Context: an optimization exercise on an open-source flow, tuned for small area and a short achievable clock period. The choices shown serve that exercise and are no tape-out recipe.
At most, simulation tests tie the RTL to the original design; equivalence was not proved.
Some runs may be left out. An edit can pass the tests and still lose a function that they never use.
Only the layout flow was run in runs 1 to 3 and 12; the RTL was not checked for function there.

### flow/run.sh
#!/bin/bash
# synth_recipe.tcl (not shown) runs the flow's synth.tcl, then flattens the netlist and writes it again
# the make line also repeats each setting of config.mk as NAME=value (left out here)
make -C /OpenROAD-flow-scripts/flow DESIGN_CONFIG=/design/flow/config.mk WORK_HOME=/design/flow/orfs CLKGATE_MAP_FILE= SYNTH_SCRIPT=/design/flow/synth_recipe.tcl finish
### flow/design.v
module my_fir
#(parameter F=10)
(
input logic                clk,
input logic                rst,
input logic signed  [15:0] filter_in,
output logic signed [31:0] filter_out
    );
logic signed [15:0] d [0:15];
logic r0_2811;
logic r0_2812;
logic r0_2813;
logic r0_2814;
logic r0_2815;
logic r0_2816;
logic r0_2817;
logic r0_2818;
logic r0_2819;
logic r0_2820;
logic r0_2821;
logic r0_2822;
logic r0_2823;
logic r0_2824;
logic r0_2825;
logic r0_2826;
logic r0_2827;
logic r0_2828;
logic r0_2829;
logic r0_2830;
logic r0_2831;
logic r0_2832;
logic r0_2833;
logic r0_2834;
logic r0_2835;
logic r0_2836;
logic r0_2837;
logic r0_2838;
logic r0_2839;
logic r0_2840;
logic r0_2841;
logic r0_2842;
logic r0_2843;
logic r0_2844;
logic r0_2845;
logic r0_2846;
logic r0_2847;
logic r0_2848;
logic r0_2849;
logic r0_2850;
logic r0_2851;
logic r0_2852;
logic r0_2853;
logic r0_2854;
logic r0_2855;
logic r0_2856;
logic r0_2857;
logic r0_2858;
logic r0_2859;
logic r0_2860;
logic r0_2861;
logic r0_2862;
logic r0_2863;
logic r0_2864;
logic r0_2865;
logic r0_2866;
logic r0_2867;
logic r0_2868;
logic r0_2869;
logic r0_2870;
logic r0_2871;
logic r0_2872;
logic r0_2873;
logic r0_2874;
logic r0_2875;
logic r0_2876;
logic r0_2877;
logic r0_2878;
logic r0_2879;
logic r0_2880;
logic r0_2881;
logic r0_2882;
logic r0_2883;
logic r0_2884;
logic r0_2885;
logic r0_2886;
logic r0_2887;
logic r0_2888;
logic r0_2889;
logic r0_2890;
logic r0_2891;
logic r0_2892;
logic r0_2893;
logic r0_2894;
logic r0_2895;
logic r0_2896;
logic r0_2897;
logic r0_2898;
logic r0_2899;
logic r0_2900;
logic r0_2901;
logic r0_2902;
logic r0_2903;
logic r0_2904;
logic r0_2905;
logic r0_2906;
logic r0_2907;
logic r0_2908;
logic r0_2909;
logic r0_2910;
logic r0_2911;
logic r0_2912;
logic r0_2913;
logic r0_2914;
logic r0_2915;
logic r0_2916;
logic r0_2917;
logic r0_2918;
logic r0_2919;
logic r0_2920;
logic r0_2921;
logic r0_2922;
logic r0_2923;
logic r0_2924;
logic r0_2925;
logic r0_2926;
logic r0_2927;
logic r0_2928;
logic r0_2929;
logic r0_2930;
logic r0_2931;
logic r0_2932;
logic r0_2933;
logic r0_2934;
logic r0_2935;
logic r0_2936;
logic r0_2937;
logic r0_2938;
logic r0_2939;
logic r0_2940;
logic r0_2941;
logic r0_2942;
logic r0_2943;
logic r0_2944;
logic r0_2945;
logic r0_2946;
logic r0_2947;
logic r0_2948;
logic r0_2949;
logic r0_2950;
logic r0_2951;
logic r0_2952;
logic r0_2953;
logic r0_2954;
logic r0_2955;
logic r0_2956;
logic r0_2957;
logic r0_2958;
logic r0_2959;
logic r0_2960;
logic r0_2961;
logic r0_2962;
logic r0_2963;
logic r0_2964;
logic r0_2965;
logic r0_2966;
logic r0_2967;
logic r0_2968;
logic r0_2969;
logic r0_2970;
logic r0_2971;
logic r0_2972;
logic r0_2973;
logic r0_2974;
logic r0_2975;
logic r0_2976;
logic r0_2977;
logic r0_2978;
logic r0_2979;
logic r0_2980;
logic r0_2981;
logic r0_2982;
logic r0_2983;
logic r0_2984;
logic r0_2985;
logic r0_2986;
logic r0_2987;
logic r0_2988;
logic r0_2989;
logic r0_2990;
logic r0_2991;
logic r0_2992;
logic r0_2993;
logic r0_2994;
logic r0_2995;
logic r0_2996;
logic r0_2997;
logic r0_2998;
logic r0_2999;
logic r0_3000;
logic r0_3001;
logic r0_3002;
logic r0_3003;
logic r0_3004;
logic r0_3005;
logic r0_3006;
logic r0_3007;
logic r0_3008;
logic r0_3009;
logic r0_3010;
logic r0_3011;
logic r0_3012;
logic r0_3013;
logic r0_3014;
logic r0_3015;
logic r0_3016;
logic r0_3017;
logic r0_3018;
logic r0_3019;
logic r0_3020;
logic r0_3021;
logic r1_3801;
logic r1_3802;
logic r1_3803;
logic r1_3804;
logic r1_3805;
logic r1_3806;
logic r1_3807;
logic r1_3808;
logic r1_3809;
logic r1_3810;
logic r1_3811;
logic r1_3812;
logic r1_3813;
logic r1_3814;
logic r1_3815;
logic r1_3816;
logic r1_3817;
logic r1_3818;
logic r1_3819;
logic r1_3820;
logic r1_3821;
logic r1_3822;
logic r1_3823;
logic r1_3824;
logic r1_3825;
logic r1_3826;
logic r1_3827;
logic r1_3828;
logic r1_3829;
logic r1_3830;
logic r1_3831;
logic r1_3832;
logic r1_3833;
logic r1_3834;
logic r1_3835;
logic r1_3836;
logic r1_3837;
logic r1_3838;
logic r1_3839;
logic r1_3840;
logic r1_3841;
logic r1_3842;
logic r1_3843;
logic r1_3844;
logic r1_3845;
logic r1_3846;
logic r1_3847;
logic r1_3848;
logic r1_3849;
logic r1_3850;
logic r1_3851;
logic r1_3852;
logic r1_3853;
logic r1_3854;
logic r1_3855;
logic r1_3856;
logic r1_3857;
logic r1_3858;
logic r1_3859;
logic r1_3860;
logic r1_3861;
logic r1_3862;
logic r1_3863;
logic r1_3864;
logic r1_3865;
logic r1_3866;
logic r1_3867;
logic r1_3868;
logic r1_3869;
logic h_4417;
logic h_4418;
logic h_4419;
logic h_4420;
logic h_4421;
logic h_4422;
logic h_4423;
logic h_4424;
logic h_4425;
logic h_4426;
logic h_4427;
logic h_4428;
logic h_4429;
logic h_4430;
logic h_4431;
logic h_4432;
logic h_4433;
logic h_4434;
logic h_4435;
logic h_4436;
logic h_4437;
logic h_4438;
logic h_4439;
logic h_4440;
logic h_4441;
logic h_4442;
logic h_4443;
logic h_4444;
logic h_4445;
logic h_4446;
logic h_4447;
logic h_4448;
logic h_4449;
logic h_4450;
logic h_4451;
logic h_4452;
logic h_4453;
logic h_4454;
logic h_4455;
logic h_4456;
logic h_4457;
logic h_4458;
logic h_4459;
logic h_4460;
logic h_4461;
logic h_4462;
logic h_4463;
logic h_4464;
logic h_4465;
logic h_4466;
logic h_4467;
logic h_4468;
logic h_4469;
logic h_4470;
logic h_4471;
logic h_4472;
logic h_4473;
logic [21:0] q;
always @(posedge clk, posedge rst)
  if (rst) begin
    for (int i = 0; i < 16; i++) d[i] <= '0;
    pr4 <= 17'd0;
    pr5 <= 17'd0;
    pr6 <= 17'd0;
    pr7 <= 17'd0;
    pr8 <= 17'd0;
    r0_2811 <= 1'b0;
    r0_2812 <= 1'b0;
    r0_2813 <= 1'b0;
    r0_2814 <= 1'b0;
    r0_2815 <= 1'b0;
    r0_2816 <= 1'b0;
    r0_2817 <= 1'b0;
    r0_2818 <= 1'b0;
    r0_2819 <= 1'b0;
    r0_2820 <= 1'b0;
    r0_2821 <= 1'b0;
    r0_2822 <= 1'b0;
    r0_2823 <= 1'b0;
    r0_2824 <= 1'b0;
    r0_2825 <= 1'b0;
    r0_2826 <= 1'b0;
    r0_2827 <= 1'b0;
    r0_2828 <= 1'b0;
    r0_2829 <= 1'b0;
    r0_2830 <= 1'b0;
    r0_2831 <= 1'b0;
    r0_2832 <= 1'b0;
    r0_2833 <= 1'b0;
    r0_2834 <= 1'b0;
    r0_2835 <= 1'b0;
    r0_2836 <= 1'b0;
    r0_2837 <= 1'b0;
    r0_2838 <= 1'b0;
    r0_2839 <= 1'b0;
    r0_2840 <= 1'b0;
    r0_2841 <= 1'b0;
    r0_2842 <= 1'b0;
    r0_2843 <= 1'b0;
    r0_2844 <= 1'b0;
    r0_2845 <= 1'b0;
    r0_2846 <= 1'b0;
    r0_2847 <= 1'b0;
    r0_2848 <= 1'b0;
    r0_2849 <= 1'b0;
    r0_2850 <= 1'b0;
    r0_2851 <= 1'b0;
    r0_2852 <= 1'b0;
    r0_2853 <= 1'b0;
    r0_2854 <= 1'b0;
    r0_2855 <= 1'b0;
    r0_2856 <= 1'b0;
    r0_2857 <= 1'b0;
    r0_2858 <= 1'b0;
    r0_2859 <= 1'b0;
    r0_2860 <= 1'b0;
    r0_2861 <= 1'b0;
    r0_2862 <= 1'b0;
    r0_2863 <= 1'b0;
    r0_2864 <= 1'b0;
    r0_2865 <= 1'b0;
    r0_2866 <= 1'b0;
    r0_2867 <= 1'b0;
    r0_2868 <= 1'b0;
    r0_2869 <= 1'b0;
    r0_2870 <= 1'b0;
    r0_2871 <= 1'b0;
    r0_2872 <= 1'b0;
    r0_2873 <= 1'b0;
    r0_2874 <= 1'b0;
    r0_2875 <= 1'b0;
    r0_2876 <= 1'b0;
    r0_2877 <= 1'b0;
    r0_2878 <= 1'b0;
    r0_2879 <= 1'b0;
    r0_2880 <= 1'b0;
    r0_2881 <= 1'b0;
    r0_2882 <= 1'b0;
    r0_2883 <= 1'b0;
    r0_2884 <= 1'b0;
    r0_2885 <= 1'b0;
    r0_2886 <= 1'b0;
    r0_2887 <= 1'b0;
    r0_2888 <= 1'b0;
    r0_2889 <= 1'b0;
    r0_2890 <= 1'b0;
    r0_2891 <= 1'b0;
    r0_2892 <= 1'b0;
    r0_2893 <= 1'b0;
    r0_2894 <= 1'b0;
    r0_2895 <= 1'b0;
    r0_2896 <= 1'b0;
    r0_2897 <= 1'b0;
    r0_2898 <= 1'b0;
    r0_2899 <= 1'b0;
    r0_2900 <= 1'b0;
    r0_2901 <= 1'b0;
    r0_2902 <= 1'b0;
    r0_2903 <= 1'b0;
    r0_2904 <= 1'b0;
    r0_2905 <= 1'b0;
    r0_2906 <= 1'b0;
    r0_2907 <= 1'b0;
    r0_2908 <= 1'b0;
    r0_2909 <= 1'b0;
    r0_2910 <= 1'b0;
    r0_2911 <= 1'b0;
    r0_2912 <= 1'b0;
    r0_2913 <= 1'b0;
    r0_2914 <= 1'b0;
    r0_2915 <= 1'b0;
    r0_2916 <= 1'b0;
    r0_2917 <= 1'b0;
    r0_2918 <= 1'b0;
    r0_2919 <= 1'b0;
    r0_2920 <= 1'b0;
    r0_2921 <= 1'b0;
    r0_2922 <= 1'b0;
    r0_2923 <= 1'b0;
    r0_2924 <= 1'b0;
    r0_2925 <= 1'b0;
    r0_2926 <= 1'b0;
    r0_2927 <= 1'b0;
    r0_2928 <= 1'b0;
    r0_2929 <= 1'b0;
    r0_2930 <= 1'b0;
    r0_2931 <= 1'b0;
    r0_2932 <= 1'b0;
    r0_2933 <= 1'b0;
    r0_2934 <= 1'b0;
    r0_2935 <= 1'b0;
    r0_2936 <= 1'b0;
    r0_2937 <= 1'b0;
    r0_2938 <= 1'b0;
    r0_2939 <= 1'b0;
    r0_2940 <= 1'b0;
    r0_2941 <= 1'b0;
    r0_2942 <= 1'b0;
    r0_2943 <= 1'b0;
    r0_2944 <= 1'b0;
    r0_2945 <= 1'b0;
    r0_2946 <= 1'b0;
    r0_2947 <= 1'b0;
    r0_2948 <= 1'b0;
    r0_2949 <= 1'b0;
    r0_2950 <= 1'b0;
    r0_2951 <= 1'b0;
    r0_2952 <= 1'b0;
    r0_2953 <= 1'b0;
    r0_2954 <= 1'b0;
    r0_2955 <= 1'b0;
    r0_2956 <= 1'b0;
    r0_2957 <= 1'b0;
    r0_2958 <= 1'b0;
    r0_2959 <= 1'b0;
    r0_2960 <= 1'b0;
    r0_2961 <= 1'b0;
    r0_2962 <= 1'b0;
    r0_2963 <= 1'b0;
    r0_2964 <= 1'b0;
    r0_2965 <= 1'b0;
    r0_2966 <= 1'b0;
    r0_2967 <= 1'b0;
    r0_2968 <= 1'b0;
    r0_2969 <= 1'b0;
    r0_2970 <= 1'b0;
    r0_2971 <= 1'b0;
    r0_2972 <= 1'b0;
    r0_2973 <= 1'b0;
    r0_2974 <= 1'b0;
    r0_2975 <= 1'b0;
    r0_2976 <= 1'b0;
    r0_2977 <= 1'b0;
    r0_2978 <= 1'b0;
    r0_2979 <= 1'b0;
    r0_2980 <= 1'b0;
    r0_2981 <= 1'b0;
    r0_2982 <= 1'b0;
    r0_2983 <= 1'b0;
    r0_2984 <= 1'b0;
    r0_2985 <= 1'b0;
    r0_2986 <= 1'b0;
    r0_2987 <= 1'b0;
    r0_2988 <= 1'b0;
    r0_2989 <= 1'b0;
    r0_2990 <= 1'b0;
    r0_2991 <= 1'b0;
    r0_2992 <= 1'b0;
    r0_2993 <= 1'b0;
    r0_2994 <= 1'b0;
    r0_2995 <= 1'b0;
    r0_2996 <= 1'b0;
    r0_2997 <= 1'b0;
    r0_2998 <= 1'b0;
    r0_2999 <= 1'b0;
    r0_3000 <= 1'b0;
    r0_3001 <= 1'b0;
    r0_3002 <= 1'b0;
    r0_3003 <= 1'b0;
    r0_3004 <= 1'b0;
    r0_3005 <= 1'b0;
    r0_3006 <= 1'b0;
    r0_3007 <= 1'b0;
    r0_3008 <= 1'b0;
    r0_3009 <= 1'b0;
    r0_3010 <= 1'b0;
    r0_3011 <= 1'b0;
    r0_3012 <= 1'b0;
    r0_3013 <= 1'b0;
    r0_3014 <= 1'b0;
    r0_3015 <= 1'b0;
    r0_3016 <= 1'b0;
    r0_3017 <= 1'b0;
    r0_3018 <= 1'b0;
    r0_3019 <= 1'b0;
    r0_3020 <= 1'b0;
    r0_3021 <= 1'b0;
    r1_3801 <= 1'b0;
    r1_3802 <= 1'b0;
    r1_3803 <= 1'b0;
    r1_3804 <= 1'b0;
    r1_3805 <= 1'b0;
    r1_3806 <= 1'b0;
    r1_3807 <= 1'b0;
    r1_3808 <= 1'b0;
    r1_3809 <= 1'b0;
    r1_3810 <= 1'b0;
    r1_3811 <= 1'b0;
    r1_3812 <= 1'b0;
    r1_3813 <= 1'b0;
    r1_3814 <= 1'b0;
    r1_3815 <= 1'b0;
    r1_3816 <= 1'b0;
    r1_3817 <= 1'b0;
    r1_3818 <= 1'b0;
    r1_3819 <= 1'b0;
    r1_3820 <= 1'b0;
    r1_3821 <= 1'b0;
    r1_3822 <= 1'b0;
    r1_3823 <= 1'b0;
    r1_3824 <= 1'b0;
    r1_3825 <= 1'b0;
    r1_3826 <= 1'b0;
    r1_3827 <= 1'b0;
    r1_3828 <= 1'b0;
    r1_3829 <= 1'b0;
    r1_3830 <= 1'b0;
    r1_3831 <= 1'b0;
    r1_3832 <= 1'b0;
    r1_3833 <= 1'b0;
    r1_3834 <= 1'b0;
    r1_3835 <= 1'b0;
    r1_3836 <= 1'b0;
    r1_3837 <= 1'b0;
    r1_3838 <= 1'b0;
    r1_3839 <= 1'b0;
    r1_3840 <= 1'b0;
    r1_3841 <= 1'b0;
    r1_3842 <= 1'b0;
    r1_3843 <= 1'b0;
    r1_3844 <= 1'b0;
    r1_3845 <= 1'b0;
    r1_3846 <= 1'b0;
    r1_3847 <= 1'b0;
    r1_3848 <= 1'b0;
    r1_3849 <= 1'b0;
    r1_3850 <= 1'b0;
    r1_3851 <= 1'b0;
    r1_3852 <= 1'b0;
    r1_3853 <= 1'b0;
    r1_3854 <= 1'b0;
    r1_3855 <= 1'b0;
    r1_3856 <= 1'b0;
    r1_3857 <= 1'b0;
    r1_3858 <= 1'b0;
    r1_3859 <= 1'b0;
    r1_3860 <= 1'b0;
    r1_3861 <= 1'b0;
    r1_3862 <= 1'b0;
    r1_3863 <= 1'b0;
    r1_3864 <= 1'b0;
    r1_3865 <= 1'b0;
    r1_3866 <= 1'b0;
    r1_3867 <= 1'b0;
    r1_3868 <= 1'b0;
    r1_3869 <= 1'b0;
    h_4417 <= 1'b0;
    h_4418 <= 1'b0;
    h_4419 <= 1'b0;
    h_4420 <= 1'b0;
    h_4421 <= 1'b0;
    h_4422 <= 1'b0;
    h_4423 <= 1'b0;
    h_4424 <= 1'b0;
    h_4425 <= 1'b0;
    h_4426 <= 1'b0;
    h_4427 <= 1'b0;
    h_4428 <= 1'b0;
    h_4429 <= 1'b0;
    h_4430 <= 1'b0;
    h_4431 <= 1'b0;
    h_4432 <= 1'b0;
    h_4433 <= 1'b0;
    h_4434 <= 1'b0;
    h_4435 <= 1'b0;
    h_4436 <= 1'b0;
    h_4437 <= 1'b0;
    h_4438 <= 1'b0;
    h_4439 <= 1'b0;
    h_4440 <= 1'b0;
    h_4441 <= 1'b0;
    h_4442 <= 1'b0;
    h_4443 <= 1'b0;
    h_4444 <= 1'b0;
    h_4445 <= 1'b0;
    h_4446 <= 1'b0;
    h_4447 <= 1'b0;
    h_4448 <= 1'b0;
    h_4449 <= 1'b0;
    h_4450 <= 1'b0;
    h_4451 <= 1'b0;
    h_4452 <= 1'b0;
    h_4453 <= 1'b0;
    h_4454 <= 1'b0;
    h_4455 <= 1'b0;
    h_4456 <= 1'b0;
    h_4457 <= 1'b0;
    h_4458 <= 1'b0;
    h_4459 <= 1'b0;
    h_4460 <= 1'b0;
    h_4461 <= 1'b0;
    h_4462 <= 1'b0;
    h_4463 <= 1'b0;
    h_4464 <= 1'b0;
    h_4465 <= 1'b0;
    h_4466 <= 1'b0;
    h_4467 <= 1'b0;
    h_4468 <= 1'b0;
    h_4469 <= 1'b0;
    h_4470 <= 1'b0;
    h_4471 <= 1'b0;
    h_4472 <= 1'b0;
    h_4473 <= 1'b0;
    q <= '0;
  end else begin
    d[0] <= filter_in;
    for (int i = 1; i < 16; i++) d[i] <= d[i-1];
    pr4 <= pr4_d;
    pr5 <= pr5_d;
    pr6 <= pr6_d;
    pr7 <= pr7_d;
    pr8 <= pr8_d;
    r0_2811 <= g739;
    r0_2812 <= s743;
    r0_2813 <= ~s759;
    r0_2814 <= c760;
    r0_2815 <= s779;
    r0_2816 <= c772;
    r0_2817 <= s803;
    r0_2818 <= s807;
    r0_2819 <= c780;
    r0_2820 <= s835;
    r0_2821 <= c808;
    r0_2822 <= s843;
    r0_2823 <= s847;
    r0_2824 <= c844;
    r0_2825 <= c848;
    r0_2826 <= ~s891;
    r0_2827 <= ~s895;
    r0_2828 <= c888;
    r0_2829 <= s947;
    r0_2830 <= c892;
    r0_2831 <= s955;
    r0_2832 <= ~s951;
    r0_2833 <= c896;
    r0_2834 <= s1011;
    r0_2835 <= c956;
    r0_2836 <= c952;
    r0_2837 <= s1015;
    r0_2838 <= s1019;
    r0_2839 <= s1023;
    r0_2840 <= c1016;
    r0_2841 <= c1020;
    r0_2842 <= s1087;
    r0_2843 <= s1091;
    r0_2844 <= ~s1095;
    r0_2845 <= ~c1024;
    r0_2846 <= s1099;
    r0_2847 <= c1092;
    r0_2848 <= s1171;
    r0_2849 <= ~s1179;
    r0_2850 <= c1096;
    r0_2851 <= s1183;
    r0_2852 <= c1100;
    r0_2853 <= s1187;
    r0_2854 <= c1176;
    r0_2855 <= c1180;
    r0_2856 <= s1267;
    r0_2857 <= s1271;
    r0_2858 <= s1275;
    r0_2859 <= c1184;
    r0_2860 <= ~s1279;
    r0_2861 <= c1188;
    r0_2862 <= s1283;
    r0_2863 <= c1268;
    r0_2864 <= c1272;
    r0_2865 <= c1276;
    r0_2866 <= s1367;
    r0_2867 <= s1371;
    r0_2868 <= c1280;
    r0_2869 <= s1375;
    r0_2870 <= s1379;
    r0_2871 <= ~s1383;
    r0_2872 <= c1284;
    r0_2873 <= c1372;
    r0_2874 <= s1471;
    r0_2875 <= c1380;
    r0_2876 <= s1479;
    r0_2877 <= s1483;
    r0_2878 <= s1487;
    r0_2879 <= c1384;
    r0_2880 <= s1491;
    r0_2881 <= s1495;
    r0_2882 <= s1599;
    r0_2883 <= s1603;
    r0_2884 <= s1607;
    r0_2885 <= c1492;
    r0_2886 <= ~s1611;
    r0_2887 <= c1496;
    r0_2888 <= s1619;
    r0_2889 <= s1615;
    r0_2890 <= ~s1719;
    r0_2891 <= c1608;
    r0_2892 <= s1715;
    r0_2893 <= s1723;
    r0_2894 <= s1727;
    r0_2895 <= ~s1731;
    r0_2896 <= ~s1735;
    r0_2897 <= c1612;
    r0_2898 <= c1620;
    r0_2899 <= c1616;
    r0_2900 <= s1743;
    r0_2901 <= s1739;
    r0_2902 <= s1839;
    r0_2903 <= c1732;
    r0_2904 <= s1843;
    r0_2905 <= s1847;
    r0_2906 <= s1851;
    r0_2907 <= c1736;
    r0_2908 <= s1855;
    r0_2909 <= s1859;
    r0_2910 <= c1744;
    r0_2911 <= c1740;
    r0_2912 <= s1863;
    r0_2913 <= s1867;
    r0_2914 <= c1856;
    r0_2915 <= c1860;
    r0_2916 <= s1967;
    r0_2917 <= s1971;
    r0_2918 <= s1975;
    r0_2919 <= s1979;
    r0_2920 <= s1983;
    r0_2921 <= c1864;
    r0_2922 <= c1868;
    r0_2923 <= s1987;
    r0_2924 <= s1991;
    r0_2925 <= c1968;
    r0_2926 <= c1976;
    r0_2927 <= c1980;
    r0_2928 <= s2079;
    r0_2929 <= s2083;
    r0_2930 <= s2087;
    r0_2931 <= s2091;
    r0_2932 <= s2095;
    r0_2933 <= ~s2099;
    r0_2934 <= c1988;
    r0_2935 <= c1992;
    r0_2936 <= s2103;
    r0_2937 <= s2191;
    r0_2938 <= s2195;
    r0_2939 <= s2199;
    r0_2940 <= s2203;
    r0_2941 <= c2100;
    r0_2942 <= s2207;
    r0_2943 <= c2104;
    r0_2944 <= s2215;
    r0_2945 <= s2211;
    r0_2946 <= c2200;
    r0_2947 <= s2291;
    r0_2948 <= ~c2204;
    r0_2949 <= s2299;
    r0_2950 <= s2307;
    r0_2951 <= ~c2208;
    r0_2952 <= s2303;
    r0_2953 <= c2216;
    r0_2954 <= c2212;
    r0_2955 <= s2311;
    r0_2956 <= s2315;
    r0_2957 <= c2296;
    r0_2958 <= c2308;
    r0_2959 <= c2304;
    r0_2960 <= s2387;
    r0_2961 <= s2391;
    r0_2962 <= s2399;
    r0_2963 <= ~s2395;
    r0_2964 <= c2312;
    r0_2965 <= c2316;
    r0_2966 <= s2403;
    r0_2967 <= c2388;
    r0_2968 <= c2400;
    r0_2969 <= s2467;
    r0_2970 <= s2471;
    r0_2971 <= c2396;
    r0_2972 <= s2475;
    r0_2973 <= s2479;
    r0_2974 <= ~c2404;
    r0_2975 <= s2483;
    r0_2976 <= c2468;
    r0_2977 <= c2476;
    r0_2978 <= s2539;
    r0_2979 <= s2543;
    r0_2980 <= s2547;
    r0_2981 <= c2480;
    r0_2982 <= c2484;
    r0_2983 <= s2551;
    r0_2984 <= c2540;
    r0_2985 <= c2548;
    r0_2986 <= s2599;
    r0_2987 <= s2603;
    r0_2988 <= ~s2607;
    r0_2989 <= c2552;
    r0_2990 <= s2611;
    r0_2991 <= c2600;
    r0_2992 <= c2604;
    r0_2993 <= s2655;
    r0_2994 <= s2659;
    r0_2995 <= c2608;
    r0_2996 <= ~s2663;
    r0_2997 <= c2612;
    r0_2998 <= ~s2695;
    r0_2999 <= c2660;
    r0_3000 <= s2703;
    r0_3001 <= c2664;
    r0_3002 <= s2707;
    r0_3003 <= c2700;
    r0_3004 <= ~s2735;
    r0_3005 <= ~s2739;
    r0_3006 <= c2708;
    r0_3007 <= s2743;
    r0_3008 <= c2740;
    r0_3009 <= ~s2767;
    r0_3010 <= c2744;
    r0_3011 <= ~s2771;
    r0_3012 <= s2787;
    r0_3013 <= c2768;
    r0_3014 <= ~s2791;
    r0_3015 <= c2772;
    r0_3016 <= s2799;
    r0_3017 <= c2792;
    r0_3018 <= s2803;
    r0_3019 <= ~c2804;
    r0_3020 <= ~s2807;
    r0_3021 <= c2808;
    r1_3801 <= r0_2811;
    r1_3802 <= r0_2812;
    r1_3803 <= r0_2813;
    r1_3804 <= r0_2814;
    r1_3805 <= r0_2815;
    r1_3806 <= r0_2818;
    r1_3807 <= s3233;
    r1_3808 <= s3241;
    r1_3809 <= ~c3242;
    r1_3810 <= s3249;
    r1_3811 <= c3250;
    r1_3812 <= ~s3261;
    r1_3813 <= s3277;
    r1_3814 <= s3297;
    r1_3815 <= ~c3298;
    r1_3816 <= ~s3317;
    r1_3817 <= ~c3318;
    r1_3818 <= s3341;
    r1_3819 <= ~c3342;
    r1_3820 <= s3369;
    r1_3821 <= ~c3370;
    r1_3822 <= ~s3397;
    r1_3823 <= c3394;
    r1_3824 <= c3398;
    r1_3825 <= ~s3421;
    r1_3826 <= c3422;
    r1_3827 <= ~s3453;
    r1_3828 <= c3454;
    r1_3829 <= s3489;
    r1_3830 <= c3486;
    r1_3831 <= ~s3517;
    r1_3832 <= s3521;
    r1_3833 <= ~c3490;
    r1_3834 <= c3522;
    r1_3835 <= ~s3557;
    r1_3836 <= ~s3577;
    r1_3837 <= c3550;
    r1_3838 <= s3585;
    r1_3839 <= c3558;
    r1_3840 <= ~c3586;
    r1_3841 <= ~s3617;
    r1_3842 <= c3614;
    r1_3843 <= s3641;
    r1_3844 <= s3645;
    r1_3845 <= c3618;
    r1_3846 <= c3646;
    r1_3847 <= ~s3673;
    r1_3848 <= s3693;
    r1_3849 <= c3674;
    r1_3850 <= ~s3697;
    r1_3851 <= s3713;
    r1_3852 <= c3698;
    r1_3853 <= ~s3717;
    r1_3854 <= c3718;
    r1_3855 <= ~s3737;
    r1_3856 <= c3738;
    r1_3857 <= s3753;
    r1_3858 <= c3750;
    r1_3859 <= ~s3765;
    r1_3860 <= ~c3754;
    r1_3861 <= s3777;
    r1_3862 <= c3774;
    r1_3863 <= ~s3785;
    r1_3864 <= c3778;
    r1_3865 <= ~s3793;
    r1_3866 <= ~s3797;
    r1_3867 <= c3794;
    r1_3868 <= r0_3021;
    r1_3869 <= c3798;
    h_4417 <= x3870[0];
    h_4418 <= s4022;
    h_4419 <= s4030;
    h_4420 <= c4031;
    h_4421 <= ~s4038;
    h_4422 <= c4039;
    h_4423 <= ~s4046;
    h_4424 <= s4058;
    h_4425 <= ~s4070;
    h_4426 <= c4059;
    h_4427 <= s4086;
    h_4428 <= c4087;
    h_4429 <= ~g4102;
    h_4430 <= ~g4118;
    h_4431 <= ~g4103;
    h_4432 <= g4119;
    h_4433 <= s4134;
    h_4434 <= ~s4150;
    h_4435 <= c4135;
    h_4436 <= c4151;
    h_4437 <= ~s4166;
    h_4438 <= c4167;
    h_4439 <= ~s4182;
    h_4440 <= s4202;
    h_4441 <= ~g4222;
    h_4442 <= c4203;
    h_4443 <= ~g4223;
    h_4444 <= s4242;
    h_4445 <= ~c4243;
    h_4446 <= ~s4262;
    h_4447 <= c4263;
    h_4448 <= s4278;
    h_4449 <= ~g4298;
    h_4450 <= ~c4279;
    h_4451 <= g4299;
    h_4452 <= ~g4314;
    h_4453 <= ~g4315;
    h_4454 <= s4330;
    h_4455 <= g4342;
    h_4456 <= ~c4331;
    h_4457 <= ~s4354;
    h_4458 <= ~g4366;
    h_4459 <= c4355;
    h_4460 <= ~g4367;
    h_4461 <= s4374;
    h_4462 <= ~s4382;
    h_4463 <= s4390;
    h_4464 <= c4383;
    h_4465 <= g4394;
    h_4466 <= c4391;
    h_4467 <= s4402;
    h_4468 <= g4406;
    h_4469 <= c4403;
    h_4470 <= g4410;
    h_4471 <= ~g4407;
    h_4472 <= ~g4411;
    h_4473 <= g4414;
    q <= acc_[21:0];
  end
wire [15:0] x0 = d[15];
wire [15:0] x1 = d[14];
wire [15:0] x2 = d[1];
wire [15:0] x3 = d[13];
wire [16:0] pr4_d;
padd_ upr4_d (d[1], d[11], pr4_d);
logic [16:0] pr4;
wire [16:0] pr5_d;
padd_ upr5_d (d[2], d[10], pr5_d);
logic [16:0] pr5;
wire [16:0] pr6_d;
padd_ upr6_d (d[3], d[9], pr6_d);
logic [16:0] pr6;
wire [16:0] pr7_d;
padd_ upr7_d (d[4], d[8], pr7_d);
logic [16:0] pr7;
wire [16:0] pr8_d;
padd_ upr8_d (d[5], d[7], pr8_d);
logic [16:0] pr8;
wire [15:0] x9 = d[7];
wire g739;
x2_ ug739 (pr6[0], pr8[0], g739);
wire g740;
or2_ ug740 (pr6[0], pr8[0], g740);
wire s743, c744;
fa_ us743 (x0[0], pr5[0], x9[0], s743, c744);
wire s747, c748;
fa_ us747 (x0[1], x1[0], pr5[1], s747, c748);
wire s751, c752;
fa_ us751 (pr4[0], pr6[1], pr8[1], s751, c752);
wire s755, c756;
fa_ us755 (x9[1], c744, s747, s755, c756);
wire s759, c760;
fa_ us759 (g740, s751, ~s755, s759, c760);
wire s763, c764;
fa_ us763 (x0[2], x1[1], pr5[2], s763, c764);
wire s767, c768;
fa_ us767 (pr4[1], pr6[2], pr8[2], s767, c768);
wire s771, c772;
fa_ us771 (pr6[0], x9[2], c748, s771, c772);
wire s775, c776;
fa_ us775 (c752, ~s763, s767, s775, c776);
wire s779, c780;
fa_ us779 (c756, s771, ~s775, s779, c780);
wire s783, c784;
fa_ us783 (x0[3], x1[2], pr5[3], s783, c784);
wire s787, c788;
fa_ us787 (x2[0], x3[0], pr4[2], s787, c788);
wire s791, c792;
fa_ us791 (pr4[0], pr5[0], pr6[3], s791, c792);
wire s795, c796;
fa_ us795 (pr6[1], pr8[0], x9[3], s795, c796);
wire s799, c800;
fa_ us799 (pr8[3], c768, s787, s799, c800);
wire s803, c804;
fa_ us803 (c764, s783, s795, s803, c804);
wire s807, c808;
fa_ us807 (s791, c776, s799, s807, c808);
wire g811;
x2_ ug811 (x2[1], x3[1], g811);
wire g812;
or2_ ug812 (x2[1], x3[1], g812);
wire s815, c816;
fa_ us815 (x0[4], x0[0], x1[3], s815, c816);
wire s819, c820;
fa_ us819 (pr4[3], pr4[1], pr5[1], s819, c820);
wire s823, c824;
fa_ us823 (pr5[4], pr6[2], pr7[0], s823, c824);
wire s827, c828;
fa_ us827 (pr6[4], pr8[4], x9[0], s827, c828);
wire s831, c832;
fa_ us831 (pr8[1], x9[4], g811, s831, c832);
wire s835, c836;
fa_ us835 (c784, c796, s815, s835, c836);
wire s839, c840;
fa_ us839 (c788, c792, s819, s839, c840);
wire s843, c844;
fa_ us843 (s823, s831, c804, s843, c844);
wire s847, c848;
fa_ us847 (s827, c800, s839, s847, c848);
wire g851;
x2_ ug851 (x2[2], x3[2], g851);
wire g852;
or2_ ug852 (x2[2], x3[2], g852);
wire s855, c856;
fa_ us855 (x0[5], x0[1], x1[4], s855, c856);
wire s859, c860;
fa_ us859 (pr4[4], pr4[2], pr5[2], s859, c860);
wire s863, c864;
fa_ us863 (pr5[5], pr6[3], pr7[1], s863, c864);
wire s867, c868;
fa_ us867 (pr5[0], pr6[5], pr8[5], s867, c868);
wire s871, c872;
fa_ us871 (pr8[2], x9[5], ~x9[1], s871, c872);
wire s875, c876;
fa_ us875 (g812, c820, c828, s875, c876);
wire s879, c880;
fa_ us879 (g851, c816, c824, s879, c880);
wire s883, c884;
fa_ us883 (s855, s863, s871, s883, c884);
wire s887, c888;
fa_ us887 (s859, s867, ~c832, s887, c888);
wire s891, c892;
fa_ us891 (c836, s879, s883, s891, c892);
wire s895, c896;
fa_ us895 (c840, s875, s887, s895, c896);
wire g899;
x2_ ug899 (x1[0], x2[3], g899);
wire g900;
or2_ ug900 (x1[0], x2[3], g900);
wire s903, c904;
fa_ us903 (x0[6], x0[2], x1[5], s903, c904);
wire s907, c908;
fa_ us907 (x2[0], x3[0], pr4[0], s907, c908);
wire s911, c912;
fa_ us911 (x3[3], pr4[5], pr4[3], s911, c912);
wire s915, c916;
fa_ us915 (pr5[6], pr6[4], pr7[2], s915, c916);
wire s919, c920;
fa_ us919 (pr5[3], pr5[1], pr6[6], s919, c920);
wire s923, c924;
fa_ us923 (pr7[0], pr8[3], x9[6], s923, c924);
wire s927, c928;
fa_ us927 (pr8[6], x9[2], ~x9[0], s927, c928);
wire s931, c932;
fa_ us931 (g852, c860, c868, s931, c932);
wire s935, c936;
fa_ us935 (g899, c856, c864, s935, c936);
wire s939, c940;
fa_ us939 (c872, s903, s907, s939, c940);
wire s943, c944;
fa_ us943 (s911, s919, s927, s943, c944);
wire s947, c948;
fa_ us947 (s915, s923, c880, s947, c948);
wire s951, c952;
fa_ us951 (c876, s931, s943, s951, c952);
wire s955, c956;
fa_ us955 (s935, c884, s939, s955, c956);
wire s959, c960;
fa_ us959 (x0[7], x0[3], x1[6], s959, c960);
wire s963, c964;
fa_ us963 (x1[1], x2[4], x3[4], s963, c964);
wire s967, c968;
fa_ us967 (x2[1], x3[1], pr4[1], s967, c968);
wire s971, c972;
fa_ us971 (pr4[6], pr4[4], pr5[4], s971, c972);
wire s975, c976;
fa_ us975 (pr5[7], pr6[5], pr6[0], s975, c976);
wire s979, c980;
fa_ us979 (pr5[2], pr6[7], pr8[7], s979, c980);
wire s983, c984;
fa_ us983 (pr7[3], pr7[1], pr8[4], s983, c984);
wire s987, c988;
fa_ us987 (pr8[0], x9[7], x9[1], s987, c988);
wire s991, c992;
fa_ us991 (x9[3], g900, c912, s991, c992);
wire s995, c996;
fa_ us995 (c904, c908, c916, s995, c996);
wire s999, c1000;
fa_ us999 (c920, c928, s963, s999, c1000);
wire s1003, c1004;
fa_ us1003 (c924, s959, s967, s1003, c1004);
wire s1007, c1008;
fa_ us1007 (s971, ~s975, s979, s1007, c1008);
wire s1011, c1012;
fa_ us1011 (s983, s987, c936, s1011, c1012);
wire s1015, c1016;
fa_ us1015 (c932, s991, c944, s1015, c1016);
wire s1019, c1020;
fa_ us1019 (c940, s995, s1003, s1019, c1020);
wire s1023, c1024;
fa_ us1023 (s999, s1007, ~c948, s1023, c1024);
wire s1027, c1028;
fa_ us1027 (x0[8], x0[4], x1[7], s1027, c1028);
wire s1031, c1032;
fa_ us1031 (x1[2], x2[5], x3[5], s1031, c1032);
wire s1035, c1036;
fa_ us1035 (x2[2], x3[2], pr4[2], s1035, c1036);
wire s1039, c1040;
fa_ us1039 (pr4[7], pr4[5], pr5[5], s1039, c1040);
wire s1043, c1044;
fa_ us1043 (pr5[8], pr6[6], pr6[1], s1043, c1044);
wire s1047, c1048;
fa_ us1047 (pr5[3], pr5[0], pr6[8], s1047, c1048);
wire s1051, c1052;
fa_ us1051 (pr7[4], pr7[2], pr7[0], s1051, c1052);
wire s1055, c1056;
fa_ us1055 (~pr8[8], pr8[5], pr8[1], s1055, c1056);
wire s1059, c1060;
fa_ us1059 (x9[8], x9[2], x9[0], s1059, c1060);
wire s1063, c1064;
fa_ us1063 (x9[4], c964, c972, s1063, c1064);
wire s1067, c1068;
fa_ us1067 (c960, c968, c976, s1067, c1068);
wire s1071, c1072;
fa_ us1071 (c980, s1031, s1039, s1071, c1072);
wire s1075, c1076;
fa_ us1075 (c984, c988, s1027, s1075, c1076);
wire s1079, c1080;
fa_ us1079 (s1035, s1043, s1051, s1079, c1080);
wire s1083, c1084;
fa_ us1083 (~s1047, s1059, s1055, s1083, c1084);
wire s1087, c1088;
fa_ us1087 (c992, c1000, s1063, s1087, c1088);
wire s1091, c1092;
fa_ us1091 (c996, c1004, s1067, s1091, c1092);
wire s1095, c1096;
fa_ us1095 (c1008, s1071, ~s1075, s1095, c1096);
wire s1099, c1100;
fa_ us1099 (s1079, s1083, c1012, s1099, c1100);
wire g1103;
x2_ ug1103 (x1[3], x2[6], g1103);
wire g1104;
or2_ ug1104 (x1[3], x2[6], g1104);
wire s1107, c1108;
fa_ us1107 (x0[9], x0[5], x1[8], s1107, c1108);
wire s1111, c1112;
fa_ us1111 (x2[3], x3[3], pr4[3], s1111, c1112);
wire s1115, c1116;
fa_ us1115 (x2[0], x3[6], x3[0], s1115, c1116);
wire s1119, c1120;
fa_ us1119 (pr4[8], pr4[6], pr5[6], s1119, c1120);
wire s1123, c1124;
fa_ us1123 (pr4[0], pr5[9], pr6[7], s1123, c1124);
wire s1127, c1128;
fa_ us1127 (pr5[4], pr5[1], pr6[9], s1127, c1128);
wire s1131, c1132;
fa_ us1131 (pr6[2], pr7[5], pr7[3], s1131, c1132);
wire s1135, c1136;
fa_ us1135 (pr7[1], pr8[6], pr8[2], s1135, c1136);
wire s1139, c1140;
fa_ us1139 (pr8[9], ~x9[9], x9[5], s1139, c1140);
wire s1143, c1144;
fa_ us1143 (x9[3], x9[1], g1103, s1143, c1144);
wire s1147, c1148;
fa_ us1147 (c1028, c1036, c1044, s1147, c1148);
wire s1151, c1152;
fa_ us1151 (c1032, c1040, c1048, s1151, c1152);
wire s1155, c1156;
fa_ us1155 (c1052, c1060, c1056, s1155, c1156);
wire s1159, c1160;
fa_ us1159 (s1107, s1111, s1123, s1159, c1160);
wire s1163, c1164;
fa_ us1163 (s1115, s1119, s1127, s1163, c1164);
wire s1167, c1168;
fa_ us1167 (s1131, s1135, ~s1139, s1167, c1168);
wire s1171, c1172;
fa_ us1171 (s1143, c1068, c1076, s1171, c1172);
wire s1175, c1176;
fa_ us1175 (c1064, c1072, s1151, s1175, c1176);
wire s1179, c1180;
fa_ us1179 (c1080, s1147, c1084, s1179, c1180);
wire s1183, c1184;
fa_ us1183 (s1155, s1159, s1167, s1183, c1184);
wire s1187, c1188;
fa_ us1187 (s1163, c1088, s1175, s1187, c1188);
wire g1191;
x2_ ug1191 (x1[4], x2[7], g1191);
wire g1192;
or2_ ug1192 (x1[4], x2[7], g1192);
wire s1195, c1196;
fa_ us1195 (x0[10], x0[6], x1[9], s1195, c1196);
wire s1199, c1200;
fa_ us1199 (x2[4], x3[4], pr4[4], s1199, c1200);
wire s1203, c1204;
fa_ us1203 (x2[1], x3[7], x3[1], s1203, c1204);
wire s1207, c1208;
fa_ us1207 (pr4[9], pr4[7], pr5[7], s1207, c1208);
wire s1211, c1212;
fa_ us1211 (pr4[1], pr5[10], pr5[0], s1211, c1212);
wire s1215, c1216;
fa_ us1215 (pr5[5], pr5[2], pr6[10], s1215, c1216);
wire s1219, c1220;
fa_ us1219 (pr6[8], pr6[3], pr7[6], s1219, c1220);
wire s1223, c1224;
fa_ us1223 (pr7[4], pr7[2], pr8[7], s1223, c1224);
wire s1227, c1228;
fa_ us1227 (pr7[0], pr8[10], x9[6], s1227, c1228);
wire s1231, c1232;
fa_ us1231 (pr8[3], pr8[0], x9[10], s1231, c1232);
wire s1235, c1236;
fa_ us1235 (x9[4], x9[2], g1191, s1235, c1236);
wire s1239, c1240;
fa_ us1239 (g1104, c1116, c1120, s1239, c1240);
wire s1243, c1244;
fa_ us1243 (c1108, c1112, c1124, s1243, c1244);
wire s1247, c1248;
fa_ us1247 (c1128, c1140, s1203, s1247, c1248);
wire s1251, c1252;
fa_ us1251 (c1132, c1136, s1195, s1251, c1252);
wire s1255, c1256;
fa_ us1255 (s1199, s1211, s1219, s1255, c1256);
wire s1259, c1260;
fa_ us1259 (s1207, s1215, s1227, s1259, c1260);
wire s1263, c1264;
fa_ us1263 (s1223, s1231, c1144, s1263, c1264);
wire s1267, c1268;
fa_ us1267 (s1235, c1148, c1156, s1267, c1268);
wire s1271, c1272;
fa_ us1271 (c1152, c1164, s1239, s1271, c1272);
wire s1275, c1276;
fa_ us1275 (c1160, s1243, s1251, s1275, c1276);
wire s1279, c1280;
fa_ us1279 (s1247, ~s1255, s1259, s1279, c1280);
wire s1283, c1284;
fa_ us1283 (c1168, s1263, c1172, s1283, c1284);
wire s1287, c1288;
fa_ us1287 (x0[11], x0[7], x1[10], s1287, c1288);
wire s1291, c1292;
fa_ us1291 (x1[5], x2[8], x2[2], s1291, c1292);
wire s1295, c1296;
fa_ us1295 (x2[5], x3[5], pr4[5], s1295, c1296);
wire s1299, c1300;
fa_ us1299 (x3[8], x3[2], pr4[10], s1299, c1300);
wire s1303, c1304;
fa_ us1303 (pr4[8], pr4[0], pr5[8], s1303, c1304);
wire s1307, c1308;
fa_ us1307 (pr4[2], pr5[11], pr5[1], s1307, c1308);
wire s1311, c1312;
fa_ us1311 (pr5[6], pr5[3], pr6[11], s1311, c1312);
wire s1315, c1316;
fa_ us1315 (pr6[9], pr6[4], pr6[0], s1315, c1316);
wire s1319, c1320;
fa_ us1319 (pr7[7], pr7[5], pr7[3], s1319, c1320);
wire s1323, c1324;
fa_ us1323 (pr7[1], pr8[11], x9[7], s1323, c1324);
wire s1327, c1328;
fa_ us1327 (pr8[8], pr8[4], pr8[1], s1327, c1328);
wire s1331, c1332;
fa_ us1331 (x9[11], x9[5], x9[3], s1331, c1332);
wire s1335, c1336;
fa_ us1335 (g1192, c1204, c1208, s1335, c1336);
wire s1339, c1340;
fa_ us1339 (c1196, c1200, c1212, s1339, c1340);
wire s1343, c1344;
fa_ us1343 (c1216, c1228, s1291, s1343, c1344);
wire s1347, c1348;
fa_ us1347 (c1220, c1224, c1232, s1347, c1348);
wire s1351, c1352;
fa_ us1351 (s1287, s1295, s1307, s1351, c1352);
wire s1355, c1356;
fa_ us1355 (s1299, s1303, s1311, s1355, c1356);
wire s1359, c1360;
fa_ us1359 (s1315, s1319, s1327, s1359, c1360);
wire s1363, c1364;
fa_ us1363 (~s1323, s1331, c1236, s1363, c1364);
wire s1367, c1368;
fa_ us1367 (c1240, c1248, c1260, s1367, c1368);
wire s1371, c1372;
fa_ us1371 (c1244, c1252, c1256, s1371, c1372);
wire s1375, c1376;
fa_ us1375 (s1335, s1343, s1355, s1375, c1376);
wire s1379, c1380;
fa_ us1379 (s1339, s1347, s1351, s1379, c1380);
wire s1383, c1384;
fa_ us1383 (s1359, c1264, s1363, s1383, c1384);
wire g1387;
x2_ ug1387 (x1[6], x2[9], g1387);
wire g1388;
or2_ ug1388 (x1[6], x2[9], g1388);
wire s1391, c1392;
fa_ us1391 (x0[12], x0[8], x1[11], s1391, c1392);
wire s1395, c1396;
fa_ us1395 (x2[6], x3[6], pr4[6], s1395, c1396);
wire s1399, c1400;
fa_ us1399 (x2[3], x3[9], x3[3], s1399, c1400);
wire s1403, c1404;
fa_ us1403 (pr4[11], pr4[9], pr4[1], s1403, c1404);
wire s1407, c1408;
fa_ us1407 (pr4[3], pr5[12], pr5[2], s1407, c1408);
wire s1411, c1412;
fa_ us1411 (pr5[9], pr5[7], pr5[4], s1411, c1412);
wire s1415, c1416;
fa_ us1415 (pr5[0], pr6[12], pr7[2], s1415, c1416);
wire s1419, c1420;
fa_ us1419 (pr6[10], pr6[5], pr6[1], s1419, c1420);
wire s1423, c1424;
fa_ us1423 (pr7[8], pr7[6], pr7[4], s1423, c1424);
wire s1427, c1428;
fa_ us1427 (~pr8[12], pr8[9], pr8[5], s1427, c1428);
wire s1431, c1432;
fa_ us1431 (pr8[2], pr8[0], x9[12], s1431, c1432);
wire s1435, c1436;
fa_ us1435 (~x9[8], x9[6], x9[4], s1435, c1436);
wire s1439, c1440;
fa_ us1439 (x9[0], g1387, c1288, s1439, c1440);
wire s1443, c1444;
fa_ us1443 (c1292, c1300, c1304, s1443, c1444);
wire s1447, c1448;
fa_ us1447 (c1296, c1308, c1316, s1447, c1448);
wire s1451, c1452;
fa_ us1451 (c1312, c1324, s1399, s1451, c1452);
wire s1455, c1456;
fa_ us1455 (c1320, c1328, c1332, s1455, c1456);
wire s1459, c1460;
fa_ us1459 (s1391, s1395, s1407, s1459, c1460);
wire s1463, c1464;
fa_ us1463 (s1403, s1411, s1415, s1463, c1464);
wire s1467, c1468;
fa_ us1467 (s1419, s1423, s1431, s1467, c1468);
wire s1471, c1472;
fa_ us1471 (s1427, s1435, c1340, s1471, c1472);
wire s1475, c1476;
fa_ us1475 (c1336, c1344, c1356, s1475, c1476);
wire s1479, c1480;
fa_ us1479 (c1348, c1352, c1360, s1479, c1480);
wire s1483, c1484;
fa_ us1483 (s1439, s1447, s1455, s1483, c1484);
wire s1487, c1488;
fa_ us1487 (s1443, s1451, s1463, s1487, c1488);
wire s1491, c1492;
fa_ us1491 (s1459, s1467, c1364, s1491, c1492);
wire s1495, c1496;
fa_ us1495 (c1368, c1376, s1475, s1495, c1496);
wire g1499;
x2_ ug1499 (x1[7], x2[10], g1499);
wire g1500;
or2_ ug1500 (x1[7], x2[10], g1500);
wire s1503, c1504;
fa_ us1503 (x0[13], x0[9], x1[12], s1503, c1504);
wire s1507, c1508;
fa_ us1507 (x2[7], x3[7], pr4[7], s1507, c1508);
wire s1511, c1512;
fa_ us1511 (x2[4], x3[10], x3[4], s1511, c1512);
wire s1515, c1516;
fa_ us1515 (pr4[12], pr4[10], pr4[2], s1515, c1516);
wire s1519, c1520;
fa_ us1519 (pr4[4], pr5[13], pr5[3], s1519, c1520);
wire s1523, c1524;
fa_ us1523 (pr5[10], pr5[8], pr5[5], s1523, c1524);
wire s1527, c1528;
fa_ us1527 (pr5[1], pr6[13], pr6[0], s1527, c1528);
wire s1531, c1532;
fa_ us1531 (pr6[11], pr6[6], pr6[2], s1531, c1532);
wire s1535, c1536;
fa_ us1535 (pr7[9], pr7[7], pr7[5], s1535, c1536);
wire s1539, c1540;
fa_ us1539 (pr7[3], pr7[0], pr8[13], s1539, c1540);
wire s1543, c1544;
fa_ us1543 (pr8[10], pr8[6], pr8[3], s1543, c1544);
wire s1547, c1548;
fa_ us1547 (pr8[1], x9[13], x9[7], s1547, c1548);
wire s1551, c1552;
fa_ us1551 (~x9[9], x9[5], x9[1], s1551, c1552);
wire s1555, c1556;
fa_ us1555 (g1388, c1400, c1404, s1555, c1556);
wire s1559, c1560;
fa_ us1559 (g1499, c1392, c1396, s1559, c1560);
wire s1563, c1564;
fa_ us1563 (c1408, c1420, c1424, s1563, c1564);
wire s1567, c1568;
fa_ us1567 (c1412, c1416, s1511, s1567, c1568);
wire s1571, c1572;
fa_ us1571 (c1432, c1428, c1436, s1571, c1572);
wire s1575, c1576;
fa_ us1575 (s1503, s1507, s1519, s1575, c1576);
wire s1579, c1580;
fa_ us1579 (s1515, s1523, s1527, s1579, c1580);
wire s1583, c1584;
fa_ us1583 (s1531, s1535, s1543, s1583, c1584);
wire s1587, c1588;
fa_ us1587 (~s1539, s1547, s1551, s1587, c1588);
wire s1591, c1592;
fa_ us1591 (c1440, c1448, c1456, s1591, c1592);
wire s1595, c1596;
fa_ us1595 (c1444, c1452, c1464, s1595, c1596);
wire s1599, c1600;
fa_ us1599 (c1460, c1468, s1559, s1599, c1600);
wire s1603, c1604;
fa_ us1603 (s1555, s1567, s1579, s1603, c1604);
wire s1607, c1608;
fa_ us1607 (s1563, s1571, s1575, s1607, c1608);
wire s1611, c1612;
fa_ us1611 (s1583, s1587, c1472, s1611, c1612);
wire s1615, c1616;
fa_ us1615 (c1476, c1488, s1595, s1615, c1616);
wire s1619, c1620;
fa_ us1619 (c1480, c1484, s1591, s1619, c1620);
wire s1623, c1624;
fa_ us1623 (x0[14], x0[10], x1[13], s1623, c1624);
wire s1627, c1628;
fa_ us1627 (x1[8], x2[11], x2[5], s1627, c1628);
wire s1631, c1632;
fa_ us1631 (x2[8], x3[8], pr4[8], s1631, c1632);
wire s1635, c1636;
fa_ us1635 (x3[11], x3[5], pr4[13], s1635, c1636);
wire s1639, c1640;
fa_ us1639 (pr4[11], pr4[3], pr5[11], s1639, c1640);
wire s1643, c1644;
fa_ us1643 (pr4[5], pr5[14], pr5[4], s1643, c1644);
wire s1647, c1648;
fa_ us1647 (pr5[9], pr5[6], pr5[2], s1647, c1648);
wire s1651, c1652;
fa_ us1651 (pr6[14], pr6[1], pr7[4], s1651, c1652);
wire s1655, c1656;
fa_ us1655 (pr6[12], pr6[7], pr6[3], s1655, c1656);
wire s1659, c1660;
fa_ us1659 (pr7[10], pr7[8], pr7[6], s1659, c1660);
wire s1663, c1664;
fa_ us1663 (pr7[1], pr8[14], pr8[0], s1663, c1664);
wire s1667, c1668;
fa_ us1667 (pr8[11], pr8[7], pr8[4], s1667, c1668);
wire s1671, c1672;
fa_ us1671 (pr8[2], x9[14], x9[8], s1671, c1672);
wire s1675, c1676;
fa_ us1675 (~x9[10], x9[6], x9[2], s1675, c1676);
wire s1679, c1680;
fa_ us1679 (x9[0], g1500, c1512, s1679, c1680);
wire s1683, c1684;
fa_ us1683 (c1504, c1508, c1520, s1683, c1684);
wire s1687, c1688;
fa_ us1687 (c1516, c1524, c1528, s1687, c1688);
wire s1691, c1692;
fa_ us1691 (c1532, c1536, c1544, s1691, c1692);
wire s1695, c1696;
fa_ us1695 (c1540, s1627, s1635, s1695, c1696);
wire s1699, c1700;
fa_ us1699 (c1548, c1552, s1623, s1699, c1700);
wire s1703, c1704;
fa_ us1703 (s1631, s1643, s1655, s1703, c1704);
wire s1707, c1708;
fa_ us1707 (s1639, s1647, s1651, s1707, c1708);
wire s1711, c1712;
fa_ us1711 (s1659, s1667, s1671, s1711, c1712);
wire s1715, c1716;
fa_ us1715 (s1663, c1556, c1568, s1715, c1716);
wire s1719, c1720;
fa_ us1719 (s1675, c1560, c1564, s1719, c1720);
wire s1723, c1724;
fa_ us1723 (c1572, c1576, c1584, s1723, c1724);
wire s1727, c1728;
fa_ us1727 (c1580, s1679, s1687, s1727, c1728);
wire s1731, c1732;
fa_ us1731 (s1683, s1691, c1588, s1731, c1732);
wire s1735, c1736;
fa_ us1735 (~s1695, s1699, s1703, s1735, c1736);
wire s1739, c1740;
fa_ us1739 (s1707, c1596, c1604, s1739, c1740);
wire s1743, c1744;
fa_ us1743 (s1711, c1592, c1600, s1743, c1744);
wire s1747, c1748;
fa_ us1747 (x0[15], x1[9], x2[12], s1747, c1748);
wire s1751, c1752;
fa_ us1751 (x0[11], x1[14], x2[9], s1751, c1752);
wire s1755, c1756;
fa_ us1755 (x2[6], x3[12], x3[6], s1755, c1756);
wire s1759, c1760;
fa_ us1759 (x3[9], pr4[9], pr4[6], s1759, c1760);
wire s1763, c1764;
fa_ us1763 (pr4[14], pr4[12], pr4[4], s1763, c1764);
wire s1767, c1768;
fa_ us1767 (pr5[15], pr5[5], pr6[13], s1767, c1768);
wire s1771, c1772;
fa_ us1771 (pr5[12], pr5[10], pr5[7], s1771, c1772);
wire s1775, c1776;
fa_ us1775 (pr5[3], pr6[15], pr6[2], s1775, c1776);
wire s1779, c1780;
fa_ us1779 (pr6[8], pr6[4], pr7[11], s1779, c1780);
wire s1783, c1784;
fa_ us1783 (pr7[9], pr7[7], pr8[12], s1783, c1784);
wire s1787, c1788;
fa_ us1787 (pr7[5], pr7[2], pr8[15], s1787, c1788);
wire s1791, c1792;
fa_ us1791 (pr8[8], pr8[5], pr8[3], s1791, c1792);
wire s1795, c1796;
fa_ us1795 (pr8[1], x9[15], x9[11], s1795, c1796);
wire s1799, c1800;
fa_ us1799 (x9[9], x9[7], x9[3], s1799, c1800);
wire s1803, c1804;
fa_ us1803 (x9[1], c1628, c1636, s1803, c1804);
wire s1807, c1808;
fa_ us1807 (c1624, c1632, c1644, s1807, c1808);
wire s1811, c1812;
fa_ us1811 (c1640, c1648, c1652, s1811, c1812);
wire s1815, c1816;
fa_ us1815 (c1656, c1660, c1668, s1815, c1816);
wire s1819, c1820;
fa_ us1819 (c1664, s1747, s1755, s1819, c1820);
wire s1823, c1824;
fa_ us1823 (c1672, c1676, s1751, s1823, c1824);
wire s1827, c1828;
fa_ us1827 (s1759, s1767, s1779, s1827, c1828);
wire s1831, c1832;
fa_ us1831 (s1763, s1771, s1775, s1831, c1832);
wire s1835, c1836;
fa_ us1835 (s1783, s1791, s1799, s1835, c1836);
wire s1839, c1840;
fa_ us1839 (s1787, s1795, c1680, s1839, c1840);
wire s1843, c1844;
fa_ us1843 (c1684, c1692, c1700, s1843, c1844);
wire s1847, c1848;
fa_ us1847 (c1688, c1696, c1708, s1847, c1848);
wire s1851, c1852;
fa_ us1851 (c1704, c1712, s1807, s1851, c1852);
wire s1855, c1856;
fa_ us1855 (s1803, s1811, s1819, s1855, c1856);
wire s1859, c1860;
fa_ us1859 (s1815, s1823, s1827, s1859, c1860);
wire s1863, c1864;
fa_ us1863 (s1831, c1716, c1728, s1863, c1864);
wire s1867, c1868;
fa_ us1867 (s1835, c1720, c1724, s1867, c1868);
wire g1871;
x2_ ug1871 (x1[15], x1[10], g1871);
wire g1872;
or2_ ug1872 (x1[15], x1[10], g1872);
wire s1875, c1876;
fa_ us1875 (x0[12], x2[10], x3[10], s1875, c1876);
wire s1879, c1880;
fa_ us1879 (x2[13], x2[7], x3[13], s1879, c1880);
wire s1883, c1884;
fa_ us1883 (x3[7], pr4[15], pr4[13], s1883, c1884);
wire s1887, c1888;
fa_ us1887 (pr4[10], pr4[7], pr5[6], s1887, c1888);
wire s1891, c1892;
fa_ us1891 (pr4[5], pr5[16], pr5[13], s1891, c1892);
wire s1895, c1896;
fa_ us1895 (pr5[11], pr5[8], pr5[4], s1895, c1896);
wire s1899, c1900;
fa_ us1899 (pr6[16], pr6[14], pr6[9], s1899, c1900);
wire s1903, c1904;
fa_ us1903 (pr6[5], pr7[12], pr7[10], s1903, c1904);
wire s1907, c1908;
fa_ us1907 (pr6[3], pr7[6], pr7[3], s1907, c1908);
wire s1911, c1912;
fa_ us1911 (pr7[8], pr8[16], pr8[13], s1911, c1912);
wire s1915, c1916;
fa_ us1915 (pr8[9], pr8[6], pr8[4], s1915, c1916);
wire s1919, c1920;
fa_ us1919 (pr8[2], x9[12], x9[2], s1919, c1920);
wire s1923, c1924;
fa_ us1923 (x9[10], x9[8], x9[4], s1923, c1924);
wire s1927, c1928;
fa_ us1927 (g1871, c1752, c1760, s1927, c1928);
wire s1931, c1932;
fa_ us1931 (c1748, c1756, c1764, s1931, c1932);
wire s1935, c1936;
fa_ us1935 (c1768, c1780, c1784, s1935, c1936);
wire s1939, c1940;
fa_ us1939 (c1772, c1776, c1788, s1939, c1940);
wire s1943, c1944;
fa_ us1943 (c1792, c1800, s1875, s1943, c1944);
wire s1947, c1948;
fa_ us1947 (c1796, s1879, s1883, s1947, c1948);
wire s1951, c1952;
fa_ us1951 (s1887, s1899, s1903, s1951, c1952);
wire s1955, c1956;
fa_ us1955 (s1891, s1895, s1907, s1955, c1956);
wire s1959, c1960;
fa_ us1959 (s1911, s1915, s1923, s1959, c1960);
wire s1963, c1964;
fa_ us1963 (s1919, c1804, c1812, s1963, c1964);
wire s1967, c1968;
fa_ us1967 (c1808, c1816, c1824, s1967, c1968);
wire s1971, c1972;
fa_ us1971 (c1820, c1832, s1931, s1971, c1972);
wire s1975, c1976;
fa_ us1975 (c1828, c1836, s1927, s1975, c1976);
wire s1979, c1980;
fa_ us1979 (s1935, s1943, s1951, s1979, c1980);
wire s1983, c1984;
fa_ us1983 (s1939, s1947, s1955, s1983, c1984);
wire s1987, c1988;
fa_ us1987 (s1959, c1844, c1852, s1987, c1988);
wire s1991, c1992;
fa_ us1991 (c1840, c1848, s1963, s1991, c1992);
wire s1995, c1996;
fa_ us1995 (x0[13], x2[11], x3[11], s1995, c1996);
wire s1999, c2000;
fa_ us1999 (x1[11], x2[14], x2[8], s1999, c2000);
wire s2003, c2004;
fa_ us2003 (x3[14], x3[8], pr4[14], s2003, c2004);
wire s2007, c2008;
fa_ us2007 (pr4[16], pr4[11], pr4[8], s2007, c2008);
wire s2011, c2012;
fa_ us2011 (pr4[6], pr5[14], pr5[12], s2011, c2012);
wire s2015, c2016;
fa_ us2015 (pr5[9], pr5[5], pr6[4], s2015, c2016);
wire s2019, c2020;
fa_ us2019 (pr5[7], pr6[15], pr6[10], s2019, c2020);
wire s2023, c2024;
fa_ us2023 (pr6[6], pr7[13], pr7[11], s2023, c2024);
wire s2027, c2028;
fa_ us2027 (pr7[9], pr8[14], pr8[10], s2027, c2028);
wire s2031, c2032;
fa_ us2031 (pr7[7], pr7[4], pr8[3], s2031, c2032);
wire s2035, c2036;
fa_ us2035 (pr8[7], pr8[5], x9[11], s2035, c2036);
wire s2039, c2040;
fa_ us2039 (~x9[13], x9[9], x9[5], s2039, c2040);
wire s2043, c2044;
fa_ us2043 (x9[3], g1872, c1880, s2043, c2044);
wire s2047, c2048;
fa_ us2047 (c1876, c1888, c1900, s2047, c2048);
wire s2051, c2052;
fa_ us2051 (c1884, c1892, c1896, s2051, c2052);
wire s2055, c2056;
fa_ us2055 (c1904, c1912, c1916, s2055, c2056);
wire s2059, c2060;
fa_ us2059 (c1908, c1920, s1999, s2059, c2060);
wire s2063, c2064;
fa_ us2063 (c1924, s1995, s2007, s2063, c2064);
wire s2067, c2068;
fa_ us2067 (s2003, s2011, s2015, s2067, c2068);
wire s2071, c2072;
fa_ us2071 (s2019, s2023, s2027, s2071, c2072);
wire s2075, c2076;
fa_ us2075 (~s2031, s2035, s2039, s2075, c2076);
wire s2079, c2080;
fa_ us2079 (c1928, c1936, c1944, s2079, c2080);
wire s2083, c2084;
fa_ us2083 (c1932, c1940, c1948, s2083, c2084);
wire s2087, c2088;
fa_ us2087 (c1952, c1960, s2047, s2087, c2088);
wire s2091, c2092;
fa_ us2091 (c1956, s2043, s2051, s2091, c2092);
wire s2095, c2096;
fa_ us2095 (s2055, s2063, s2071, s2095, c2096);
wire s2099, c2100;
fa_ us2099 (s2059, s2067, ~s2075, s2099, c2100);
wire s2103, c2104;
fa_ us2103 (c1964, c1972, c1984, s2103, c2104);
wire g2107;
x2_ ug2107 (x1[12], x2[9], g2107);
wire g2108;
or2_ ug2108 (x1[12], x2[9], g2108);
wire s2111, c2112;
fa_ us2111 (x0[14], x2[15], x2[12], s2111, c2112);
wire s2115, c2116;
fa_ us2115 (x3[15], x3[12], pr4[12], s2115, c2116);
wire s2119, c2120;
fa_ us2119 (x3[9], pr4[15], pr4[7], s2119, c2120);
wire s2123, c2124;
fa_ us2123 (pr4[9], pr5[8], pr6[11], s2123, c2124);
wire s2127, c2128;
fa_ us2127 (pr5[15], pr5[13], pr5[10], s2127, c2128);
wire s2131, c2132;
fa_ us2131 (pr5[6], pr6[16], pr6[5], s2131, c2132);
wire s2135, c2136;
fa_ us2135 (pr6[7], pr7[14], pr7[12], s2135, c2136);
wire s2139, c2140;
fa_ us2139 (pr7[10], pr8[15], pr8[11], s2139, c2140);
wire s2143, c2144;
fa_ us2143 (pr7[8], pr7[5], pr8[4], s2143, c2144);
wire s2147, c2148;
fa_ us2147 (pr8[8], pr8[6], x9[12], s2147, c2148);
wire s2151, c2152;
fa_ us2151 (~x9[14], x9[10], x9[6], s2151, c2152);
wire s2155, c2156;
fa_ us2155 (x9[4], c2000, c2004, s2155, c2156);
wire s2159, c2160;
fa_ us2159 (g2107, c1996, c2008, s2159, c2160);
wire s2163, c2164;
fa_ us2163 (c2012, c2016, c2032, s2163, c2164);
wire s2167, c2168;
fa_ us2167 (c2020, c2024, c2028, s2167, c2168);
wire s2171, c2172;
fa_ us2171 (c2036, c2040, s2111, s2171, c2172);
wire s2175, c2176;
fa_ us2175 (s2115, s2123, s2135, s2175, c2176);
wire s2179, c2180;
fa_ us2179 (s2119, s2127, s2131, s2179, c2180);
wire s2183, c2184;
fa_ us2183 (s2139, s2147, s2151, s2183, c2184);
wire s2187, c2188;
fa_ us2187 (s2143, c2044, c2052, s2187, c2188);
wire s2191, c2192;
fa_ us2191 (c2048, c2056, c2064, s2191, c2192);
wire s2195, c2196;
fa_ us2195 (c2060, c2068, s2155, s2195, c2196);
wire s2199, c2200;
fa_ us2199 (c2072, s2159, s2167, s2199, c2200);
wire s2203, c2204;
fa_ us2203 (~s2163, c2076, s2171, s2203, c2204);
wire s2207, c2208;
fa_ us2207 (s2175, ~s2179, s2183, s2207, c2208);
wire s2211, c2212;
fa_ us2211 (c2080, c2088, c2096, s2211, c2212);
wire s2215, c2216;
fa_ us2215 (c2084, c2092, s2187, s2215, c2216);
wire s2219, c2220;
fa_ us2219 (x0[15], x1[13], x2[10], s2219, c2220);
wire s2223, c2224;
fa_ us2223 (x2[13], x3[13], pr4[16], s2223, c2224);
wire s2227, c2228;
fa_ us2227 (x3[10], pr4[8], pr5[14], s2227, c2228);
wire s2231, c2232;
fa_ us2231 (pr4[13], pr4[10], pr5[16], s2231, c2232);
wire s2235, c2236;
fa_ us2235 (pr5[11], pr5[7], pr6[6], s2235, c2236);
wire s2239, c2240;
fa_ us2239 (pr5[9], pr6[12], pr6[8], s2239, c2240);
wire s2243, c2244;
fa_ us2243 (pr7[15], pr7[13], pr7[11], s2243, c2244);
wire s2247, c2248;
fa_ us2247 (pr7[9], pr7[6], pr8[16], s2247, c2248);
wire s2251, c2252;
fa_ us2251 (pr8[12], pr8[9], pr8[7], s2251, c2252);
wire s2255, c2256;
fa_ us2255 (~pr8[5], x9[15], x9[13], s2255, c2256);
wire s2259, c2260;
fa_ us2259 (x9[11], x9[7], ~x9[5], s2259, c2260);
wire s2263, c2264;
fa_ us2263 (g2108, c2120, c2128, s2263, c2264);
wire s2267, c2268;
fa_ us2267 (c2112, c2116, c2124, s2267, c2268);
wire s2271, c2272;
fa_ us2271 (c2132, c2144, s2219, s2271, c2272);
wire s2275, c2276;
fa_ us2275 (c2136, c2140, c2148, s2275, c2276);
wire s2279, c2280;
fa_ us2279 (c2152, s2223, s2231, s2279, c2280);
wire s2283, c2284;
fa_ us2283 (s2227, s2235, s2247, s2283, c2284);
wire s2287, c2288;
fa_ us2287 (s2239, s2243, s2251, s2287, c2288);
wire s2291, c2292;
fa_ us2291 (s2255, s2259, c2160, s2291, c2292);
wire s2295, c2296;
fa_ us2295 (c2156, c2164, c2180, s2295, c2296);
wire s2299, c2300;
fa_ us2299 (c2168, c2172, c2176, s2299, c2300);
wire s2303, c2304;
fa_ us2303 (s2263, s2271, s2283, s2303, c2304);
wire s2307, c2308;
fa_ us2307 (s2267, s2275, c2184, s2307, c2308);
wire s2311, c2312;
fa_ us2311 (s2279, s2287, c2192, s2311, c2312);
wire s2315, c2316;
fa_ us2315 (c2188, c2196, s2295, s2315, c2316);
wire g2319;
x2_ ug2319 (x1[14], x2[11], g2319);
wire g2320;
or2_ ug2320 (x1[14], x2[11], g2320);
wire s2323, c2324;
fa_ us2323 (x2[14], x3[14], pr4[14], s2323, c2324);
wire s2327, c2328;
fa_ us2327 (x3[11], pr4[9], pr5[15], s2327, c2328);
wire s2331, c2332;
fa_ us2331 (pr4[11], pr5[10], pr6[13], s2331, c2332);
wire s2335, c2336;
fa_ us2335 (pr5[12], pr5[8], pr6[7], s2335, c2336);
wire s2339, c2340;
fa_ us2339 (pr6[9], pr7[14], pr7[12], s2339, c2340);
wire s2343, c2344;
fa_ us2343 (pr7[16], pr7[10], pr7[7], s2343, c2344);
wire s2347, c2348;
fa_ us2347 (pr8[13], pr8[10], pr8[8], s2347, c2348);
wire s2351, c2352;
fa_ us2351 (~pr8[6], x9[14], x9[12], s2351, c2352);
wire s2355, c2356;
fa_ us2355 (x9[8], g2319, c2224, s2355, c2356);
wire s2359, c2360;
fa_ us2359 (x9[6], c2220, c2228, s2359, c2360);
wire s2363, c2364;
fa_ us2363 (c2232, c2240, c2244, s2363, c2364);
wire s2367, c2368;
fa_ us2367 (c2236, c2248, s2327, s2367, c2368);
wire s2371, c2372;
fa_ us2371 (c2252, c2256, c2260, s2371, c2372);
wire s2375, c2376;
fa_ us2375 (s2323, s2331, s2339, s2375, c2376);
wire s2379, c2380;
fa_ us2379 (s2335, s2343, ~s2347, s2379, c2380);
wire s2383, c2384;
fa_ us2383 (s2351, c2268, c2276, s2383, c2384);
wire s2387, c2388;
fa_ us2387 (c2264, c2272, c2284, s2387, c2388);
wire s2391, c2392;
fa_ us2391 (c2280, c2288, s2355, s2391, c2392);
wire s2395, c2396;
fa_ us2395 (s2359, s2367, s2379, s2395, c2396);
wire s2399, c2400;
fa_ us2399 (s2363, s2371, s2375, s2399, c2400);
wire s2403, c2404;
fa_ us2403 (c2292, c2300, s2383, s2403, c2404);
wire s2407, c2408;
fa_ us2407 (x1[15], pr4[15], pr4[12], s2407, c2408);
wire s2411, c2412;
fa_ us2411 (x2[15], x2[12], x3[15], s2411, c2412);
wire s2415, c2416;
fa_ us2415 (x3[12], pr4[10], pr5[13], s2415, c2416);
wire s2419, c2420;
fa_ us2419 (pr5[16], pr5[11], pr6[14], s2419, c2420);
wire s2423, c2424;
fa_ us2423 (pr5[9], pr6[8], pr7[11], s2423, c2424);
wire s2427, c2428;
fa_ us2427 (pr6[10], pr7[15], pr7[13], s2427, c2428);
wire s2431, c2432;
fa_ us2431 (pr7[8], pr8[7], x9[15], s2431, c2432);
wire s2435, c2436;
fa_ us2435 (pr8[14], pr8[11], pr8[9], s2435, c2436);
wire s2439, c2440;
fa_ us2439 (x9[13], x9[9], ~x9[7], s2439, c2440);
wire s2443, c2444;
fa_ us2443 (g2320, c2328, c2336, s2443, c2444);
wire s2447, c2448;
fa_ us2447 (c2324, c2332, c2340, s2447, c2448);
wire s2451, c2452;
fa_ us2451 (c2344, s2411, s2415, s2451, c2452);
wire s2455, c2456;
fa_ us2455 (c2348, c2352, s2407, s2455, c2456);
wire s2459, c2460;
fa_ us2459 (s2419, s2427, s2435, s2459, c2460);
wire s2463, c2464;
fa_ us2463 (s2423, s2431, ~s2439, s2463, c2464);
wire s2467, c2468;
fa_ us2467 (c2356, c2364, c2372, s2467, c2468);
wire s2471, c2472;
fa_ us2471 (c2360, c2368, s2443, s2471, c2472);
wire s2475, c2476;
fa_ us2475 (c2376, s2447, s2455, s2475, c2476);
wire s2479, c2480;
fa_ us2479 (c2380, s2451, s2463, s2479, c2480);
wire s2483, c2484;
fa_ us2483 (s2459, c2384, c2392, s2483, c2484);
wire s2487, c2488;
fa_ us2487 (x2[13], x3[13], pr4[16], s2487, c2488);
wire s2491, c2492;
fa_ us2491 (pr4[13], pr5[12], pr6[15], s2491, c2492);
wire s2495, c2496;
fa_ us2495 (pr4[11], pr5[14], pr5[10], s2495, c2496);
wire s2499, c2500;
fa_ us2499 (pr6[11], pr7[14], pr8[15], s2499, c2500);
wire s2503, c2504;
fa_ us2503 (pr6[9], pr7[16], pr7[12], s2503, c2504);
wire s2507, c2508;
fa_ us2507 (pr7[9], pr8[8], x9[8], s2507, c2508);
wire s2511, c2512;
fa_ us2511 (pr8[12], pr8[10], x9[14], s2511, c2512);
wire s2515, c2516;
fa_ us2515 (x9[10], c2408, c2420, s2515, c2516);
wire s2519, c2520;
fa_ us2519 (c2412, c2416, c2424, s2519, c2520);
wire s2523, c2524;
fa_ us2523 (c2428, c2436, c2440, s2523, c2524);
wire s2527, c2528;
fa_ us2527 (c2432, s2487, s2495, s2527, c2528);
wire s2531, c2532;
fa_ us2531 (s2491, s2499, s2511, s2531, c2532);
wire s2535, c2536;
fa_ us2535 (s2503, s2507, c2444, s2535, c2536);
wire s2539, c2540;
fa_ us2539 (c2448, c2456, c2460, s2539, c2540);
wire s2543, c2544;
fa_ us2543 (c2452, s2519, s2527, s2543, c2544);
wire s2547, c2548;
fa_ us2547 (s2515, s2523, s2531, s2547, c2548);
wire s2551, c2552;
fa_ us2551 (c2464, c2472, s2535, s2551, c2552);
wire s2555, c2556;
fa_ us2555 (x2[14], x3[14], pr4[12], s2555, c2556);
wire s2559, c2560;
fa_ us2559 (pr4[14], pr5[13], pr6[12], s2559, c2560);
wire s2563, c2564;
fa_ us2563 (pr5[15], pr5[11], pr6[16], s2563, c2564);
wire s2567, c2568;
fa_ us2567 (pr6[10], pr7[13], pr7[10], s2567, c2568);
wire s2571, c2572;
fa_ us2571 (pr7[15], pr8[13], pr8[11], s2571, c2572);
wire s2575, c2576;
fa_ us2575 (pr8[16], pr8[9], x9[15], s2575, c2576);
wire s2579, c2580;
fa_ us2579 (x9[11], c2492, c2500, s2579, c2580);
wire s2583, c2584;
fa_ us2583 (x9[9], c2488, c2496, s2583, c2584);
wire s2587, c2588;
fa_ us2587 (c2504, c2508, s2555, s2587, c2588);
wire s2591, c2592;
fa_ us2591 (c2512, s2559, s2571, s2591, c2592);
wire s2595, c2596;
fa_ us2595 (s2563, s2567, s2575, s2595, c2596);
wire s2599, c2600;
fa_ us2599 (c2516, c2524, c2532, s2599, c2600);
wire s2603, c2604;
fa_ us2603 (c2520, c2528, s2583, s2603, c2604);
wire s2607, c2608;
fa_ us2607 (s2579, ~s2587, s2591, s2607, c2608);
wire s2611, c2612;
fa_ us2611 (s2595, c2536, c2544, s2611, c2612);
wire g2615;
x2_ ug2615 (pr4[13], pr5[12], g2615);
wire g2616;
or2_ ug2616 (pr4[13], pr5[12], g2616);
wire s2619, c2620;
fa_ us2619 (x2[15], x3[15], pr4[15], s2619, c2620);
wire s2623, c2624;
fa_ us2623 (pr5[16], pr5[14], pr6[13], s2623, c2624);
wire s2627, c2628;
fa_ us2627 (pr6[11], pr7[16], pr7[14], s2627, c2628);
wire s2631, c2632;
fa_ us2631 (pr7[11], pr8[10], x9[10], s2631, c2632);
wire s2635, c2636;
fa_ us2635 (pr8[14], pr8[12], x9[12], s2635, c2636);
wire s2639, c2640;
fa_ us2639 (g2615, c2560, c2572, s2639, c2640);
wire s2643, c2644;
fa_ us2643 (c2556, c2564, c2568, s2643, c2644);
wire s2647, c2648;
fa_ us2647 (c2576, s2627, s2631, s2647, c2648);
wire s2651, c2652;
fa_ us2651 (s2619, s2623, s2635, s2651, c2652);
wire s2655, c2656;
fa_ us2655 (c2580, c2592, s2639, s2655, c2656);
wire s2659, c2660;
fa_ us2659 (c2584, c2588, c2596, s2659, c2660);
wire s2663, c2664;
fa_ us2663 (s2643, s2647, ~s2651, s2663, c2664);
wire g2667;
x2_ ug2667 (pr4[16], pr4[14], g2667);
wire g2668;
or2_ ug2668 (pr4[16], pr4[14], g2668);
wire s2671, c2672;
fa_ us2671 (pr5[15], pr6[14], pr8[15], s2671, c2672);
wire s2675, c2676;
fa_ us2675 (pr5[13], pr6[12], pr7[15], s2675, c2676);
wire s2679, c2680;
fa_ us2679 (pr7[12], pr8[11], x9[11], s2679, c2680);
wire s2683, c2684;
fa_ us2683 (pr8[13], x9[13], g2667, s2683, c2684);
wire s2687, c2688;
fa_ us2687 (g2616, c2628, c2632, s2687, c2688);
wire s2691, c2692;
fa_ us2691 (c2620, c2624, c2636, s2691, c2692);
wire s2695, c2696;
fa_ us2695 (~s2671, s2675, s2679, s2695, c2696);
wire s2699, c2700;
fa_ us2699 (s2683, c2640, c2652, s2699, c2700);
wire s2703, c2704;
fa_ us2703 (c2644, c2648, s2687, s2703, c2704);
wire s2707, c2708;
fa_ us2707 (s2691, c2656, s2699, s2707, c2708);
wire s2711, c2712;
fa_ us2711 (pr4[15], pr5[16], pr5[14], s2711, c2712);
wire s2715, c2716;
fa_ us2715 (pr6[15], pr7[16], pr8[14], s2715, c2716);
wire s2719, c2720;
fa_ us2719 (pr6[13], pr7[13], pr8[16], s2719, c2720);
wire s2723, c2724;
fa_ us2723 (pr8[12], ~x9[14], x9[12], s2723, c2724);
wire s2727, c2728;
fa_ us2727 (g2668, c2676, c2680, s2727, c2728);
wire s2731, c2732;
fa_ us2731 (c2672, ~s2711, s2715, s2731, c2732);
wire s2735, c2736;
fa_ us2735 (s2719, s2723, c2688, s2735, c2736);
wire s2739, c2740;
fa_ us2739 (c2684, c2692, s2731, s2739, c2740);
wire s2743, c2744;
fa_ us2743 (s2727, c2696, c2704, s2743, c2744);
wire s2747, c2748;
fa_ us2747 (~pr4[16], pr5[15], pr6[16], s2747, c2748);
wire s2751, c2752;
fa_ us2751 (pr6[14], pr7[14], pr8[13], s2751, c2752);
wire s2755, c2756;
fa_ us2755 (~pr8[15], x9[15], x9[13], s2755, c2756);
wire s2759, c2760;
fa_ us2759 (c2712, c2720, c2724, s2759, c2760);
wire s2763, c2764;
fa_ us2763 (~c2716, s2751, s2747, s2763, c2764);
wire s2767, c2768;
fa_ us2767 (s2755, c2728, s2759, s2767, c2768);
wire s2771, c2772;
fa_ us2771 (~c2732, s2763, c2736, s2771, c2772);
wire g2775;
x2_ ug2775 (pr6[15], pr7[15], g2775);
wire g2776;
or2_ ug2776 (pr6[15], pr7[15], g2776);
wire s2779, c2780;
fa_ us2779 (~pr5[16], pr8[16], pr8[14], s2779, c2780);
wire s2783, c2784;
fa_ us2783 (x9[14], c2752, c2748, s2783, c2784);
wire s2787, c2788;
fa_ us2787 (~g2775, c2756, s2779, s2787, c2788);
wire s2791, c2792;
fa_ us2791 (c2760, c2764, s2783, s2791, c2792);
wire s2795, c2796;
fa_ us2795 (pr6[16], pr7[16], x9[15], s2795, c2796);
wire s2799, c2800;
fa_ us2799 (pr8[15], g2776, c2780, s2799, c2800);
wire s2803, c2804;
fa_ us2803 (~s2795, c2784, c2788, s2803, c2804);
wire s2807, c2808;
fa_ us2807 (pr8[16], c2796, ~c2800, s2807, c2808);
wire s3233, c3234;
fa_ us3233 (r0_2816, r0_2817, r0_2819, s3233, c3234);
wire s3237, c3238;
fa_ us3237 (r0_2820, ~r0_2821, r0_2822, s3237, c3238);
wire s3241, c3242;
fa_ us3241 (~r0_2823, c3234, s3237, s3241, c3242);
wire s3245, c3246;
fa_ us3245 (~r0_2824, r0_2825, r0_2826, s3245, c3246);
wire s3249, c3250;
fa_ us3249 (r0_2827, c3238, ~s3245, s3249, c3250);
wire s3253, c3254;
fa_ us3253 (~r0_2828, r0_2829, r0_2830, s3253, c3254);
wire s3257, c3258;
fa_ us3257 (r0_2831, r0_2832, ~r0_2833, s3257, c3258);
wire s3261, c3262;
fa_ us3261 (~c3246, s3253, s3257, s3261, c3262);
wire s3265, c3266;
fa_ us3265 (r0_2834, r0_2835, r0_2838, s3265, c3266);
wire s3269, c3270;
fa_ us3269 (r0_2836, r0_2837, r0_2839, s3269, c3270);
wire s3273, c3274;
fa_ us3273 (c3254, c3258, s3265, s3273, c3274);
wire s3277, c3278;
fa_ us3277 (~s3269, c3262, s3273, s3277, c3278);
wire s3281, c3282;
fa_ us3281 (r0_2840, ~r0_2841, r0_2842, s3281, c3282);
wire s3285, c3286;
fa_ us3285 (r0_2843, r0_2844, r0_2845, s3285, c3286);
wire s3289, c3290;
fa_ us3289 (r0_2846, c3266, s3285, s3289, c3290);
wire s3293, c3294;
fa_ us3293 (c3270, s3281, ~c3274, s3293, c3294);
wire s3297, c3298;
fa_ us3297 (s3289, c3278, ~s3293, s3297, c3298);
wire s3301, c3302;
fa_ us3301 (r0_2847, r0_2848, r0_2851, s3301, c3302);
wire s3305, c3306;
fa_ us3305 (r0_2849, r0_2850, r0_2853, s3305, c3306);
wire s3309, c3310;
fa_ us3309 (r0_2852, c3286, s3301, s3309, c3310);
wire s3313, c3314;
fa_ us3313 (c3282, s3305, ~c3290, s3313, c3314);
wire s3317, c3318;
fa_ us3317 (~s3309, c3294, s3313, s3317, c3318);
wire s3321, c3322;
fa_ us3321 (r0_2854, r0_2857, r0_2861, s3321, c3322);
wire s3325, c3326;
fa_ us3325 (r0_2855, r0_2856, r0_2858, s3325, c3326);
wire s3329, c3330;
fa_ us3329 (r0_2859, r0_2860, r0_2862, s3329, c3330);
wire s3333, c3334;
fa_ us3333 (c3302, s3325, s3329, s3333, c3334);
wire s3337, c3338;
fa_ us3337 (c3306, s3321, ~c3310, s3337, c3338);
wire s3341, c3342;
fa_ us3341 (~s3333, c3314, s3337, s3341, c3342);
wire s3345, c3346;
fa_ us3345 (r0_2863, r0_2865, r0_2867, s3345, c3346);
wire s3349, c3350;
fa_ us3349 (r0_2864, r0_2866, r0_2868, s3349, c3350);
wire s3353, c3354;
fa_ us3353 (r0_2869, ~r0_2870, r0_2871, s3353, c3354);
wire s3357, c3358;
fa_ us3357 (r0_2872, c3326, c3330, s3357, c3358);
wire s3361, c3362;
fa_ us3361 (c3322, s3349, s3353, s3361, c3362);
wire s3365, c3366;
fa_ us3365 (s3345, c3334, s3357, s3365, c3366);
wire s3369, c3370;
fa_ us3369 (s3361, c3338, ~s3365, s3369, c3370);
wire s3373, c3374;
fa_ us3373 (r0_2873, r0_2874, r0_2875, s3373, c3374);
wire s3377, c3378;
fa_ us3377 (r0_2876, r0_2877, r0_2879, s3377, c3378);
wire s3381, c3382;
fa_ us3381 (r0_2878, ~r0_2880, r0_2881, s3381, c3382);
wire s3385, c3386;
fa_ us3385 (c3346, s3373, s3377, s3385, c3386);
wire s3389, c3390;
fa_ us3389 (c3350, c3354, s3381, s3389, c3390);
wire s3393, c3394;
fa_ us3393 (c3358, ~c3362, s3385, s3393, c3394);
wire s3397, c3398;
fa_ us3397 (~s3389, c3366, s3393, s3397, c3398);
wire s3401, c3402;
fa_ us3401 (r0_2882, r0_2884, r0_2885, s3401, c3402);
wire s3405, c3406;
fa_ us3405 (r0_2883, r0_2886, r0_2887, s3405, c3406);
wire s3409, c3410;
fa_ us3409 (r0_2888, c3374, c3378, s3409, c3410);
wire s3413, c3414;
fa_ us3413 (r0_2889, c3382, s3405, s3413, c3414);
wire s3417, c3418;
fa_ us3417 (s3401, c3386, s3409, s3417, c3418);
wire s3421, c3422;
fa_ us3421 (c3390, s3413, ~s3417, s3421, c3422);
wire s3425, c3426;
fa_ us3425 (r0_2890, r0_2892, r0_2894, s3425, c3426);
wire s3429, c3430;
fa_ us3429 (r0_2891, r0_2893, r0_2897, s3429, c3430);
wire s3433, c3434;
fa_ us3433 (r0_2895, r0_2896, r0_2899, s3433, c3434);
wire s3437, c3438;
fa_ us3437 (r0_2898, r0_2900, ~r0_2901, s3437, c3438);
wire s3441, c3442;
fa_ us3441 (c3402, s3429, s3437, s3441, c3442);
wire s3445, c3446;
fa_ us3445 (c3406, s3425, s3433, s3445, c3446);
wire s3449, c3450;
fa_ us3449 (~c3410, c3414, s3445, s3449, c3450);
wire s3453, c3454;
fa_ us3453 (s3441, c3418, ~s3449, s3453, c3454);
wire s3457, c3458;
fa_ us3457 (r0_2902, r0_2905, r0_2908, s3457, c3458);
wire s3461, c3462;
fa_ us3461 (r0_2903, r0_2904, r0_2906, s3461, c3462);
wire s3465, c3466;
fa_ us3465 (r0_2907, r0_2909, r0_2910, s3465, c3466);
wire s3469, c3470;
fa_ us3469 (r0_2911, r0_2912, ~r0_2913, s3469, c3470);
wire s3473, c3474;
fa_ us3473 (c3426, c3434, s3457, s3473, c3474);
wire s3477, c3478;
fa_ us3477 (c3430, c3438, s3461, s3477, c3478);
wire s3481, c3482;
fa_ us3481 (s3465, c3442, s3477, s3481, c3482);
wire s3485, c3486;
fa_ us3485 (s3469, c3446, s3473, s3485, c3486);
wire s3489, c3490;
fa_ us3489 (c3450, ~s3481, s3485, s3489, c3490);
wire s3493, c3494;
fa_ us3493 (r0_2914, r0_2917, r0_2920, s3493, c3494);
wire s3497, c3498;
fa_ us3497 (r0_2915, r0_2916, r0_2918, s3497, c3498);
wire s3501, c3502;
fa_ us3501 (r0_2919, r0_2922, r0_2923, s3501, c3502);
wire s3505, c3506;
fa_ us3505 (r0_2921, r0_2924, c3458, s3505, c3506);
wire s3509, c3510;
fa_ us3509 (c3462, c3466, s3497, s3509, c3510);
wire s3513, c3514;
fa_ us3513 (c3470, s3493, ~s3501, s3513, c3514);
wire s3517, c3518;
fa_ us3517 (c3474, s3505, s3513, s3517, c3518);
wire s3521, c3522;
fa_ us3521 (c3478, s3509, c3482, s3521, c3522);
wire s3525, c3526;
fa_ us3525 (r0_2925, r0_2926, r0_2927, s3525, c3526);
wire s3529, c3530;
fa_ us3529 (r0_2928, r0_2930, r0_2932, s3529, c3530);
wire s3533, c3534;
fa_ us3533 (r0_2929, r0_2931, r0_2935, s3533, c3534);
wire s3537, c3538;
fa_ us3537 (r0_2933, r0_2934, ~r0_2936, s3537, c3538);
wire s3541, c3542;
fa_ us3541 (~c3494, c3498, c3502, s3541, c3542);
wire s3545, c3546;
fa_ us3545 (s3525, s3529, s3537, s3545, c3546);
wire s3549, c3550;
fa_ us3549 (s3533, c3506, c3514, s3549, c3550);
wire s3553, c3554;
fa_ us3553 (c3510, s3541, s3545, s3553, c3554);
wire s3557, c3558;
fa_ us3557 (c3518, s3549, ~s3553, s3557, c3558);
wire s3561, c3562;
fa_ us3561 (r0_2937, r0_2939, r0_2940, s3561, c3562);
wire s3565, c3566;
fa_ us3565 (r0_2938, r0_2941, r0_2943, s3565, c3566);
wire s3569, c3570;
fa_ us3569 (r0_2942, ~r0_2944, r0_2945, s3569, c3570);
wire s3573, c3574;
fa_ us3573 (c3526, c3530, c3538, s3573, c3574);
wire s3577, c3578;
fa_ us3577 (c3534, ~s3561, s3565, s3577, c3578);
wire s3581, c3582;
fa_ us3581 (s3569, c3542, c3546, s3581, c3582);
wire s3585, c3586;
fa_ us3585 (s3573, c3554, s3581, s3585, c3586);
wire s3589, c3590;
fa_ us3589 (r0_2946, r0_2947, r0_2949, s3589, c3590);
wire s3593, c3594;
fa_ us3593 (r0_2948, r0_2951, r0_2952, s3593, c3594);
wire s3597, c3598;
fa_ us3597 (r0_2950, r0_2954, r0_2955, s3597, c3598);
wire s3601, c3602;
fa_ us3601 (r0_2953, r0_2956, c3566, s3601, c3602);
wire s3605, c3606;
fa_ us3605 (c3562, c3570, s3589, s3605, c3606);
wire s3609, c3610;
fa_ us3609 (s3593, s3601, c3578, s3609, c3610);
wire s3613, c3614;
fa_ us3613 (s3597, c3574, s3605, s3613, c3614);
wire s3617, c3618;
fa_ us3617 (c3582, ~s3609, s3613, s3617, c3618);
wire s3621, c3622;
fa_ us3621 (r0_2957, r0_2959, r0_2960, s3621, c3622);
wire s3625, c3626;
fa_ us3625 (r0_2958, r0_2961, r0_2962, s3625, c3626);
wire s3629, c3630;
fa_ us3629 (r0_2963, r0_2964, r0_2966, s3629, c3630);
wire s3633, c3634;
fa_ us3633 (r0_2965, c3594, s3621, s3633, c3634);
wire s3637, c3638;
fa_ us3637 (c3590, c3598, s3625, s3637, c3638);
wire s3641, c3642;
fa_ us3641 (s3629, c3606, s3637, s3641, c3642);
wire s3645, c3646;
fa_ us3645 (c3602, s3633, c3610, s3645, c3646);
wire s3649, c3650;
fa_ us3649 (r0_2967, r0_2970, r0_2971, s3649, c3650);
wire s3653, c3654;
fa_ us3653 (r0_2968, r0_2969, r0_2972, s3653, c3654);
wire s3657, c3658;
fa_ us3657 (r0_2973, r0_2974, ~r0_2975, s3657, c3658);
wire s3661, c3662;
fa_ us3661 (c3622, s3649, s3657, s3661, c3662);
wire s3665, c3666;
fa_ us3665 (c3626, c3630, s3653, s3665, c3666);
wire s3669, c3670;
fa_ us3669 (~c3634, c3638, s3665, s3669, c3670);
wire s3673, c3674;
fa_ us3673 (~s3661, c3642, s3669, s3673, c3674);
wire s3677, c3678;
fa_ us3677 (r0_2976, r0_2977, r0_2978, s3677, c3678);
wire s3681, c3682;
fa_ us3681 (r0_2979, r0_2981, r0_2983, s3681, c3682);
wire s3685, c3686;
fa_ us3685 (r0_2980, r0_2982, c3654, s3685, c3686);
wire s3689, c3690;
fa_ us3689 (c3650, c3658, s3681, s3689, c3690);
wire s3693, c3694;
fa_ us3693 (s3677, c3666, s3685, s3693, c3694);
wire s3697, c3698;
fa_ us3697 (c3662, s3689, ~c3670, s3697, c3698);
wire s3701, c3702;
fa_ us3701 (r0_2984, r0_2985, r0_2986, s3701, c3702);
wire s3705, c3706;
fa_ us3705 (r0_2987, r0_2988, r0_2989, s3705, c3706);
wire s3709, c3710;
fa_ us3709 (r0_2990, c3682, s3705, s3709, c3710);
wire s3713, c3714;
fa_ us3713 (c3678, s3701, c3686, s3713, c3714);
wire s3717, c3718;
fa_ us3717 (c3690, s3709, ~c3694, s3717, c3718);
wire s3721, c3722;
fa_ us3721 (r0_2991, r0_2993, r0_2995, s3721, c3722);
wire s3725, c3726;
fa_ us3725 (r0_2992, r0_2994, r0_2997, s3725, c3726);
wire s3729, c3730;
fa_ us3729 (r0_2996, c3702, s3721, s3729, c3730);
wire s3733, c3734;
fa_ us3733 (c3706, s3725, c3710, s3733, c3734);
wire s3737, c3738;
fa_ us3737 (s3729, c3714, ~s3733, s3737, c3738);
wire s3741, c3742;
fa_ us3741 (~r0_2998, r0_2999, r0_3000, s3741, c3742);
wire s3745, c3746;
fa_ us3745 (r0_3001, c3726, s3741, s3745, c3746);
wire s3749, c3750;
fa_ us3749 (r0_3002, c3722, c3730, s3749, c3750);
wire s3753, c3754;
fa_ us3753 (s3745, c3734, ~s3749, s3753, c3754);
wire s3757, c3758;
fa_ us3757 (r0_3003, r0_3004, r0_3006, s3757, c3758);
wire s3761, c3762;
fa_ us3761 (r0_3005, r0_3007, c3742, s3761, c3762);
wire s3765, c3766;
fa_ us3765 (~s3757, c3746, s3761, s3765, c3766);
wire s3769, c3770;
fa_ us3769 (r0_3008, r0_3009, r0_3011, s3769, c3770);
wire s3773, c3774;
fa_ us3773 (~r0_3010, c3758, s3769, s3773, c3774);
wire s3777, c3778;
fa_ us3777 (c3762, ~s3773, c3766, s3777, c3778);
wire s3781, c3782;
fa_ us3781 (r0_3012, r0_3013, r0_3015, s3781, c3782);
wire s3785, c3786;
fa_ us3785 (r0_3014, c3770, ~s3781, s3785, c3786);
wire s3789, c3790;
fa_ us3789 (r0_3016, r0_3017, r0_3018, s3789, c3790);
wire s3793, c3794;
fa_ us3793 (c3782, s3789, ~c3786, s3793, c3794);
wire s3797, c3798;
fa_ us3797 (~r0_3019, r0_3020, c3790, s3797, c3798);
wire [15:0] x3870 = d[1];
wire [15:0] x3871 = d[2];
wire s4022, c4023;
ha_ us4022 (r1_3801, r1_3802, s4022, c4023);
wire s4026, c4027;
ha_ us4026 (r1_3803, x3870[1], s4026, c4027);
wire s4030, c4031;
fa_ us4030 (x3871[0], c4023, s4026, s4030, c4031);
wire s4034, c4035;
fa_ us4034 (~r1_3804, r1_3805, x3870[2], s4034, c4035);
wire s4038, c4039;
fa_ us4038 (x3871[1], c4027, s4034, s4038, c4039);
wire s4042, c4043;
fa_ us4042 (~r1_3806, r1_3807, x3870[3], s4042, c4043);
wire s4046, c4047;
fa_ us4046 (x3871[2], c4035, s4042, s4046, c4047);
wire s4050, c4051;
ha_ us4050 (r1_3808, x3870[4], s4050, c4051);
wire s4054, c4055;
fa_ us4054 (x3870[0], x3871[3], s4050, s4054, c4055);
wire s4058, c4059;
fa_ us4058 (c4043, s4054, c4047, s4058, c4059);
wire s4062, c4063;
fa_ us4062 (~r1_3809, r1_3810, x3870[5], s4062, c4063);
wire s4066, c4067;
fa_ us4066 (x3870[1], x3871[4], c4051, s4066, c4067);
wire s4070, c4071;
fa_ us4070 (s4062, c4055, s4066, s4070, c4071);
wire s4074, c4075;
fa_ us4074 (r1_3811, x3870[6], x3870[2], s4074, c4075);
wire s4078, c4079;
fa_ us4078 (r1_3812, ~x3871[5], x3871[0], s4078, c4079);
wire s4082, c4083;
fa_ us4082 (c4063, s4074, ~s4078, s4082, c4083);
wire s4086, c4087;
fa_ us4086 (c4067, s4082, c4071, s4086, c4087);
wire s4090, c4091;
fa_ us4090 (r1_3813, x3870[7], x3870[3], s4090, c4091);
wire s4094, c4095;
fa_ us4094 (x3871[6], c4075, s4090, s4094, c4095);
wire s4098, c4099;
fa_ us4098 (x3871[1], c4079, ~s4094, s4098, c4099);
wire g4102;
x2_ ug4102 (c4083, s4098, g4102);
wire g4103;
anb_ ug4103 (c4083, s4098, g4103);
wire s4106, c4107;
fa_ us4106 (r1_3814, x3870[8], x3870[4], s4106, c4107);
wire s4110, c4111;
fa_ us4110 (x3871[7], c4091, s4106, s4110, c4111);
wire s4114, c4115;
fa_ us4114 (~x3871[2], c4095, s4110, s4114, c4115);
wire g4118;
x2_ ug4118 (c4099, s4114, g4118);
wire g4119;
anb_ ug4119 (s4114, c4099, g4119);
wire s4122, c4123;
fa_ us4122 (~r1_3815, r1_3816, x3870[9], s4122, c4123);
wire s4126, c4127;
fa_ us4126 (x3870[5], x3871[8], ~x3871[3], s4126, c4127);
wire s4130, c4131;
fa_ us4130 (c4107, s4122, s4126, s4130, c4131);
wire s4134, c4135;
fa_ us4134 (c4111, s4130, c4115, s4134, c4135);
wire s4138, c4139;
fa_ us4138 (r1_3817, x3870[10], x3870[6], s4138, c4139);
wire s4142, c4143;
fa_ us4142 (r1_3818, ~x3871[9], x3871[4], s4142, c4143);
wire s4146, c4147;
fa_ us4146 (c4123, c4127, s4138, s4146, c4147);
wire s4150, c4151;
fa_ us4150 (~s4142, c4131, s4146, s4150, c4151);
wire s4154, c4155;
fa_ us4154 (r1_3819, x3870[11], x3870[7], s4154, c4155);
wire s4158, c4159;
fa_ us4158 (r1_3820, ~x3871[10], x3871[5], s4158, c4159);
wire s4162, c4163;
fa_ us4162 (c4139, ~c4143, s4154, s4162, c4163);
wire s4166, c4167;
fa_ us4166 (~s4158, c4147, s4162, s4166, c4167);
wire s4170, c4171;
fa_ us4170 (r1_3821, x3870[12], x3870[8], s4170, c4171);
wire s4174, c4175;
fa_ us4174 (r1_3822, ~x3871[11], x3871[6], s4174, c4175);
wire s4178, c4179;
fa_ us4178 (c4155, ~c4159, s4170, s4178, c4179);
wire s4182, c4183;
fa_ us4182 (~s4174, c4163, s4178, s4182, c4183);
wire s4186, c4187;
fa_ us4186 (r1_3823, r1_3824, r1_3825, s4186, c4187);
wire s4190, c4191;
fa_ us4190 (x3870[13], x3870[9], x3871[12], s4190, c4191);
wire s4194, c4195;
fa_ us4194 (x3871[7], ~c4171, c4175, s4194, c4195);
wire s4198, c4199;
fa_ us4198 (s4186, s4190, c4179, s4198, c4199);
wire s4202, c4203;
fa_ us4202 (~s4194, c4183, s4198, s4202, c4203);
wire s4206, c4207;
fa_ us4206 (r1_3826, r1_3827, x3871[8], s4206, c4207);
wire s4210, c4211;
fa_ us4210 (x3870[14], x3870[10], x3871[13], s4210, c4211);
wire s4214, c4215;
fa_ us4214 (c4187, c4191, s4210, s4214, c4215);
wire s4218, c4219;
fa_ us4218 (s4206, c4195, ~s4214, s4218, c4219);
wire g4222;
x2_ ug4222 (c4199, s4218, g4222);
wire g4223;
anb_ ug4223 (c4199, s4218, g4223);
wire g4226;
x2_ ug4226 (r1_3829, x3870[15], g4226);
wire g4227;
or2_ ug4227 (r1_3829, x3870[15], g4227);
wire s4230, c4231;
fa_ us4230 (r1_3828, x3870[11], x3871[14], s4230, c4231);
wire s4234, c4235;
fa_ us4234 (x3871[9], ~g4226, c4207, s4234, c4235);
wire s4238, c4239;
fa_ us4238 (c4211, s4230, c4215, s4238, c4239);
wire s4242, c4243;
fa_ us4242 (s4234, ~s4238, c4219, s4242, c4243);
wire s4246, c4247;
fa_ us4246 (r1_3830, x3871[15], x3871[10], s4246, c4247);
wire s4250, c4251;
fa_ us4250 (r1_3831, r1_3832, r1_3833, s4250, c4251);
wire s4254, c4255;
fa_ us4254 (x3870[12], c4231, s4250, s4254, c4255);
wire s4258, c4259;
fa_ us4258 (g4227, s4246, c4235, s4258, c4259);
wire s4262, c4263;
fa_ us4262 (s4254, c4239, ~s4258, s4262, c4263);
wire s4266, c4267;
ha_ us4266 (r1_3834, r1_3835, s4266, c4267);
wire s4270, c4271;
fa_ us4270 (x3870[13], s4266, c4251, s4270, c4271);
wire s4274, c4275;
fa_ us4274 (x3871[11], c4247, ~c4255, s4274, c4275);
wire s4278, c4279;
fa_ us4278 (~s4270, c4259, s4274, s4278, c4279);
wire g4282;
x2_ ug4282 (r1_3837, r1_3839, g4282);
wire g4283;
or2_ ug4283 (r1_3837, r1_3839, g4283);
wire s4286, c4287;
fa_ us4286 (r1_3836, r1_3838, x3870[14], s4286, c4287);
wire s4290, c4291;
fa_ us4290 (~x3871[12], c4267, g4282, s4290, c4291);
wire s4294, c4295;
fa_ us4294 (s4286, s4290, c4271, s4294, c4295);
wire g4298;
x2_ ug4298 (s4294, c4275, g4298);
wire g4299;
anb_ ug4299 (s4294, c4275, g4299);
wire s4302, c4303;
fa_ us4302 (r1_3840, r1_3841, x3870[15], s4302, c4303);
wire s4306, c4307;
fa_ us4306 (x3871[13], g4283, s4302, s4306, c4307);
wire s4310, c4311;
fa_ us4310 (c4287, c4291, ~s4306, s4310, c4311);
wire g4314;
x2_ ug4314 (c4295, s4310, g4314);
wire g4315;
or2_ ug4315 (c4295, s4310, g4315);
wire g4318;
x2_ ug4318 (r1_3844, x3871[14], g4318);
wire g4319;
or2_ ug4319 (r1_3844, x3871[14], g4319);
wire s4322, c4323;
fa_ us4322 (r1_3842, r1_3843, r1_3845, s4322, c4323);
wire s4326, c4327;
fa_ us4326 (g4318, ~c4303, s4322, s4326, c4327);
wire s4330, c4331;
fa_ us4330 (~c4307, s4326, c4311, s4330, c4331);
wire s4334, c4335;
fa_ us4334 (r1_3846, r1_3847, ~x3871[15], s4334, c4335);
wire s4338, c4339;
fa_ us4338 (g4319, ~c4323, s4334, s4338, c4339);
wire g4342;
x2_ ug4342 (c4327, s4338, g4342);
wire g4343;
anb_ ug4343 (c4327, s4338, g4343);
wire s4346, c4347;
ha_ us4346 (r1_3848, r1_3849, s4346, c4347);
wire s4350, c4351;
fa_ us4350 (r1_3850, s4346, ~c4335, s4350, c4351);
wire s4354, c4355;
fa_ us4354 (c4339, ~s4350, g4343, s4354, c4355);
wire g4358;
x2_ ug4358 (r1_3851, r1_3852, g4358);
wire g4359;
orn_ ug4359 (r1_3851, r1_3852, g4359);
wire s4362, c4363;
fa_ us4362 (r1_3853, c4347, ~g4358, s4362, c4363);
wire g4366;
x2_ ug4366 (s4362, c4351, g4366);
wire g4367;
or2_ ug4367 (s4362, c4351, g4367);
wire g4370;
x2_ ug4370 (r1_3854, r1_3855, g4370);
wire g4371;
or2_ ug4371 (r1_3854, r1_3855, g4371);
wire s4374, c4375;
fa_ us4374 (~g4359, g4370, c4363, s4374, c4375);
wire g4378;
x2_ ug4378 (r1_3856, r1_3857, g4378);
wire g4379;
orn_ ug4379 (r1_3856, r1_3857, g4379);
wire s4382, c4383;
fa_ us4382 (g4371, g4378, ~c4375, s4382, c4383);
wire s4386, c4387;
ha_ us4386 (r1_3858, r1_3859, s4386, c4387);
wire s4390, c4391;
fa_ us4390 (r1_3860, ~g4379, s4386, s4390, c4391);
wire g4394;
x2_ ug4394 (r1_3861, c4387, g4394);
wire g4395;
orn_ ug4395 (c4387, r1_3861, g4395);
wire g4398;
x2_ ug4398 (r1_3863, r1_3864, g4398);
wire g4399;
or2_ ug4399 (r1_3863, r1_3864, g4399);
wire s4402, c4403;
fa_ us4402 (r1_3862, g4398, ~g4395, s4402, c4403);
wire g4406;
x2_ ug4406 (r1_3865, g4399, g4406);
wire g4407;
orn_ ug4407 (r1_3865, g4399, g4407);
wire g4410;
x2_ ug4410 (r1_3866, r1_3867, g4410);
wire g4411;
orn_ ug4411 (r1_3866, r1_3867, g4411);
wire g4414;
x2_ ug4414 (r1_3868, r1_3869, g4414);
wire g4415;
orn_ ug4415 (r1_3868, r1_3869, g4415);
wire [21:0] acc_;
cpa_ ucpa_ ({h_4473, h_4471, h_4469, h_4466, h_4464, h_4461, h_4459, h_4456, h_4454, h_4452, h_4450, h_4448, h_4446, h_4444, h_4442, h_4439, h_4437, h_4435, h_4433, h_4431, h_4429, h_4426, h_4423, h_4421, h_4418, h_4472, h_4470, h_4468, h_4467, h_4465, h_4463, h_4462, h_4460, h_4458, h_4457, h_4455, h_4453, h_4451, h_4449, h_4447, h_4445, h_4443, h_4441, h_4440, h_4438, h_4436, h_4434, h_4432, h_4430, h_4428, h_4427, h_4425, h_4424, h_4422, h_4420, h_4419, h_4417}, acc_);
assign filter_out = {{10{q[21]}}, q};
endmodule
module fa_ (input logic a, input logic b, input logic c, output logic s, output logic co);
assign s = a ^ b ^ c;
assign co = (a & b) | (a & c) | (b & c);
endmodule
module anb_ (input logic a, input logic b, output logic y);
assign y = ~a & b;
endmodule
module ha_ (input logic a, input logic b, output logic s, output logic co);
assign s = a ^ b;
assign co = a & b;
endmodule
module or2_ (input logic a, input logic b, output logic y);
assign y = a | b;
endmodule
module orn_ (input logic a, input logic b, output logic y);
assign y = ~a | b;
endmodule
module padd_ (input logic [15:0] a, input logic [15:0] b, output logic [16:0] p);
wire p__g0_0 = a[0] & b[0];
wire p__p0_0 = a[0] ^ b[0];
wire p__g1_1 = a[1] & b[1];
wire p__p1_1 = a[1] ^ b[1];
wire p__g2_2 = a[2] & b[2];
wire p__p2_2 = a[2] ^ b[2];
wire p__g3_3 = a[3] & b[3];
wire p__p3_3 = a[3] ^ b[3];
wire p__g4_4 = a[4] & b[4];
wire p__p4_4 = a[4] ^ b[4];
wire p__g5_5 = a[5] & b[5];
wire p__p5_5 = a[5] ^ b[5];
wire p__g6_6 = a[6] & b[6];
wire p__p6_6 = a[6] ^ b[6];
wire p__g7_7 = a[7] & b[7];
wire p__p7_7 = a[7] ^ b[7];
wire p__g8_8 = a[8] & b[8];
wire p__p8_8 = a[8] ^ b[8];
wire p__g9_9 = a[9] & b[9];
wire p__p9_9 = a[9] ^ b[9];
wire p__g10_10 = a[10] & b[10];
wire p__p10_10 = a[10] ^ b[10];
wire p__g11_11 = a[11] & b[11];
wire p__p11_11 = a[11] ^ b[11];
wire p__g12_12 = a[12] & b[12];
wire p__p12_12 = a[12] ^ b[12];
wire p__g13_13 = a[13] & b[13];
wire p__p13_13 = a[13] ^ b[13];
wire p__g14_14 = a[14] & b[14];
wire p__p14_14 = a[14] ^ b[14];
wire p__g15_15 = a[15] & b[15];
wire p__p15_15 = a[15] ^ b[15];
wire p__g16_16 = a[15] & b[15];
wire p__p16_16 = a[15] ^ b[15];
wire p__g1_0 = p__g1_1 | (p__p1_1 & p__g0_0);
wire p__g3_2 = p__g3_3 | (p__p3_3 & p__g2_2);
wire p__p3_2 = p__p3_3 & p__p2_2;
wire p__g5_4 = p__g5_5 | (p__p5_5 & p__g4_4);
wire p__p5_4 = p__p5_5 & p__p4_4;
wire p__g7_6 = p__g7_7 | (p__p7_7 & p__g6_6);
wire p__p7_6 = p__p7_7 & p__p6_6;
wire p__g9_8 = p__g9_9 | (p__p9_9 & p__g8_8);
wire p__p9_8 = p__p9_9 & p__p8_8;
wire p__g11_10 = p__g11_11 | (p__p11_11 & p__g10_10);
wire p__p11_10 = p__p11_11 & p__p10_10;
wire p__g13_12 = p__g13_13 | (p__p13_13 & p__g12_12);
wire p__p13_12 = p__p13_13 & p__p12_12;
wire p__g15_14 = p__g15_15 | (p__p15_15 & p__g14_14);
wire p__p15_14 = p__p15_15 & p__p14_14;
wire p__g3_0 = p__g3_2 | (p__p3_2 & p__g1_0);
wire p__g7_4 = p__g7_6 | (p__p7_6 & p__g5_4);
wire p__p7_4 = p__p7_6 & p__p5_4;
wire p__g11_8 = p__g11_10 | (p__p11_10 & p__g9_8);
wire p__p11_8 = p__p11_10 & p__p9_8;
wire p__g15_12 = p__g15_14 | (p__p15_14 & p__g13_12);
wire p__p15_12 = p__p15_14 & p__p13_12;
wire p__g7_0 = p__g7_4 | (p__p7_4 & p__g3_0);
wire p__g15_8 = p__g15_12 | (p__p15_12 & p__g11_8);
wire p__p15_8 = p__p15_12 & p__p11_8;
wire p__g15_0 = p__g15_8 | (p__p15_8 & p__g7_0);
wire p__g11_0 = p__g11_8 | (p__p11_8 & p__g7_0);
wire p__g5_0 = p__g5_4 | (p__p5_4 & p__g3_0);
wire p__g9_0 = p__g9_8 | (p__p9_8 & p__g7_0);
wire p__g13_0 = p__g13_12 | (p__p13_12 & p__g11_0);
wire p__g2_0 = p__g2_2 | (p__p2_2 & p__g1_0);
wire p__g4_0 = p__g4_4 | (p__p4_4 & p__g3_0);
wire p__g6_0 = p__g6_6 | (p__p6_6 & p__g5_0);
wire p__g8_0 = p__g8_8 | (p__p8_8 & p__g7_0);
wire p__g10_0 = p__g10_10 | (p__p10_10 & p__g9_0);
wire p__g12_0 = p__g12_12 | (p__p12_12 & p__g11_0);
wire p__g14_0 = p__g14_14 | (p__p14_14 & p__g13_0);
wire p__g16_0 = p__g16_16 | (p__p16_16 & p__g15_0);
assign p = {p__p16_16 ^ p__g15_0, p__p15_15 ^ p__g14_0, p__p14_14 ^ p__g13_0, p__p13_13 ^ p__g12_0, p__p12_12 ^ p__g11_0, p__p11_11 ^ p__g10_0, p__p10_10 ^ p__g9_0, p__p9_9 ^ p__g8_0, p__p8_8 ^ p__g7_0, p__p7_7 ^ p__g6_0, p__p6_6 ^ p__g5_0, p__p5_5 ^ p__g4_0, p__p4_4 ^ p__g3_0, p__p3_3 ^ p__g2_0, p__p2_2 ^ p__g1_0, p__p1_1 ^ p__g0_0, p__p0_0};
endmodule
module x2_ (input logic a, input logic b, output logic y);
assign y = a ^ b;
endmodule
module cpa_ (input logic [56:0] i, output logic [21:0] y);
wire g0_0 = ~i[0] & ~i[32];
wire p0_0 = ~i[0] ^ ~i[32];
wire g1_1 = ~i[1] & 1'b0;
wire p1_1 = ~i[1] ^ 1'b0;
wire g2_2 = ~i[2] & i[33];
wire p2_2 = ~i[2] ^ i[33];
wire g3_3 = ~i[3] & i[34];
wire p3_3 = ~i[3] ^ i[34];
wire g4_4 = ~i[4] & 1'b0;
wire p4_4 = ~i[4] ^ 1'b0;
wire g5_5 = i[5] & ~i[35];
wire p5_5 = i[5] ^ ~i[35];
wire g6_6 = ~i[6] & 1'b0;
wire p6_6 = ~i[6] ^ 1'b0;
wire g7_7 = ~i[7] & i[36];
wire p7_7 = ~i[7] ^ i[36];
wire g8_8 = i[8] & ~i[37];
wire p8_8 = i[8] ^ ~i[37];
wire g9_9 = i[9] & ~i[38];
wire p9_9 = i[9] ^ ~i[38];
wire g10_10 = i[10] & ~i[39];
wire p10_10 = i[10] ^ ~i[39];
wire g11_11 = ~i[11] & i[40];
wire p11_11 = ~i[11] ^ i[40];
wire g12_12 = ~i[12] & i[41];
wire p12_12 = ~i[12] ^ i[41];
wire g13_13 = ~i[13] & 1'b0;
wire p13_13 = ~i[13] ^ 1'b0;
wire g14_14 = i[14] & ~i[42];
wire p14_14 = i[14] ^ ~i[42];
wire g15_15 = ~i[15] & i[43];
wire p15_15 = ~i[15] ^ i[43];
wire g16_16 = ~i[16] & i[44];
wire p16_16 = ~i[16] ^ i[44];
wire g17_17 = ~i[17] & i[45];
wire p17_17 = ~i[17] ^ i[45];
wire g18_18 = i[18] & ~i[46];
wire p18_18 = i[18] ^ ~i[46];
wire g19_19 = i[19] & ~i[47];
wire p19_19 = i[19] ^ ~i[47];
wire g20_20 = i[20] & ~i[48];
wire p20_20 = i[20] ^ ~i[48];
wire g21_21 = ~i[21] & i[49];
wire p21_21 = ~i[21] ^ i[49];
wire g22_22 = ~i[22] & 1'b0;
wire p22_22 = ~i[22] ^ 1'b0;
wire g23_23 = ~i[23] & i[50];
wire p23_23 = ~i[23] ^ i[50];
wire g24_24 = i[24] & ~i[51];
wire p24_24 = i[24] ^ ~i[51];
wire g25_25 = ~i[25] & 1'b0;
wire p25_25 = ~i[25] ^ 1'b0;
wire g26_26 = ~i[26] & i[52];
wire p26_26 = ~i[26] ^ i[52];
wire g27_27 = i[27] & ~i[53];
wire p27_27 = i[27] ^ ~i[53];
wire g28_28 = ~i[28] & 1'b0;
wire p28_28 = ~i[28] ^ 1'b0;
wire g29_29 = i[29] & ~i[54];
wire p29_29 = i[29] ^ ~i[54];
wire g30_30 = i[30] & ~i[55];
wire p30_30 = i[30] ^ ~i[55];
wire g31_31 = ~i[31] & i[56];
wire p31_31 = ~i[31] ^ i[56];
wire g1_0 = g1_1 | (p1_1 & g0_0);
wire g3_2 = g3_3 | (p3_3 & g2_2);
wire p3_2 = p3_3 & p2_2;
wire g5_4 = g5_5 | (p5_5 & g4_4);
wire p5_4 = p5_5 & p4_4;
wire g7_6 = g7_7 | (p7_7 & g6_6);
wire p7_6 = p7_7 & p6_6;
wire g9_8 = g9_9 | (p9_9 & g8_8);
wire p9_8 = p9_9 & p8_8;
wire g11_10 = g11_11 | (p11_11 & g10_10);
wire p11_10 = p11_11 & p10_10;
wire g13_12 = g13_13 | (p13_13 & g12_12);
wire p13_12 = p13_13 & p12_12;
wire g15_14 = g15_15 | (p15_15 & g14_14);
wire p15_14 = p15_15 & p14_14;
wire g17_16 = g17_17 | (p17_17 & g16_16);
wire p17_16 = p17_17 & p16_16;
wire g19_18 = g19_19 | (p19_19 & g18_18);
wire p19_18 = p19_19 & p18_18;
wire g21_20 = g21_21 | (p21_21 & g20_20);
wire p21_20 = p21_21 & p20_20;
wire g23_22 = g23_23 | (p23_23 & g22_22);
wire p23_22 = p23_23 & p22_22;
wire g25_24 = g25_25 | (p25_25 & g24_24);
wire p25_24 = p25_25 & p24_24;
wire g27_26 = g27_27 | (p27_27 & g26_26);
wire p27_26 = p27_27 & p26_26;
wire g29_28 = g29_29 | (p29_29 & g28_28);
wire p29_28 = p29_29 & p28_28;
wire g31_30 = g31_31 | (p31_31 & g30_30);
wire p31_30 = p31_31 & p30_30;
wire g3_0 = g3_2 | (p3_2 & g1_0);
wire g7_4 = g7_6 | (p7_6 & g5_4);
wire p7_4 = p7_6 & p5_4;
wire g11_8 = g11_10 | (p11_10 & g9_8);
wire p11_8 = p11_10 & p9_8;
wire g15_12 = g15_14 | (p15_14 & g13_12);
wire p15_12 = p15_14 & p13_12;
wire g19_16 = g19_18 | (p19_18 & g17_16);
wire p19_16 = p19_18 & p17_16;
wire g23_20 = g23_22 | (p23_22 & g21_20);
wire p23_20 = p23_22 & p21_20;
wire g27_24 = g27_26 | (p27_26 & g25_24);
wire p27_24 = p27_26 & p25_24;
wire g31_28 = g31_30 | (p31_30 & g29_28);
wire p31_28 = p31_30 & p29_28;
wire g7_0 = g7_4 | (p7_4 & g3_0);
wire g15_8 = g15_12 | (p15_12 & g11_8);
wire p15_8 = p15_12 & p11_8;
wire g23_16 = g23_20 | (p23_20 & g19_16);
wire p23_16 = p23_20 & p19_16;
wire g31_24 = g31_28 | (p31_28 & g27_24);
wire p31_24 = p31_28 & p27_24;
wire g15_0 = g15_8 | (p15_8 & g7_0);
wire g31_16 = g31_24 | (p31_24 & g23_16);
wire p31_16 = p31_24 & p23_16;
wire g31_0 = g31_16 | (p31_16 & g15_0);
wire g23_0 = g23_16 | (p23_16 & g15_0);
wire g11_0 = g11_8 | (p11_8 & g7_0);
wire g19_0 = g19_16 | (p19_16 & g15_0);
wire g27_0 = g27_24 | (p27_24 & g23_0);
wire g5_0 = g5_4 | (p5_4 & g3_0);
wire g9_0 = g9_8 | (p9_8 & g7_0);
wire g13_0 = g13_12 | (p13_12 & g11_0);
wire g17_0 = g17_16 | (p17_16 & g15_0);
wire g21_0 = g21_20 | (p21_20 & g19_0);
wire g25_0 = g25_24 | (p25_24 & g23_0);
wire g29_0 = g29_28 | (p29_28 & g27_0);
wire g2_0 = g2_2 | (p2_2 & g1_0);
wire g4_0 = g4_4 | (p4_4 & g3_0);
wire g6_0 = g6_6 | (p6_6 & g5_0);
wire g8_0 = g8_8 | (p8_8 & g7_0);
wire g10_0 = g10_10 | (p10_10 & g9_0);
wire g12_0 = g12_12 | (p12_12 & g11_0);
wire g14_0 = g14_14 | (p14_14 & g13_0);
wire g16_0 = g16_16 | (p16_16 & g15_0);
wire g18_0 = g18_18 | (p18_18 & g17_0);
wire g20_0 = g20_20 | (p20_20 & g19_0);
wire g22_0 = g22_22 | (p22_22 & g21_0);
wire g24_0 = g24_24 | (p24_24 & g23_0);
wire g26_0 = g26_26 | (p26_26 & g25_0);
wire g28_0 = g28_28 | (p28_28 & g27_0);
wire g30_0 = g30_30 | (p30_30 & g29_0);
assign y = {p31_31 ^ g30_0, p30_30 ^ g29_0, p29_29 ^ g28_0, p28_28 ^ g27_0, p27_27 ^ g26_0, p26_26 ^ g25_0, p25_25 ^ g24_0, p24_24 ^ g23_0, p23_23 ^ g22_0, p22_22 ^ g21_0, p21_21 ^ g20_0, p20_20 ^ g19_0, p19_19 ^ g18_0, p18_18 ^ g17_0, p17_17 ^ g16_0, p16_16 ^ g15_0, p15_15 ^ g14_0, p14_14 ^ g13_0, p13_13 ^ g12_0, p12_12 ^ g11_0, p11_11 ^ g10_0, p10_10 ^ g9_0};
endmodule
### flow/constraint.sdc
create_clock -name core_clock -period 6.5 [get_ports {clk}]
set_input_delay 1.3000 -clock core_clock [delete_from_list [all_inputs] [get_ports {clk}]]
set_output_delay 1.3000 -clock core_clock [all_outputs]
set_load 0.01 [all_outputs]
### flow/config.mk
export PLATFORM = sky130hd
export DESIGN_NAME = my_fir
export DESIGN_NICKNAME = my_fir
export VERILOG_FILES = /design/flow/design.v
export SDC_FILE = /design/flow/constraint.sdc
export NUM_CORES = 4
export LEC_CHECK = 0
export ABC_CLOCK_PERIOD_IN_PS = 2600
export CAP_MARGIN = 20
export CORE_MARGIN = 2
export CORE_UTILIZATION = 60
export CTS_CLUSTER_DIAMETER = 80
export CTS_CLUSTER_SIZE = 18
export PLACE_DENSITY = 0.75
export SETUP_SLACK_MARGIN = 3.75
export SLEW_MARGIN = 20
export SYNTH_HIERARCHICAL = 1
Fig. 1: run 1, I/O pins on the die edge
The bar under the picture is 100 um long. Pins as bars across the die edge, other pins in grey.
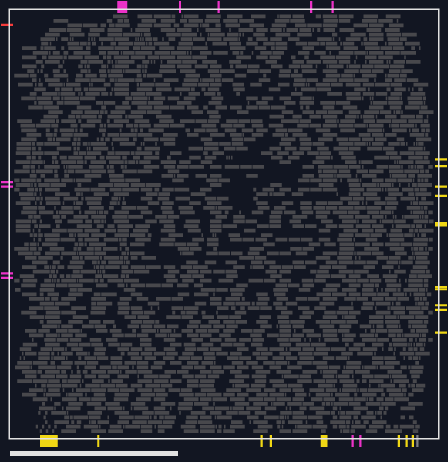
legend:
  red:
    port: `clk`
    pins: 1
    direction: input
    edge: left
  magenta:
    port: `filter_in`
    pins: 16
    direction: input
    edge: 10 top, 4 left, 2 bottom
  yellow:
    port: `filter_out`
    pins: 32
    direction: output
    edge: 21 bottom, 11 right
port buffer count: 49
Die W: 255 um
die height: 255 um

Fig. 2: run 1, the metal 3 layer
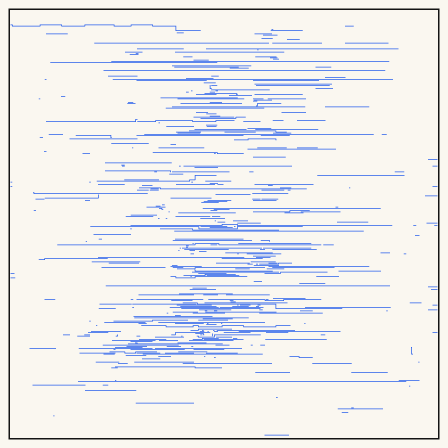
longest straight run: 196 um
share of all routed wire: 9.2%
final wirelength: 101000 um
via count: 18.4k
GR Util met3: 9.99%

==> run notes, run 1 <==
compound-cell area share of the yosys netlist=2.34%; fraction of area in multi-input gates=~47%; register bank with the most flops=d; post-synthesis sequential area ratio=approximately 46%; Final period util=a little over two fifths; Final Max Tran Viols=0; CP cell instances=inv_1 > ha_1 > and4bb_4 > nand4_1 > a2111oi_4 > or2_4 > buf_4 > buf_6 > a31oi_4 > fa_2 > inv_1; CTS Buf Count=48; top-area cell type share of the netlist area=between 40% and 50%; sequential cell count=roughly 700; CTS Buffer Depth=3; IO Pins=50; most frequent cells in the layout=fa_1 (764), dfrtp_1 (585), inv_1 (313); R2R depth=11; nets=3264; crit path to=q[8]; area of the multi-input gates=0.0193 mm2; Placed Cells=3129; unrepaired setup endpoints after global routing=yes; delay-heaviest family, CP=adder cells; pin count of the biggest net entering global routing=151; routed length per instance=just over 30 um; clock buffers=49; Post-CTS Resized=between 150 and 200; number of flops mapped to enable cells by yosys=0; buffer and inverter count on the worst path=4; layout cell share with drive strength beyond 1=12.8%; multiplexer share of the synthesized area=0%; Root Driver=clkbuf_16; commonest non-fill, non-tap cell in the layout=fa_1; vias in the first global route=about 22k; first-pass GRT wire length=~150000 um; CTS sink cnt=approximately 700; status=no timing/DRC/antenna violations; flop2flop setup slack=3.70 ns; top_reg_cell synth=dfrtp_1; clock slew at reported path FFs=around 0.07 ns; Signal buffers=100; post-synth cell types=between 50 and 60; Non-clock buffers, area share=under 10%; WS Path Type=flop to flop; critical hold path startpoint=d[6][5]; Area contributors post-synth=dfrtp_1 (46%), fa_1 (41%), ha_1 (3.5%); critical path arrival=3.31 ns; die area=around 0.065 mm2; wl on met1=approximately 40000 um; CTS H-tree depth=2; Layout area overhead=9.65%; WL met3=9240 um
Fig. 3: run 1, placement by cell class
The bar under the picture is 100 um long.
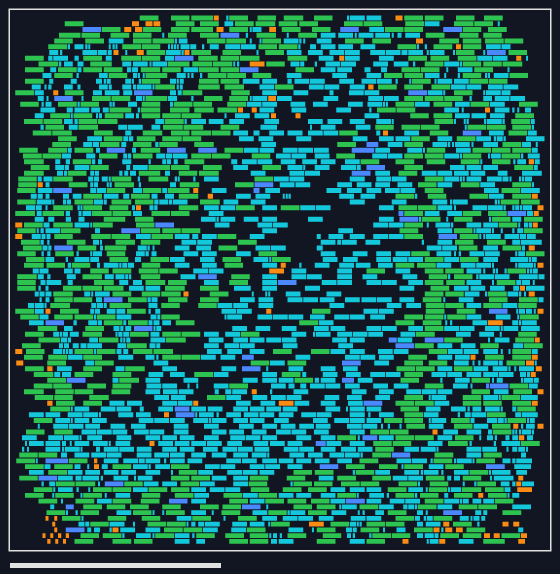
legend:
  orange:
    class: other buffers and delay cells
    cells: 100
    share_of_their_area: 2.2%
  green:
    class: flip-flops
    cells: 699
    share_of_their_area: 44%
  blue:
    class: clock drivers and dummy loads
    cells: 61
    share_of_their_area: 3.5%
  cyan:
    class: all other logic
    cells: 1522
    share_of_their_area: 51%
design area: 0.0416 mm2
FP Rows: 92
sequential share of cell area: 42.5%
Core Box Area: 0.0627 mm2

==> run 2: too many edits to list; what changed since run 1 <==
flow/design.v: 2893 -> 2846 lines; modules unchanged: 7
  my_fir: edited, 2648 -> 2630 lines
  cpa_: edited, 150 -> 121 lines
==> module cpa_ as of run 2 <==
module cpa_ (input logic [47:0] i, output logic [21:0] y);
wire g0_0 = i[47];
wire p0_0 = 1'b0;
wire g1_1 = ~i[0] & 1'b0;
wire p1_1 = ~i[0] ^ 1'b0;
wire g2_2 = ~i[1] & i[26];
wire p2_2 = ~i[1] ^ i[26];
wire g3_3 = ~i[2] & i[27];
wire p3_3 = ~i[2] ^ i[27];
wire g4_4 = i[3] & ~i[28];
wire p4_4 = i[3] ^ ~i[28];
wire g5_5 = i[4] & ~i[29];
wire p5_5 = i[4] ^ ~i[29];
wire g6_6 = i[5] & ~i[30];
wire p6_6 = i[5] ^ ~i[30];
wire g7_7 = ~i[6] & i[31];
wire p7_7 = ~i[6] ^ i[31];
wire g8_8 = ~i[7] & 1'b0;
wire p8_8 = ~i[7] ^ 1'b0;
wire g9_9 = ~i[8] & i[32];
wire p9_9 = ~i[8] ^ i[32];
wire g10_10 = i[9] & ~i[33];
wire p10_10 = i[9] ^ ~i[33];
wire g11_11 = ~i[10] & i[34];
wire p11_11 = ~i[10] ^ i[34];
wire g12_12 = ~i[11] & i[35];
wire p12_12 = ~i[11] ^ i[35];
wire g13_13 = ~i[12] & i[36];
wire p13_13 = ~i[12] ^ i[36];
wire g14_14 = i[13] & ~i[37];
wire p14_14 = i[13] ^ ~i[37];
wire g15_15 = i[14] & ~i[38];
wire p15_15 = i[14] ^ ~i[38];
wire g16_16 = ~i[15] & i[39];
wire p16_16 = ~i[15] ^ i[39];
wire g17_17 = ~i[16] & 1'b0;
wire p17_17 = ~i[16] ^ 1'b0;
wire g18_18 = ~i[17] & i[40];
wire p18_18 = ~i[17] ^ i[40];
wire g19_19 = i[18] & ~i[41];
wire p19_19 = i[18] ^ ~i[41];
wire g20_20 = ~i[19] & 1'b0;
wire p20_20 = ~i[19] ^ 1'b0;
wire g21_21 = ~i[20] & i[42];
wire p21_21 = ~i[20] ^ i[42];
wire g22_22 = i[21] & ~i[43];
wire p22_22 = i[21] ^ ~i[43];
wire g23_23 = ~i[22] & 1'b0;
wire p23_23 = ~i[22] ^ 1'b0;
wire g24_24 = ~i[23] & i[44];
wire p24_24 = ~i[23] ^ i[44];
wire g25_25 = i[24] & ~i[45];
wire p25_25 = i[24] ^ ~i[45];
wire g26_26 = ~i[25] & i[46];
wire p26_26 = ~i[25] ^ i[46];
wire g1_0 = g1_1 | (p1_1 & g0_0);
wire g3_2 = g3_3 | (p3_3 & g2_2);
wire p3_2 = p3_3 & p2_2;
wire g5_4 = g5_5 | (p5_5 & g4_4);
wire p5_4 = p5_5 & p4_4;
wire g7_6 = g7_7 | (p7_7 & g6_6);
wire p7_6 = p7_7 & p6_6;
wire g9_8 = g9_9 | (p9_9 & g8_8);
wire p9_8 = p9_9 & p8_8;
wire g11_10 = g11_11 | (p11_11 & g10_10);
wire p11_10 = p11_11 & p10_10;
wire g13_12 = g13_13 | (p13_13 & g12_12);
wire p13_12 = p13_13 & p12_12;
wire g15_14 = g15_15 | (p15_15 & g14_14);
wire p15_14 = p15_15 & p14_14;
wire g17_16 = g17_17 | (p17_17 & g16_16);
wire p17_16 = p17_17 & p16_16;
wire g19_18 = g19_19 | (p19_19 & g18_18);
wire p19_18 = p19_19 & p18_18;
wire g21_20 = g21_21 | (p21_21 & g20_20);
wire p21_20 = p21_21 & p20_20;
wire g23_22 = g23_23 | (p23_23 & g22_22);
wire p23_22 = p23_23 & p22_22;
wire g25_24 = g25_25 | (p25_25 & g24_24);
wire p25_24 = p25_25 & p24_24;
wire g3_0 = g3_2 | (p3_2 & g1_0);
wire g7_4 = g7_6 | (p7_6 & g5_4);
wire p7_4 = p7_6 & p5_4;
wire g11_8 = g11_10 | (p11_10 & g9_8);
wire p11_8 = p11_10 & p9_8;
wire g15_12 = g15_14 | (p15_14 & g13_12);
wire p15_12 = p15_14 & p13_12;
wire g19_16 = g19_18 | (p19_18 & g17_16);
wire p19_16 = p19_18 & p17_16;
wire g23_20 = g23_22 | (p23_22 & g21_20);
wire p23_20 = p23_22 & p21_20;
wire g7_0 = g7_4 | (p7_4 & g3_0);
wire g15_8 = g15_12 | (p15_12 & g11_8);
wire p15_8 = p15_12 & p11_8;
wire g23_16 = g23_20 | (p23_20 & g19_16);
wire p23_16 = p23_20 & p19_16;
wire g15_0 = g15_8 | (p15_8 & g7_0);
wire g23_0 = g23_16 | (p23_16 & g15_0);
wire g11_0 = g11_8 | (p11_8 & g7_0);
wire g19_0 = g19_16 | (p19_16 & g15_0);
wire g5_0 = g5_4 | (p5_4 & g3_0);
wire g9_0 = g9_8 | (p9_8 & g7_0);
wire g13_0 = g13_12 | (p13_12 & g11_0);
wire g17_0 = g17_16 | (p17_16 & g15_0);
wire g21_0 = g21_20 | (p21_20 & g19_0);
wire g25_0 = g25_24 | (p25_24 & g23_0);
wire g2_0 = g2_2 | (p2_2 & g1_0);
wire g4_0 = g4_4 | (p4_4 & g3_0);
wire g6_0 = g6_6 | (p6_6 & g5_0);
wire g8_0 = g8_8 | (p8_8 & g7_0);
wire g10_0 = g10_10 | (p10_10 & g9_0);
wire g12_0 = g12_12 | (p12_12 & g11_0);
wire g14_0 = g14_14 | (p14_14 & g13_0);
wire g16_0 = g16_16 | (p16_16 & g15_0);
wire g18_0 = g18_18 | (p18_18 & g17_0);
wire g20_0 = g20_20 | (p20_20 & g19_0);
wire g22_0 = g22_22 | (p22_22 & g21_0);
wire g24_0 = g24_24 | (p24_24 & g23_0);
wire g26_0 = g26_26 | (p26_26 & g25_0);
assign y = {p26_26 ^ g25_0, p25_25 ^ g24_0, p24_24 ^ g23_0, p23_23 ^ g22_0, p22_22 ^ g21_0, p21_21 ^ g20_0, p20_20 ^ g19_0, p19_19 ^ g18_0, p18_18 ^ g17_0, p17_17 ^ g16_0, p16_16 ^ g15_0, p15_15 ^ g14_0, p14_14 ^ g13_0, p13_13 ^ g12_0, p12_12 ^ g11_0, p11_11 ^ g10_0, p10_10 ^ g9_0, p9_9 ^ g8_0, p8_8 ^ g7_0, p7_7 ^ g6_0, p6_6 ^ g5_0, p5_5 ^ g4_0};
endmodule
Fig. 4: run 2, the metal 3 layer
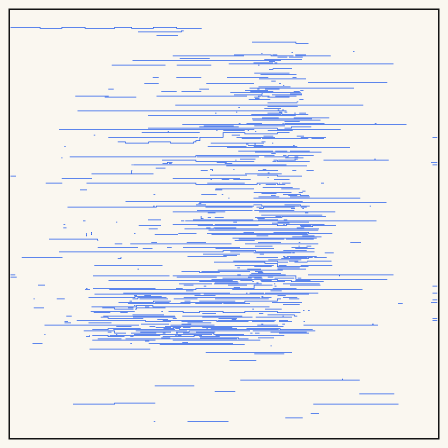
share of all routed wire: 11%
wire length on this layer: 10400 um
GR Util met3: 10.9%
final wirelength: 92000 um
via count: 18.1k

Fig. 5: run 2, I/O pins on the die edge
The bar under the picture is 100 um long. Pins as bars across the die edge, other pins in grey.
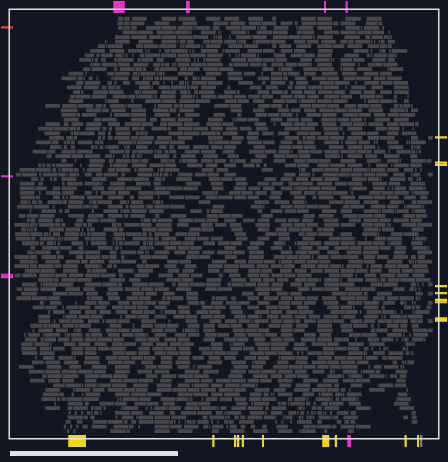
legend:
  red:
    port: `clk`
    pins: 1
    direction: input
    edge: left
  yellow:
    port: `filter_out`
    pins: 32
    direction: output
    edge: 23 bottom, 9 right
  magenta:
    port: `filter_in`
    pins: 16
    direction: input
    edge: 11 top, 3 left, 2 bottom
all pins by edge: 26 bottom, 11 top, 9 right, 4 left
die height: 254 um
Die W: 254 um

==> run 2 against run 1 <==
Still clean on timing, DRC and antenna. Wire length down 8.5%. Global-route usage fell by 2.0 points. Maximum frequency is 2.3% higher. Cell count fell by 2.0%. Cell area down 1.7%. Clock skew down 0.0018 ns. Setup slack better by 0.064 ns. Register-to-register slack better by 0.06 ns. Sequential share of layout area increased by 0.35 points. Critical path type unchanged. Critical endpoint is now r0_2945. Highest routed layer is now met5.
==> run notes, run 2 <==
post-synth cell types=44 (-19%); Signal buffers=83 (-17%); WL met3=10400 um (+13%); sequential share of cell area=42.9% (+0.35 points); buffer and inverter count on the worst path=0 (-4); vias in the first global route=21.1k (-3.7%); clock buffers=64 (+31%); Post-CTS Resized=135 (-17%); multiplexer share of the synthesized area=0% (unchanged); routed length per instance=29.1 um (-6.6%); die area=0.0645 mm2 (-1.0%); critical hold path startpoint=r0_2811; Layout area overhead=8.87%; flop2flop setup slack=3.76 ns (+0.06 ns); register bank with the most flops=d; wl on met1=35200 um (-14%); Final Max Tran Viols=0 (unchanged); critical path arrival=3.24 ns (-0.07 ns); CTS H-tree depth=2 (unchanged); CTS sink cnt=691 (-1.1%); CTS Buf Count=48 (unchanged); layout cell share with drive strength beyond 1=12.8% (about the same); Placed Cells=3065 (-2.0%); area of the multi-input gates=0.0191 mm2 (-1.4%); Final Hold Viols=0; CP cell instances=fa_1 > fa_1 > fa_1 > fa_1; sequential cell count=691 (-1.1%); crit path to=r0_2945; Non-clock buffers, area share=1.84% (-0.26 points); WS Path Type=flop to flop; top-area cell type share of the netlist area=42.3% (-3.9 points); clock slew at reported path FFs=0.08 ns (about the same); pin count of the biggest net entering global routing=133 (-12%); unrepaired setup endpoints after global routing=no; status=no timing/DRC/antenna violations; compound-cell area share of the yosys netlist=2.22% (-0.12 points); nets=3190 (-2.3%); delay-heaviest family, CP=adder cells; post-synthesis sequential area ratio=46.3% (+0.14 points); number of flops mapped to enable cells by yosys=0 (unchanged); top_reg_cell synth=dfrtp_1; Root Driver=clkbuf_16; design area=0.0408 mm2 (-1.7%); first-pass GRT wire length=138000 um (-7.0%)
Fig. 6: run 2, supply voltage drop heat map
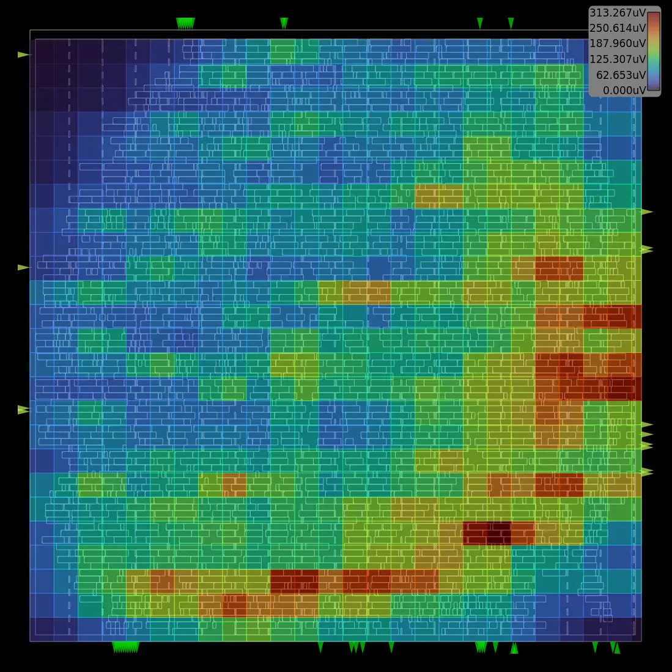

--- run 3 (diff from run 2) ---
--- a/flow/config.mk
+++ b/flow/config.mk
@@ -12,6 +12,6 @@
 export CTS_CLUSTER_DIAMETER = 80
 export CTS_CLUSTER_SIZE = 18
 export PLACE_DENSITY = 0.75
-export SETUP_SLACK_MARGIN = 3.75
+export SETUP_SLACK_MARGIN = 3.85
 export SLEW_MARGIN = 20
 export SYNTH_HIERARCHICAL = 1
Fig. 7: run 3, I/O pins on the die edge
The bar under the picture is 100 um long. Pins as bars across the die edge, other pins in grey.
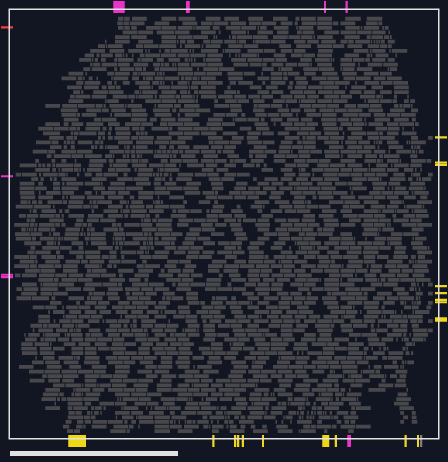
legend:
  magenta:
    port: `filter_in`
    pins: 16
    direction: input
    edge: 11 top, 3 left, 2 bottom
  yellow:
    port: `filter_out`
    pins: 32
    direction: output
    edge: 23 bottom, 9 right
  red:
    port: `clk`
    pins: 1
    direction: input
    edge: left
all pins by edge: 26 bottom, 11 top, 9 right, 4 left

Fig. 8: run 3, the metal 3 layer
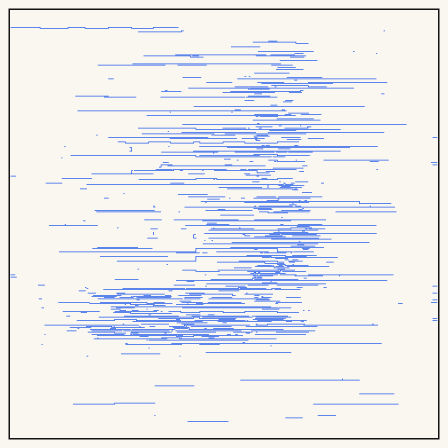
longest straight run: 133 um
nets with wire on the layer: 258
main direction: horizontal
wire length on this layer: 10100 um
share of all routed wire: 11%
via count: 18.2k
final wirelength: 93200 um
GR Util met3: 10.8%

==> run 3 against run 2 <==
Cell area grew 2.0%. Critical path depth grew 3. Highest routed layer unchanged. Setup slack gained 0.039 ns. Cell count grew 1.6%. Register-to-register slack gained 0.04 ns. Still clean.
==> run notes, run 3 <==
wl on met1=35600 um (+1.3%); Die W=254 um (unchanged); WS Path Type=flop to flop; clock buffers=64 (unchanged); Root Driver=clkbuf_16; nets=3242 (+1.6%); CTS Buf Count=48 (unchanged); WL met3=10100 um (-2.9%); compound-cell area share of the yosys netlist=2.22% (unchanged); status=no timing/DRC/antenna violations; clock slew at reported path FFs=0.07 ns (about the same); top-area cell type share of the netlist area=42.3% (unchanged); layout cell share with drive strength beyond 1=18.2% (+5.4 points); Layout area overhead=11.0%; area of the multi-input gates=0.0192 mm2 (+0.86%); flop2flop setup slack=3.80 ns (+0.04 ns); die height=254 um (unchanged); pin count of the biggest net entering global routing=133 (unchanged); CTS sink cnt=691 (unchanged); unrepaired setup endpoints after global routing=yes; Final Hold Viols=0 (unchanged); multiplexer share of the synthesized area=0% (unchanged); Signal buffers=135 (+63%); CP cell instances=ha_4 > fa_1 > fa_1 > inv_1 > ha_1 > and4bb_1 > a221o_1; top_reg_cell synth=dfrtp_1; critical path arrival=3.23 ns (about the same); routed length per instance=28.9 um (-0.39%); vias in the first global route=21.3k (+0.90%); critical hold path startpoint=r0_2811
Fig. 9: run 3, placement by cell class
The bar under the picture is 100 um long.
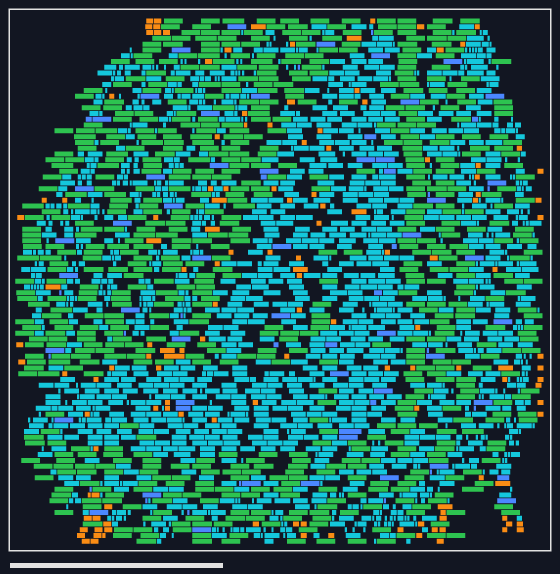
legend:
  orange:
    class: other buffers and delay cells
    cells: 135
    share_of_their_area: 3.2%
  blue:
    class: clock drivers and dummy loads
    cells: 77
    share_of_their_area: 3.5%
  green:
    class: flip-flops
    cells: 691
    share_of_their_area: 43%
  cyan:
    class: all other logic
    cells: 1477
    share_of_their_area: 50%
design area: 0.0417 mm2
FP Rows: 91
final core occ: 67.5%
Core Box Area: 0.0617 mm2
sequential share of cell area: 42.3%

## Run 4: large edit since run 3, in outline
flow/design.v: 2846 -> 2465 lines; modules unchanged: 1
  my_fir: edited, 2630 -> 2461 lines
  removed: anb_, ha_, or2_, orn_, padd_, x2_, cpa_
--- a/flow/config.mk
+++ b/flow/config.mk
@@ -9,9 +9,6 @@
 export CAP_MARGIN = 20
 export CORE_MARGIN = 2
-export CORE_UTILIZATION = 60
-export CTS_CLUSTER_DIAMETER = 80
-export CTS_CLUSTER_SIZE = 18
-export PLACE_DENSITY = 0.75
-export SETUP_SLACK_MARGIN = 3.85
+export CORE_UTILIZATION = 40
+export PLACE_DENSITY = 0.6
 export SLEW_MARGIN = 20
 export SYNTH_HIERARCHICAL = 1
Fig. 10: run 4, supply voltage drop heat map
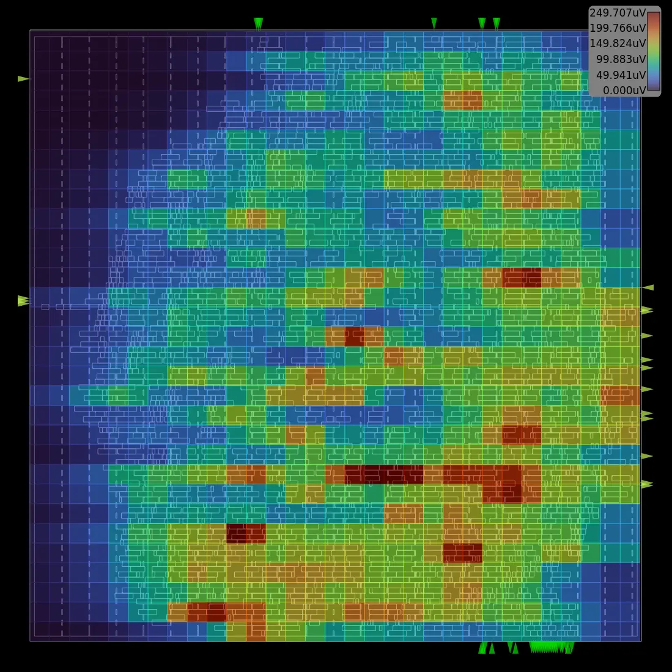

Fig. 11: run 4, M2 wires
The bar under the picture is 100 um long.
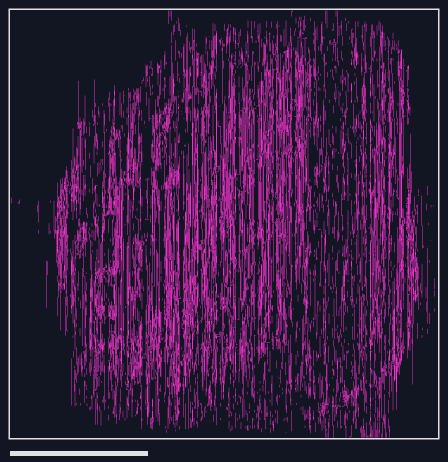
nets with wire on the layer: 2993
wire length on this layer: 50.7 mm
main direction: vertical
via count: 19.3k
final wirelength: 105000 um
grt met2 use: 36.5%

==> run 4 against run 3 <==
Critical endpoint is now r0_3043. Via count is 6.1% higher. Maximum frequency decreased by 18%. Die area is 50% higher. Largest cell class unchanged.
==> run notes, run 4 <==
status=no timing/DRC/antenna violations; Core Box Area=0.0933 mm2 (+51%); unrepaired setup endpoints after global routing=no; FP Rows=112 (+23%); CTS Buf Count=73 (+52%); GR Util met3=5.33% (-5.5 points); compound-cell area share of the yosys netlist=4.75% (+2.5 points); largest registers=d: 256 flops, q: 22 flops; CP cell instances=fa_1 > fa_1 > fa_1 > fa_1 > inv_1; top-area cell type share of the netlist area=43.8% (+1.5 points); CTS sink cnt=659 (-4.6%); post-synthesis simple-gate area fraction=~2.3%; Post-CTS Resized=0; top_reg_cell synth=dfrtp_1; Root Driver=clkbuf_16; critical path arrival=3.80 ns (+0.57 ns); critical hold path startpoint=d[12][4]; layout cell share with drive strength beyond 1=5.71% (-12 points); grt peak-use layer=met2; pin count of the biggest net entering global routing=189 (+42%); nets=3391 (+4.6%); total congestion overflow=0; routed length per instance=27.5 um (-4.9%); vias in the first global route=22.5k (+5.7%); Layout area overhead=12.3%; sequential share of cell area=39.0% (-3.3 points); Signal buffers=61 (-55%); number of flops mapped to enable cells by yosys=0; crit path launch type=flop; flop2flop setup slack=3.22 ns (-0.58 ns); design area=0.0423 mm2 (+1.5%); clock slew at reported path FFs=0.08 ns (about the same); multiplexer share of the synthesized area=0.0266% (+0.027 points); Met2 Routed Length=50700 um; clock buffers=106 (+66%); final core occ=45.3% (-22 points); WL met3=7380 um (-27%); WS Path Type=flop to flop; wl on met1=44300 um (+24%); fraction of area in multi-input gates=between 40% and 50%
Fig. 12: run 4, I/O pins on the die edge
The bar under the picture is 100 um long. Pins as bars across the die edge, other pins in grey.
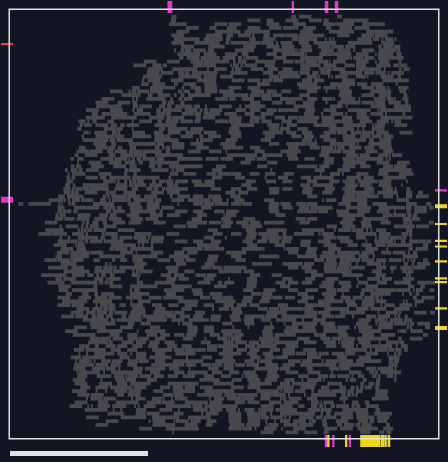
legend:
  yellow:
    port: `filter_out`
    pins: 32
    direction: output
    edge: 21 bottom, 11 right
  red:
    port: `clk`
    pins: 1
    direction: input
    edge: left
  magenta:
    port: `filter_in`
    pins: 16
    direction: input
    edge: 8 top, 4 bottom, 3 left, 1 right
all pins by edge: 26 bottom, 12 right, 8 top, 4 left
die height: 311 um
Die W: 311 um

--- run 5 (diff from run 4) ---
--- a/flow/config.mk
+++ b/flow/config.mk
@@ -10,5 +10,6 @@
 export CORE_MARGIN = 2
 export CORE_UTILIZATION = 40
 export PLACE_DENSITY = 0.6
+export SETUP_SLACK_MARGIN = 3.9
 export SLEW_MARGIN = 20
 export SYNTH_HIERARCHICAL = 1
Fig. 13: run 5, placement by cell class
The bar under the picture is 100 um long.
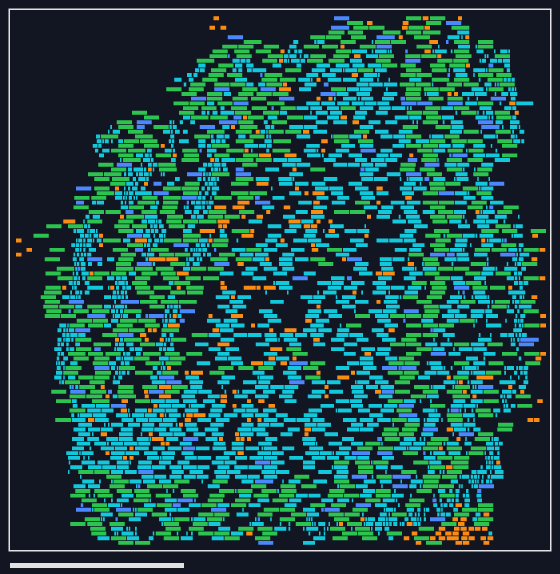
legend:
  blue:
    class: clock drivers and dummy loads
    cells: 141
    share_of_their_area: 6.1%
  orange:
    class: other buffers and delay cells
    cells: 247
    share_of_their_area: 5.9%
  cyan:
    class: all other logic
    cells: 1706
    share_of_their_area: 50%
  green:
    class: flip-flops
    cells: 659
    share_of_their_area: 38%
final core occ: 49.3%
FP Rows: 112
design area: 0.0460 mm2
Core Box Area: 0.0933 mm2

Fig. 14: run 5, M2 wires
The bar under the picture is 100 um long.
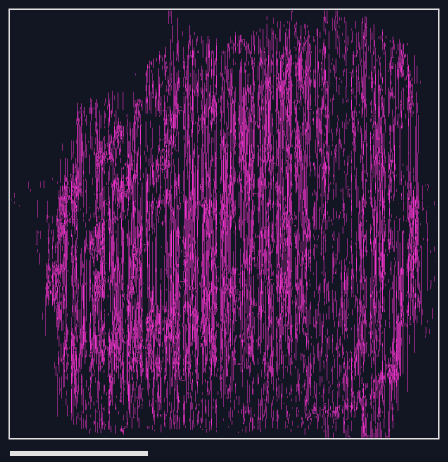
wire length on this layer: 53.8 mm
share of all routed wire: 48%
longest straight run: 113 um
final wirelength: 111000 um
grt met2 use: 38.2%
via count: 20.2k

==> run 5 against run 4 <==
Cell area rose by 8.9%. Synthesized cell count unchanged. Clock-buffer cell count down 2. Cell count is 5.2% higher. Wire length is 5.7% higher. Global-route usage grew 1.1 points. Hold slack better by 0.020 ns. Non-clock buffer count increased by 186. Area after synthesis unchanged. Largest cell class unchanged. Critical path type unchanged. Via count increased by 4.6%. Maximum frequency is 14% higher.
==> run notes, run 5 <==
pin count of the biggest net entering global routing=193 (+2.1%); GR Util met3=3.70% (-1.6 points); status=no timing/DRC/antenna violations; Layout area overhead=22.3%; top_reg_cell synth=dfrtp_1; Die W=311 um (unchanged); critical path arrival=3.40 ns (-0.40 ns); routed length per instance=27.7 um (+0.50%); number of flops mapped to enable cells by yosys=0 (unchanged); layout cell share with drive strength beyond 1=31.7% (+26 points); fraction of area in multi-input gates=46.1% (-1.4 points); compound-cell area share of the yosys netlist=4.75% (unchanged); flop2flop setup slack=3.62 ns (+0.40 ns); CTS sink cnt=659 (unchanged); top-area cell type share of the netlist area=43.8% (unchanged); critical hold path startpoint=d[12][5]; clock slew at reported path FFs=0.07 ns (about the same); Root Driver=clkbuf_16; crit path launch type=flop; Met2 Routed Length=53800 um (+6.0%); die height=311 um (unchanged); post-synthesis simple-gate area fraction=2.33% (unchanged); sequential share of cell area=36.6% (-2.4 points)
Fig. 15: run 5, I/O pins on the die edge
The bar under the picture is 100 um long. Pins as bars across the die edge, other pins in grey.
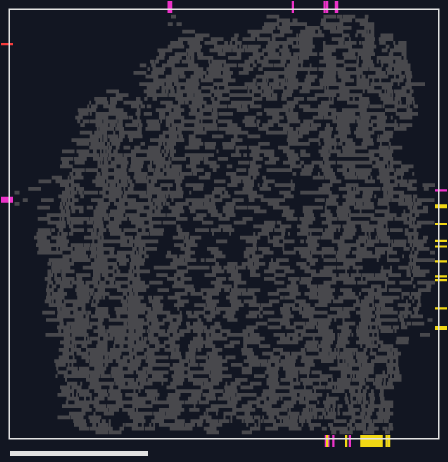
legend:
  magenta:
    port: `filter_in`
    pins: 16
    direction: input
    edge: 8 top, 4 bottom, 3 left, 1 right
  yellow:
    port: `filter_out`
    pins: 32
    direction: output
    edge: 21 bottom, 11 right
  red:
    port: `clk`
    pins: 1
    direction: input
    edge: left
all pins by edge: 26 bottom, 12 right, 8 top, 4 left

--- run 6 (diff from run 5) ---
--- a/flow/config.mk
+++ b/flow/config.mk
@@ -10,6 +10,6 @@
 export CORE_MARGIN = 2
 export CORE_UTILIZATION = 40
 export PLACE_DENSITY = 0.6
-export SETUP_SLACK_MARGIN = 3.9
+export SETUP_SLACK_MARGIN = 3.6
 export SLEW_MARGIN = 20
 export SYNTH_HIERARCHICAL = 1
Fig. 16: run 6, supply voltage drop heat map
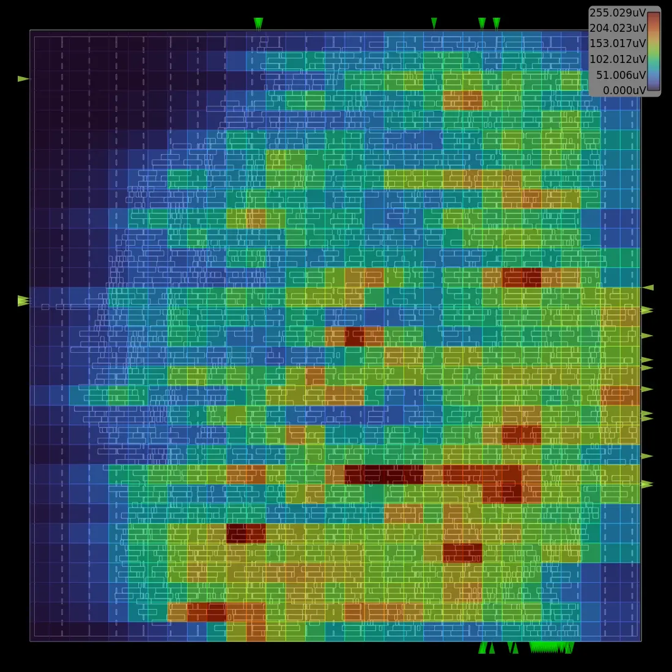

Fig. 17: run 6, I/O pins on the die edge
The bar under the picture is 100 um long. Pins as bars across the die edge, other pins in grey.
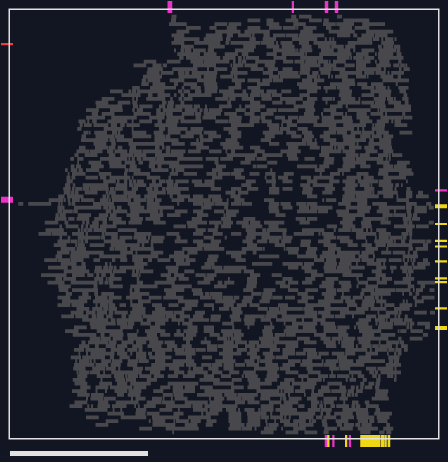
legend:
  yellow:
    port: `filter_out`
    pins: 32
    direction: output
    edge: 21 bottom, 11 right
  red:
    port: `clk`
    pins: 1
    direction: input
    edge: left
  magenta:
    port: `filter_in`
    pins: 16
    direction: input
    edge: 8 top, 4 bottom, 3 left, 1 right
all pins by edge: 26 bottom, 12 right, 8 top, 4 left

==> run 6 against run 5 <==
Sequential share of layout area is 2.3 points higher. Setup slack worse by 0.055 ns. Critical path depth is 4 lower. Sequential cell count stayed put. Cell area is 6.6% lower. Maximum frequency is 1.9% lower.
==> run notes, run 6 <==
status=no timing/DRC/antenna violations; clock slew at reported path FFs=0.08 ns (about the same); die height=311 um (unchanged); area of the multi-input gates=between 0.02 and 0.025 mm2; Worst-Margin Slew=~0.81 ns; sequential share of cell area=38.9% (+2.3 points); GR Util met3=5.45% (+1.7 points); fraction of area in multi-input gates=46.8% (+0.77 points); critical hold path startpoint=d[12][4]; pin count of the biggest net entering global routing=189 (-2.1%); design area=0.0430 mm2 (-6.6%); number of flops mapped to enable cells by yosys=0 (unchanged); buffer and inverter count on the worst path=1; initial antenna violation count=5; flop2flop setup slack=3.60 ns (-0.02 ns); Final setup viols=0; Met2 Routed Length=51000 um (-5.1%); compound-cell area share of the yosys netlist=4.75% (unchanged); final core occ=46.1% (-3.3 points); Core Box Area=0.0933 mm2 (unchanged); top-area cell type share of the netlist area=43.8% (unchanged); CTS sink cnt=659 (unchanged); post-synthesis simple-gate area fraction=2.33% (unchanged); FP Rows=112 (unchanged); Die W=311 um (unchanged); critical path arrival=1.64 ns (-1.76 ns); routed length per instance=27.3 um (-1.3%)
Fig. 18: run 6, M2 wires
The bar under the picture is 100 um long.
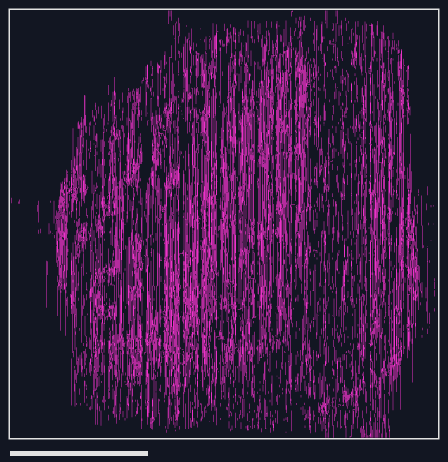
longest straight run: 149 um
wire length on this layer: 51.0 mm
nets with wire on the layer: 3038
grt met2 use: 36.6%
via count: 19.5k
final wirelength: 105000 um

--- run 7 (diff from run 6) ---
--- a/flow/config.mk
+++ b/flow/config.mk
@@ -9,6 +9,7 @@
 export CAP_MARGIN = 20
 export CORE_MARGIN = 2
 export CORE_UTILIZATION = 40
+export CTS_BUF_LIST = sky130_fd_sc_hd__clkbuf_4 sky130_fd_sc_hd__clkbuf_8
 export PLACE_DENSITY = 0.6
 export SETUP_SLACK_MARGIN = 3.6
 export SLEW_MARGIN = 20
Fig. 19: run 7, M2 wires
The bar under the picture is 100 um long.
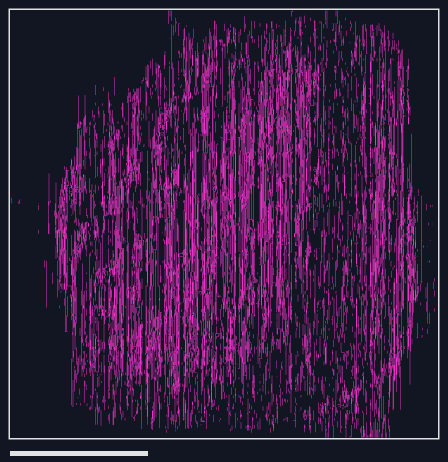
main direction: vertical
nets with wire on the layer: 3097
wire length on this layer: 50.7 mm
longest straight run: 107 um
share of all routed wire: 48%
grt met2 use: 36.2%
final wirelength: 106000 um
via count: 19.9k

Fig. 20: run 7, supply voltage drop heat map
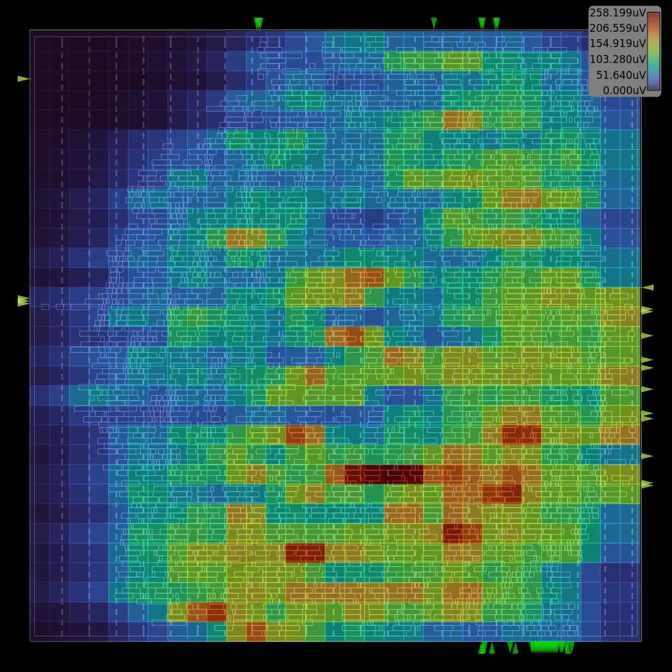

==> run 7 against run 6 <==
Clock skew rose by 0.026 ns. Non-clock buffer count rose by 4. Still clean. Maximum frequency rose by 1.8%. Global-route usage rose by 0.085 points. Cell count rose by 1.8%.
==> run notes, run 7 <==
Die W=311 um (unchanged); buffer and inverter count on the worst path=2 (+1); crit end category=flop; clock buffers=165; post-synthesis sequential area ratio=between 40% and 50%; multi-input logic cell count=~1.4k; Worst-Margin Slew=0.809 ns (-0.00190 ns); hold slack=roughly 0.32 ns; post-synthesis simple-gate area fraction=2.33% (unchanged); Final Max Tran Viols=0; GR Util met3=5.88% (+0.43 points); top-area cell type share of the netlist area=43.8% (unchanged); clock slew at reported path FFs=0.08 ns (about the same); Met2 Routed Length=50700 um (-0.49%); Final setup viols=0 (unchanged); die height=311 um (unchanged); IO Pins=50; pin count of the biggest net entering global routing=189 (unchanged); Setup WS pre-CTS=approximately 3.3 ns; fraction of area in multi-input gates=46.8% (-0.051 points); Core Box Area=0.0933 mm2 (unchanged); GP Congestion=a little under 1; critical path arrival=3.53 ns (+1.89 ns); flop2flop setup slack=3.62 ns (+0.02 ns); clock-cell share of area=5.71%; routed length per instance=26.9 um (-1.4%); compound-cell area share of the yosys netlist=4.75% (unchanged); initial antenna violation count=8 (+3); area of the multi-input gates=0.0201 mm2 (about the same); critical hold path startpoint=d[12][4]; HPWL Detailed=between 80000 and 90000 um; status=no timing/DRC/antenna violations; Root Driver=clkbuf_8; CTS sink cnt=659 (unchanged)
Fig. 21: run 7, placement by cell class
The bar under the picture is 100 um long.
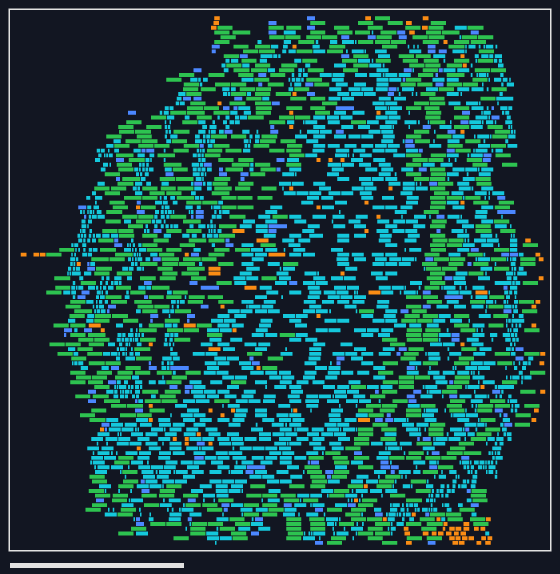
legend:
  orange:
    class: other buffers and delay cells
    cells: 113
    share_of_their_area: 2.7%
  cyan:
    class: all other logic
    cells: 1705
    share_of_their_area: 51%
  blue:
    class: clock drivers and dummy loads
    cells: 196
    share_of_their_area: 5.9%
  green:
    class: flip-flops
    cells: 659
    share_of_their_area: 40%
design area: 0.0431 mm2
sequential share of cell area: 38.8%
final core occ: 46.1%

--- run 8 (diff from run 7) ---
--- a/flow/config.mk
+++ b/flow/config.mk
@@ -8,9 +8,8 @@
 export ABC_CLOCK_PERIOD_IN_PS = 2600
 export CAP_MARGIN = 20
 export CORE_MARGIN = 2
-export CORE_UTILIZATION = 40
-export CTS_BUF_LIST = sky130_fd_sc_hd__clkbuf_4 sky130_fd_sc_hd__clkbuf_8
-export PLACE_DENSITY = 0.6
+export CORE_UTILIZATION = 60
+export PLACE_DENSITY = 0.75
 export SETUP_SLACK_MARGIN = 3.6
 export SLEW_MARGIN = 20
 export SYNTH_HIERARCHICAL = 1
Fig. 22: run 8, placement by cell class
The bar under the picture is 100 um long.
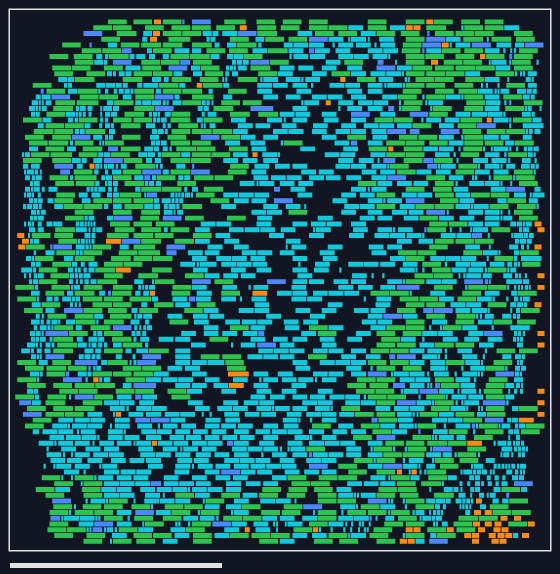
legend:
  green:
    class: flip-flops
    cells: 659
    share_of_their_area: 41%
  cyan:
    class: all other logic
    cells: 1705
    share_of_their_area: 52%
  blue:
    class: clock drivers and dummy loads
    cells: 127
    share_of_their_area: 5.9%
  orange:
    class: other buffers and delay cells
    cells: 72
    share_of_their_area: 1.8%
final core occ: 68.0%
design area: 0.0421 mm2
FP Rows: 91
sequential share of cell area: 39.6%
Core Box Area: 0.0618 mm2

Fig. 23: run 8, I/O pins on the die edge
The bar under the picture is 100 um long. Pins as bars across the die edge, other pins in grey.
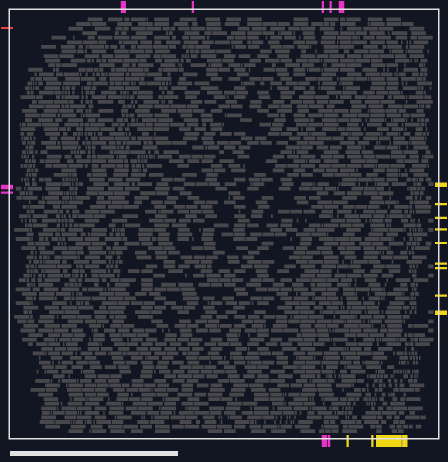
legend:
  magenta:
    port: `filter_in`
    pins: 16
    direction: input
    edge: 9 top, 4 bottom, 3 left
  red:
    port: `clk`
    pins: 1
    direction: input
    edge: left
  yellow:
    port: `filter_out`
    pins: 32
    direction: output
    edge: 21 bottom, 11 right
all pins by edge: 26 bottom, 11 right, 9 top, 4 left
die height: 254 um
Die W: 254 um

==> run 8 against run 7 <==
Clock skew down 0.017 ns. Synthesized cell count unchanged. Maximum frequency decreased by 1.6%. Cell count shrank 13%. Sequential cell count unchanged. Critical path depth down 5. Sequential share of layout area increased by 0.82 points. Non-clock buffer count fell by 41. Critical endpoint is now filter_out[22]. Highest routed layer unchanged.
==> run notes, run 8 <==
routed length per instance=29.7 um (+10%); Setup WS pre-CTS=3.23 ns (-0.0223 ns); critical hold path startpoint=d[6][2]; initial antenna violation count=2 (-6); GP Congestion=1.02 (+4.5%); Final setup viols=0 (unchanged); crit end category=output port; Met2 Routed Length=47000 um (-7.4%); buffer and inverter count on the worst path=1 (-1); IO Pins=50 (unchanged); compound-cell area share of the yosys netlist=4.75% (unchanged); grt met2 use=51.0% (+15 points); status=no timing/DRC/antenna violations; critical path arrival=1.63 ns (-1.90 ns); top-area cell type share of the netlist area=43.8% (unchanged); Root Driver=clkbuf_16; area of the multi-input gates=0.0201 mm2 (-0.19%); post-synthesis simple-gate area fraction=2.33% (unchanged); HPWL Detailed=78100 um (-5.6%); pin count of the biggest net entering global routing=166 (-12%); multi-input logic cell count=1421 (unchanged)
Fig. 24: run 8, the metal 3 layer
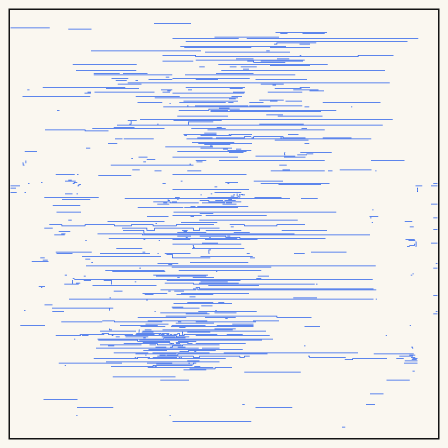
longest straight run: 181 um
wire length on this layer: 10400 um
main direction: horizontal
nets with wire on the layer: 302
via count: 19.5k
final wirelength: 101000 um

--- run 9 (diff from run 8) ---
--- a/flow/config.mk
+++ b/flow/config.mk
@@ -9,6 +9,8 @@
 export CAP_MARGIN = 20
 export CORE_MARGIN = 2
 export CORE_UTILIZATION = 60
+export CTS_CLUSTER_DIAMETER = 100
+export CTS_CLUSTER_SIZE = 22
 export PLACE_DENSITY = 0.75
 export SETUP_SLACK_MARGIN = 3.6
 export SLEW_MARGIN = 20
Fig. 25: run 9, I/O pins on the die edge
The bar under the picture is 100 um long. Pins as bars across the die edge, other pins in grey.
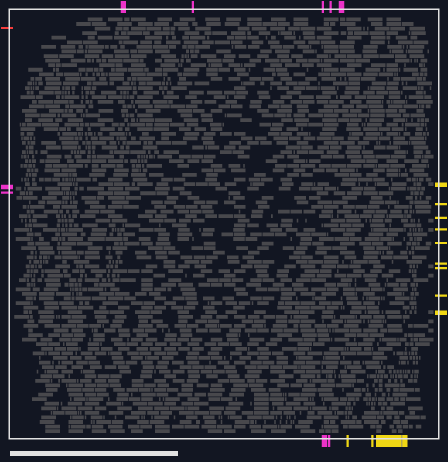
legend:
  magenta:
    port: `filter_in`
    pins: 16
    direction: input
    edge: 9 top, 4 bottom, 3 left
  red:
    port: `clk`
    pins: 1
    direction: input
    edge: left
  yellow:
    port: `filter_out`
    pins: 32
    direction: output
    edge: 21 bottom, 11 right
all pins by edge: 26 bottom, 11 right, 9 top, 4 left

Fig. 26: run 9, M2 wires
The bar under the picture is 100 um long.
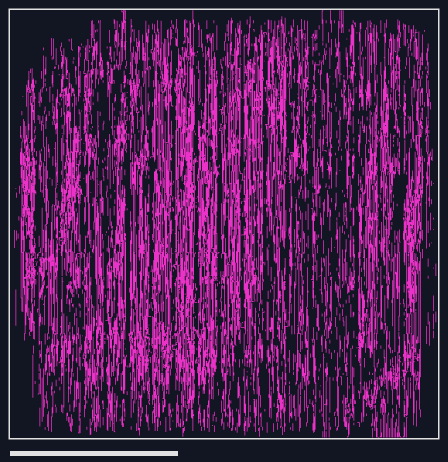
share of all routed wire: 46%
wire length on this layer: 45.8 mm
nets with wire on the layer: 2964
via count: 19.3k
final wirelength: 99600 um
grt met2 use: 49.8%

==> run 9 against run 8 <==
Still clean. Non-clock buffer count down 1. Maximum frequency grew 0.30%. Setup slack improved by 0.0089 ns. Cell count down 2.3%. Global-route usage shrank 0.64 points. Area after synthesis unchanged. Highest routed layer is now met5.
==> run notes, run 9 <==
final core occ=65.9% (-2.2 points); critical path arrival=3.41 ns (+1.78 ns); Setup WS pre-CTS=3.23 ns (unchanged); Die W=254 um (unchanged); buffer and inverter count on the worst path=1 (unchanged); Final setup viols=0 (unchanged); die height=254 um (unchanged); routed length per instance=30.0 um (+0.78%); top-area cell type share of the netlist area=43.8% (unchanged); initial antenna violation count=2 (unchanged); Root Driver=clkbuf_16; Critical path origin=d[13][6]; GP Congestion=1.02 (unchanged); Core Box Area=0.0618 mm2 (unchanged); pin count of the biggest net entering global routing=166 (unchanged); status=no timing/DRC/antenna violations; Final Hold Viols=0; worst-path fanout max=4; compound-cell area share of the yosys netlist=4.75% (unchanged); commonest cells in the netlist=fa_1 (750), dfrtp_1 (659), inv_1 (284); critical hold path startpoint=r0_2976; area of the multi-input gates=0.0201 mm2 (about the same); Met2 Routed Length=45800 um (-2.4%); multi-input logic cell count=1421 (unchanged); HPWL Detailed=78100 um (unchanged); IO Pins=50 (unchanged)
Fig. 27: run 9, placement by cell class
The bar under the picture is 100 um long.
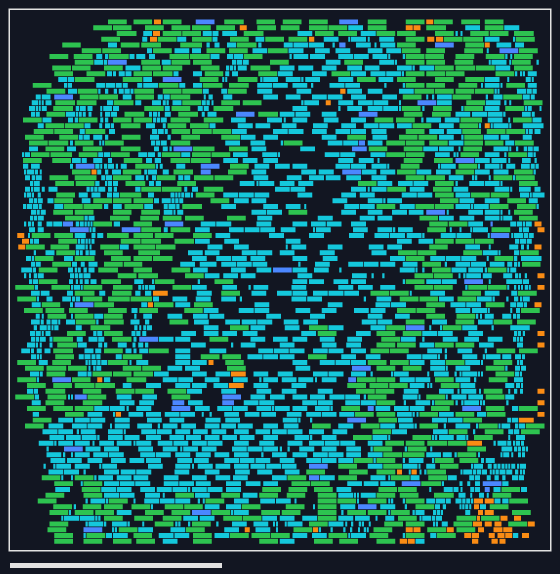
legend:
  blue:
    class: clock drivers and dummy loads
    cells: 51
    share_of_their_area: 2.8%
  orange:
    class: other buffers and delay cells
    cells: 71
    share_of_their_area: 1.8%
  cyan:
    class: all other logic
    cells: 1705
    share_of_their_area: 53%
  green:
    class: flip-flops
    cells: 659
    share_of_their_area: 42%
design area: 0.0407 mm2
sequential share of cell area: 40.9%

--- run 10 (diff from run 9) ---
--- a/flow/config.mk
+++ b/flow/config.mk
@@ -9,8 +9,8 @@
 export CAP_MARGIN = 20
 export CORE_MARGIN = 2
 export CORE_UTILIZATION = 60
-export CTS_CLUSTER_DIAMETER = 100
-export CTS_CLUSTER_SIZE = 22
+export CTS_CLUSTER_DIAMETER = 80
+export CTS_CLUSTER_SIZE = 18
 export PLACE_DENSITY = 0.75
 export SETUP_SLACK_MARGIN = 3.6
 export SLEW_MARGIN = 20
Fig. 28: run 10, placement by cell class
The bar under the picture is 100 um long.
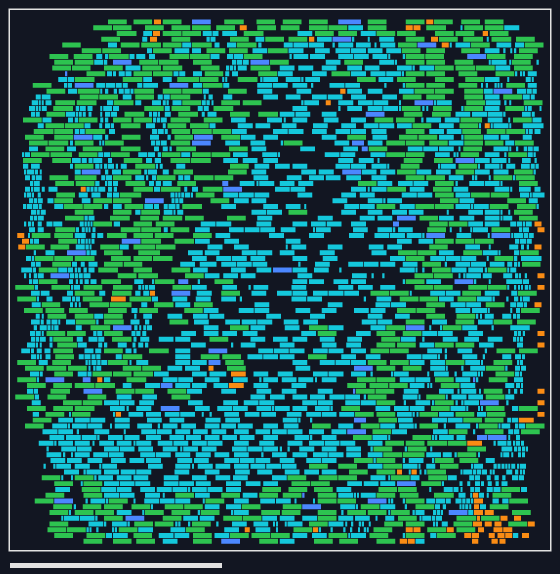
legend:
  blue:
    class: clock drivers and dummy loads
    cells: 60
    share_of_their_area: 3.3%
  orange:
    class: other buffers and delay cells
    cells: 71
    share_of_their_area: 1.8%
  green:
    class: flip-flops
    cells: 659
    share_of_their_area: 42%
  cyan:
    class: all other logic
    cells: 1705
    share_of_their_area: 53%
design area: 0.0409 mm2
final core occ: 66.2%
sequential share of cell area: 40.7%

Fig. 29: run 10, supply voltage drop heat map
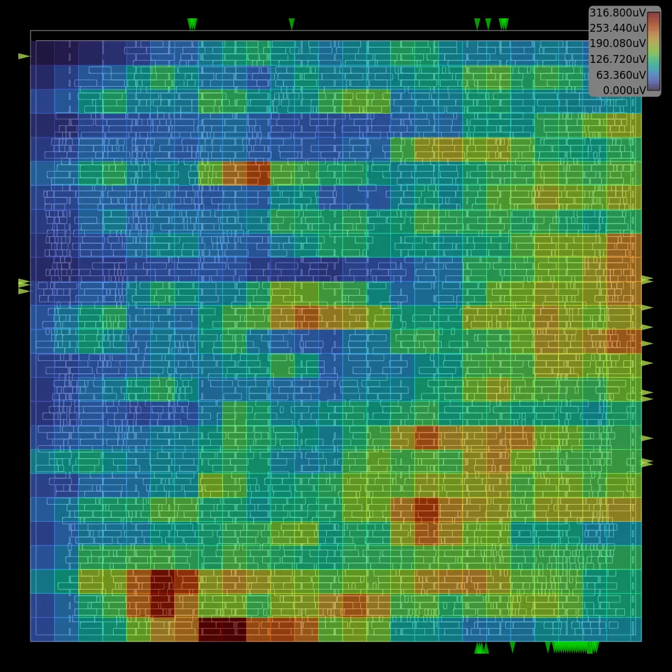

==> run 10 against run 9 <==
Die area unchanged. Largest cell class unchanged. Cell area up 0.45%. Sequential share of layout area decreased by 0.19 points. Area after synthesis stayed put. Synthesized cell count did not move. Cell count grew 0.27%. Register-to-register slack improved by 0.03 ns. First-iteration DRC count is 2.9% lower. Wire length hardly changed.
==> run notes, run 10 <==
status=no timing/DRC/antenna violations; WP depth=5; buffer and inverter count on the worst path=1 (unchanged); top-area cell type share of the netlist area=43.8% (unchanged); GP Congestion=1.02 (unchanged); pin count of the biggest net entering global routing=166 (unchanged); die height=254 um (unchanged); Setup WS pre-CTS=3.23 ns (unchanged); critical hold path startpoint=r0_2977; Critical path origin=d[1][6]; Avg Vias per Cell=5.78; IO Pins=50 (unchanged); Ys Warns=8; area of the multi-input gates=0.0201 mm2 (about the same); Core Box Area=0.0618 mm2 (unchanged); top_reg_cell synth=dfrtp_1; Layout area overhead=8.66%; Max Cap Viol=0; CTS Hold Buffers Added=0; Max Used Layer=met4; Final setup viols=0 (unchanged); initial antenna violation count=1 (-1); critical path arrival=3.39 ns (-0.02 ns); commonest cells in the netlist=fa_1 (750), dfrtp_1 (659), inv_1 (284); Final Hold Viols=0 (unchanged); Root Driver=clkbuf_16; worst-path fanout max=7 (+3); vias in the first global route=21.8k; Die W=254 um (unchanged); grt met2 use=49.6% (-0.16 points); post-route minimum period=around 2.9 ns; crit path launch type=flop; multi-input logic cell count=1421 (unchanged); routed length per instance=29.9 um (-0.33%); initial DRC count=roughly 1.7k; initial core utilization=roughly 61%; HPWL Detailed=78100 um (unchanged); post-synthesis sequential area ratio=between 40% and 50%; compound-cell area share of the yosys netlist=4.75% (unchanged); DR DRC count=0
Fig. 30: run 10, the metal 3 layer
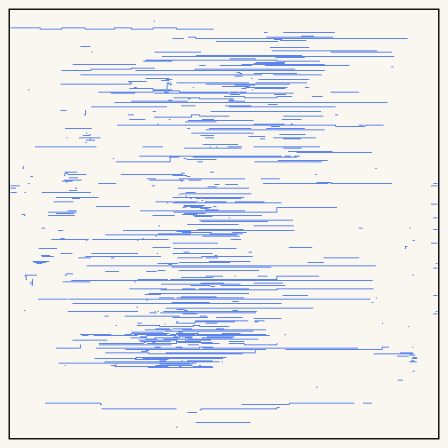
nets with wire on the layer: 271
share of all routed wire: 9.7%
via count: 19.2k
final wirelength: 99500 um
GR Util met3: 10.3%

--- run 11 (diff from run 10) ---
--- a/flow/config.mk
+++ b/flow/config.mk
@@ -12,6 +12,6 @@
 export CTS_CLUSTER_DIAMETER = 80
 export CTS_CLUSTER_SIZE = 18
 export PLACE_DENSITY = 0.75
-export SETUP_SLACK_MARGIN = 3.6
+export SETUP_SLACK_MARGIN = 3.7
 export SLEW_MARGIN = 20
 export SYNTH_HIERARCHICAL = 1
Fig. 31: run 11, placement by cell class
The bar under the picture is 100 um long.
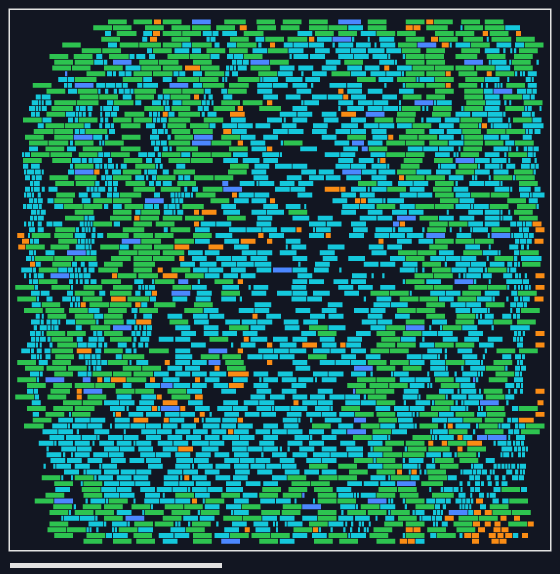
legend:
  cyan:
    class: all other logic
    cells: 1706
    share_of_their_area: 52%
  orange:
    class: other buffers and delay cells
    cells: 149
    share_of_their_area: 3.8%
  green:
    class: flip-flops
    cells: 659
    share_of_their_area: 41%
  blue:
    class: clock drivers and dummy loads
    cells: 60
    share_of_their_area: 3.2%
design area: 0.0420 mm2
final core occ: 67.9%

Fig. 32: run 11, the metal 3 layer
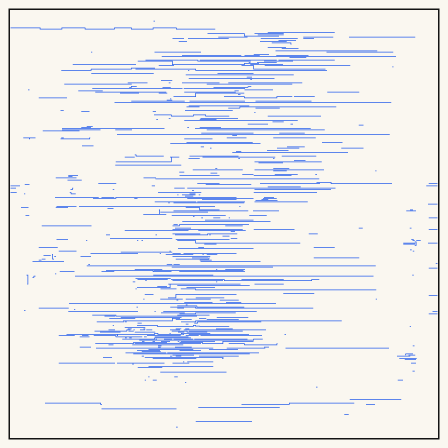
wire length on this layer: 9990 um
longest straight run: 177 um
main direction: horizontal
GR Util met3: 9.78%
final wirelength: 100000 um

==> run 11 against run 10 <==
Register-to-register slack gained 0.04 ns. Maximum frequency shrank 1.3%. Sequential share of layout area shrank 0.78 points. Highest routed layer is now met5. Cell area grew 2.7%. Utilization grew 1.8 points. Critical path depth shrank 4. Synthesized cell count is the same. Largest cell class unchanged. Clock skew grew 0.0030 ns. Clock-buffer cell count is the same. Cell count grew 2.4%. Die area is the same.
==> run notes, run 11 <==
IO Pins=50 (unchanged); post-route minimum period=2.93 ns (+0.0376 ns); HPWL Detailed=78100 um (unchanged); critical hold path startpoint=r0_2977; initial DRC count=1718 (-0.41%); die height=254 um (unchanged); initial antenna violation count=1 (unchanged); Post-CTS Resized=about 190; Final Hold Viols=0 (unchanged); vias in the first global route=22.0k (+1.1%); Ys Warns=8 (unchanged); WP depth=1 (-4); area of the multi-input gates=0.0203 mm2 (+0.77%); Max Used Layer=met5; Root Driver=clkbuf_16; worst-path fanout max=11 (+4); Core Box Area=0.0618 mm2 (unchanged); DR DRC count=0 (unchanged); routed length per instance=29.4 um (-1.6%); buffer and inverter count on the worst path=1 (unchanged); Max Cap Viol=0 (unchanged); initial core utilization=60.9% (unchanged); Critical path origin=q[21]; critical path arrival=1.63 ns (-1.76 ns); Layout area overhead=11.6%; top_reg_cell synth=dfrtp_1; multi-input logic cell count=1421 (unchanged); top-area cell type share of the netlist area=43.8% (unchanged); Final setup viols=0 (unchanged); commonest cells in the netlist=fa_1 (750), dfrtp_1 (659), inv_1 (284); status=no timing/DRC/antenna violations; GP Congestion=1.02 (unchanged)
Fig. 33: run 11, M2 wires
The bar under the picture is 100 um long.
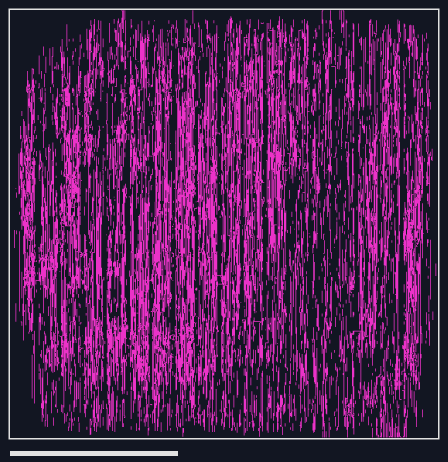
wire length on this layer: 46.3 mm
main direction: vertical
longest straight run: 98.9 um
share of all routed wire: 46%
nets with wire on the layer: 3050
via count: 19.6k
grt met2 use: 49.7%

==> run 12: too many edits to list; what changed since run 11 <==
flow/design.v: 2465 -> 2525 lines; modules unchanged: 1
  my_fir: edited, 2461 -> 2505 lines
  anb_: new, 3 lines
  ha_: new, 4 lines
  or2_: new, 3 lines
  orn_: new, 3 lines
  x2_: new, 3 lines
==> module orn_ as of run 12 <==
module orn_ (input logic a, input logic b, output logic y);
assign y = ~a | b;
endmodule
==> module x2_ as of run 12 <==
module x2_ (input logic a, input logic b, output logic y);
assign y = a ^ b;
endmodule
==> module ha_ as of run 12 <==
module ha_ (input logic a, input logic b, output logic s, output logic co);
assign s = a ^ b;
assign co = a & b;
endmodule
==> module or2_ as of run 12 <==
module or2_ (input logic a, input logic b, output logic y);
assign y = a | b;
endmodule
==> module anb_ as of run 12 <==
module anb_ (input logic a, input logic b, output logic y);
assign y = ~a & b;
endmodule
--- a/flow/config.mk
+++ b/flow/config.mk
@@ -13,5 +13,5 @@
 export CTS_CLUSTER_SIZE = 18
 export PLACE_DENSITY = 0.75
-export SETUP_SLACK_MARGIN = 3.7
+export SETUP_SLACK_MARGIN = 3.6
 export SLEW_MARGIN = 20
 export SYNTH_HIERARCHICAL = 1
Fig. 34: run 12, placement by cell class
The bar under the picture is 100 um long.
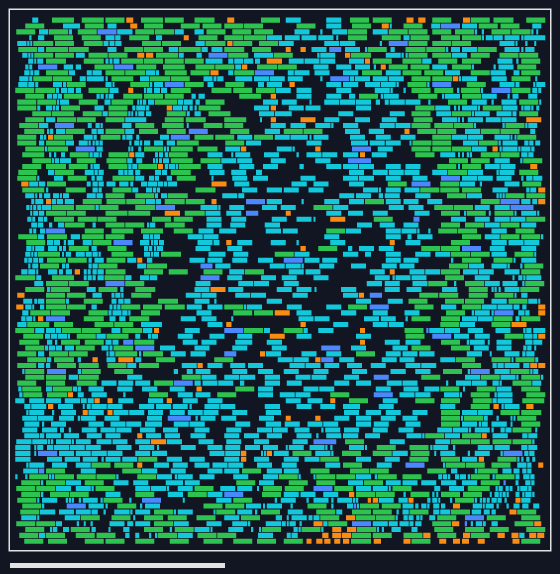
legend:
  orange:
    class: other buffers and delay cells
    cells: 131
    share_of_their_area: 3.2%
  green:
    class: flip-flops
    cells: 652
    share_of_their_area: 42%
  blue:
    class: clock drivers and dummy loads
    cells: 65
    share_of_their_area: 3.7%
  cyan:
    class: all other logic
    cells: 1589
    share_of_their_area: 51%
sequential share of cell area: 40.8%
final core occ: 67.2%
design area: 0.0406 mm2

Fig. 35: run 12, M2 wires
The bar under the picture is 100 um long.
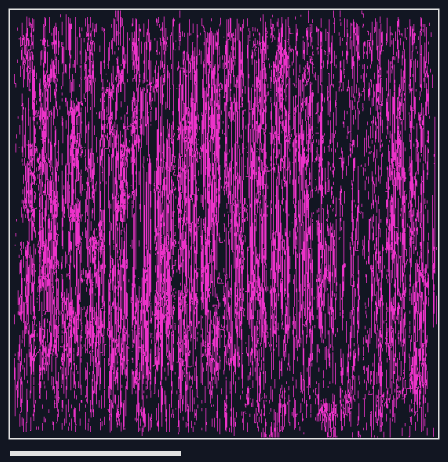
share of all routed wire: 45%
nets with wire on the layer: 2891
main direction: vertical
via count: 18.8k
final wirelength: 103000 um

==> run 12 against run 11 <==
Synthesized cell count fell by 4.5%. Wire length up 2.5%. Global-route usage grew 1.7 points. Cell count fell by 5.7%. Sequential cell count down 7. Maximum frequency about the same.
==> run notes, run 12 <==
status=no timing/DRC/antenna violations; CP most frequent cell=a21o_1; worst-path fanout max=2 (-9); GP Congestion=0.994 (-2.7%); area leader, netlist=dfrtp_1; Critical path origin=d[2][0]; Root Driver=clkbuf_16; routed length per instance=31.9 um (+8.6%); HPWL Detailed=79600 um (+1.9%); critical hold path startpoint=d[6][13]; Max Cap Viol=0 (unchanged); grt met2 use=51.6% (+1.9 points); clock slew at reported path FFs=approximately 0.080 ns; most frequent cells in the layout=fa_1 (713), dfrtp_1 (535), inv_1 (259); initial core utilization=60.6% (-0.31 points); Final Hold Viols=0 (unchanged); Core Box Area=0.0604 mm2 (-2.4%); GR Util met3=9.92% (+0.14 points); post-route minimum period=2.93 ns (-0.0000400 ns); Final setup viols=0 (unchanged); Setup WS pre-CTS=between 3 and 4 ns; commonest cells in the netlist=fa_1 (727), dfrtp_1 (652), inv_1 (261); IO Pins=50 (unchanged); largest registers=d: 256 flops, q: 22 flops; DR DRC count=0 (unchanged); Layout area overhead=11.0%; CTS Buffer Depth=3; Post-CTS Resized=142 (-24%); initial DRC count=1465 (-15%); top-area cell type share of the netlist area=44.6% (+0.81 points); compound-cell area share of the yosys netlist=3.69%; initial antenna violation count=5 (+4); CTS Hold Buffers Added=0; WP depth=11 (+10); multiplexer share of the synthesized area=0%; critical path arrival=3.49 ns (+1.86 ns); CTS sink cnt=around 650; top_reg_cell synth=dfrtp_1; Max Used Layer=met5; Ys Warns=8 (unchanged); area of the multi-input gates=0.0193 mm2 (-4.6%); multi-input logic cell count=1327 (-6.6%)
Fig. 36: run 12, I/O pins on the die edge
The bar under the picture is 100 um long. Pins as bars across the die edge, other pins in grey.
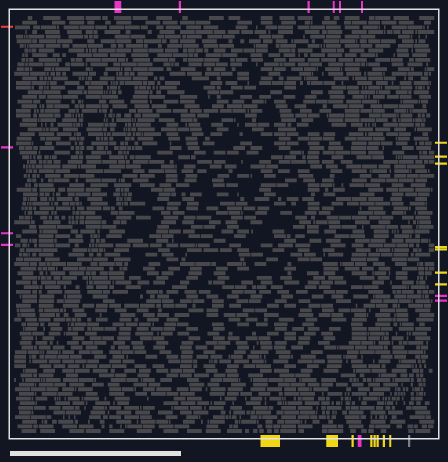
legend:
  red:
    port: `clk`
    pins: 1
    direction: input
    edge: left
  magenta:
    port: `filter_in`
    pins: 16
    direction: input
    edge: 9 top, 3 left, 2 right, 2 bottom
  yellow:
    port: `filter_out`
    pins: 32
    direction: output
    edge: 25 bottom, 7 right
all pins by edge: 28 bottom, 9 top, 9 right, 4 left
die height: 251 um
Die W: 251 um

--- run 13 (diff from run 12) ---
--- a/flow/design.v
+++ b/flow/design.v
@@ -895,21 +895,26 @@
     h_4378 <= g4318;
     h_4379 <= ~g4319;
     h_4380 <= g4322;
-    q <= acc_[31:10];
+    q <= acc_[21:0];
   end
 wire [15:0] x0 = d[15];
 wire [15:0] x1 = d[14];
 wire [15:0] x2 = d[1];
 wire [15:0] x3 = d[13];
-wire [16:0] pr4_d = {d[1][15], d[1]} + {d[11][15], d[11]};
+wire [16:0] pr4_d;
+padd_ upr4_d (d[1], d[11], pr4_d);
 logic [16:0] pr4;
-wire [16:0] pr5_d = {d[2][15], d[2]} + {d[10][15], d[10]};
+wire [16:0] pr5_d;
+padd_ upr5_d (d[2], d[10], pr5_d);
 logic [16:0] pr5;
-wire [16:0] pr6_d = {d[3][15], d[3]} + {d[9][15], d[9]};
+wire [16:0] pr6_d;
+padd_ upr6_d (d[3], d[9], pr6_d);
 logic [16:0] pr6;
-wire [16:0] pr7_d = {d[4][15], d[4]} + {d[8][15], d[8]};
+wire [16:0] pr7_d;
+padd_ upr7_d (d[4], d[8], pr7_d);
 logic [16:0] pr7;
-wire [16:0] pr8_d = {d[5][15], d[5]} + {d[7][15], d[7]};
+wire [16:0] pr8_d;
+padd_ upr8_d (d[5], d[7], pr8_d);
 logic [16:0] pr8;
 wire [15:0] x9 = d[7];
 wire g739;
@@ -2500,7 +2505,8 @@
 x2_ ug4322 (r1_3806, r1_3807, g4322);
 wire g4323;
 orn_ ug4323 (r1_3806, r1_3807, g4323);
-wire [31:0] acc_ = {~h_4379, ~h_4377, h_4375, ~h_4374, h_4372, ~h_4370, ~h_4369, h_4367, ~h_4365, ~h_4364, ~h_4362, ~h_4360, ~h_4359, ~h_4357, h_4355, h_4353, h_4351, ~h_4349, ~h_4348, h_4346, ~h_4344, h_4342, h_4340, ~h_4338, ~h_4336, ~h_4335, h_4333, ~h_4332, ~h_4330, ~h_4328, ~h_4327, ~h_4325} + {h_4380, h_4378, ~h_4376, 1'b0, ~h_4373, h_4371, 1'b0, ~h_4368, h_4366, 1'b0, h_4363, h_4361, 1'b0, h_4358, ~h_4356, ~h_4354, ~h_4352, h_4350, 1'b0, ~h_4347, h_4345, ~h_4343, ~h_4341, h_4339, h_4337, 1'b0, ~h_4334, 1'b0, h_4331, h_4329, 1'b0, ~h_4326};
+wire [21:0] acc_;
+cpa_ ucpa_ ({h_4380, h_4378, h_4376, h_4373, h_4371, h_4368, h_4366, h_4363, h_4361, h_4358, h_4356, h_4354, h_4352, h_4350, h_4347, h_4345, h_4343, h_4341, h_4339, h_4337, h_4334, h_4331, h_4329, h_4326, h_4379, h_4377, h_4375, h_4374, h_4372, h_4370, h_4369, h_4367, h_4365, h_4364, h_4362, h_4360, h_4359, h_4357, h_4355, h_4353, h_4351, h_4349, h_4348, h_4346, h_4344, h_4342, h_4340, h_4338, h_4336, h_4335, h_4333, h_4332, h_4330, h_4328, h_4327, h_4325}, acc_);
 assign filter_out = {{10{q[21]}}, q};
 endmodule
 module fa_ (input logic a, input logic b, input logic c, output logic s, output logic co);
@@ -2520,6 +2526,231 @@
 module orn_ (input logic a, input logic b, output logic y);
 assign y = ~a | b;
 endmodule
+module padd_ (input logic [15:0] a, input logic [15:0] b, output logic [16:0] p);
+wire p__g0_0 = a[0] & b[0];
+wire p__p0_0 = a[0] ^ b[0];
+wire p__g1_1 = a[1] & b[1];
+wire p__p1_1 = a[1] ^ b[1];
+wire p__g2_2 = a[2] & b[2];
+wire p__p2_2 = a[2] ^ b[2];
+wire p__g3_3 = a[3] & b[3];
+wire p__p3_3 = a[3] ^ b[3];
+wire p__g4_4 = a[4] & b[4];
+wire p__p4_4 = a[4] ^ b[4];
+wire p__g5_5 = a[5] & b[5];
+wire p__p5_5 = a[5] ^ b[5];
+wire p__g6_6 = a[6] & b[6];
+wire p__p6_6 = a[6] ^ b[6];
+wire p__g7_7 = a[7] & b[7];
+wire p__p7_7 = a[7] ^ b[7];
+wire p__g8_8 = a[8] & b[8];
+wire p__p8_8 = a[8] ^ b[8];
+wire p__g9_9 = a[9] & b[9];
+wire p__p9_9 = a[9] ^ b[9];
+wire p__g10_10 = a[10] & b[10];
+wire p__p10_10 = a[10] ^ b[10];
+wire p__g11_11 = a[11] & b[11];
+wire p__p11_11 = a[11] ^ b[11];
+wire p__g12_12 = a[12] & b[12];
+wire p__p12_12 = a[12] ^ b[12];
+wire p__g13_13 = a[13] & b[13];
+wire p__p13_13 = a[13] ^ b[13];
+wire p__g14_14 = a[14] & b[14];
+wire p__p14_14 = a[14] ^ b[14];
+wire p__g15_15 = a[15] & b[15];
+wire p__p15_15 = a[15] ^ b[15];
+wire p__g16_16 = a[15] & b[15];
+wire p__p16_16 = a[15] ^ b[15];
+wire p__g1_0 = p__g1_1 | (p__p1_1 & p__g0_0);
+wire p__g3_2 = p__g3_3 | (p__p3_3 & p__g2_2);
+wire p__p3_2 = p__p3_3 & p__p2_2;
+wire p__g5_4 = p__g5_5 | (p__p5_5 & p__g4_4);
+wire p__p5_4 = p__p5_5 & p__p4_4;
+wire p__g7_6 = p__g7_7 | (p__p7_7 & p__g6_6);
+wire p__p7_6 = p__p7_7 & p__p6_6;
+wire p__g9_8 = p__g9_9 | (p__p9_9 & p__g8_8);
+wire p__p9_8 = p__p9_9 & p__p8_8;
+wire p__g11_10 = p__g11_11 | (p__p11_11 & p__g10_10);
+wire p__p11_10 = p__p11_11 & p__p10_10;
+wire p__g13_12 = p__g13_13 | (p__p13_13 & p__g12_12);
+wire p__p13_12 = p__p13_13 & p__p12_12;
+wire p__g15_14 = p__g15_15 | (p__p15_15 & p__g14_14);
+wire p__p15_14 = p__p15_15 & p__p14_14;
+wire p__g3_0 = p__g3_2 | (p__p3_2 & p__g1_0);
+wire p__g7_4 = p__g7_6 | (p__p7_6 & p__g5_4);
+wire p__p7_4 = p__p7_6 & p__p5_4;
+wire p__g11_8 = p__g11_10 | (p__p11_10 & p__g9_8);
+wire p__p11_8 = p__p11_10 & p__p9_8;
+wire p__g15_12 = p__g15_14 | (p__p15_14 & p__g13_12);
+wire p__p15_12 = p__p15_14 & p__p13_12;
+wire p__g7_0 = p__g7_4 | (p__p7_4 & p__g3_0);
+wire p__g15_8 = p__g15_12 | (p__p15_12 & p__g11_8);
+wire p__p15_8 = p__p15_12 & p__p11_8;
+wire p__g15_0 = p__g15_8 | (p__p15_8 & p__g7_0);
+wire p__g11_0 = p__g11_8 | (p__p11_8 & p__g7_0);
+wire p__g5_0 = p__g5_4 | (p__p5_4 & p__g3_0);
+wire p__g9_0 = p__g9_8 | (p__p9_8 & p__g7_0);
+wire p__g13_0 = p__g13_12 | (p__p13_12 & p__g11_0);
+wire p__g2_0 = p__g2_2 | (p__p2_2 & p__g1_0);
+wire p__g4_0 = p__g4_4 | (p__p4_4 & p__g3_0);
+wire p__g6_0 = p__g6_6 | (p__p6_6 & p__g5_0);
+wire p__g8_0 = p__g8_8 | (p__p8_8 & p__g7_0);
+wire p__g10_0 = p__g10_10 | (p__p10_10 & p__g9_0);
+wire p__g12_0 = p__g12_12 | (p__p12_12 & p__g11_0);
+wire p__g14_0 = p__g14_14 | (p__p14_14 & p__g13_0);
+wire p__g16_0 = p__g16_16 | (p__p16_16 & p__g15_0);
+assign p = {p__p16_16 ^ p__g15_0, p__p15_15 ^ p__g14_0, p__p14_14 ^ p__g13_0, p__p13_13 ^ p__g12_0, p__p12_12 ^ p__g11_0, p__p11_11 ^ p__g10_0, p__p10_10 ^ p__g9_0, p__p9_9 ^ p__g8_0, p__p8_8 ^ p__g7_0, p__p7_7 ^ p__g6_0, p__p6_6 ^ p__g5_0, p__p5_5 ^ p__g4_0, p__p4_4 ^ p__g3_0, p__p3_3 ^ p__g2_0, p__p2_2 ^ p__g1_0, p__p1_1 ^ p__g0_0, p__p0_0};
+endmodule
 module x2_ (input logic a, input logic b, output logic y);
 assign y = a ^ b;
 endmodule
+module cpa_ (input logic [55:0] i, output logic [21:0] y);
+wire g0_0 = ~i[0] & ~i[32];
+wire p0_0 = ~i[0] ^ ~i[32];
+wire g1_1 = ~i[1] & 1'b0;
+wire p1_1 = ~i[1] ^ 1'b0;
+wire g2_2 = ~i[2] & i[33];
+wire p2_2 = ~i[2] ^ i[33];
+wire g3_3 = ~i[3] & i[34];
+wire p3_3 = ~i[3] ^ i[34];
+wire g4_4 = ~i[4] & 1'b0;
+wire p4_4 = ~i[4] ^ 1'b0;
+wire g5_5 = i[5] & ~i[35];
+wire p5_5 = i[5] ^ ~i[35];
+wire g6_6 = ~i[6] & 1'b0;
+wire p6_6 = ~i[6] ^ 1'b0;
+wire g7_7 = ~i[7] & i[36];
+wire p7_7 = ~i[7] ^ i[36];
+wire g8_8 = ~i[8] & i[37];
+wire p8_8 = ~i[8] ^ i[37];
+wire g9_9 = i[9] & ~i[38];
+wire p9_9 = i[9] ^ ~i[38];
+wire g10_10 = i[10] & ~i[39];
+wire p10_10 = i[10] ^ ~i[39];
+wire g11_11 = ~i[11] & i[40];
+wire p11_11 = ~i[11] ^ i[40];
+wire g12_12 = i[12] & ~i[41];
+wire p12_12 = i[12] ^ ~i[41];
+wire g13_13 = ~i[13] & 1'b0;
+wire p13_13 = ~i[13] ^ 1'b0;
+wire g14_14 = ~i[14] & i[42];
+wire p14_14 = ~i[14] ^ i[42];
+wire g15_15 = i[15] & ~i[43];
+wire p15_15 = i[15] ^ ~i[43];
+wire g16_16 = i[16] & ~i[44];
+wire p16_16 = i[16] ^ ~i[44];
+wire g17_17 = i[17] & ~i[45];
+wire p17_17 = i[17] ^ ~i[45];
+wire g18_18 = ~i[18] & i[46];
+wire p18_18 = ~i[18] ^ i[46];
+wire g19_19 = ~i[19] & 1'b0;
+wire p19_19 = ~i[19] ^ 1'b0;
+wire g20_20 = ~i[20] & i[47];
+wire p20_20 = ~i[20] ^ i[47];
+wire g21_21 = ~i[21] & i[48];
+wire p21_21 = ~i[21] ^ i[48];
+wire g22_22 = ~i[22] & 1'b0;
+wire p22_22 = ~i[22] ^ 1'b0;
+wire g23_23 = ~i[23] & i[49];
+wire p23_23 = ~i[23] ^ i[49];
+wire g24_24 = i[24] & ~i[50];
+wire p24_24 = i[24] ^ ~i[50];
+wire g25_25 = ~i[25] & 1'b0;
+wire p25_25 = ~i[25] ^ 1'b0;
+wire g26_26 = ~i[26] & i[51];
+wire p26_26 = ~i[26] ^ i[51];
+wire g27_27 = i[27] & ~i[52];
+wire p27_27 = i[27] ^ ~i[52];
+wire g28_28 = ~i[28] & 1'b0;
+wire p28_28 = ~i[28] ^ 1'b0;
+wire g29_29 = i[29] & ~i[53];
+wire p29_29 = i[29] ^ ~i[53];
+wire g30_30 = ~i[30] & i[54];
+wire p30_30 = ~i[30] ^ i[54];
+wire g31_31 = ~i[31] & i[55];
+wire p31_31 = ~i[31] ^ i[55];
+wire g1_0 = g1_1 | (p1_1 & g0_0);
+wire g3_2 = g3_3 | (p3_3 & g2_2);
+wire p3_2 = p3_3 & p2_2;
+wire g5_4 = g5_5 | (p5_5 & g4_4);
+wire p5_4 = p5_5 & p4_4;
+wire g7_6 = g7_7 | (p7_7 & g6_6);
+wire p7_6 = p7_7 & p6_6;
+wire g9_8 = g9_9 | (p9_9 & g8_8);
+wire p9_8 = p9_9 & p8_8;
+wire g11_10 = g11_11 | (p11_11 & g10_10);
+wire p11_10 = p11_11 & p10_10;
+wire g13_12 = g13_13 | (p13_13 & g12_12);
+wire p13_12 = p13_13 & p12_12;
+wire g15_14 = g15_15 | (p15_15 & g14_14);
+wire p15_14 = p15_15 & p14_14;
+wire g17_16 = g17_17 | (p17_17 & g16_16);
+wire p17_16 = p17_17 & p16_16;
+wire g19_18 = g19_19 | (p19_19 & g18_18);
+wire p19_18 = p19_19 & p18_18;
+wire g21_20 = g21_21 | (p21_21 & g20_20);
+wire p21_20 = p21_21 & p20_20;
+wire g23_22 = g23_23 | (p23_23 & g22_22);
+wire p23_22 = p23_23 & p22_22;
+wire g25_24 = g25_25 | (p25_25 & g24_24);
+wire p25_24 = p25_25 & p24_24;
+wire g27_26 = g27_27 | (p27_27 & g26_26);
+wire p27_26 = p27_27 & p26_26;
+wire g29_28 = g29_29 | (p29_29 & g28_28);
+wire p29_28 = p29_29 & p28_28;
+wire g31_30 = g31_31 | (p31_31 & g30_30);
+wire p31_30 = p31_31 & p30_30;
+wire g3_0 = g3_2 | (p3_2 & g1_0);
+wire g7_4 = g7_6 | (p7_6 & g5_4);
+wire p7_4 = p7_6 & p5_4;
+wire g11_8 = g11_10 | (p11_10 & g9_8);
+wire p11_8 = p11_10 & p9_8;
+wire g15_12 = g15_14 | (p15_14 & g13_12);
+wire p15_12 = p15_14 & p13_12;
+wire g19_16 = g19_18 | (p19_18 & g17_16);
+wire p19_16 = p19_18 & p17_16;
+wire g23_20 = g23_22 | (p23_22 & g21_20);
+wire p23_20 = p23_22 & p21_20;
+wire g27_24 = g27_26 | (p27_26 & g25_24);
+wire p27_24 = p27_26 & p25_24;
+wire g31_28 = g31_30 | (p31_30 & g29_28);
+wire p31_28 = p31_30 & p29_28;
+wire g7_0 = g7_4 | (p7_4 & g3_0);
+wire g15_8 = g15_12 | (p15_12 & g11_8);
+wire p15_8 = p15_12 & p11_8;
+wire g23_16 = g23_20 | (p23_20 & g19_16);
+wire p23_16 = p23_20 & p19_16;
+wire g31_24 = g31_28 | (p31_28 & g27_24);
+wire p31_24 = p31_28 & p27_24;
+wire g15_0 = g15_8 | (p15_8 & g7_0);
+wire g31_16 = g31_24 | (p31_24 & g23_16);
+wire p31_16 = p31_24 & p23_16;
+wire g31_0 = g31_16 | (p31_16 & g15_0);
+wire g23_0 = g23_16 | (p23_16 & g15_0);
+wire g11_0 = g11_8 | (p11_8 & g7_0);
+wire g19_0 = g19_16 | (p19_16 & g15_0);
+wire g27_0 = g27_24 | (p27_24 & g23_0);
+wire g5_0 = g5_4 | (p5_4 & g3_0);
+wire g9_0 = g9_8 | (p9_8 & g7_0);
+wire g13_0 = g13_12 | (p13_12 & g11_0);
+wire g17_0 = g17_16 | (p17_16 & g15_0);
+wire g21_0 = g21_20 | (p21_20 & g19_0);
+wire g25_0 = g25_24 | (p25_24 & g23_0);
+wire g29_0 = g29_28 | (p29_28 & g27_0);
+wire g2_0 = g2_2 | (p2_2 & g1_0);
+wire g4_0 = g4_4 | (p4_4 & g3_0);
+wire g6_0 = g6_6 | (p6_6 & g5_0);
+wire g8_0 = g8_8 | (p8_8 & g7_0);
+wire g10_0 = g10_10 | (p10_10 & g9_0);
+wire g12_0 = g12_12 | (p12_12 & g11_0);
+wire g14_0 = g14_14 | (p14_14 & g13_0);
+wire g16_0 = g16_16 | (p16_16 & g15_0);
+wire g18_0 = g18_18 | (p18_18 & g17_0);
+wire g20_0 = g20_20 | (p20_20 & g19_0);
+wire g22_0 = g22_22 | (p22_22 & g21_0);
+wire g24_0 = g24_24 | (p24_24 & g23_0);
+wire g26_0 = g26_26 | (p26_26 & g25_0);
+wire g28_0 = g28_28 | (p28_28 & g27_0);
+wire g30_0 = g30_30 | (p30_30 & g29_0);
+assign y = {p31_31 ^ g30_0, p30_30 ^ g29_0, p29_29 ^ g28_0, p28_28 ^ g27_0, p27_27 ^ g26_0, p26_26 ^ g25_0, p25_25 ^ g24_0, p24_24 ^ g23_0, p23_23 ^ g22_0, p22_22 ^ g21_0, p21_21 ^ g20_0, p20_20 ^ g19_0, p19_19 ^ g18_0, p18_18 ^ g17_0, p17_17 ^ g16_0, p16_16 ^ g15_0, p15_15 ^ g14_0, p14_14 ^ g13_0, p13_13 ^ g12_0, p12_12 ^ g11_0, p11_11 ^ g10_0, p10_10 ^ g9_0};
+endmodule
--- a/flow/config.mk
+++ b/flow/config.mk
@@ -12,6 +12,6 @@
 export CTS_CLUSTER_DIAMETER = 80
 export CTS_CLUSTER_SIZE = 18
 export PLACE_DENSITY = 0.75
-export SETUP_SLACK_MARGIN = 3.6
+export SETUP_SLACK_MARGIN = 3.7
 export SLEW_MARGIN = 20
 export SYNTH_HIERARCHICAL = 1
Fig. 37: run 13, the metal 3 layer
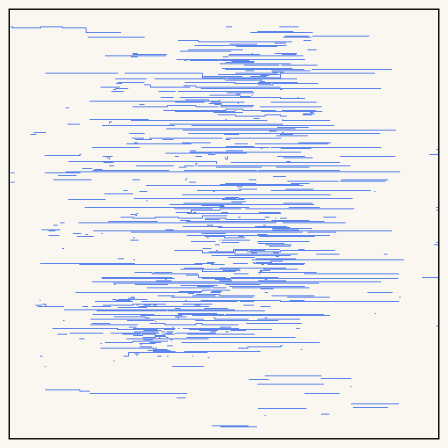
longest straight run: 196 um
wire length on this layer: 11300 um
final wirelength: 99600 um
GR Util met3: 11.4%
via count: 18.3k

Fig. 38: run 13, placement by cell class
The bar under the picture is 100 um long.
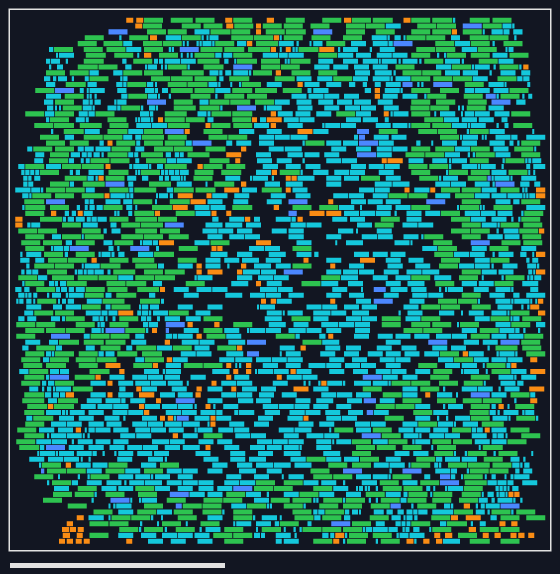
legend:
  blue:
    class: clock drivers and dummy loads
    cells: 62
    share_of_their_area: 3.3%
  cyan:
    class: all other logic
    cells: 1517
    share_of_their_area: 51%
  green:
    class: flip-flops
    cells: 652
    share_of_their_area: 41%
  orange:
    class: other buffers and delay cells
    cells: 180
    share_of_their_area: 4.3%
design area: 0.0410 mm2
FP Rows: 90
Core Box Area: 0.0604 mm2
final core occ: 68.0%
sequential share of cell area: 40.4%

==> run 13 against run 12 <==
Hold slack improved by 0.0050 ns. Sequential share of layout area down 0.40 points. Non-clock buffer count up 49. Die area barely moved. Critical path type unchanged. First-iteration DRC count increased by 29%. Maximum frequency rose by 2.6%. Clock-buffer cell count is 2 lower. Largest cell class unchanged. Clock skew is 0.0029 ns lower. Critical endpoint is now r0_3070. Setup slack better by 0.074 ns.
==> run notes, run 13 <==
Ys Warns=9 (+1); clock slew at reported path FFs=0.08 ns (about the same); CTS sink cnt=652 (unchanged); ys async rst share=100%; CTS Hold Buffers Added=0 (unchanged); CTS Buffer Depth=3 (unchanged); critical hold path startpoint=d[12][10]; Critical path origin=pr7[7]; compound-cell area share of the yosys netlist=2.21% (-1.5 points); multi-input logic cell count=1193 (-10%); worst-path fanout max=3 (+1); DR DRC count=0 (unchanged); status=no timing/DRC/antenna violations; nets=roughly 3.3k; CP most frequent cell=fa_1; Final Hold Viols=0 (unchanged); WP depth=7 (-4); Cell Area, Synth=about 0.037 mm2; top_reg_cell synth=dfrtp_1; area leader, netlist=dfrtp_1; initial DRC count=1893 (+29%); IO Pins=50 (unchanged); largest registers=d: 256 flops, q: 22 flops; HPWL Detailed=78200 um (-1.7%); die height=251 um (about the same); initial antenna violation count=3 (-2); most frequent cells in the layout=fa_1 (715), dfrtp_1 (520), inv_1 (317); critical path arrival=3.35 ns (-0.14 ns); Layout area overhead=12.2%; Root Driver=clkbuf_16; routed length per instance=31.2 um (-2.3%); commonest cells in the netlist=fa_1 (771), dfrtp_1 (652), inv_1 (323); Max Cap Viol=0 (unchanged); multiplexer share of the synthesized area=0% (unchanged); area of the multi-input gates=0.0192 mm2 (-0.82%); well-tap cell count=approximately 780; Die W=251 um (about the same); GP Congestion=1.04 (+4.9%); wl on met1=just under 40000 um
Fig. 39: run 13, M2 wires
The bar under the picture is 100 um long.
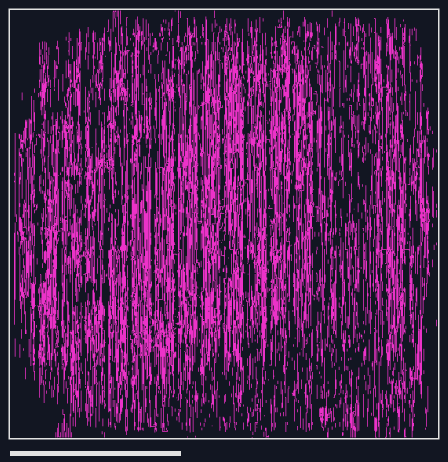
main direction: vertical
longest straight run: 97.6 um
grt met2 use: 50.3%

--- run 14 (diff from run 13) ---
--- a/flow/config.mk
+++ b/flow/config.mk
@@ -12,6 +12,6 @@
 export CTS_CLUSTER_DIAMETER = 80
 export CTS_CLUSTER_SIZE = 18
 export PLACE_DENSITY = 0.75
-export SETUP_SLACK_MARGIN = 3.7
+export SETUP_SLACK_MARGIN = 3.6
 export SLEW_MARGIN = 20
 export SYNTH_HIERARCHICAL = 1
Fig. 40: run 14, I/O pins on the die edge
The bar under the picture is 100 um long. Pins as bars across the die edge, other pins in grey.
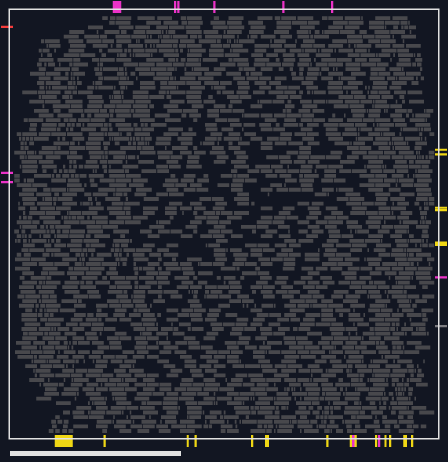
legend:
  magenta:
    port: `filter_in`
    pins: 16
    direction: input
    edge: 10 top, 3 bottom, 2 left, 1 right
  yellow:
    port: `filter_out`
    pins: 32
    direction: output
    edge: 26 bottom, 6 right
  red:
    port: `clk`
    pins: 1
    direction: input
    edge: left
all pins by edge: 29 bottom, 10 top, 8 right, 3 left
die height: 251 um
Die W: 251 um

Fig. 41: run 14, supply voltage drop heat map
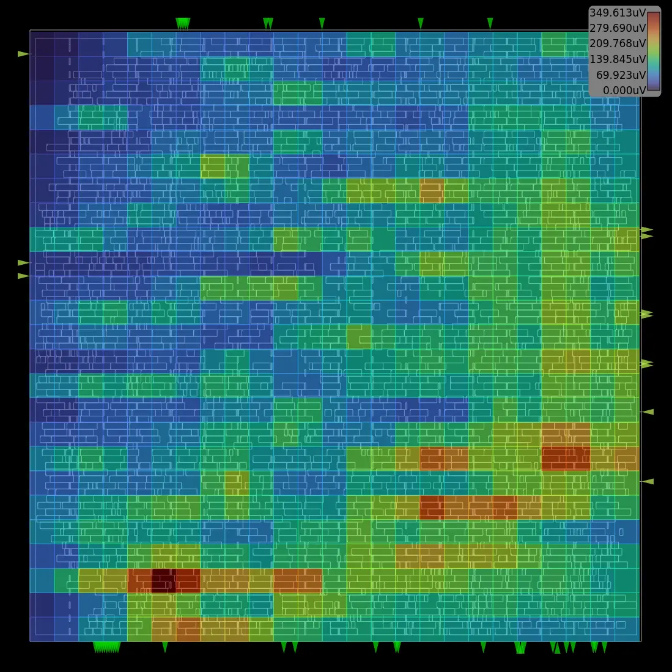

==> run 14 against run 13 <==
Critical endpoint is now r0_3016. Critical path type unchanged. Register-to-register slack got worse by 0.02 ns. Clock skew down 0.0040 ns. Utilization is 1.4 points lower. Still clean on timing, DRC and antenna. Wire length down 1.2%.
==> run notes, run 14 <==
most frequent cells in the layout=fa_1 (767), dfrtp_1 (534), inv_1 (321); initial antenna violation count=6 (+3); grt met2 use=49.6% (-0.75 points); WP depth=4 (-3); Layout area overhead=9.87%; well-tap cell count=782 (unchanged); initial DRC count=1908 (+0.79%); TritonCTS clock tree=done; routed length per instance=31.4 um (+0.70%); final core occ=66.6% (-1.4 points); GP Congestion=1.04 (unchanged); FP Rows=90 (unchanged); Final Hold Viols=0 (unchanged); CTS Buffer Depth=3 (unchanged); Non-clock buffers, area share=between 2 and 3%; Ys Warns=9 (unchanged); layout cell share with drive strength beyond 1=between 10% and 20%; Max Cap Viol=0 (unchanged); area of the multi-input gates=0.0190 mm2 (-1.0%); 1st-pass router iterations=5; GR met1 Demand/Resource=between 40% and 50%; CTS sink cnt=652 (unchanged); critical hold path startpoint=d[12][12]; main combinational cell family by area after synthesis=adder cells; design area=0.0402 mm2 (-2.1%); WS Path Type=flop to flop; Core Box Area=0.0604 mm2 (unchanged); CTS Hold Buffers Added=0 (unchanged); top_reg_cell synth=dfrtp_1; compound-cell area share of the yosys netlist=2.21% (unchanged); multiplexer share of the synthesized area=0% (unchanged); Cell Area, Synth=0.0366 mm2 (unchanged); wl on met1=39800 um (+0.12%); largest registers=d: 256 flops, q: 22 flops; unrepaired setup endpoints after global routing=yes; IO Pins=50 (unchanged); ys async rst share=100% (unchanged); commonest cells in the netlist=fa_1 (771), dfrtp_1 (652), inv_1 (323); CP most frequent cell=fa_1; worst-path fanout max=5 (+2); DR DRC count=0 (unchanged); Slowest-stage cell, CP=dfrtp_1; status=no timing/DRC/antenna violations; nets=3226 (-1.9%); Root Driver=clkbuf_16; clock slew at reported path FFs=0.08 ns (about the same); critical path arrival=3.34 ns (about the same)
Fig. 42: run 14, the metal 3 layer
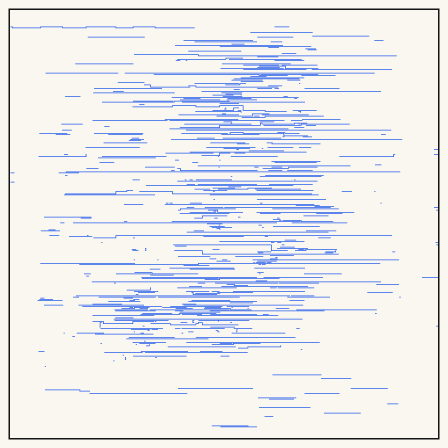
nets with wire on the layer: 294
wire length on this layer: 10700 um
share of all routed wire: 11%
GR Util met3: 11.3%
final wirelength: 98500 um
via count: 18.1k

--- run 15: outline of the changes from run 14 ---
flow/design.v: 2756 -> 2019 lines; modules unchanged: 1
  my_fir: edited, 2511 -> 2015 lines
  removed: anb_, ha_, or2_, orn_, padd_, x2_, cpa_
==> flow/config.mk (replaced) <==
export PLATFORM = sky130hd
export DESIGN_NAME = my_fir
export DESIGN_NICKNAME = my_fir
export VERILOG_FILES = /design/flow/design.v
export SDC_FILE = /design/flow/constraint.sdc
export NUM_CORES = 4
export LEC_CHECK = 0
export CAP_MARGIN = 20
export CORE_MARGIN = 2
export CORE_UTILIZATION = 40
export PLACE_DENSITY = 0.6
export SLEW_MARGIN = 20
export SYNTH_HIERARCHICAL = 1
Fig. 43: run 15, I/O pins on the die edge
The bar under the picture is 100 um long. Pins as bars across the die edge, other pins in grey.
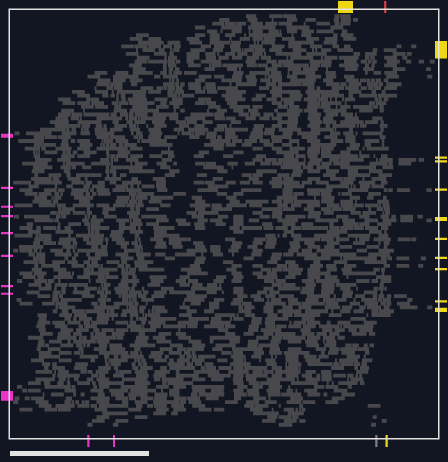
legend:
  red:
    port: `clk`
    pins: 1
    direction: input
    edge: top
  yellow:
    port: `filter_out`
    pins: 32
    direction: output
    edge: 20 right, 11 top, 1 bottom
  magenta:
    port: `filter_in`
    pins: 16
    direction: input
    edge: 14 left, 2 bottom
all pins by edge: 20 right, 14 left, 12 top, 4 bottom
die height: 308 um
Die W: 308 um

Fig. 44: run 15, M2 wires
The bar under the picture is 100 um long.
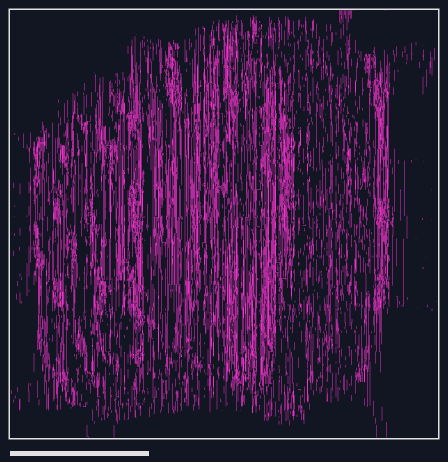
longest straight run: 184 um
wire length on this layer: 46.5 mm
share of all routed wire: 46%
grt met2 use: 35.1%
final wirelength: 100000 um

==> run 15 against run 14 <==
Utilization is 21 points lower. Largest cell class unchanged. First-iteration DRC count is 18% lower. Critical endpoint is now pr6[14]. Maximum frequency is 14% lower. Area after synthesis is 0.87% higher.
==> run notes, run 15 <==
first-pass GRT wire length=150000 um; Ys Warns=8 (-1); clock buffers=between 100 and 150; status=no timing/DRC/antenna violations; main combinational cell family by area after synthesis=adder cells; GP Congestion=0.955 (-8.4%); Root Driver=clkbuf_16; Layout area overhead=12.6%; CTS Buffer Depth=3 (unchanged); Final Hold Viols=0 (unchanged); well-tap cell count=1186 (+52%); total congestion overflow=0; DR DRC count=0 (unchanged); Final setup viols=0; final core occ=45.4% (-21 points); IO Pins=50 (unchanged); initial DRC count=1569 (-18%); Critical R2R Capture=pr6[14]; Non-clock buffers, area share=1.50% (-1.4 points); top_reg_cell synth=dfrtp_1; ys async rst share=100% (unchanged); unrepaired setup endpoints after global routing=no; nets=3383 (+4.9%); TritonCTS clock tree=done; GR met1 Demand/Resource=30.8% (-19 points); area of the multi-input gates=0.0200 mm2 (+5.4%); FP Rows=111 (+23%); via count=19.7k (+9.0%); routed length per instance=26.4 um (-16%); design area=0.0415 mm2 (+3.4%); initial antenna violation count=4 (-2); most frequent cells in the layout=fa_1 (648), dfrtp_1 (568), inv_1 (174), ha_1 (174), a21oi_1 (97); Max Cap Viol=0 (unchanged); WP depth=9 (+5); largest registers=d: 272 flops, q: 22 flops; worst-path fanout max=7 (+2); layout cell share with drive strength beyond 1=8.81% (-3.4 points); Placed Area=0.0390 mm2; critical path arrival=3.83 ns (+0.49 ns); WS Path Type=flop to flop; Slowest-stage cell, CP=dfrtp_1; GR Util met3=4.26% (-7.0 points); clock slew at reported path FFs=0.06 ns (-0.02 ns); total track usage=approximately 22%; CTS sink cnt=645 (-1.1%); wl on met1=43400 um (+9.0%); Core Box Area=0.0915 mm2 (+52%); commonest cells in the netlist=fa_1 (648), dfrtp_1 (568), inv_1 (175); CTS H-tree depth=3
Fig. 45: run 15, supply voltage drop heat map
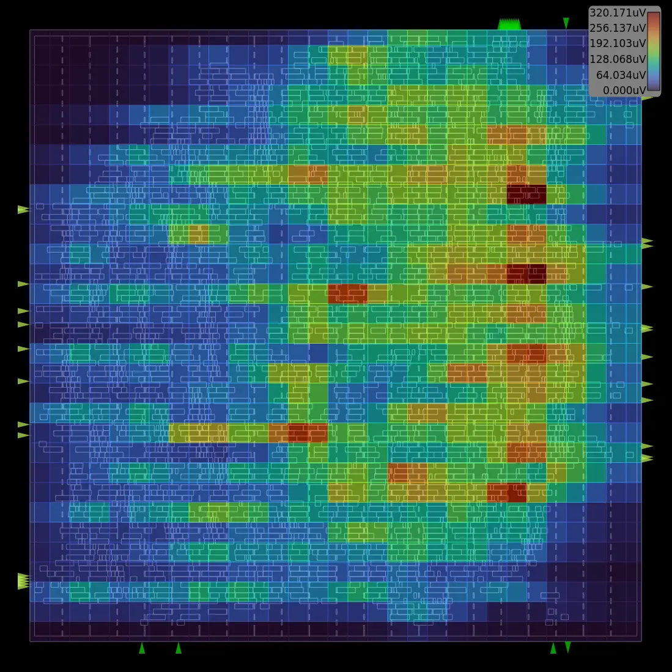


## Gallery

The metal 3 layer.
(a)
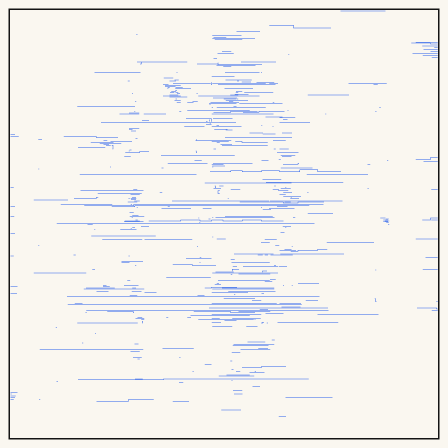
(b)
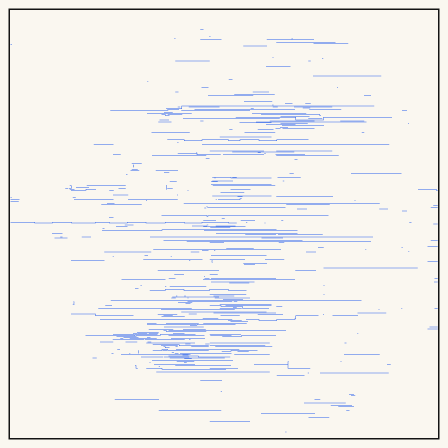
(c)
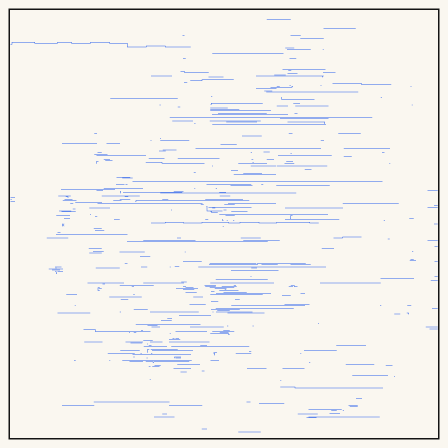
(d)
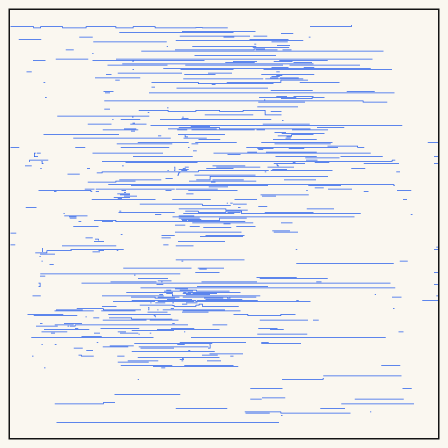
For run 5, see (c).
For run 15, see (a).
For run 12, see (d).
For run 6, see (b).


==> notes/layouts.md <==
Pictures saved along the way, in no particular order.

Placement by cell class.
The bar under the picture is 100 um long.
panel A
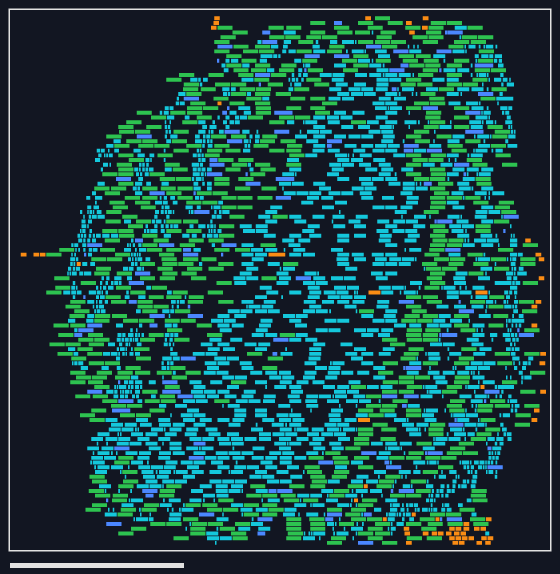
panel B
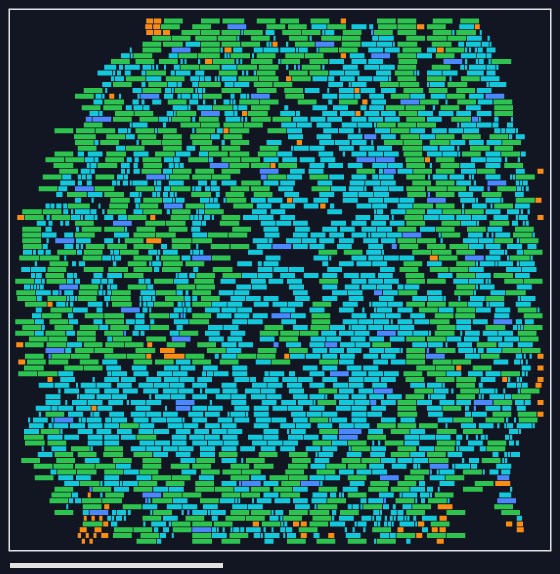
panel C
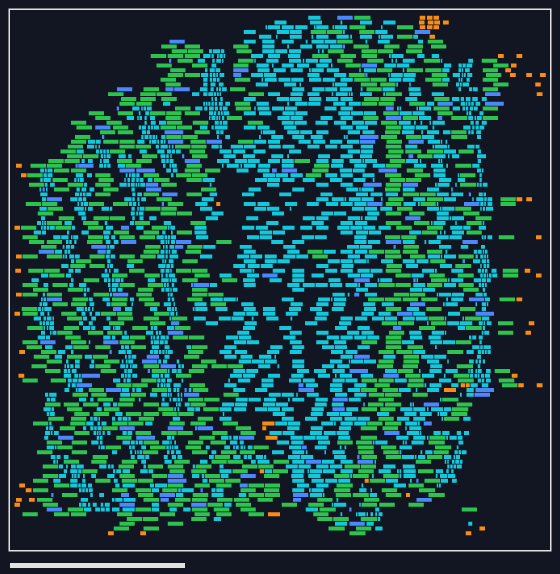
Of these, smallest die: panel B
Of these, highest utilization: panel B
| from | picture |
|---|---|
| run 15 | panel C |
| run 4 | panel A |
| run 2 | panel B |

Key to panel A:
legend:
  orange:
    class: other buffers and delay cells
    cells: 61
    share_of_their_area: 1.6%
  green:
    class: flip-flops
    cells: 659
    share_of_their_area: 41%
  cyan:
    class: all other logic
    cells: 1705
    share_of_their_area: 52%
  blue:
    class: clock drivers and dummy loads
    cells: 130
    share_of_their_area: 6.0%

separate check: timing with driven ports:
How much do the figures lean on ideal ports? The routed layouts below were timed once more, with nothing changed but the port constraints.
Step 1 (the two cells are an assumption about what drives the block):
set clk [get_ports {clk}]
set_driving_cell -lib_cell sky130_fd_sc_hd__clkbuf_16 $clk
set_driving_cell -lib_cell sky130_fd_sc_hd__buf_2 [delete_from_list [all_inputs] $clk]
Step 2, shift: input delay + t, output delay - t, t = (earliest + latest rising clock arrival at the registers) / 2. This alone moves slack from input paths to output paths.
Slacks: ideal / step 1 / step 2; pairs: ideal / step 1.
run	shift t [ns]	slack for setup (ns)	clock arrival spread, ns
run 1	0.688	3.697 / 3.697 / 3.370	0.030 / 0.029
run 2	0.673	3.761 / 3.750 / 3.350	0.031 / 0.031
run 3	0.675	3.801 / 3.801 / 3.538	0.030 / 0.031
run 4	0.692	3.217 / 3.217 / 3.217	0.029 / 0.028
run 5	0.705	3.620 / 3.620 / 3.421	0.035 / 0.035
run 6	0.695	3.565 / 3.499 / 3.267	0.029 / 0.029
run 7	0.801	3.617 / 3.617 / 3.243	0.052 / 0.053
run 8	0.667	3.570 / 3.508 / 3.227	0.035 / 0.034
run 9	0.654	3.579 / 3.579 / 3.148	0.024 / 0.024
run 10	0.671	3.611 / 3.611 / 3.140	0.024 / 0.023
run 11	0.666	3.573 / 3.511 / 3.301	0.026 / 0.026
run 12	0.692	3.573 / 3.573 / 3.216	0.034 / 0.035
run 13	0.664	3.647 / 3.647 / 3.358	0.030 / 0.030
run 14	0.665	3.624 / 3.617 / 3.356	0.026 / 0.026
run 15	0.701	3.164 / 3.164 / 3.164	0.041 / 0.041
After both steps every run listed still meets setup and hold. The setup slack of run 10, which loses most, moves by 0.000 ns with the drivers and by -0.471 ns with both steps. Setup slack includes reset recovery checks.
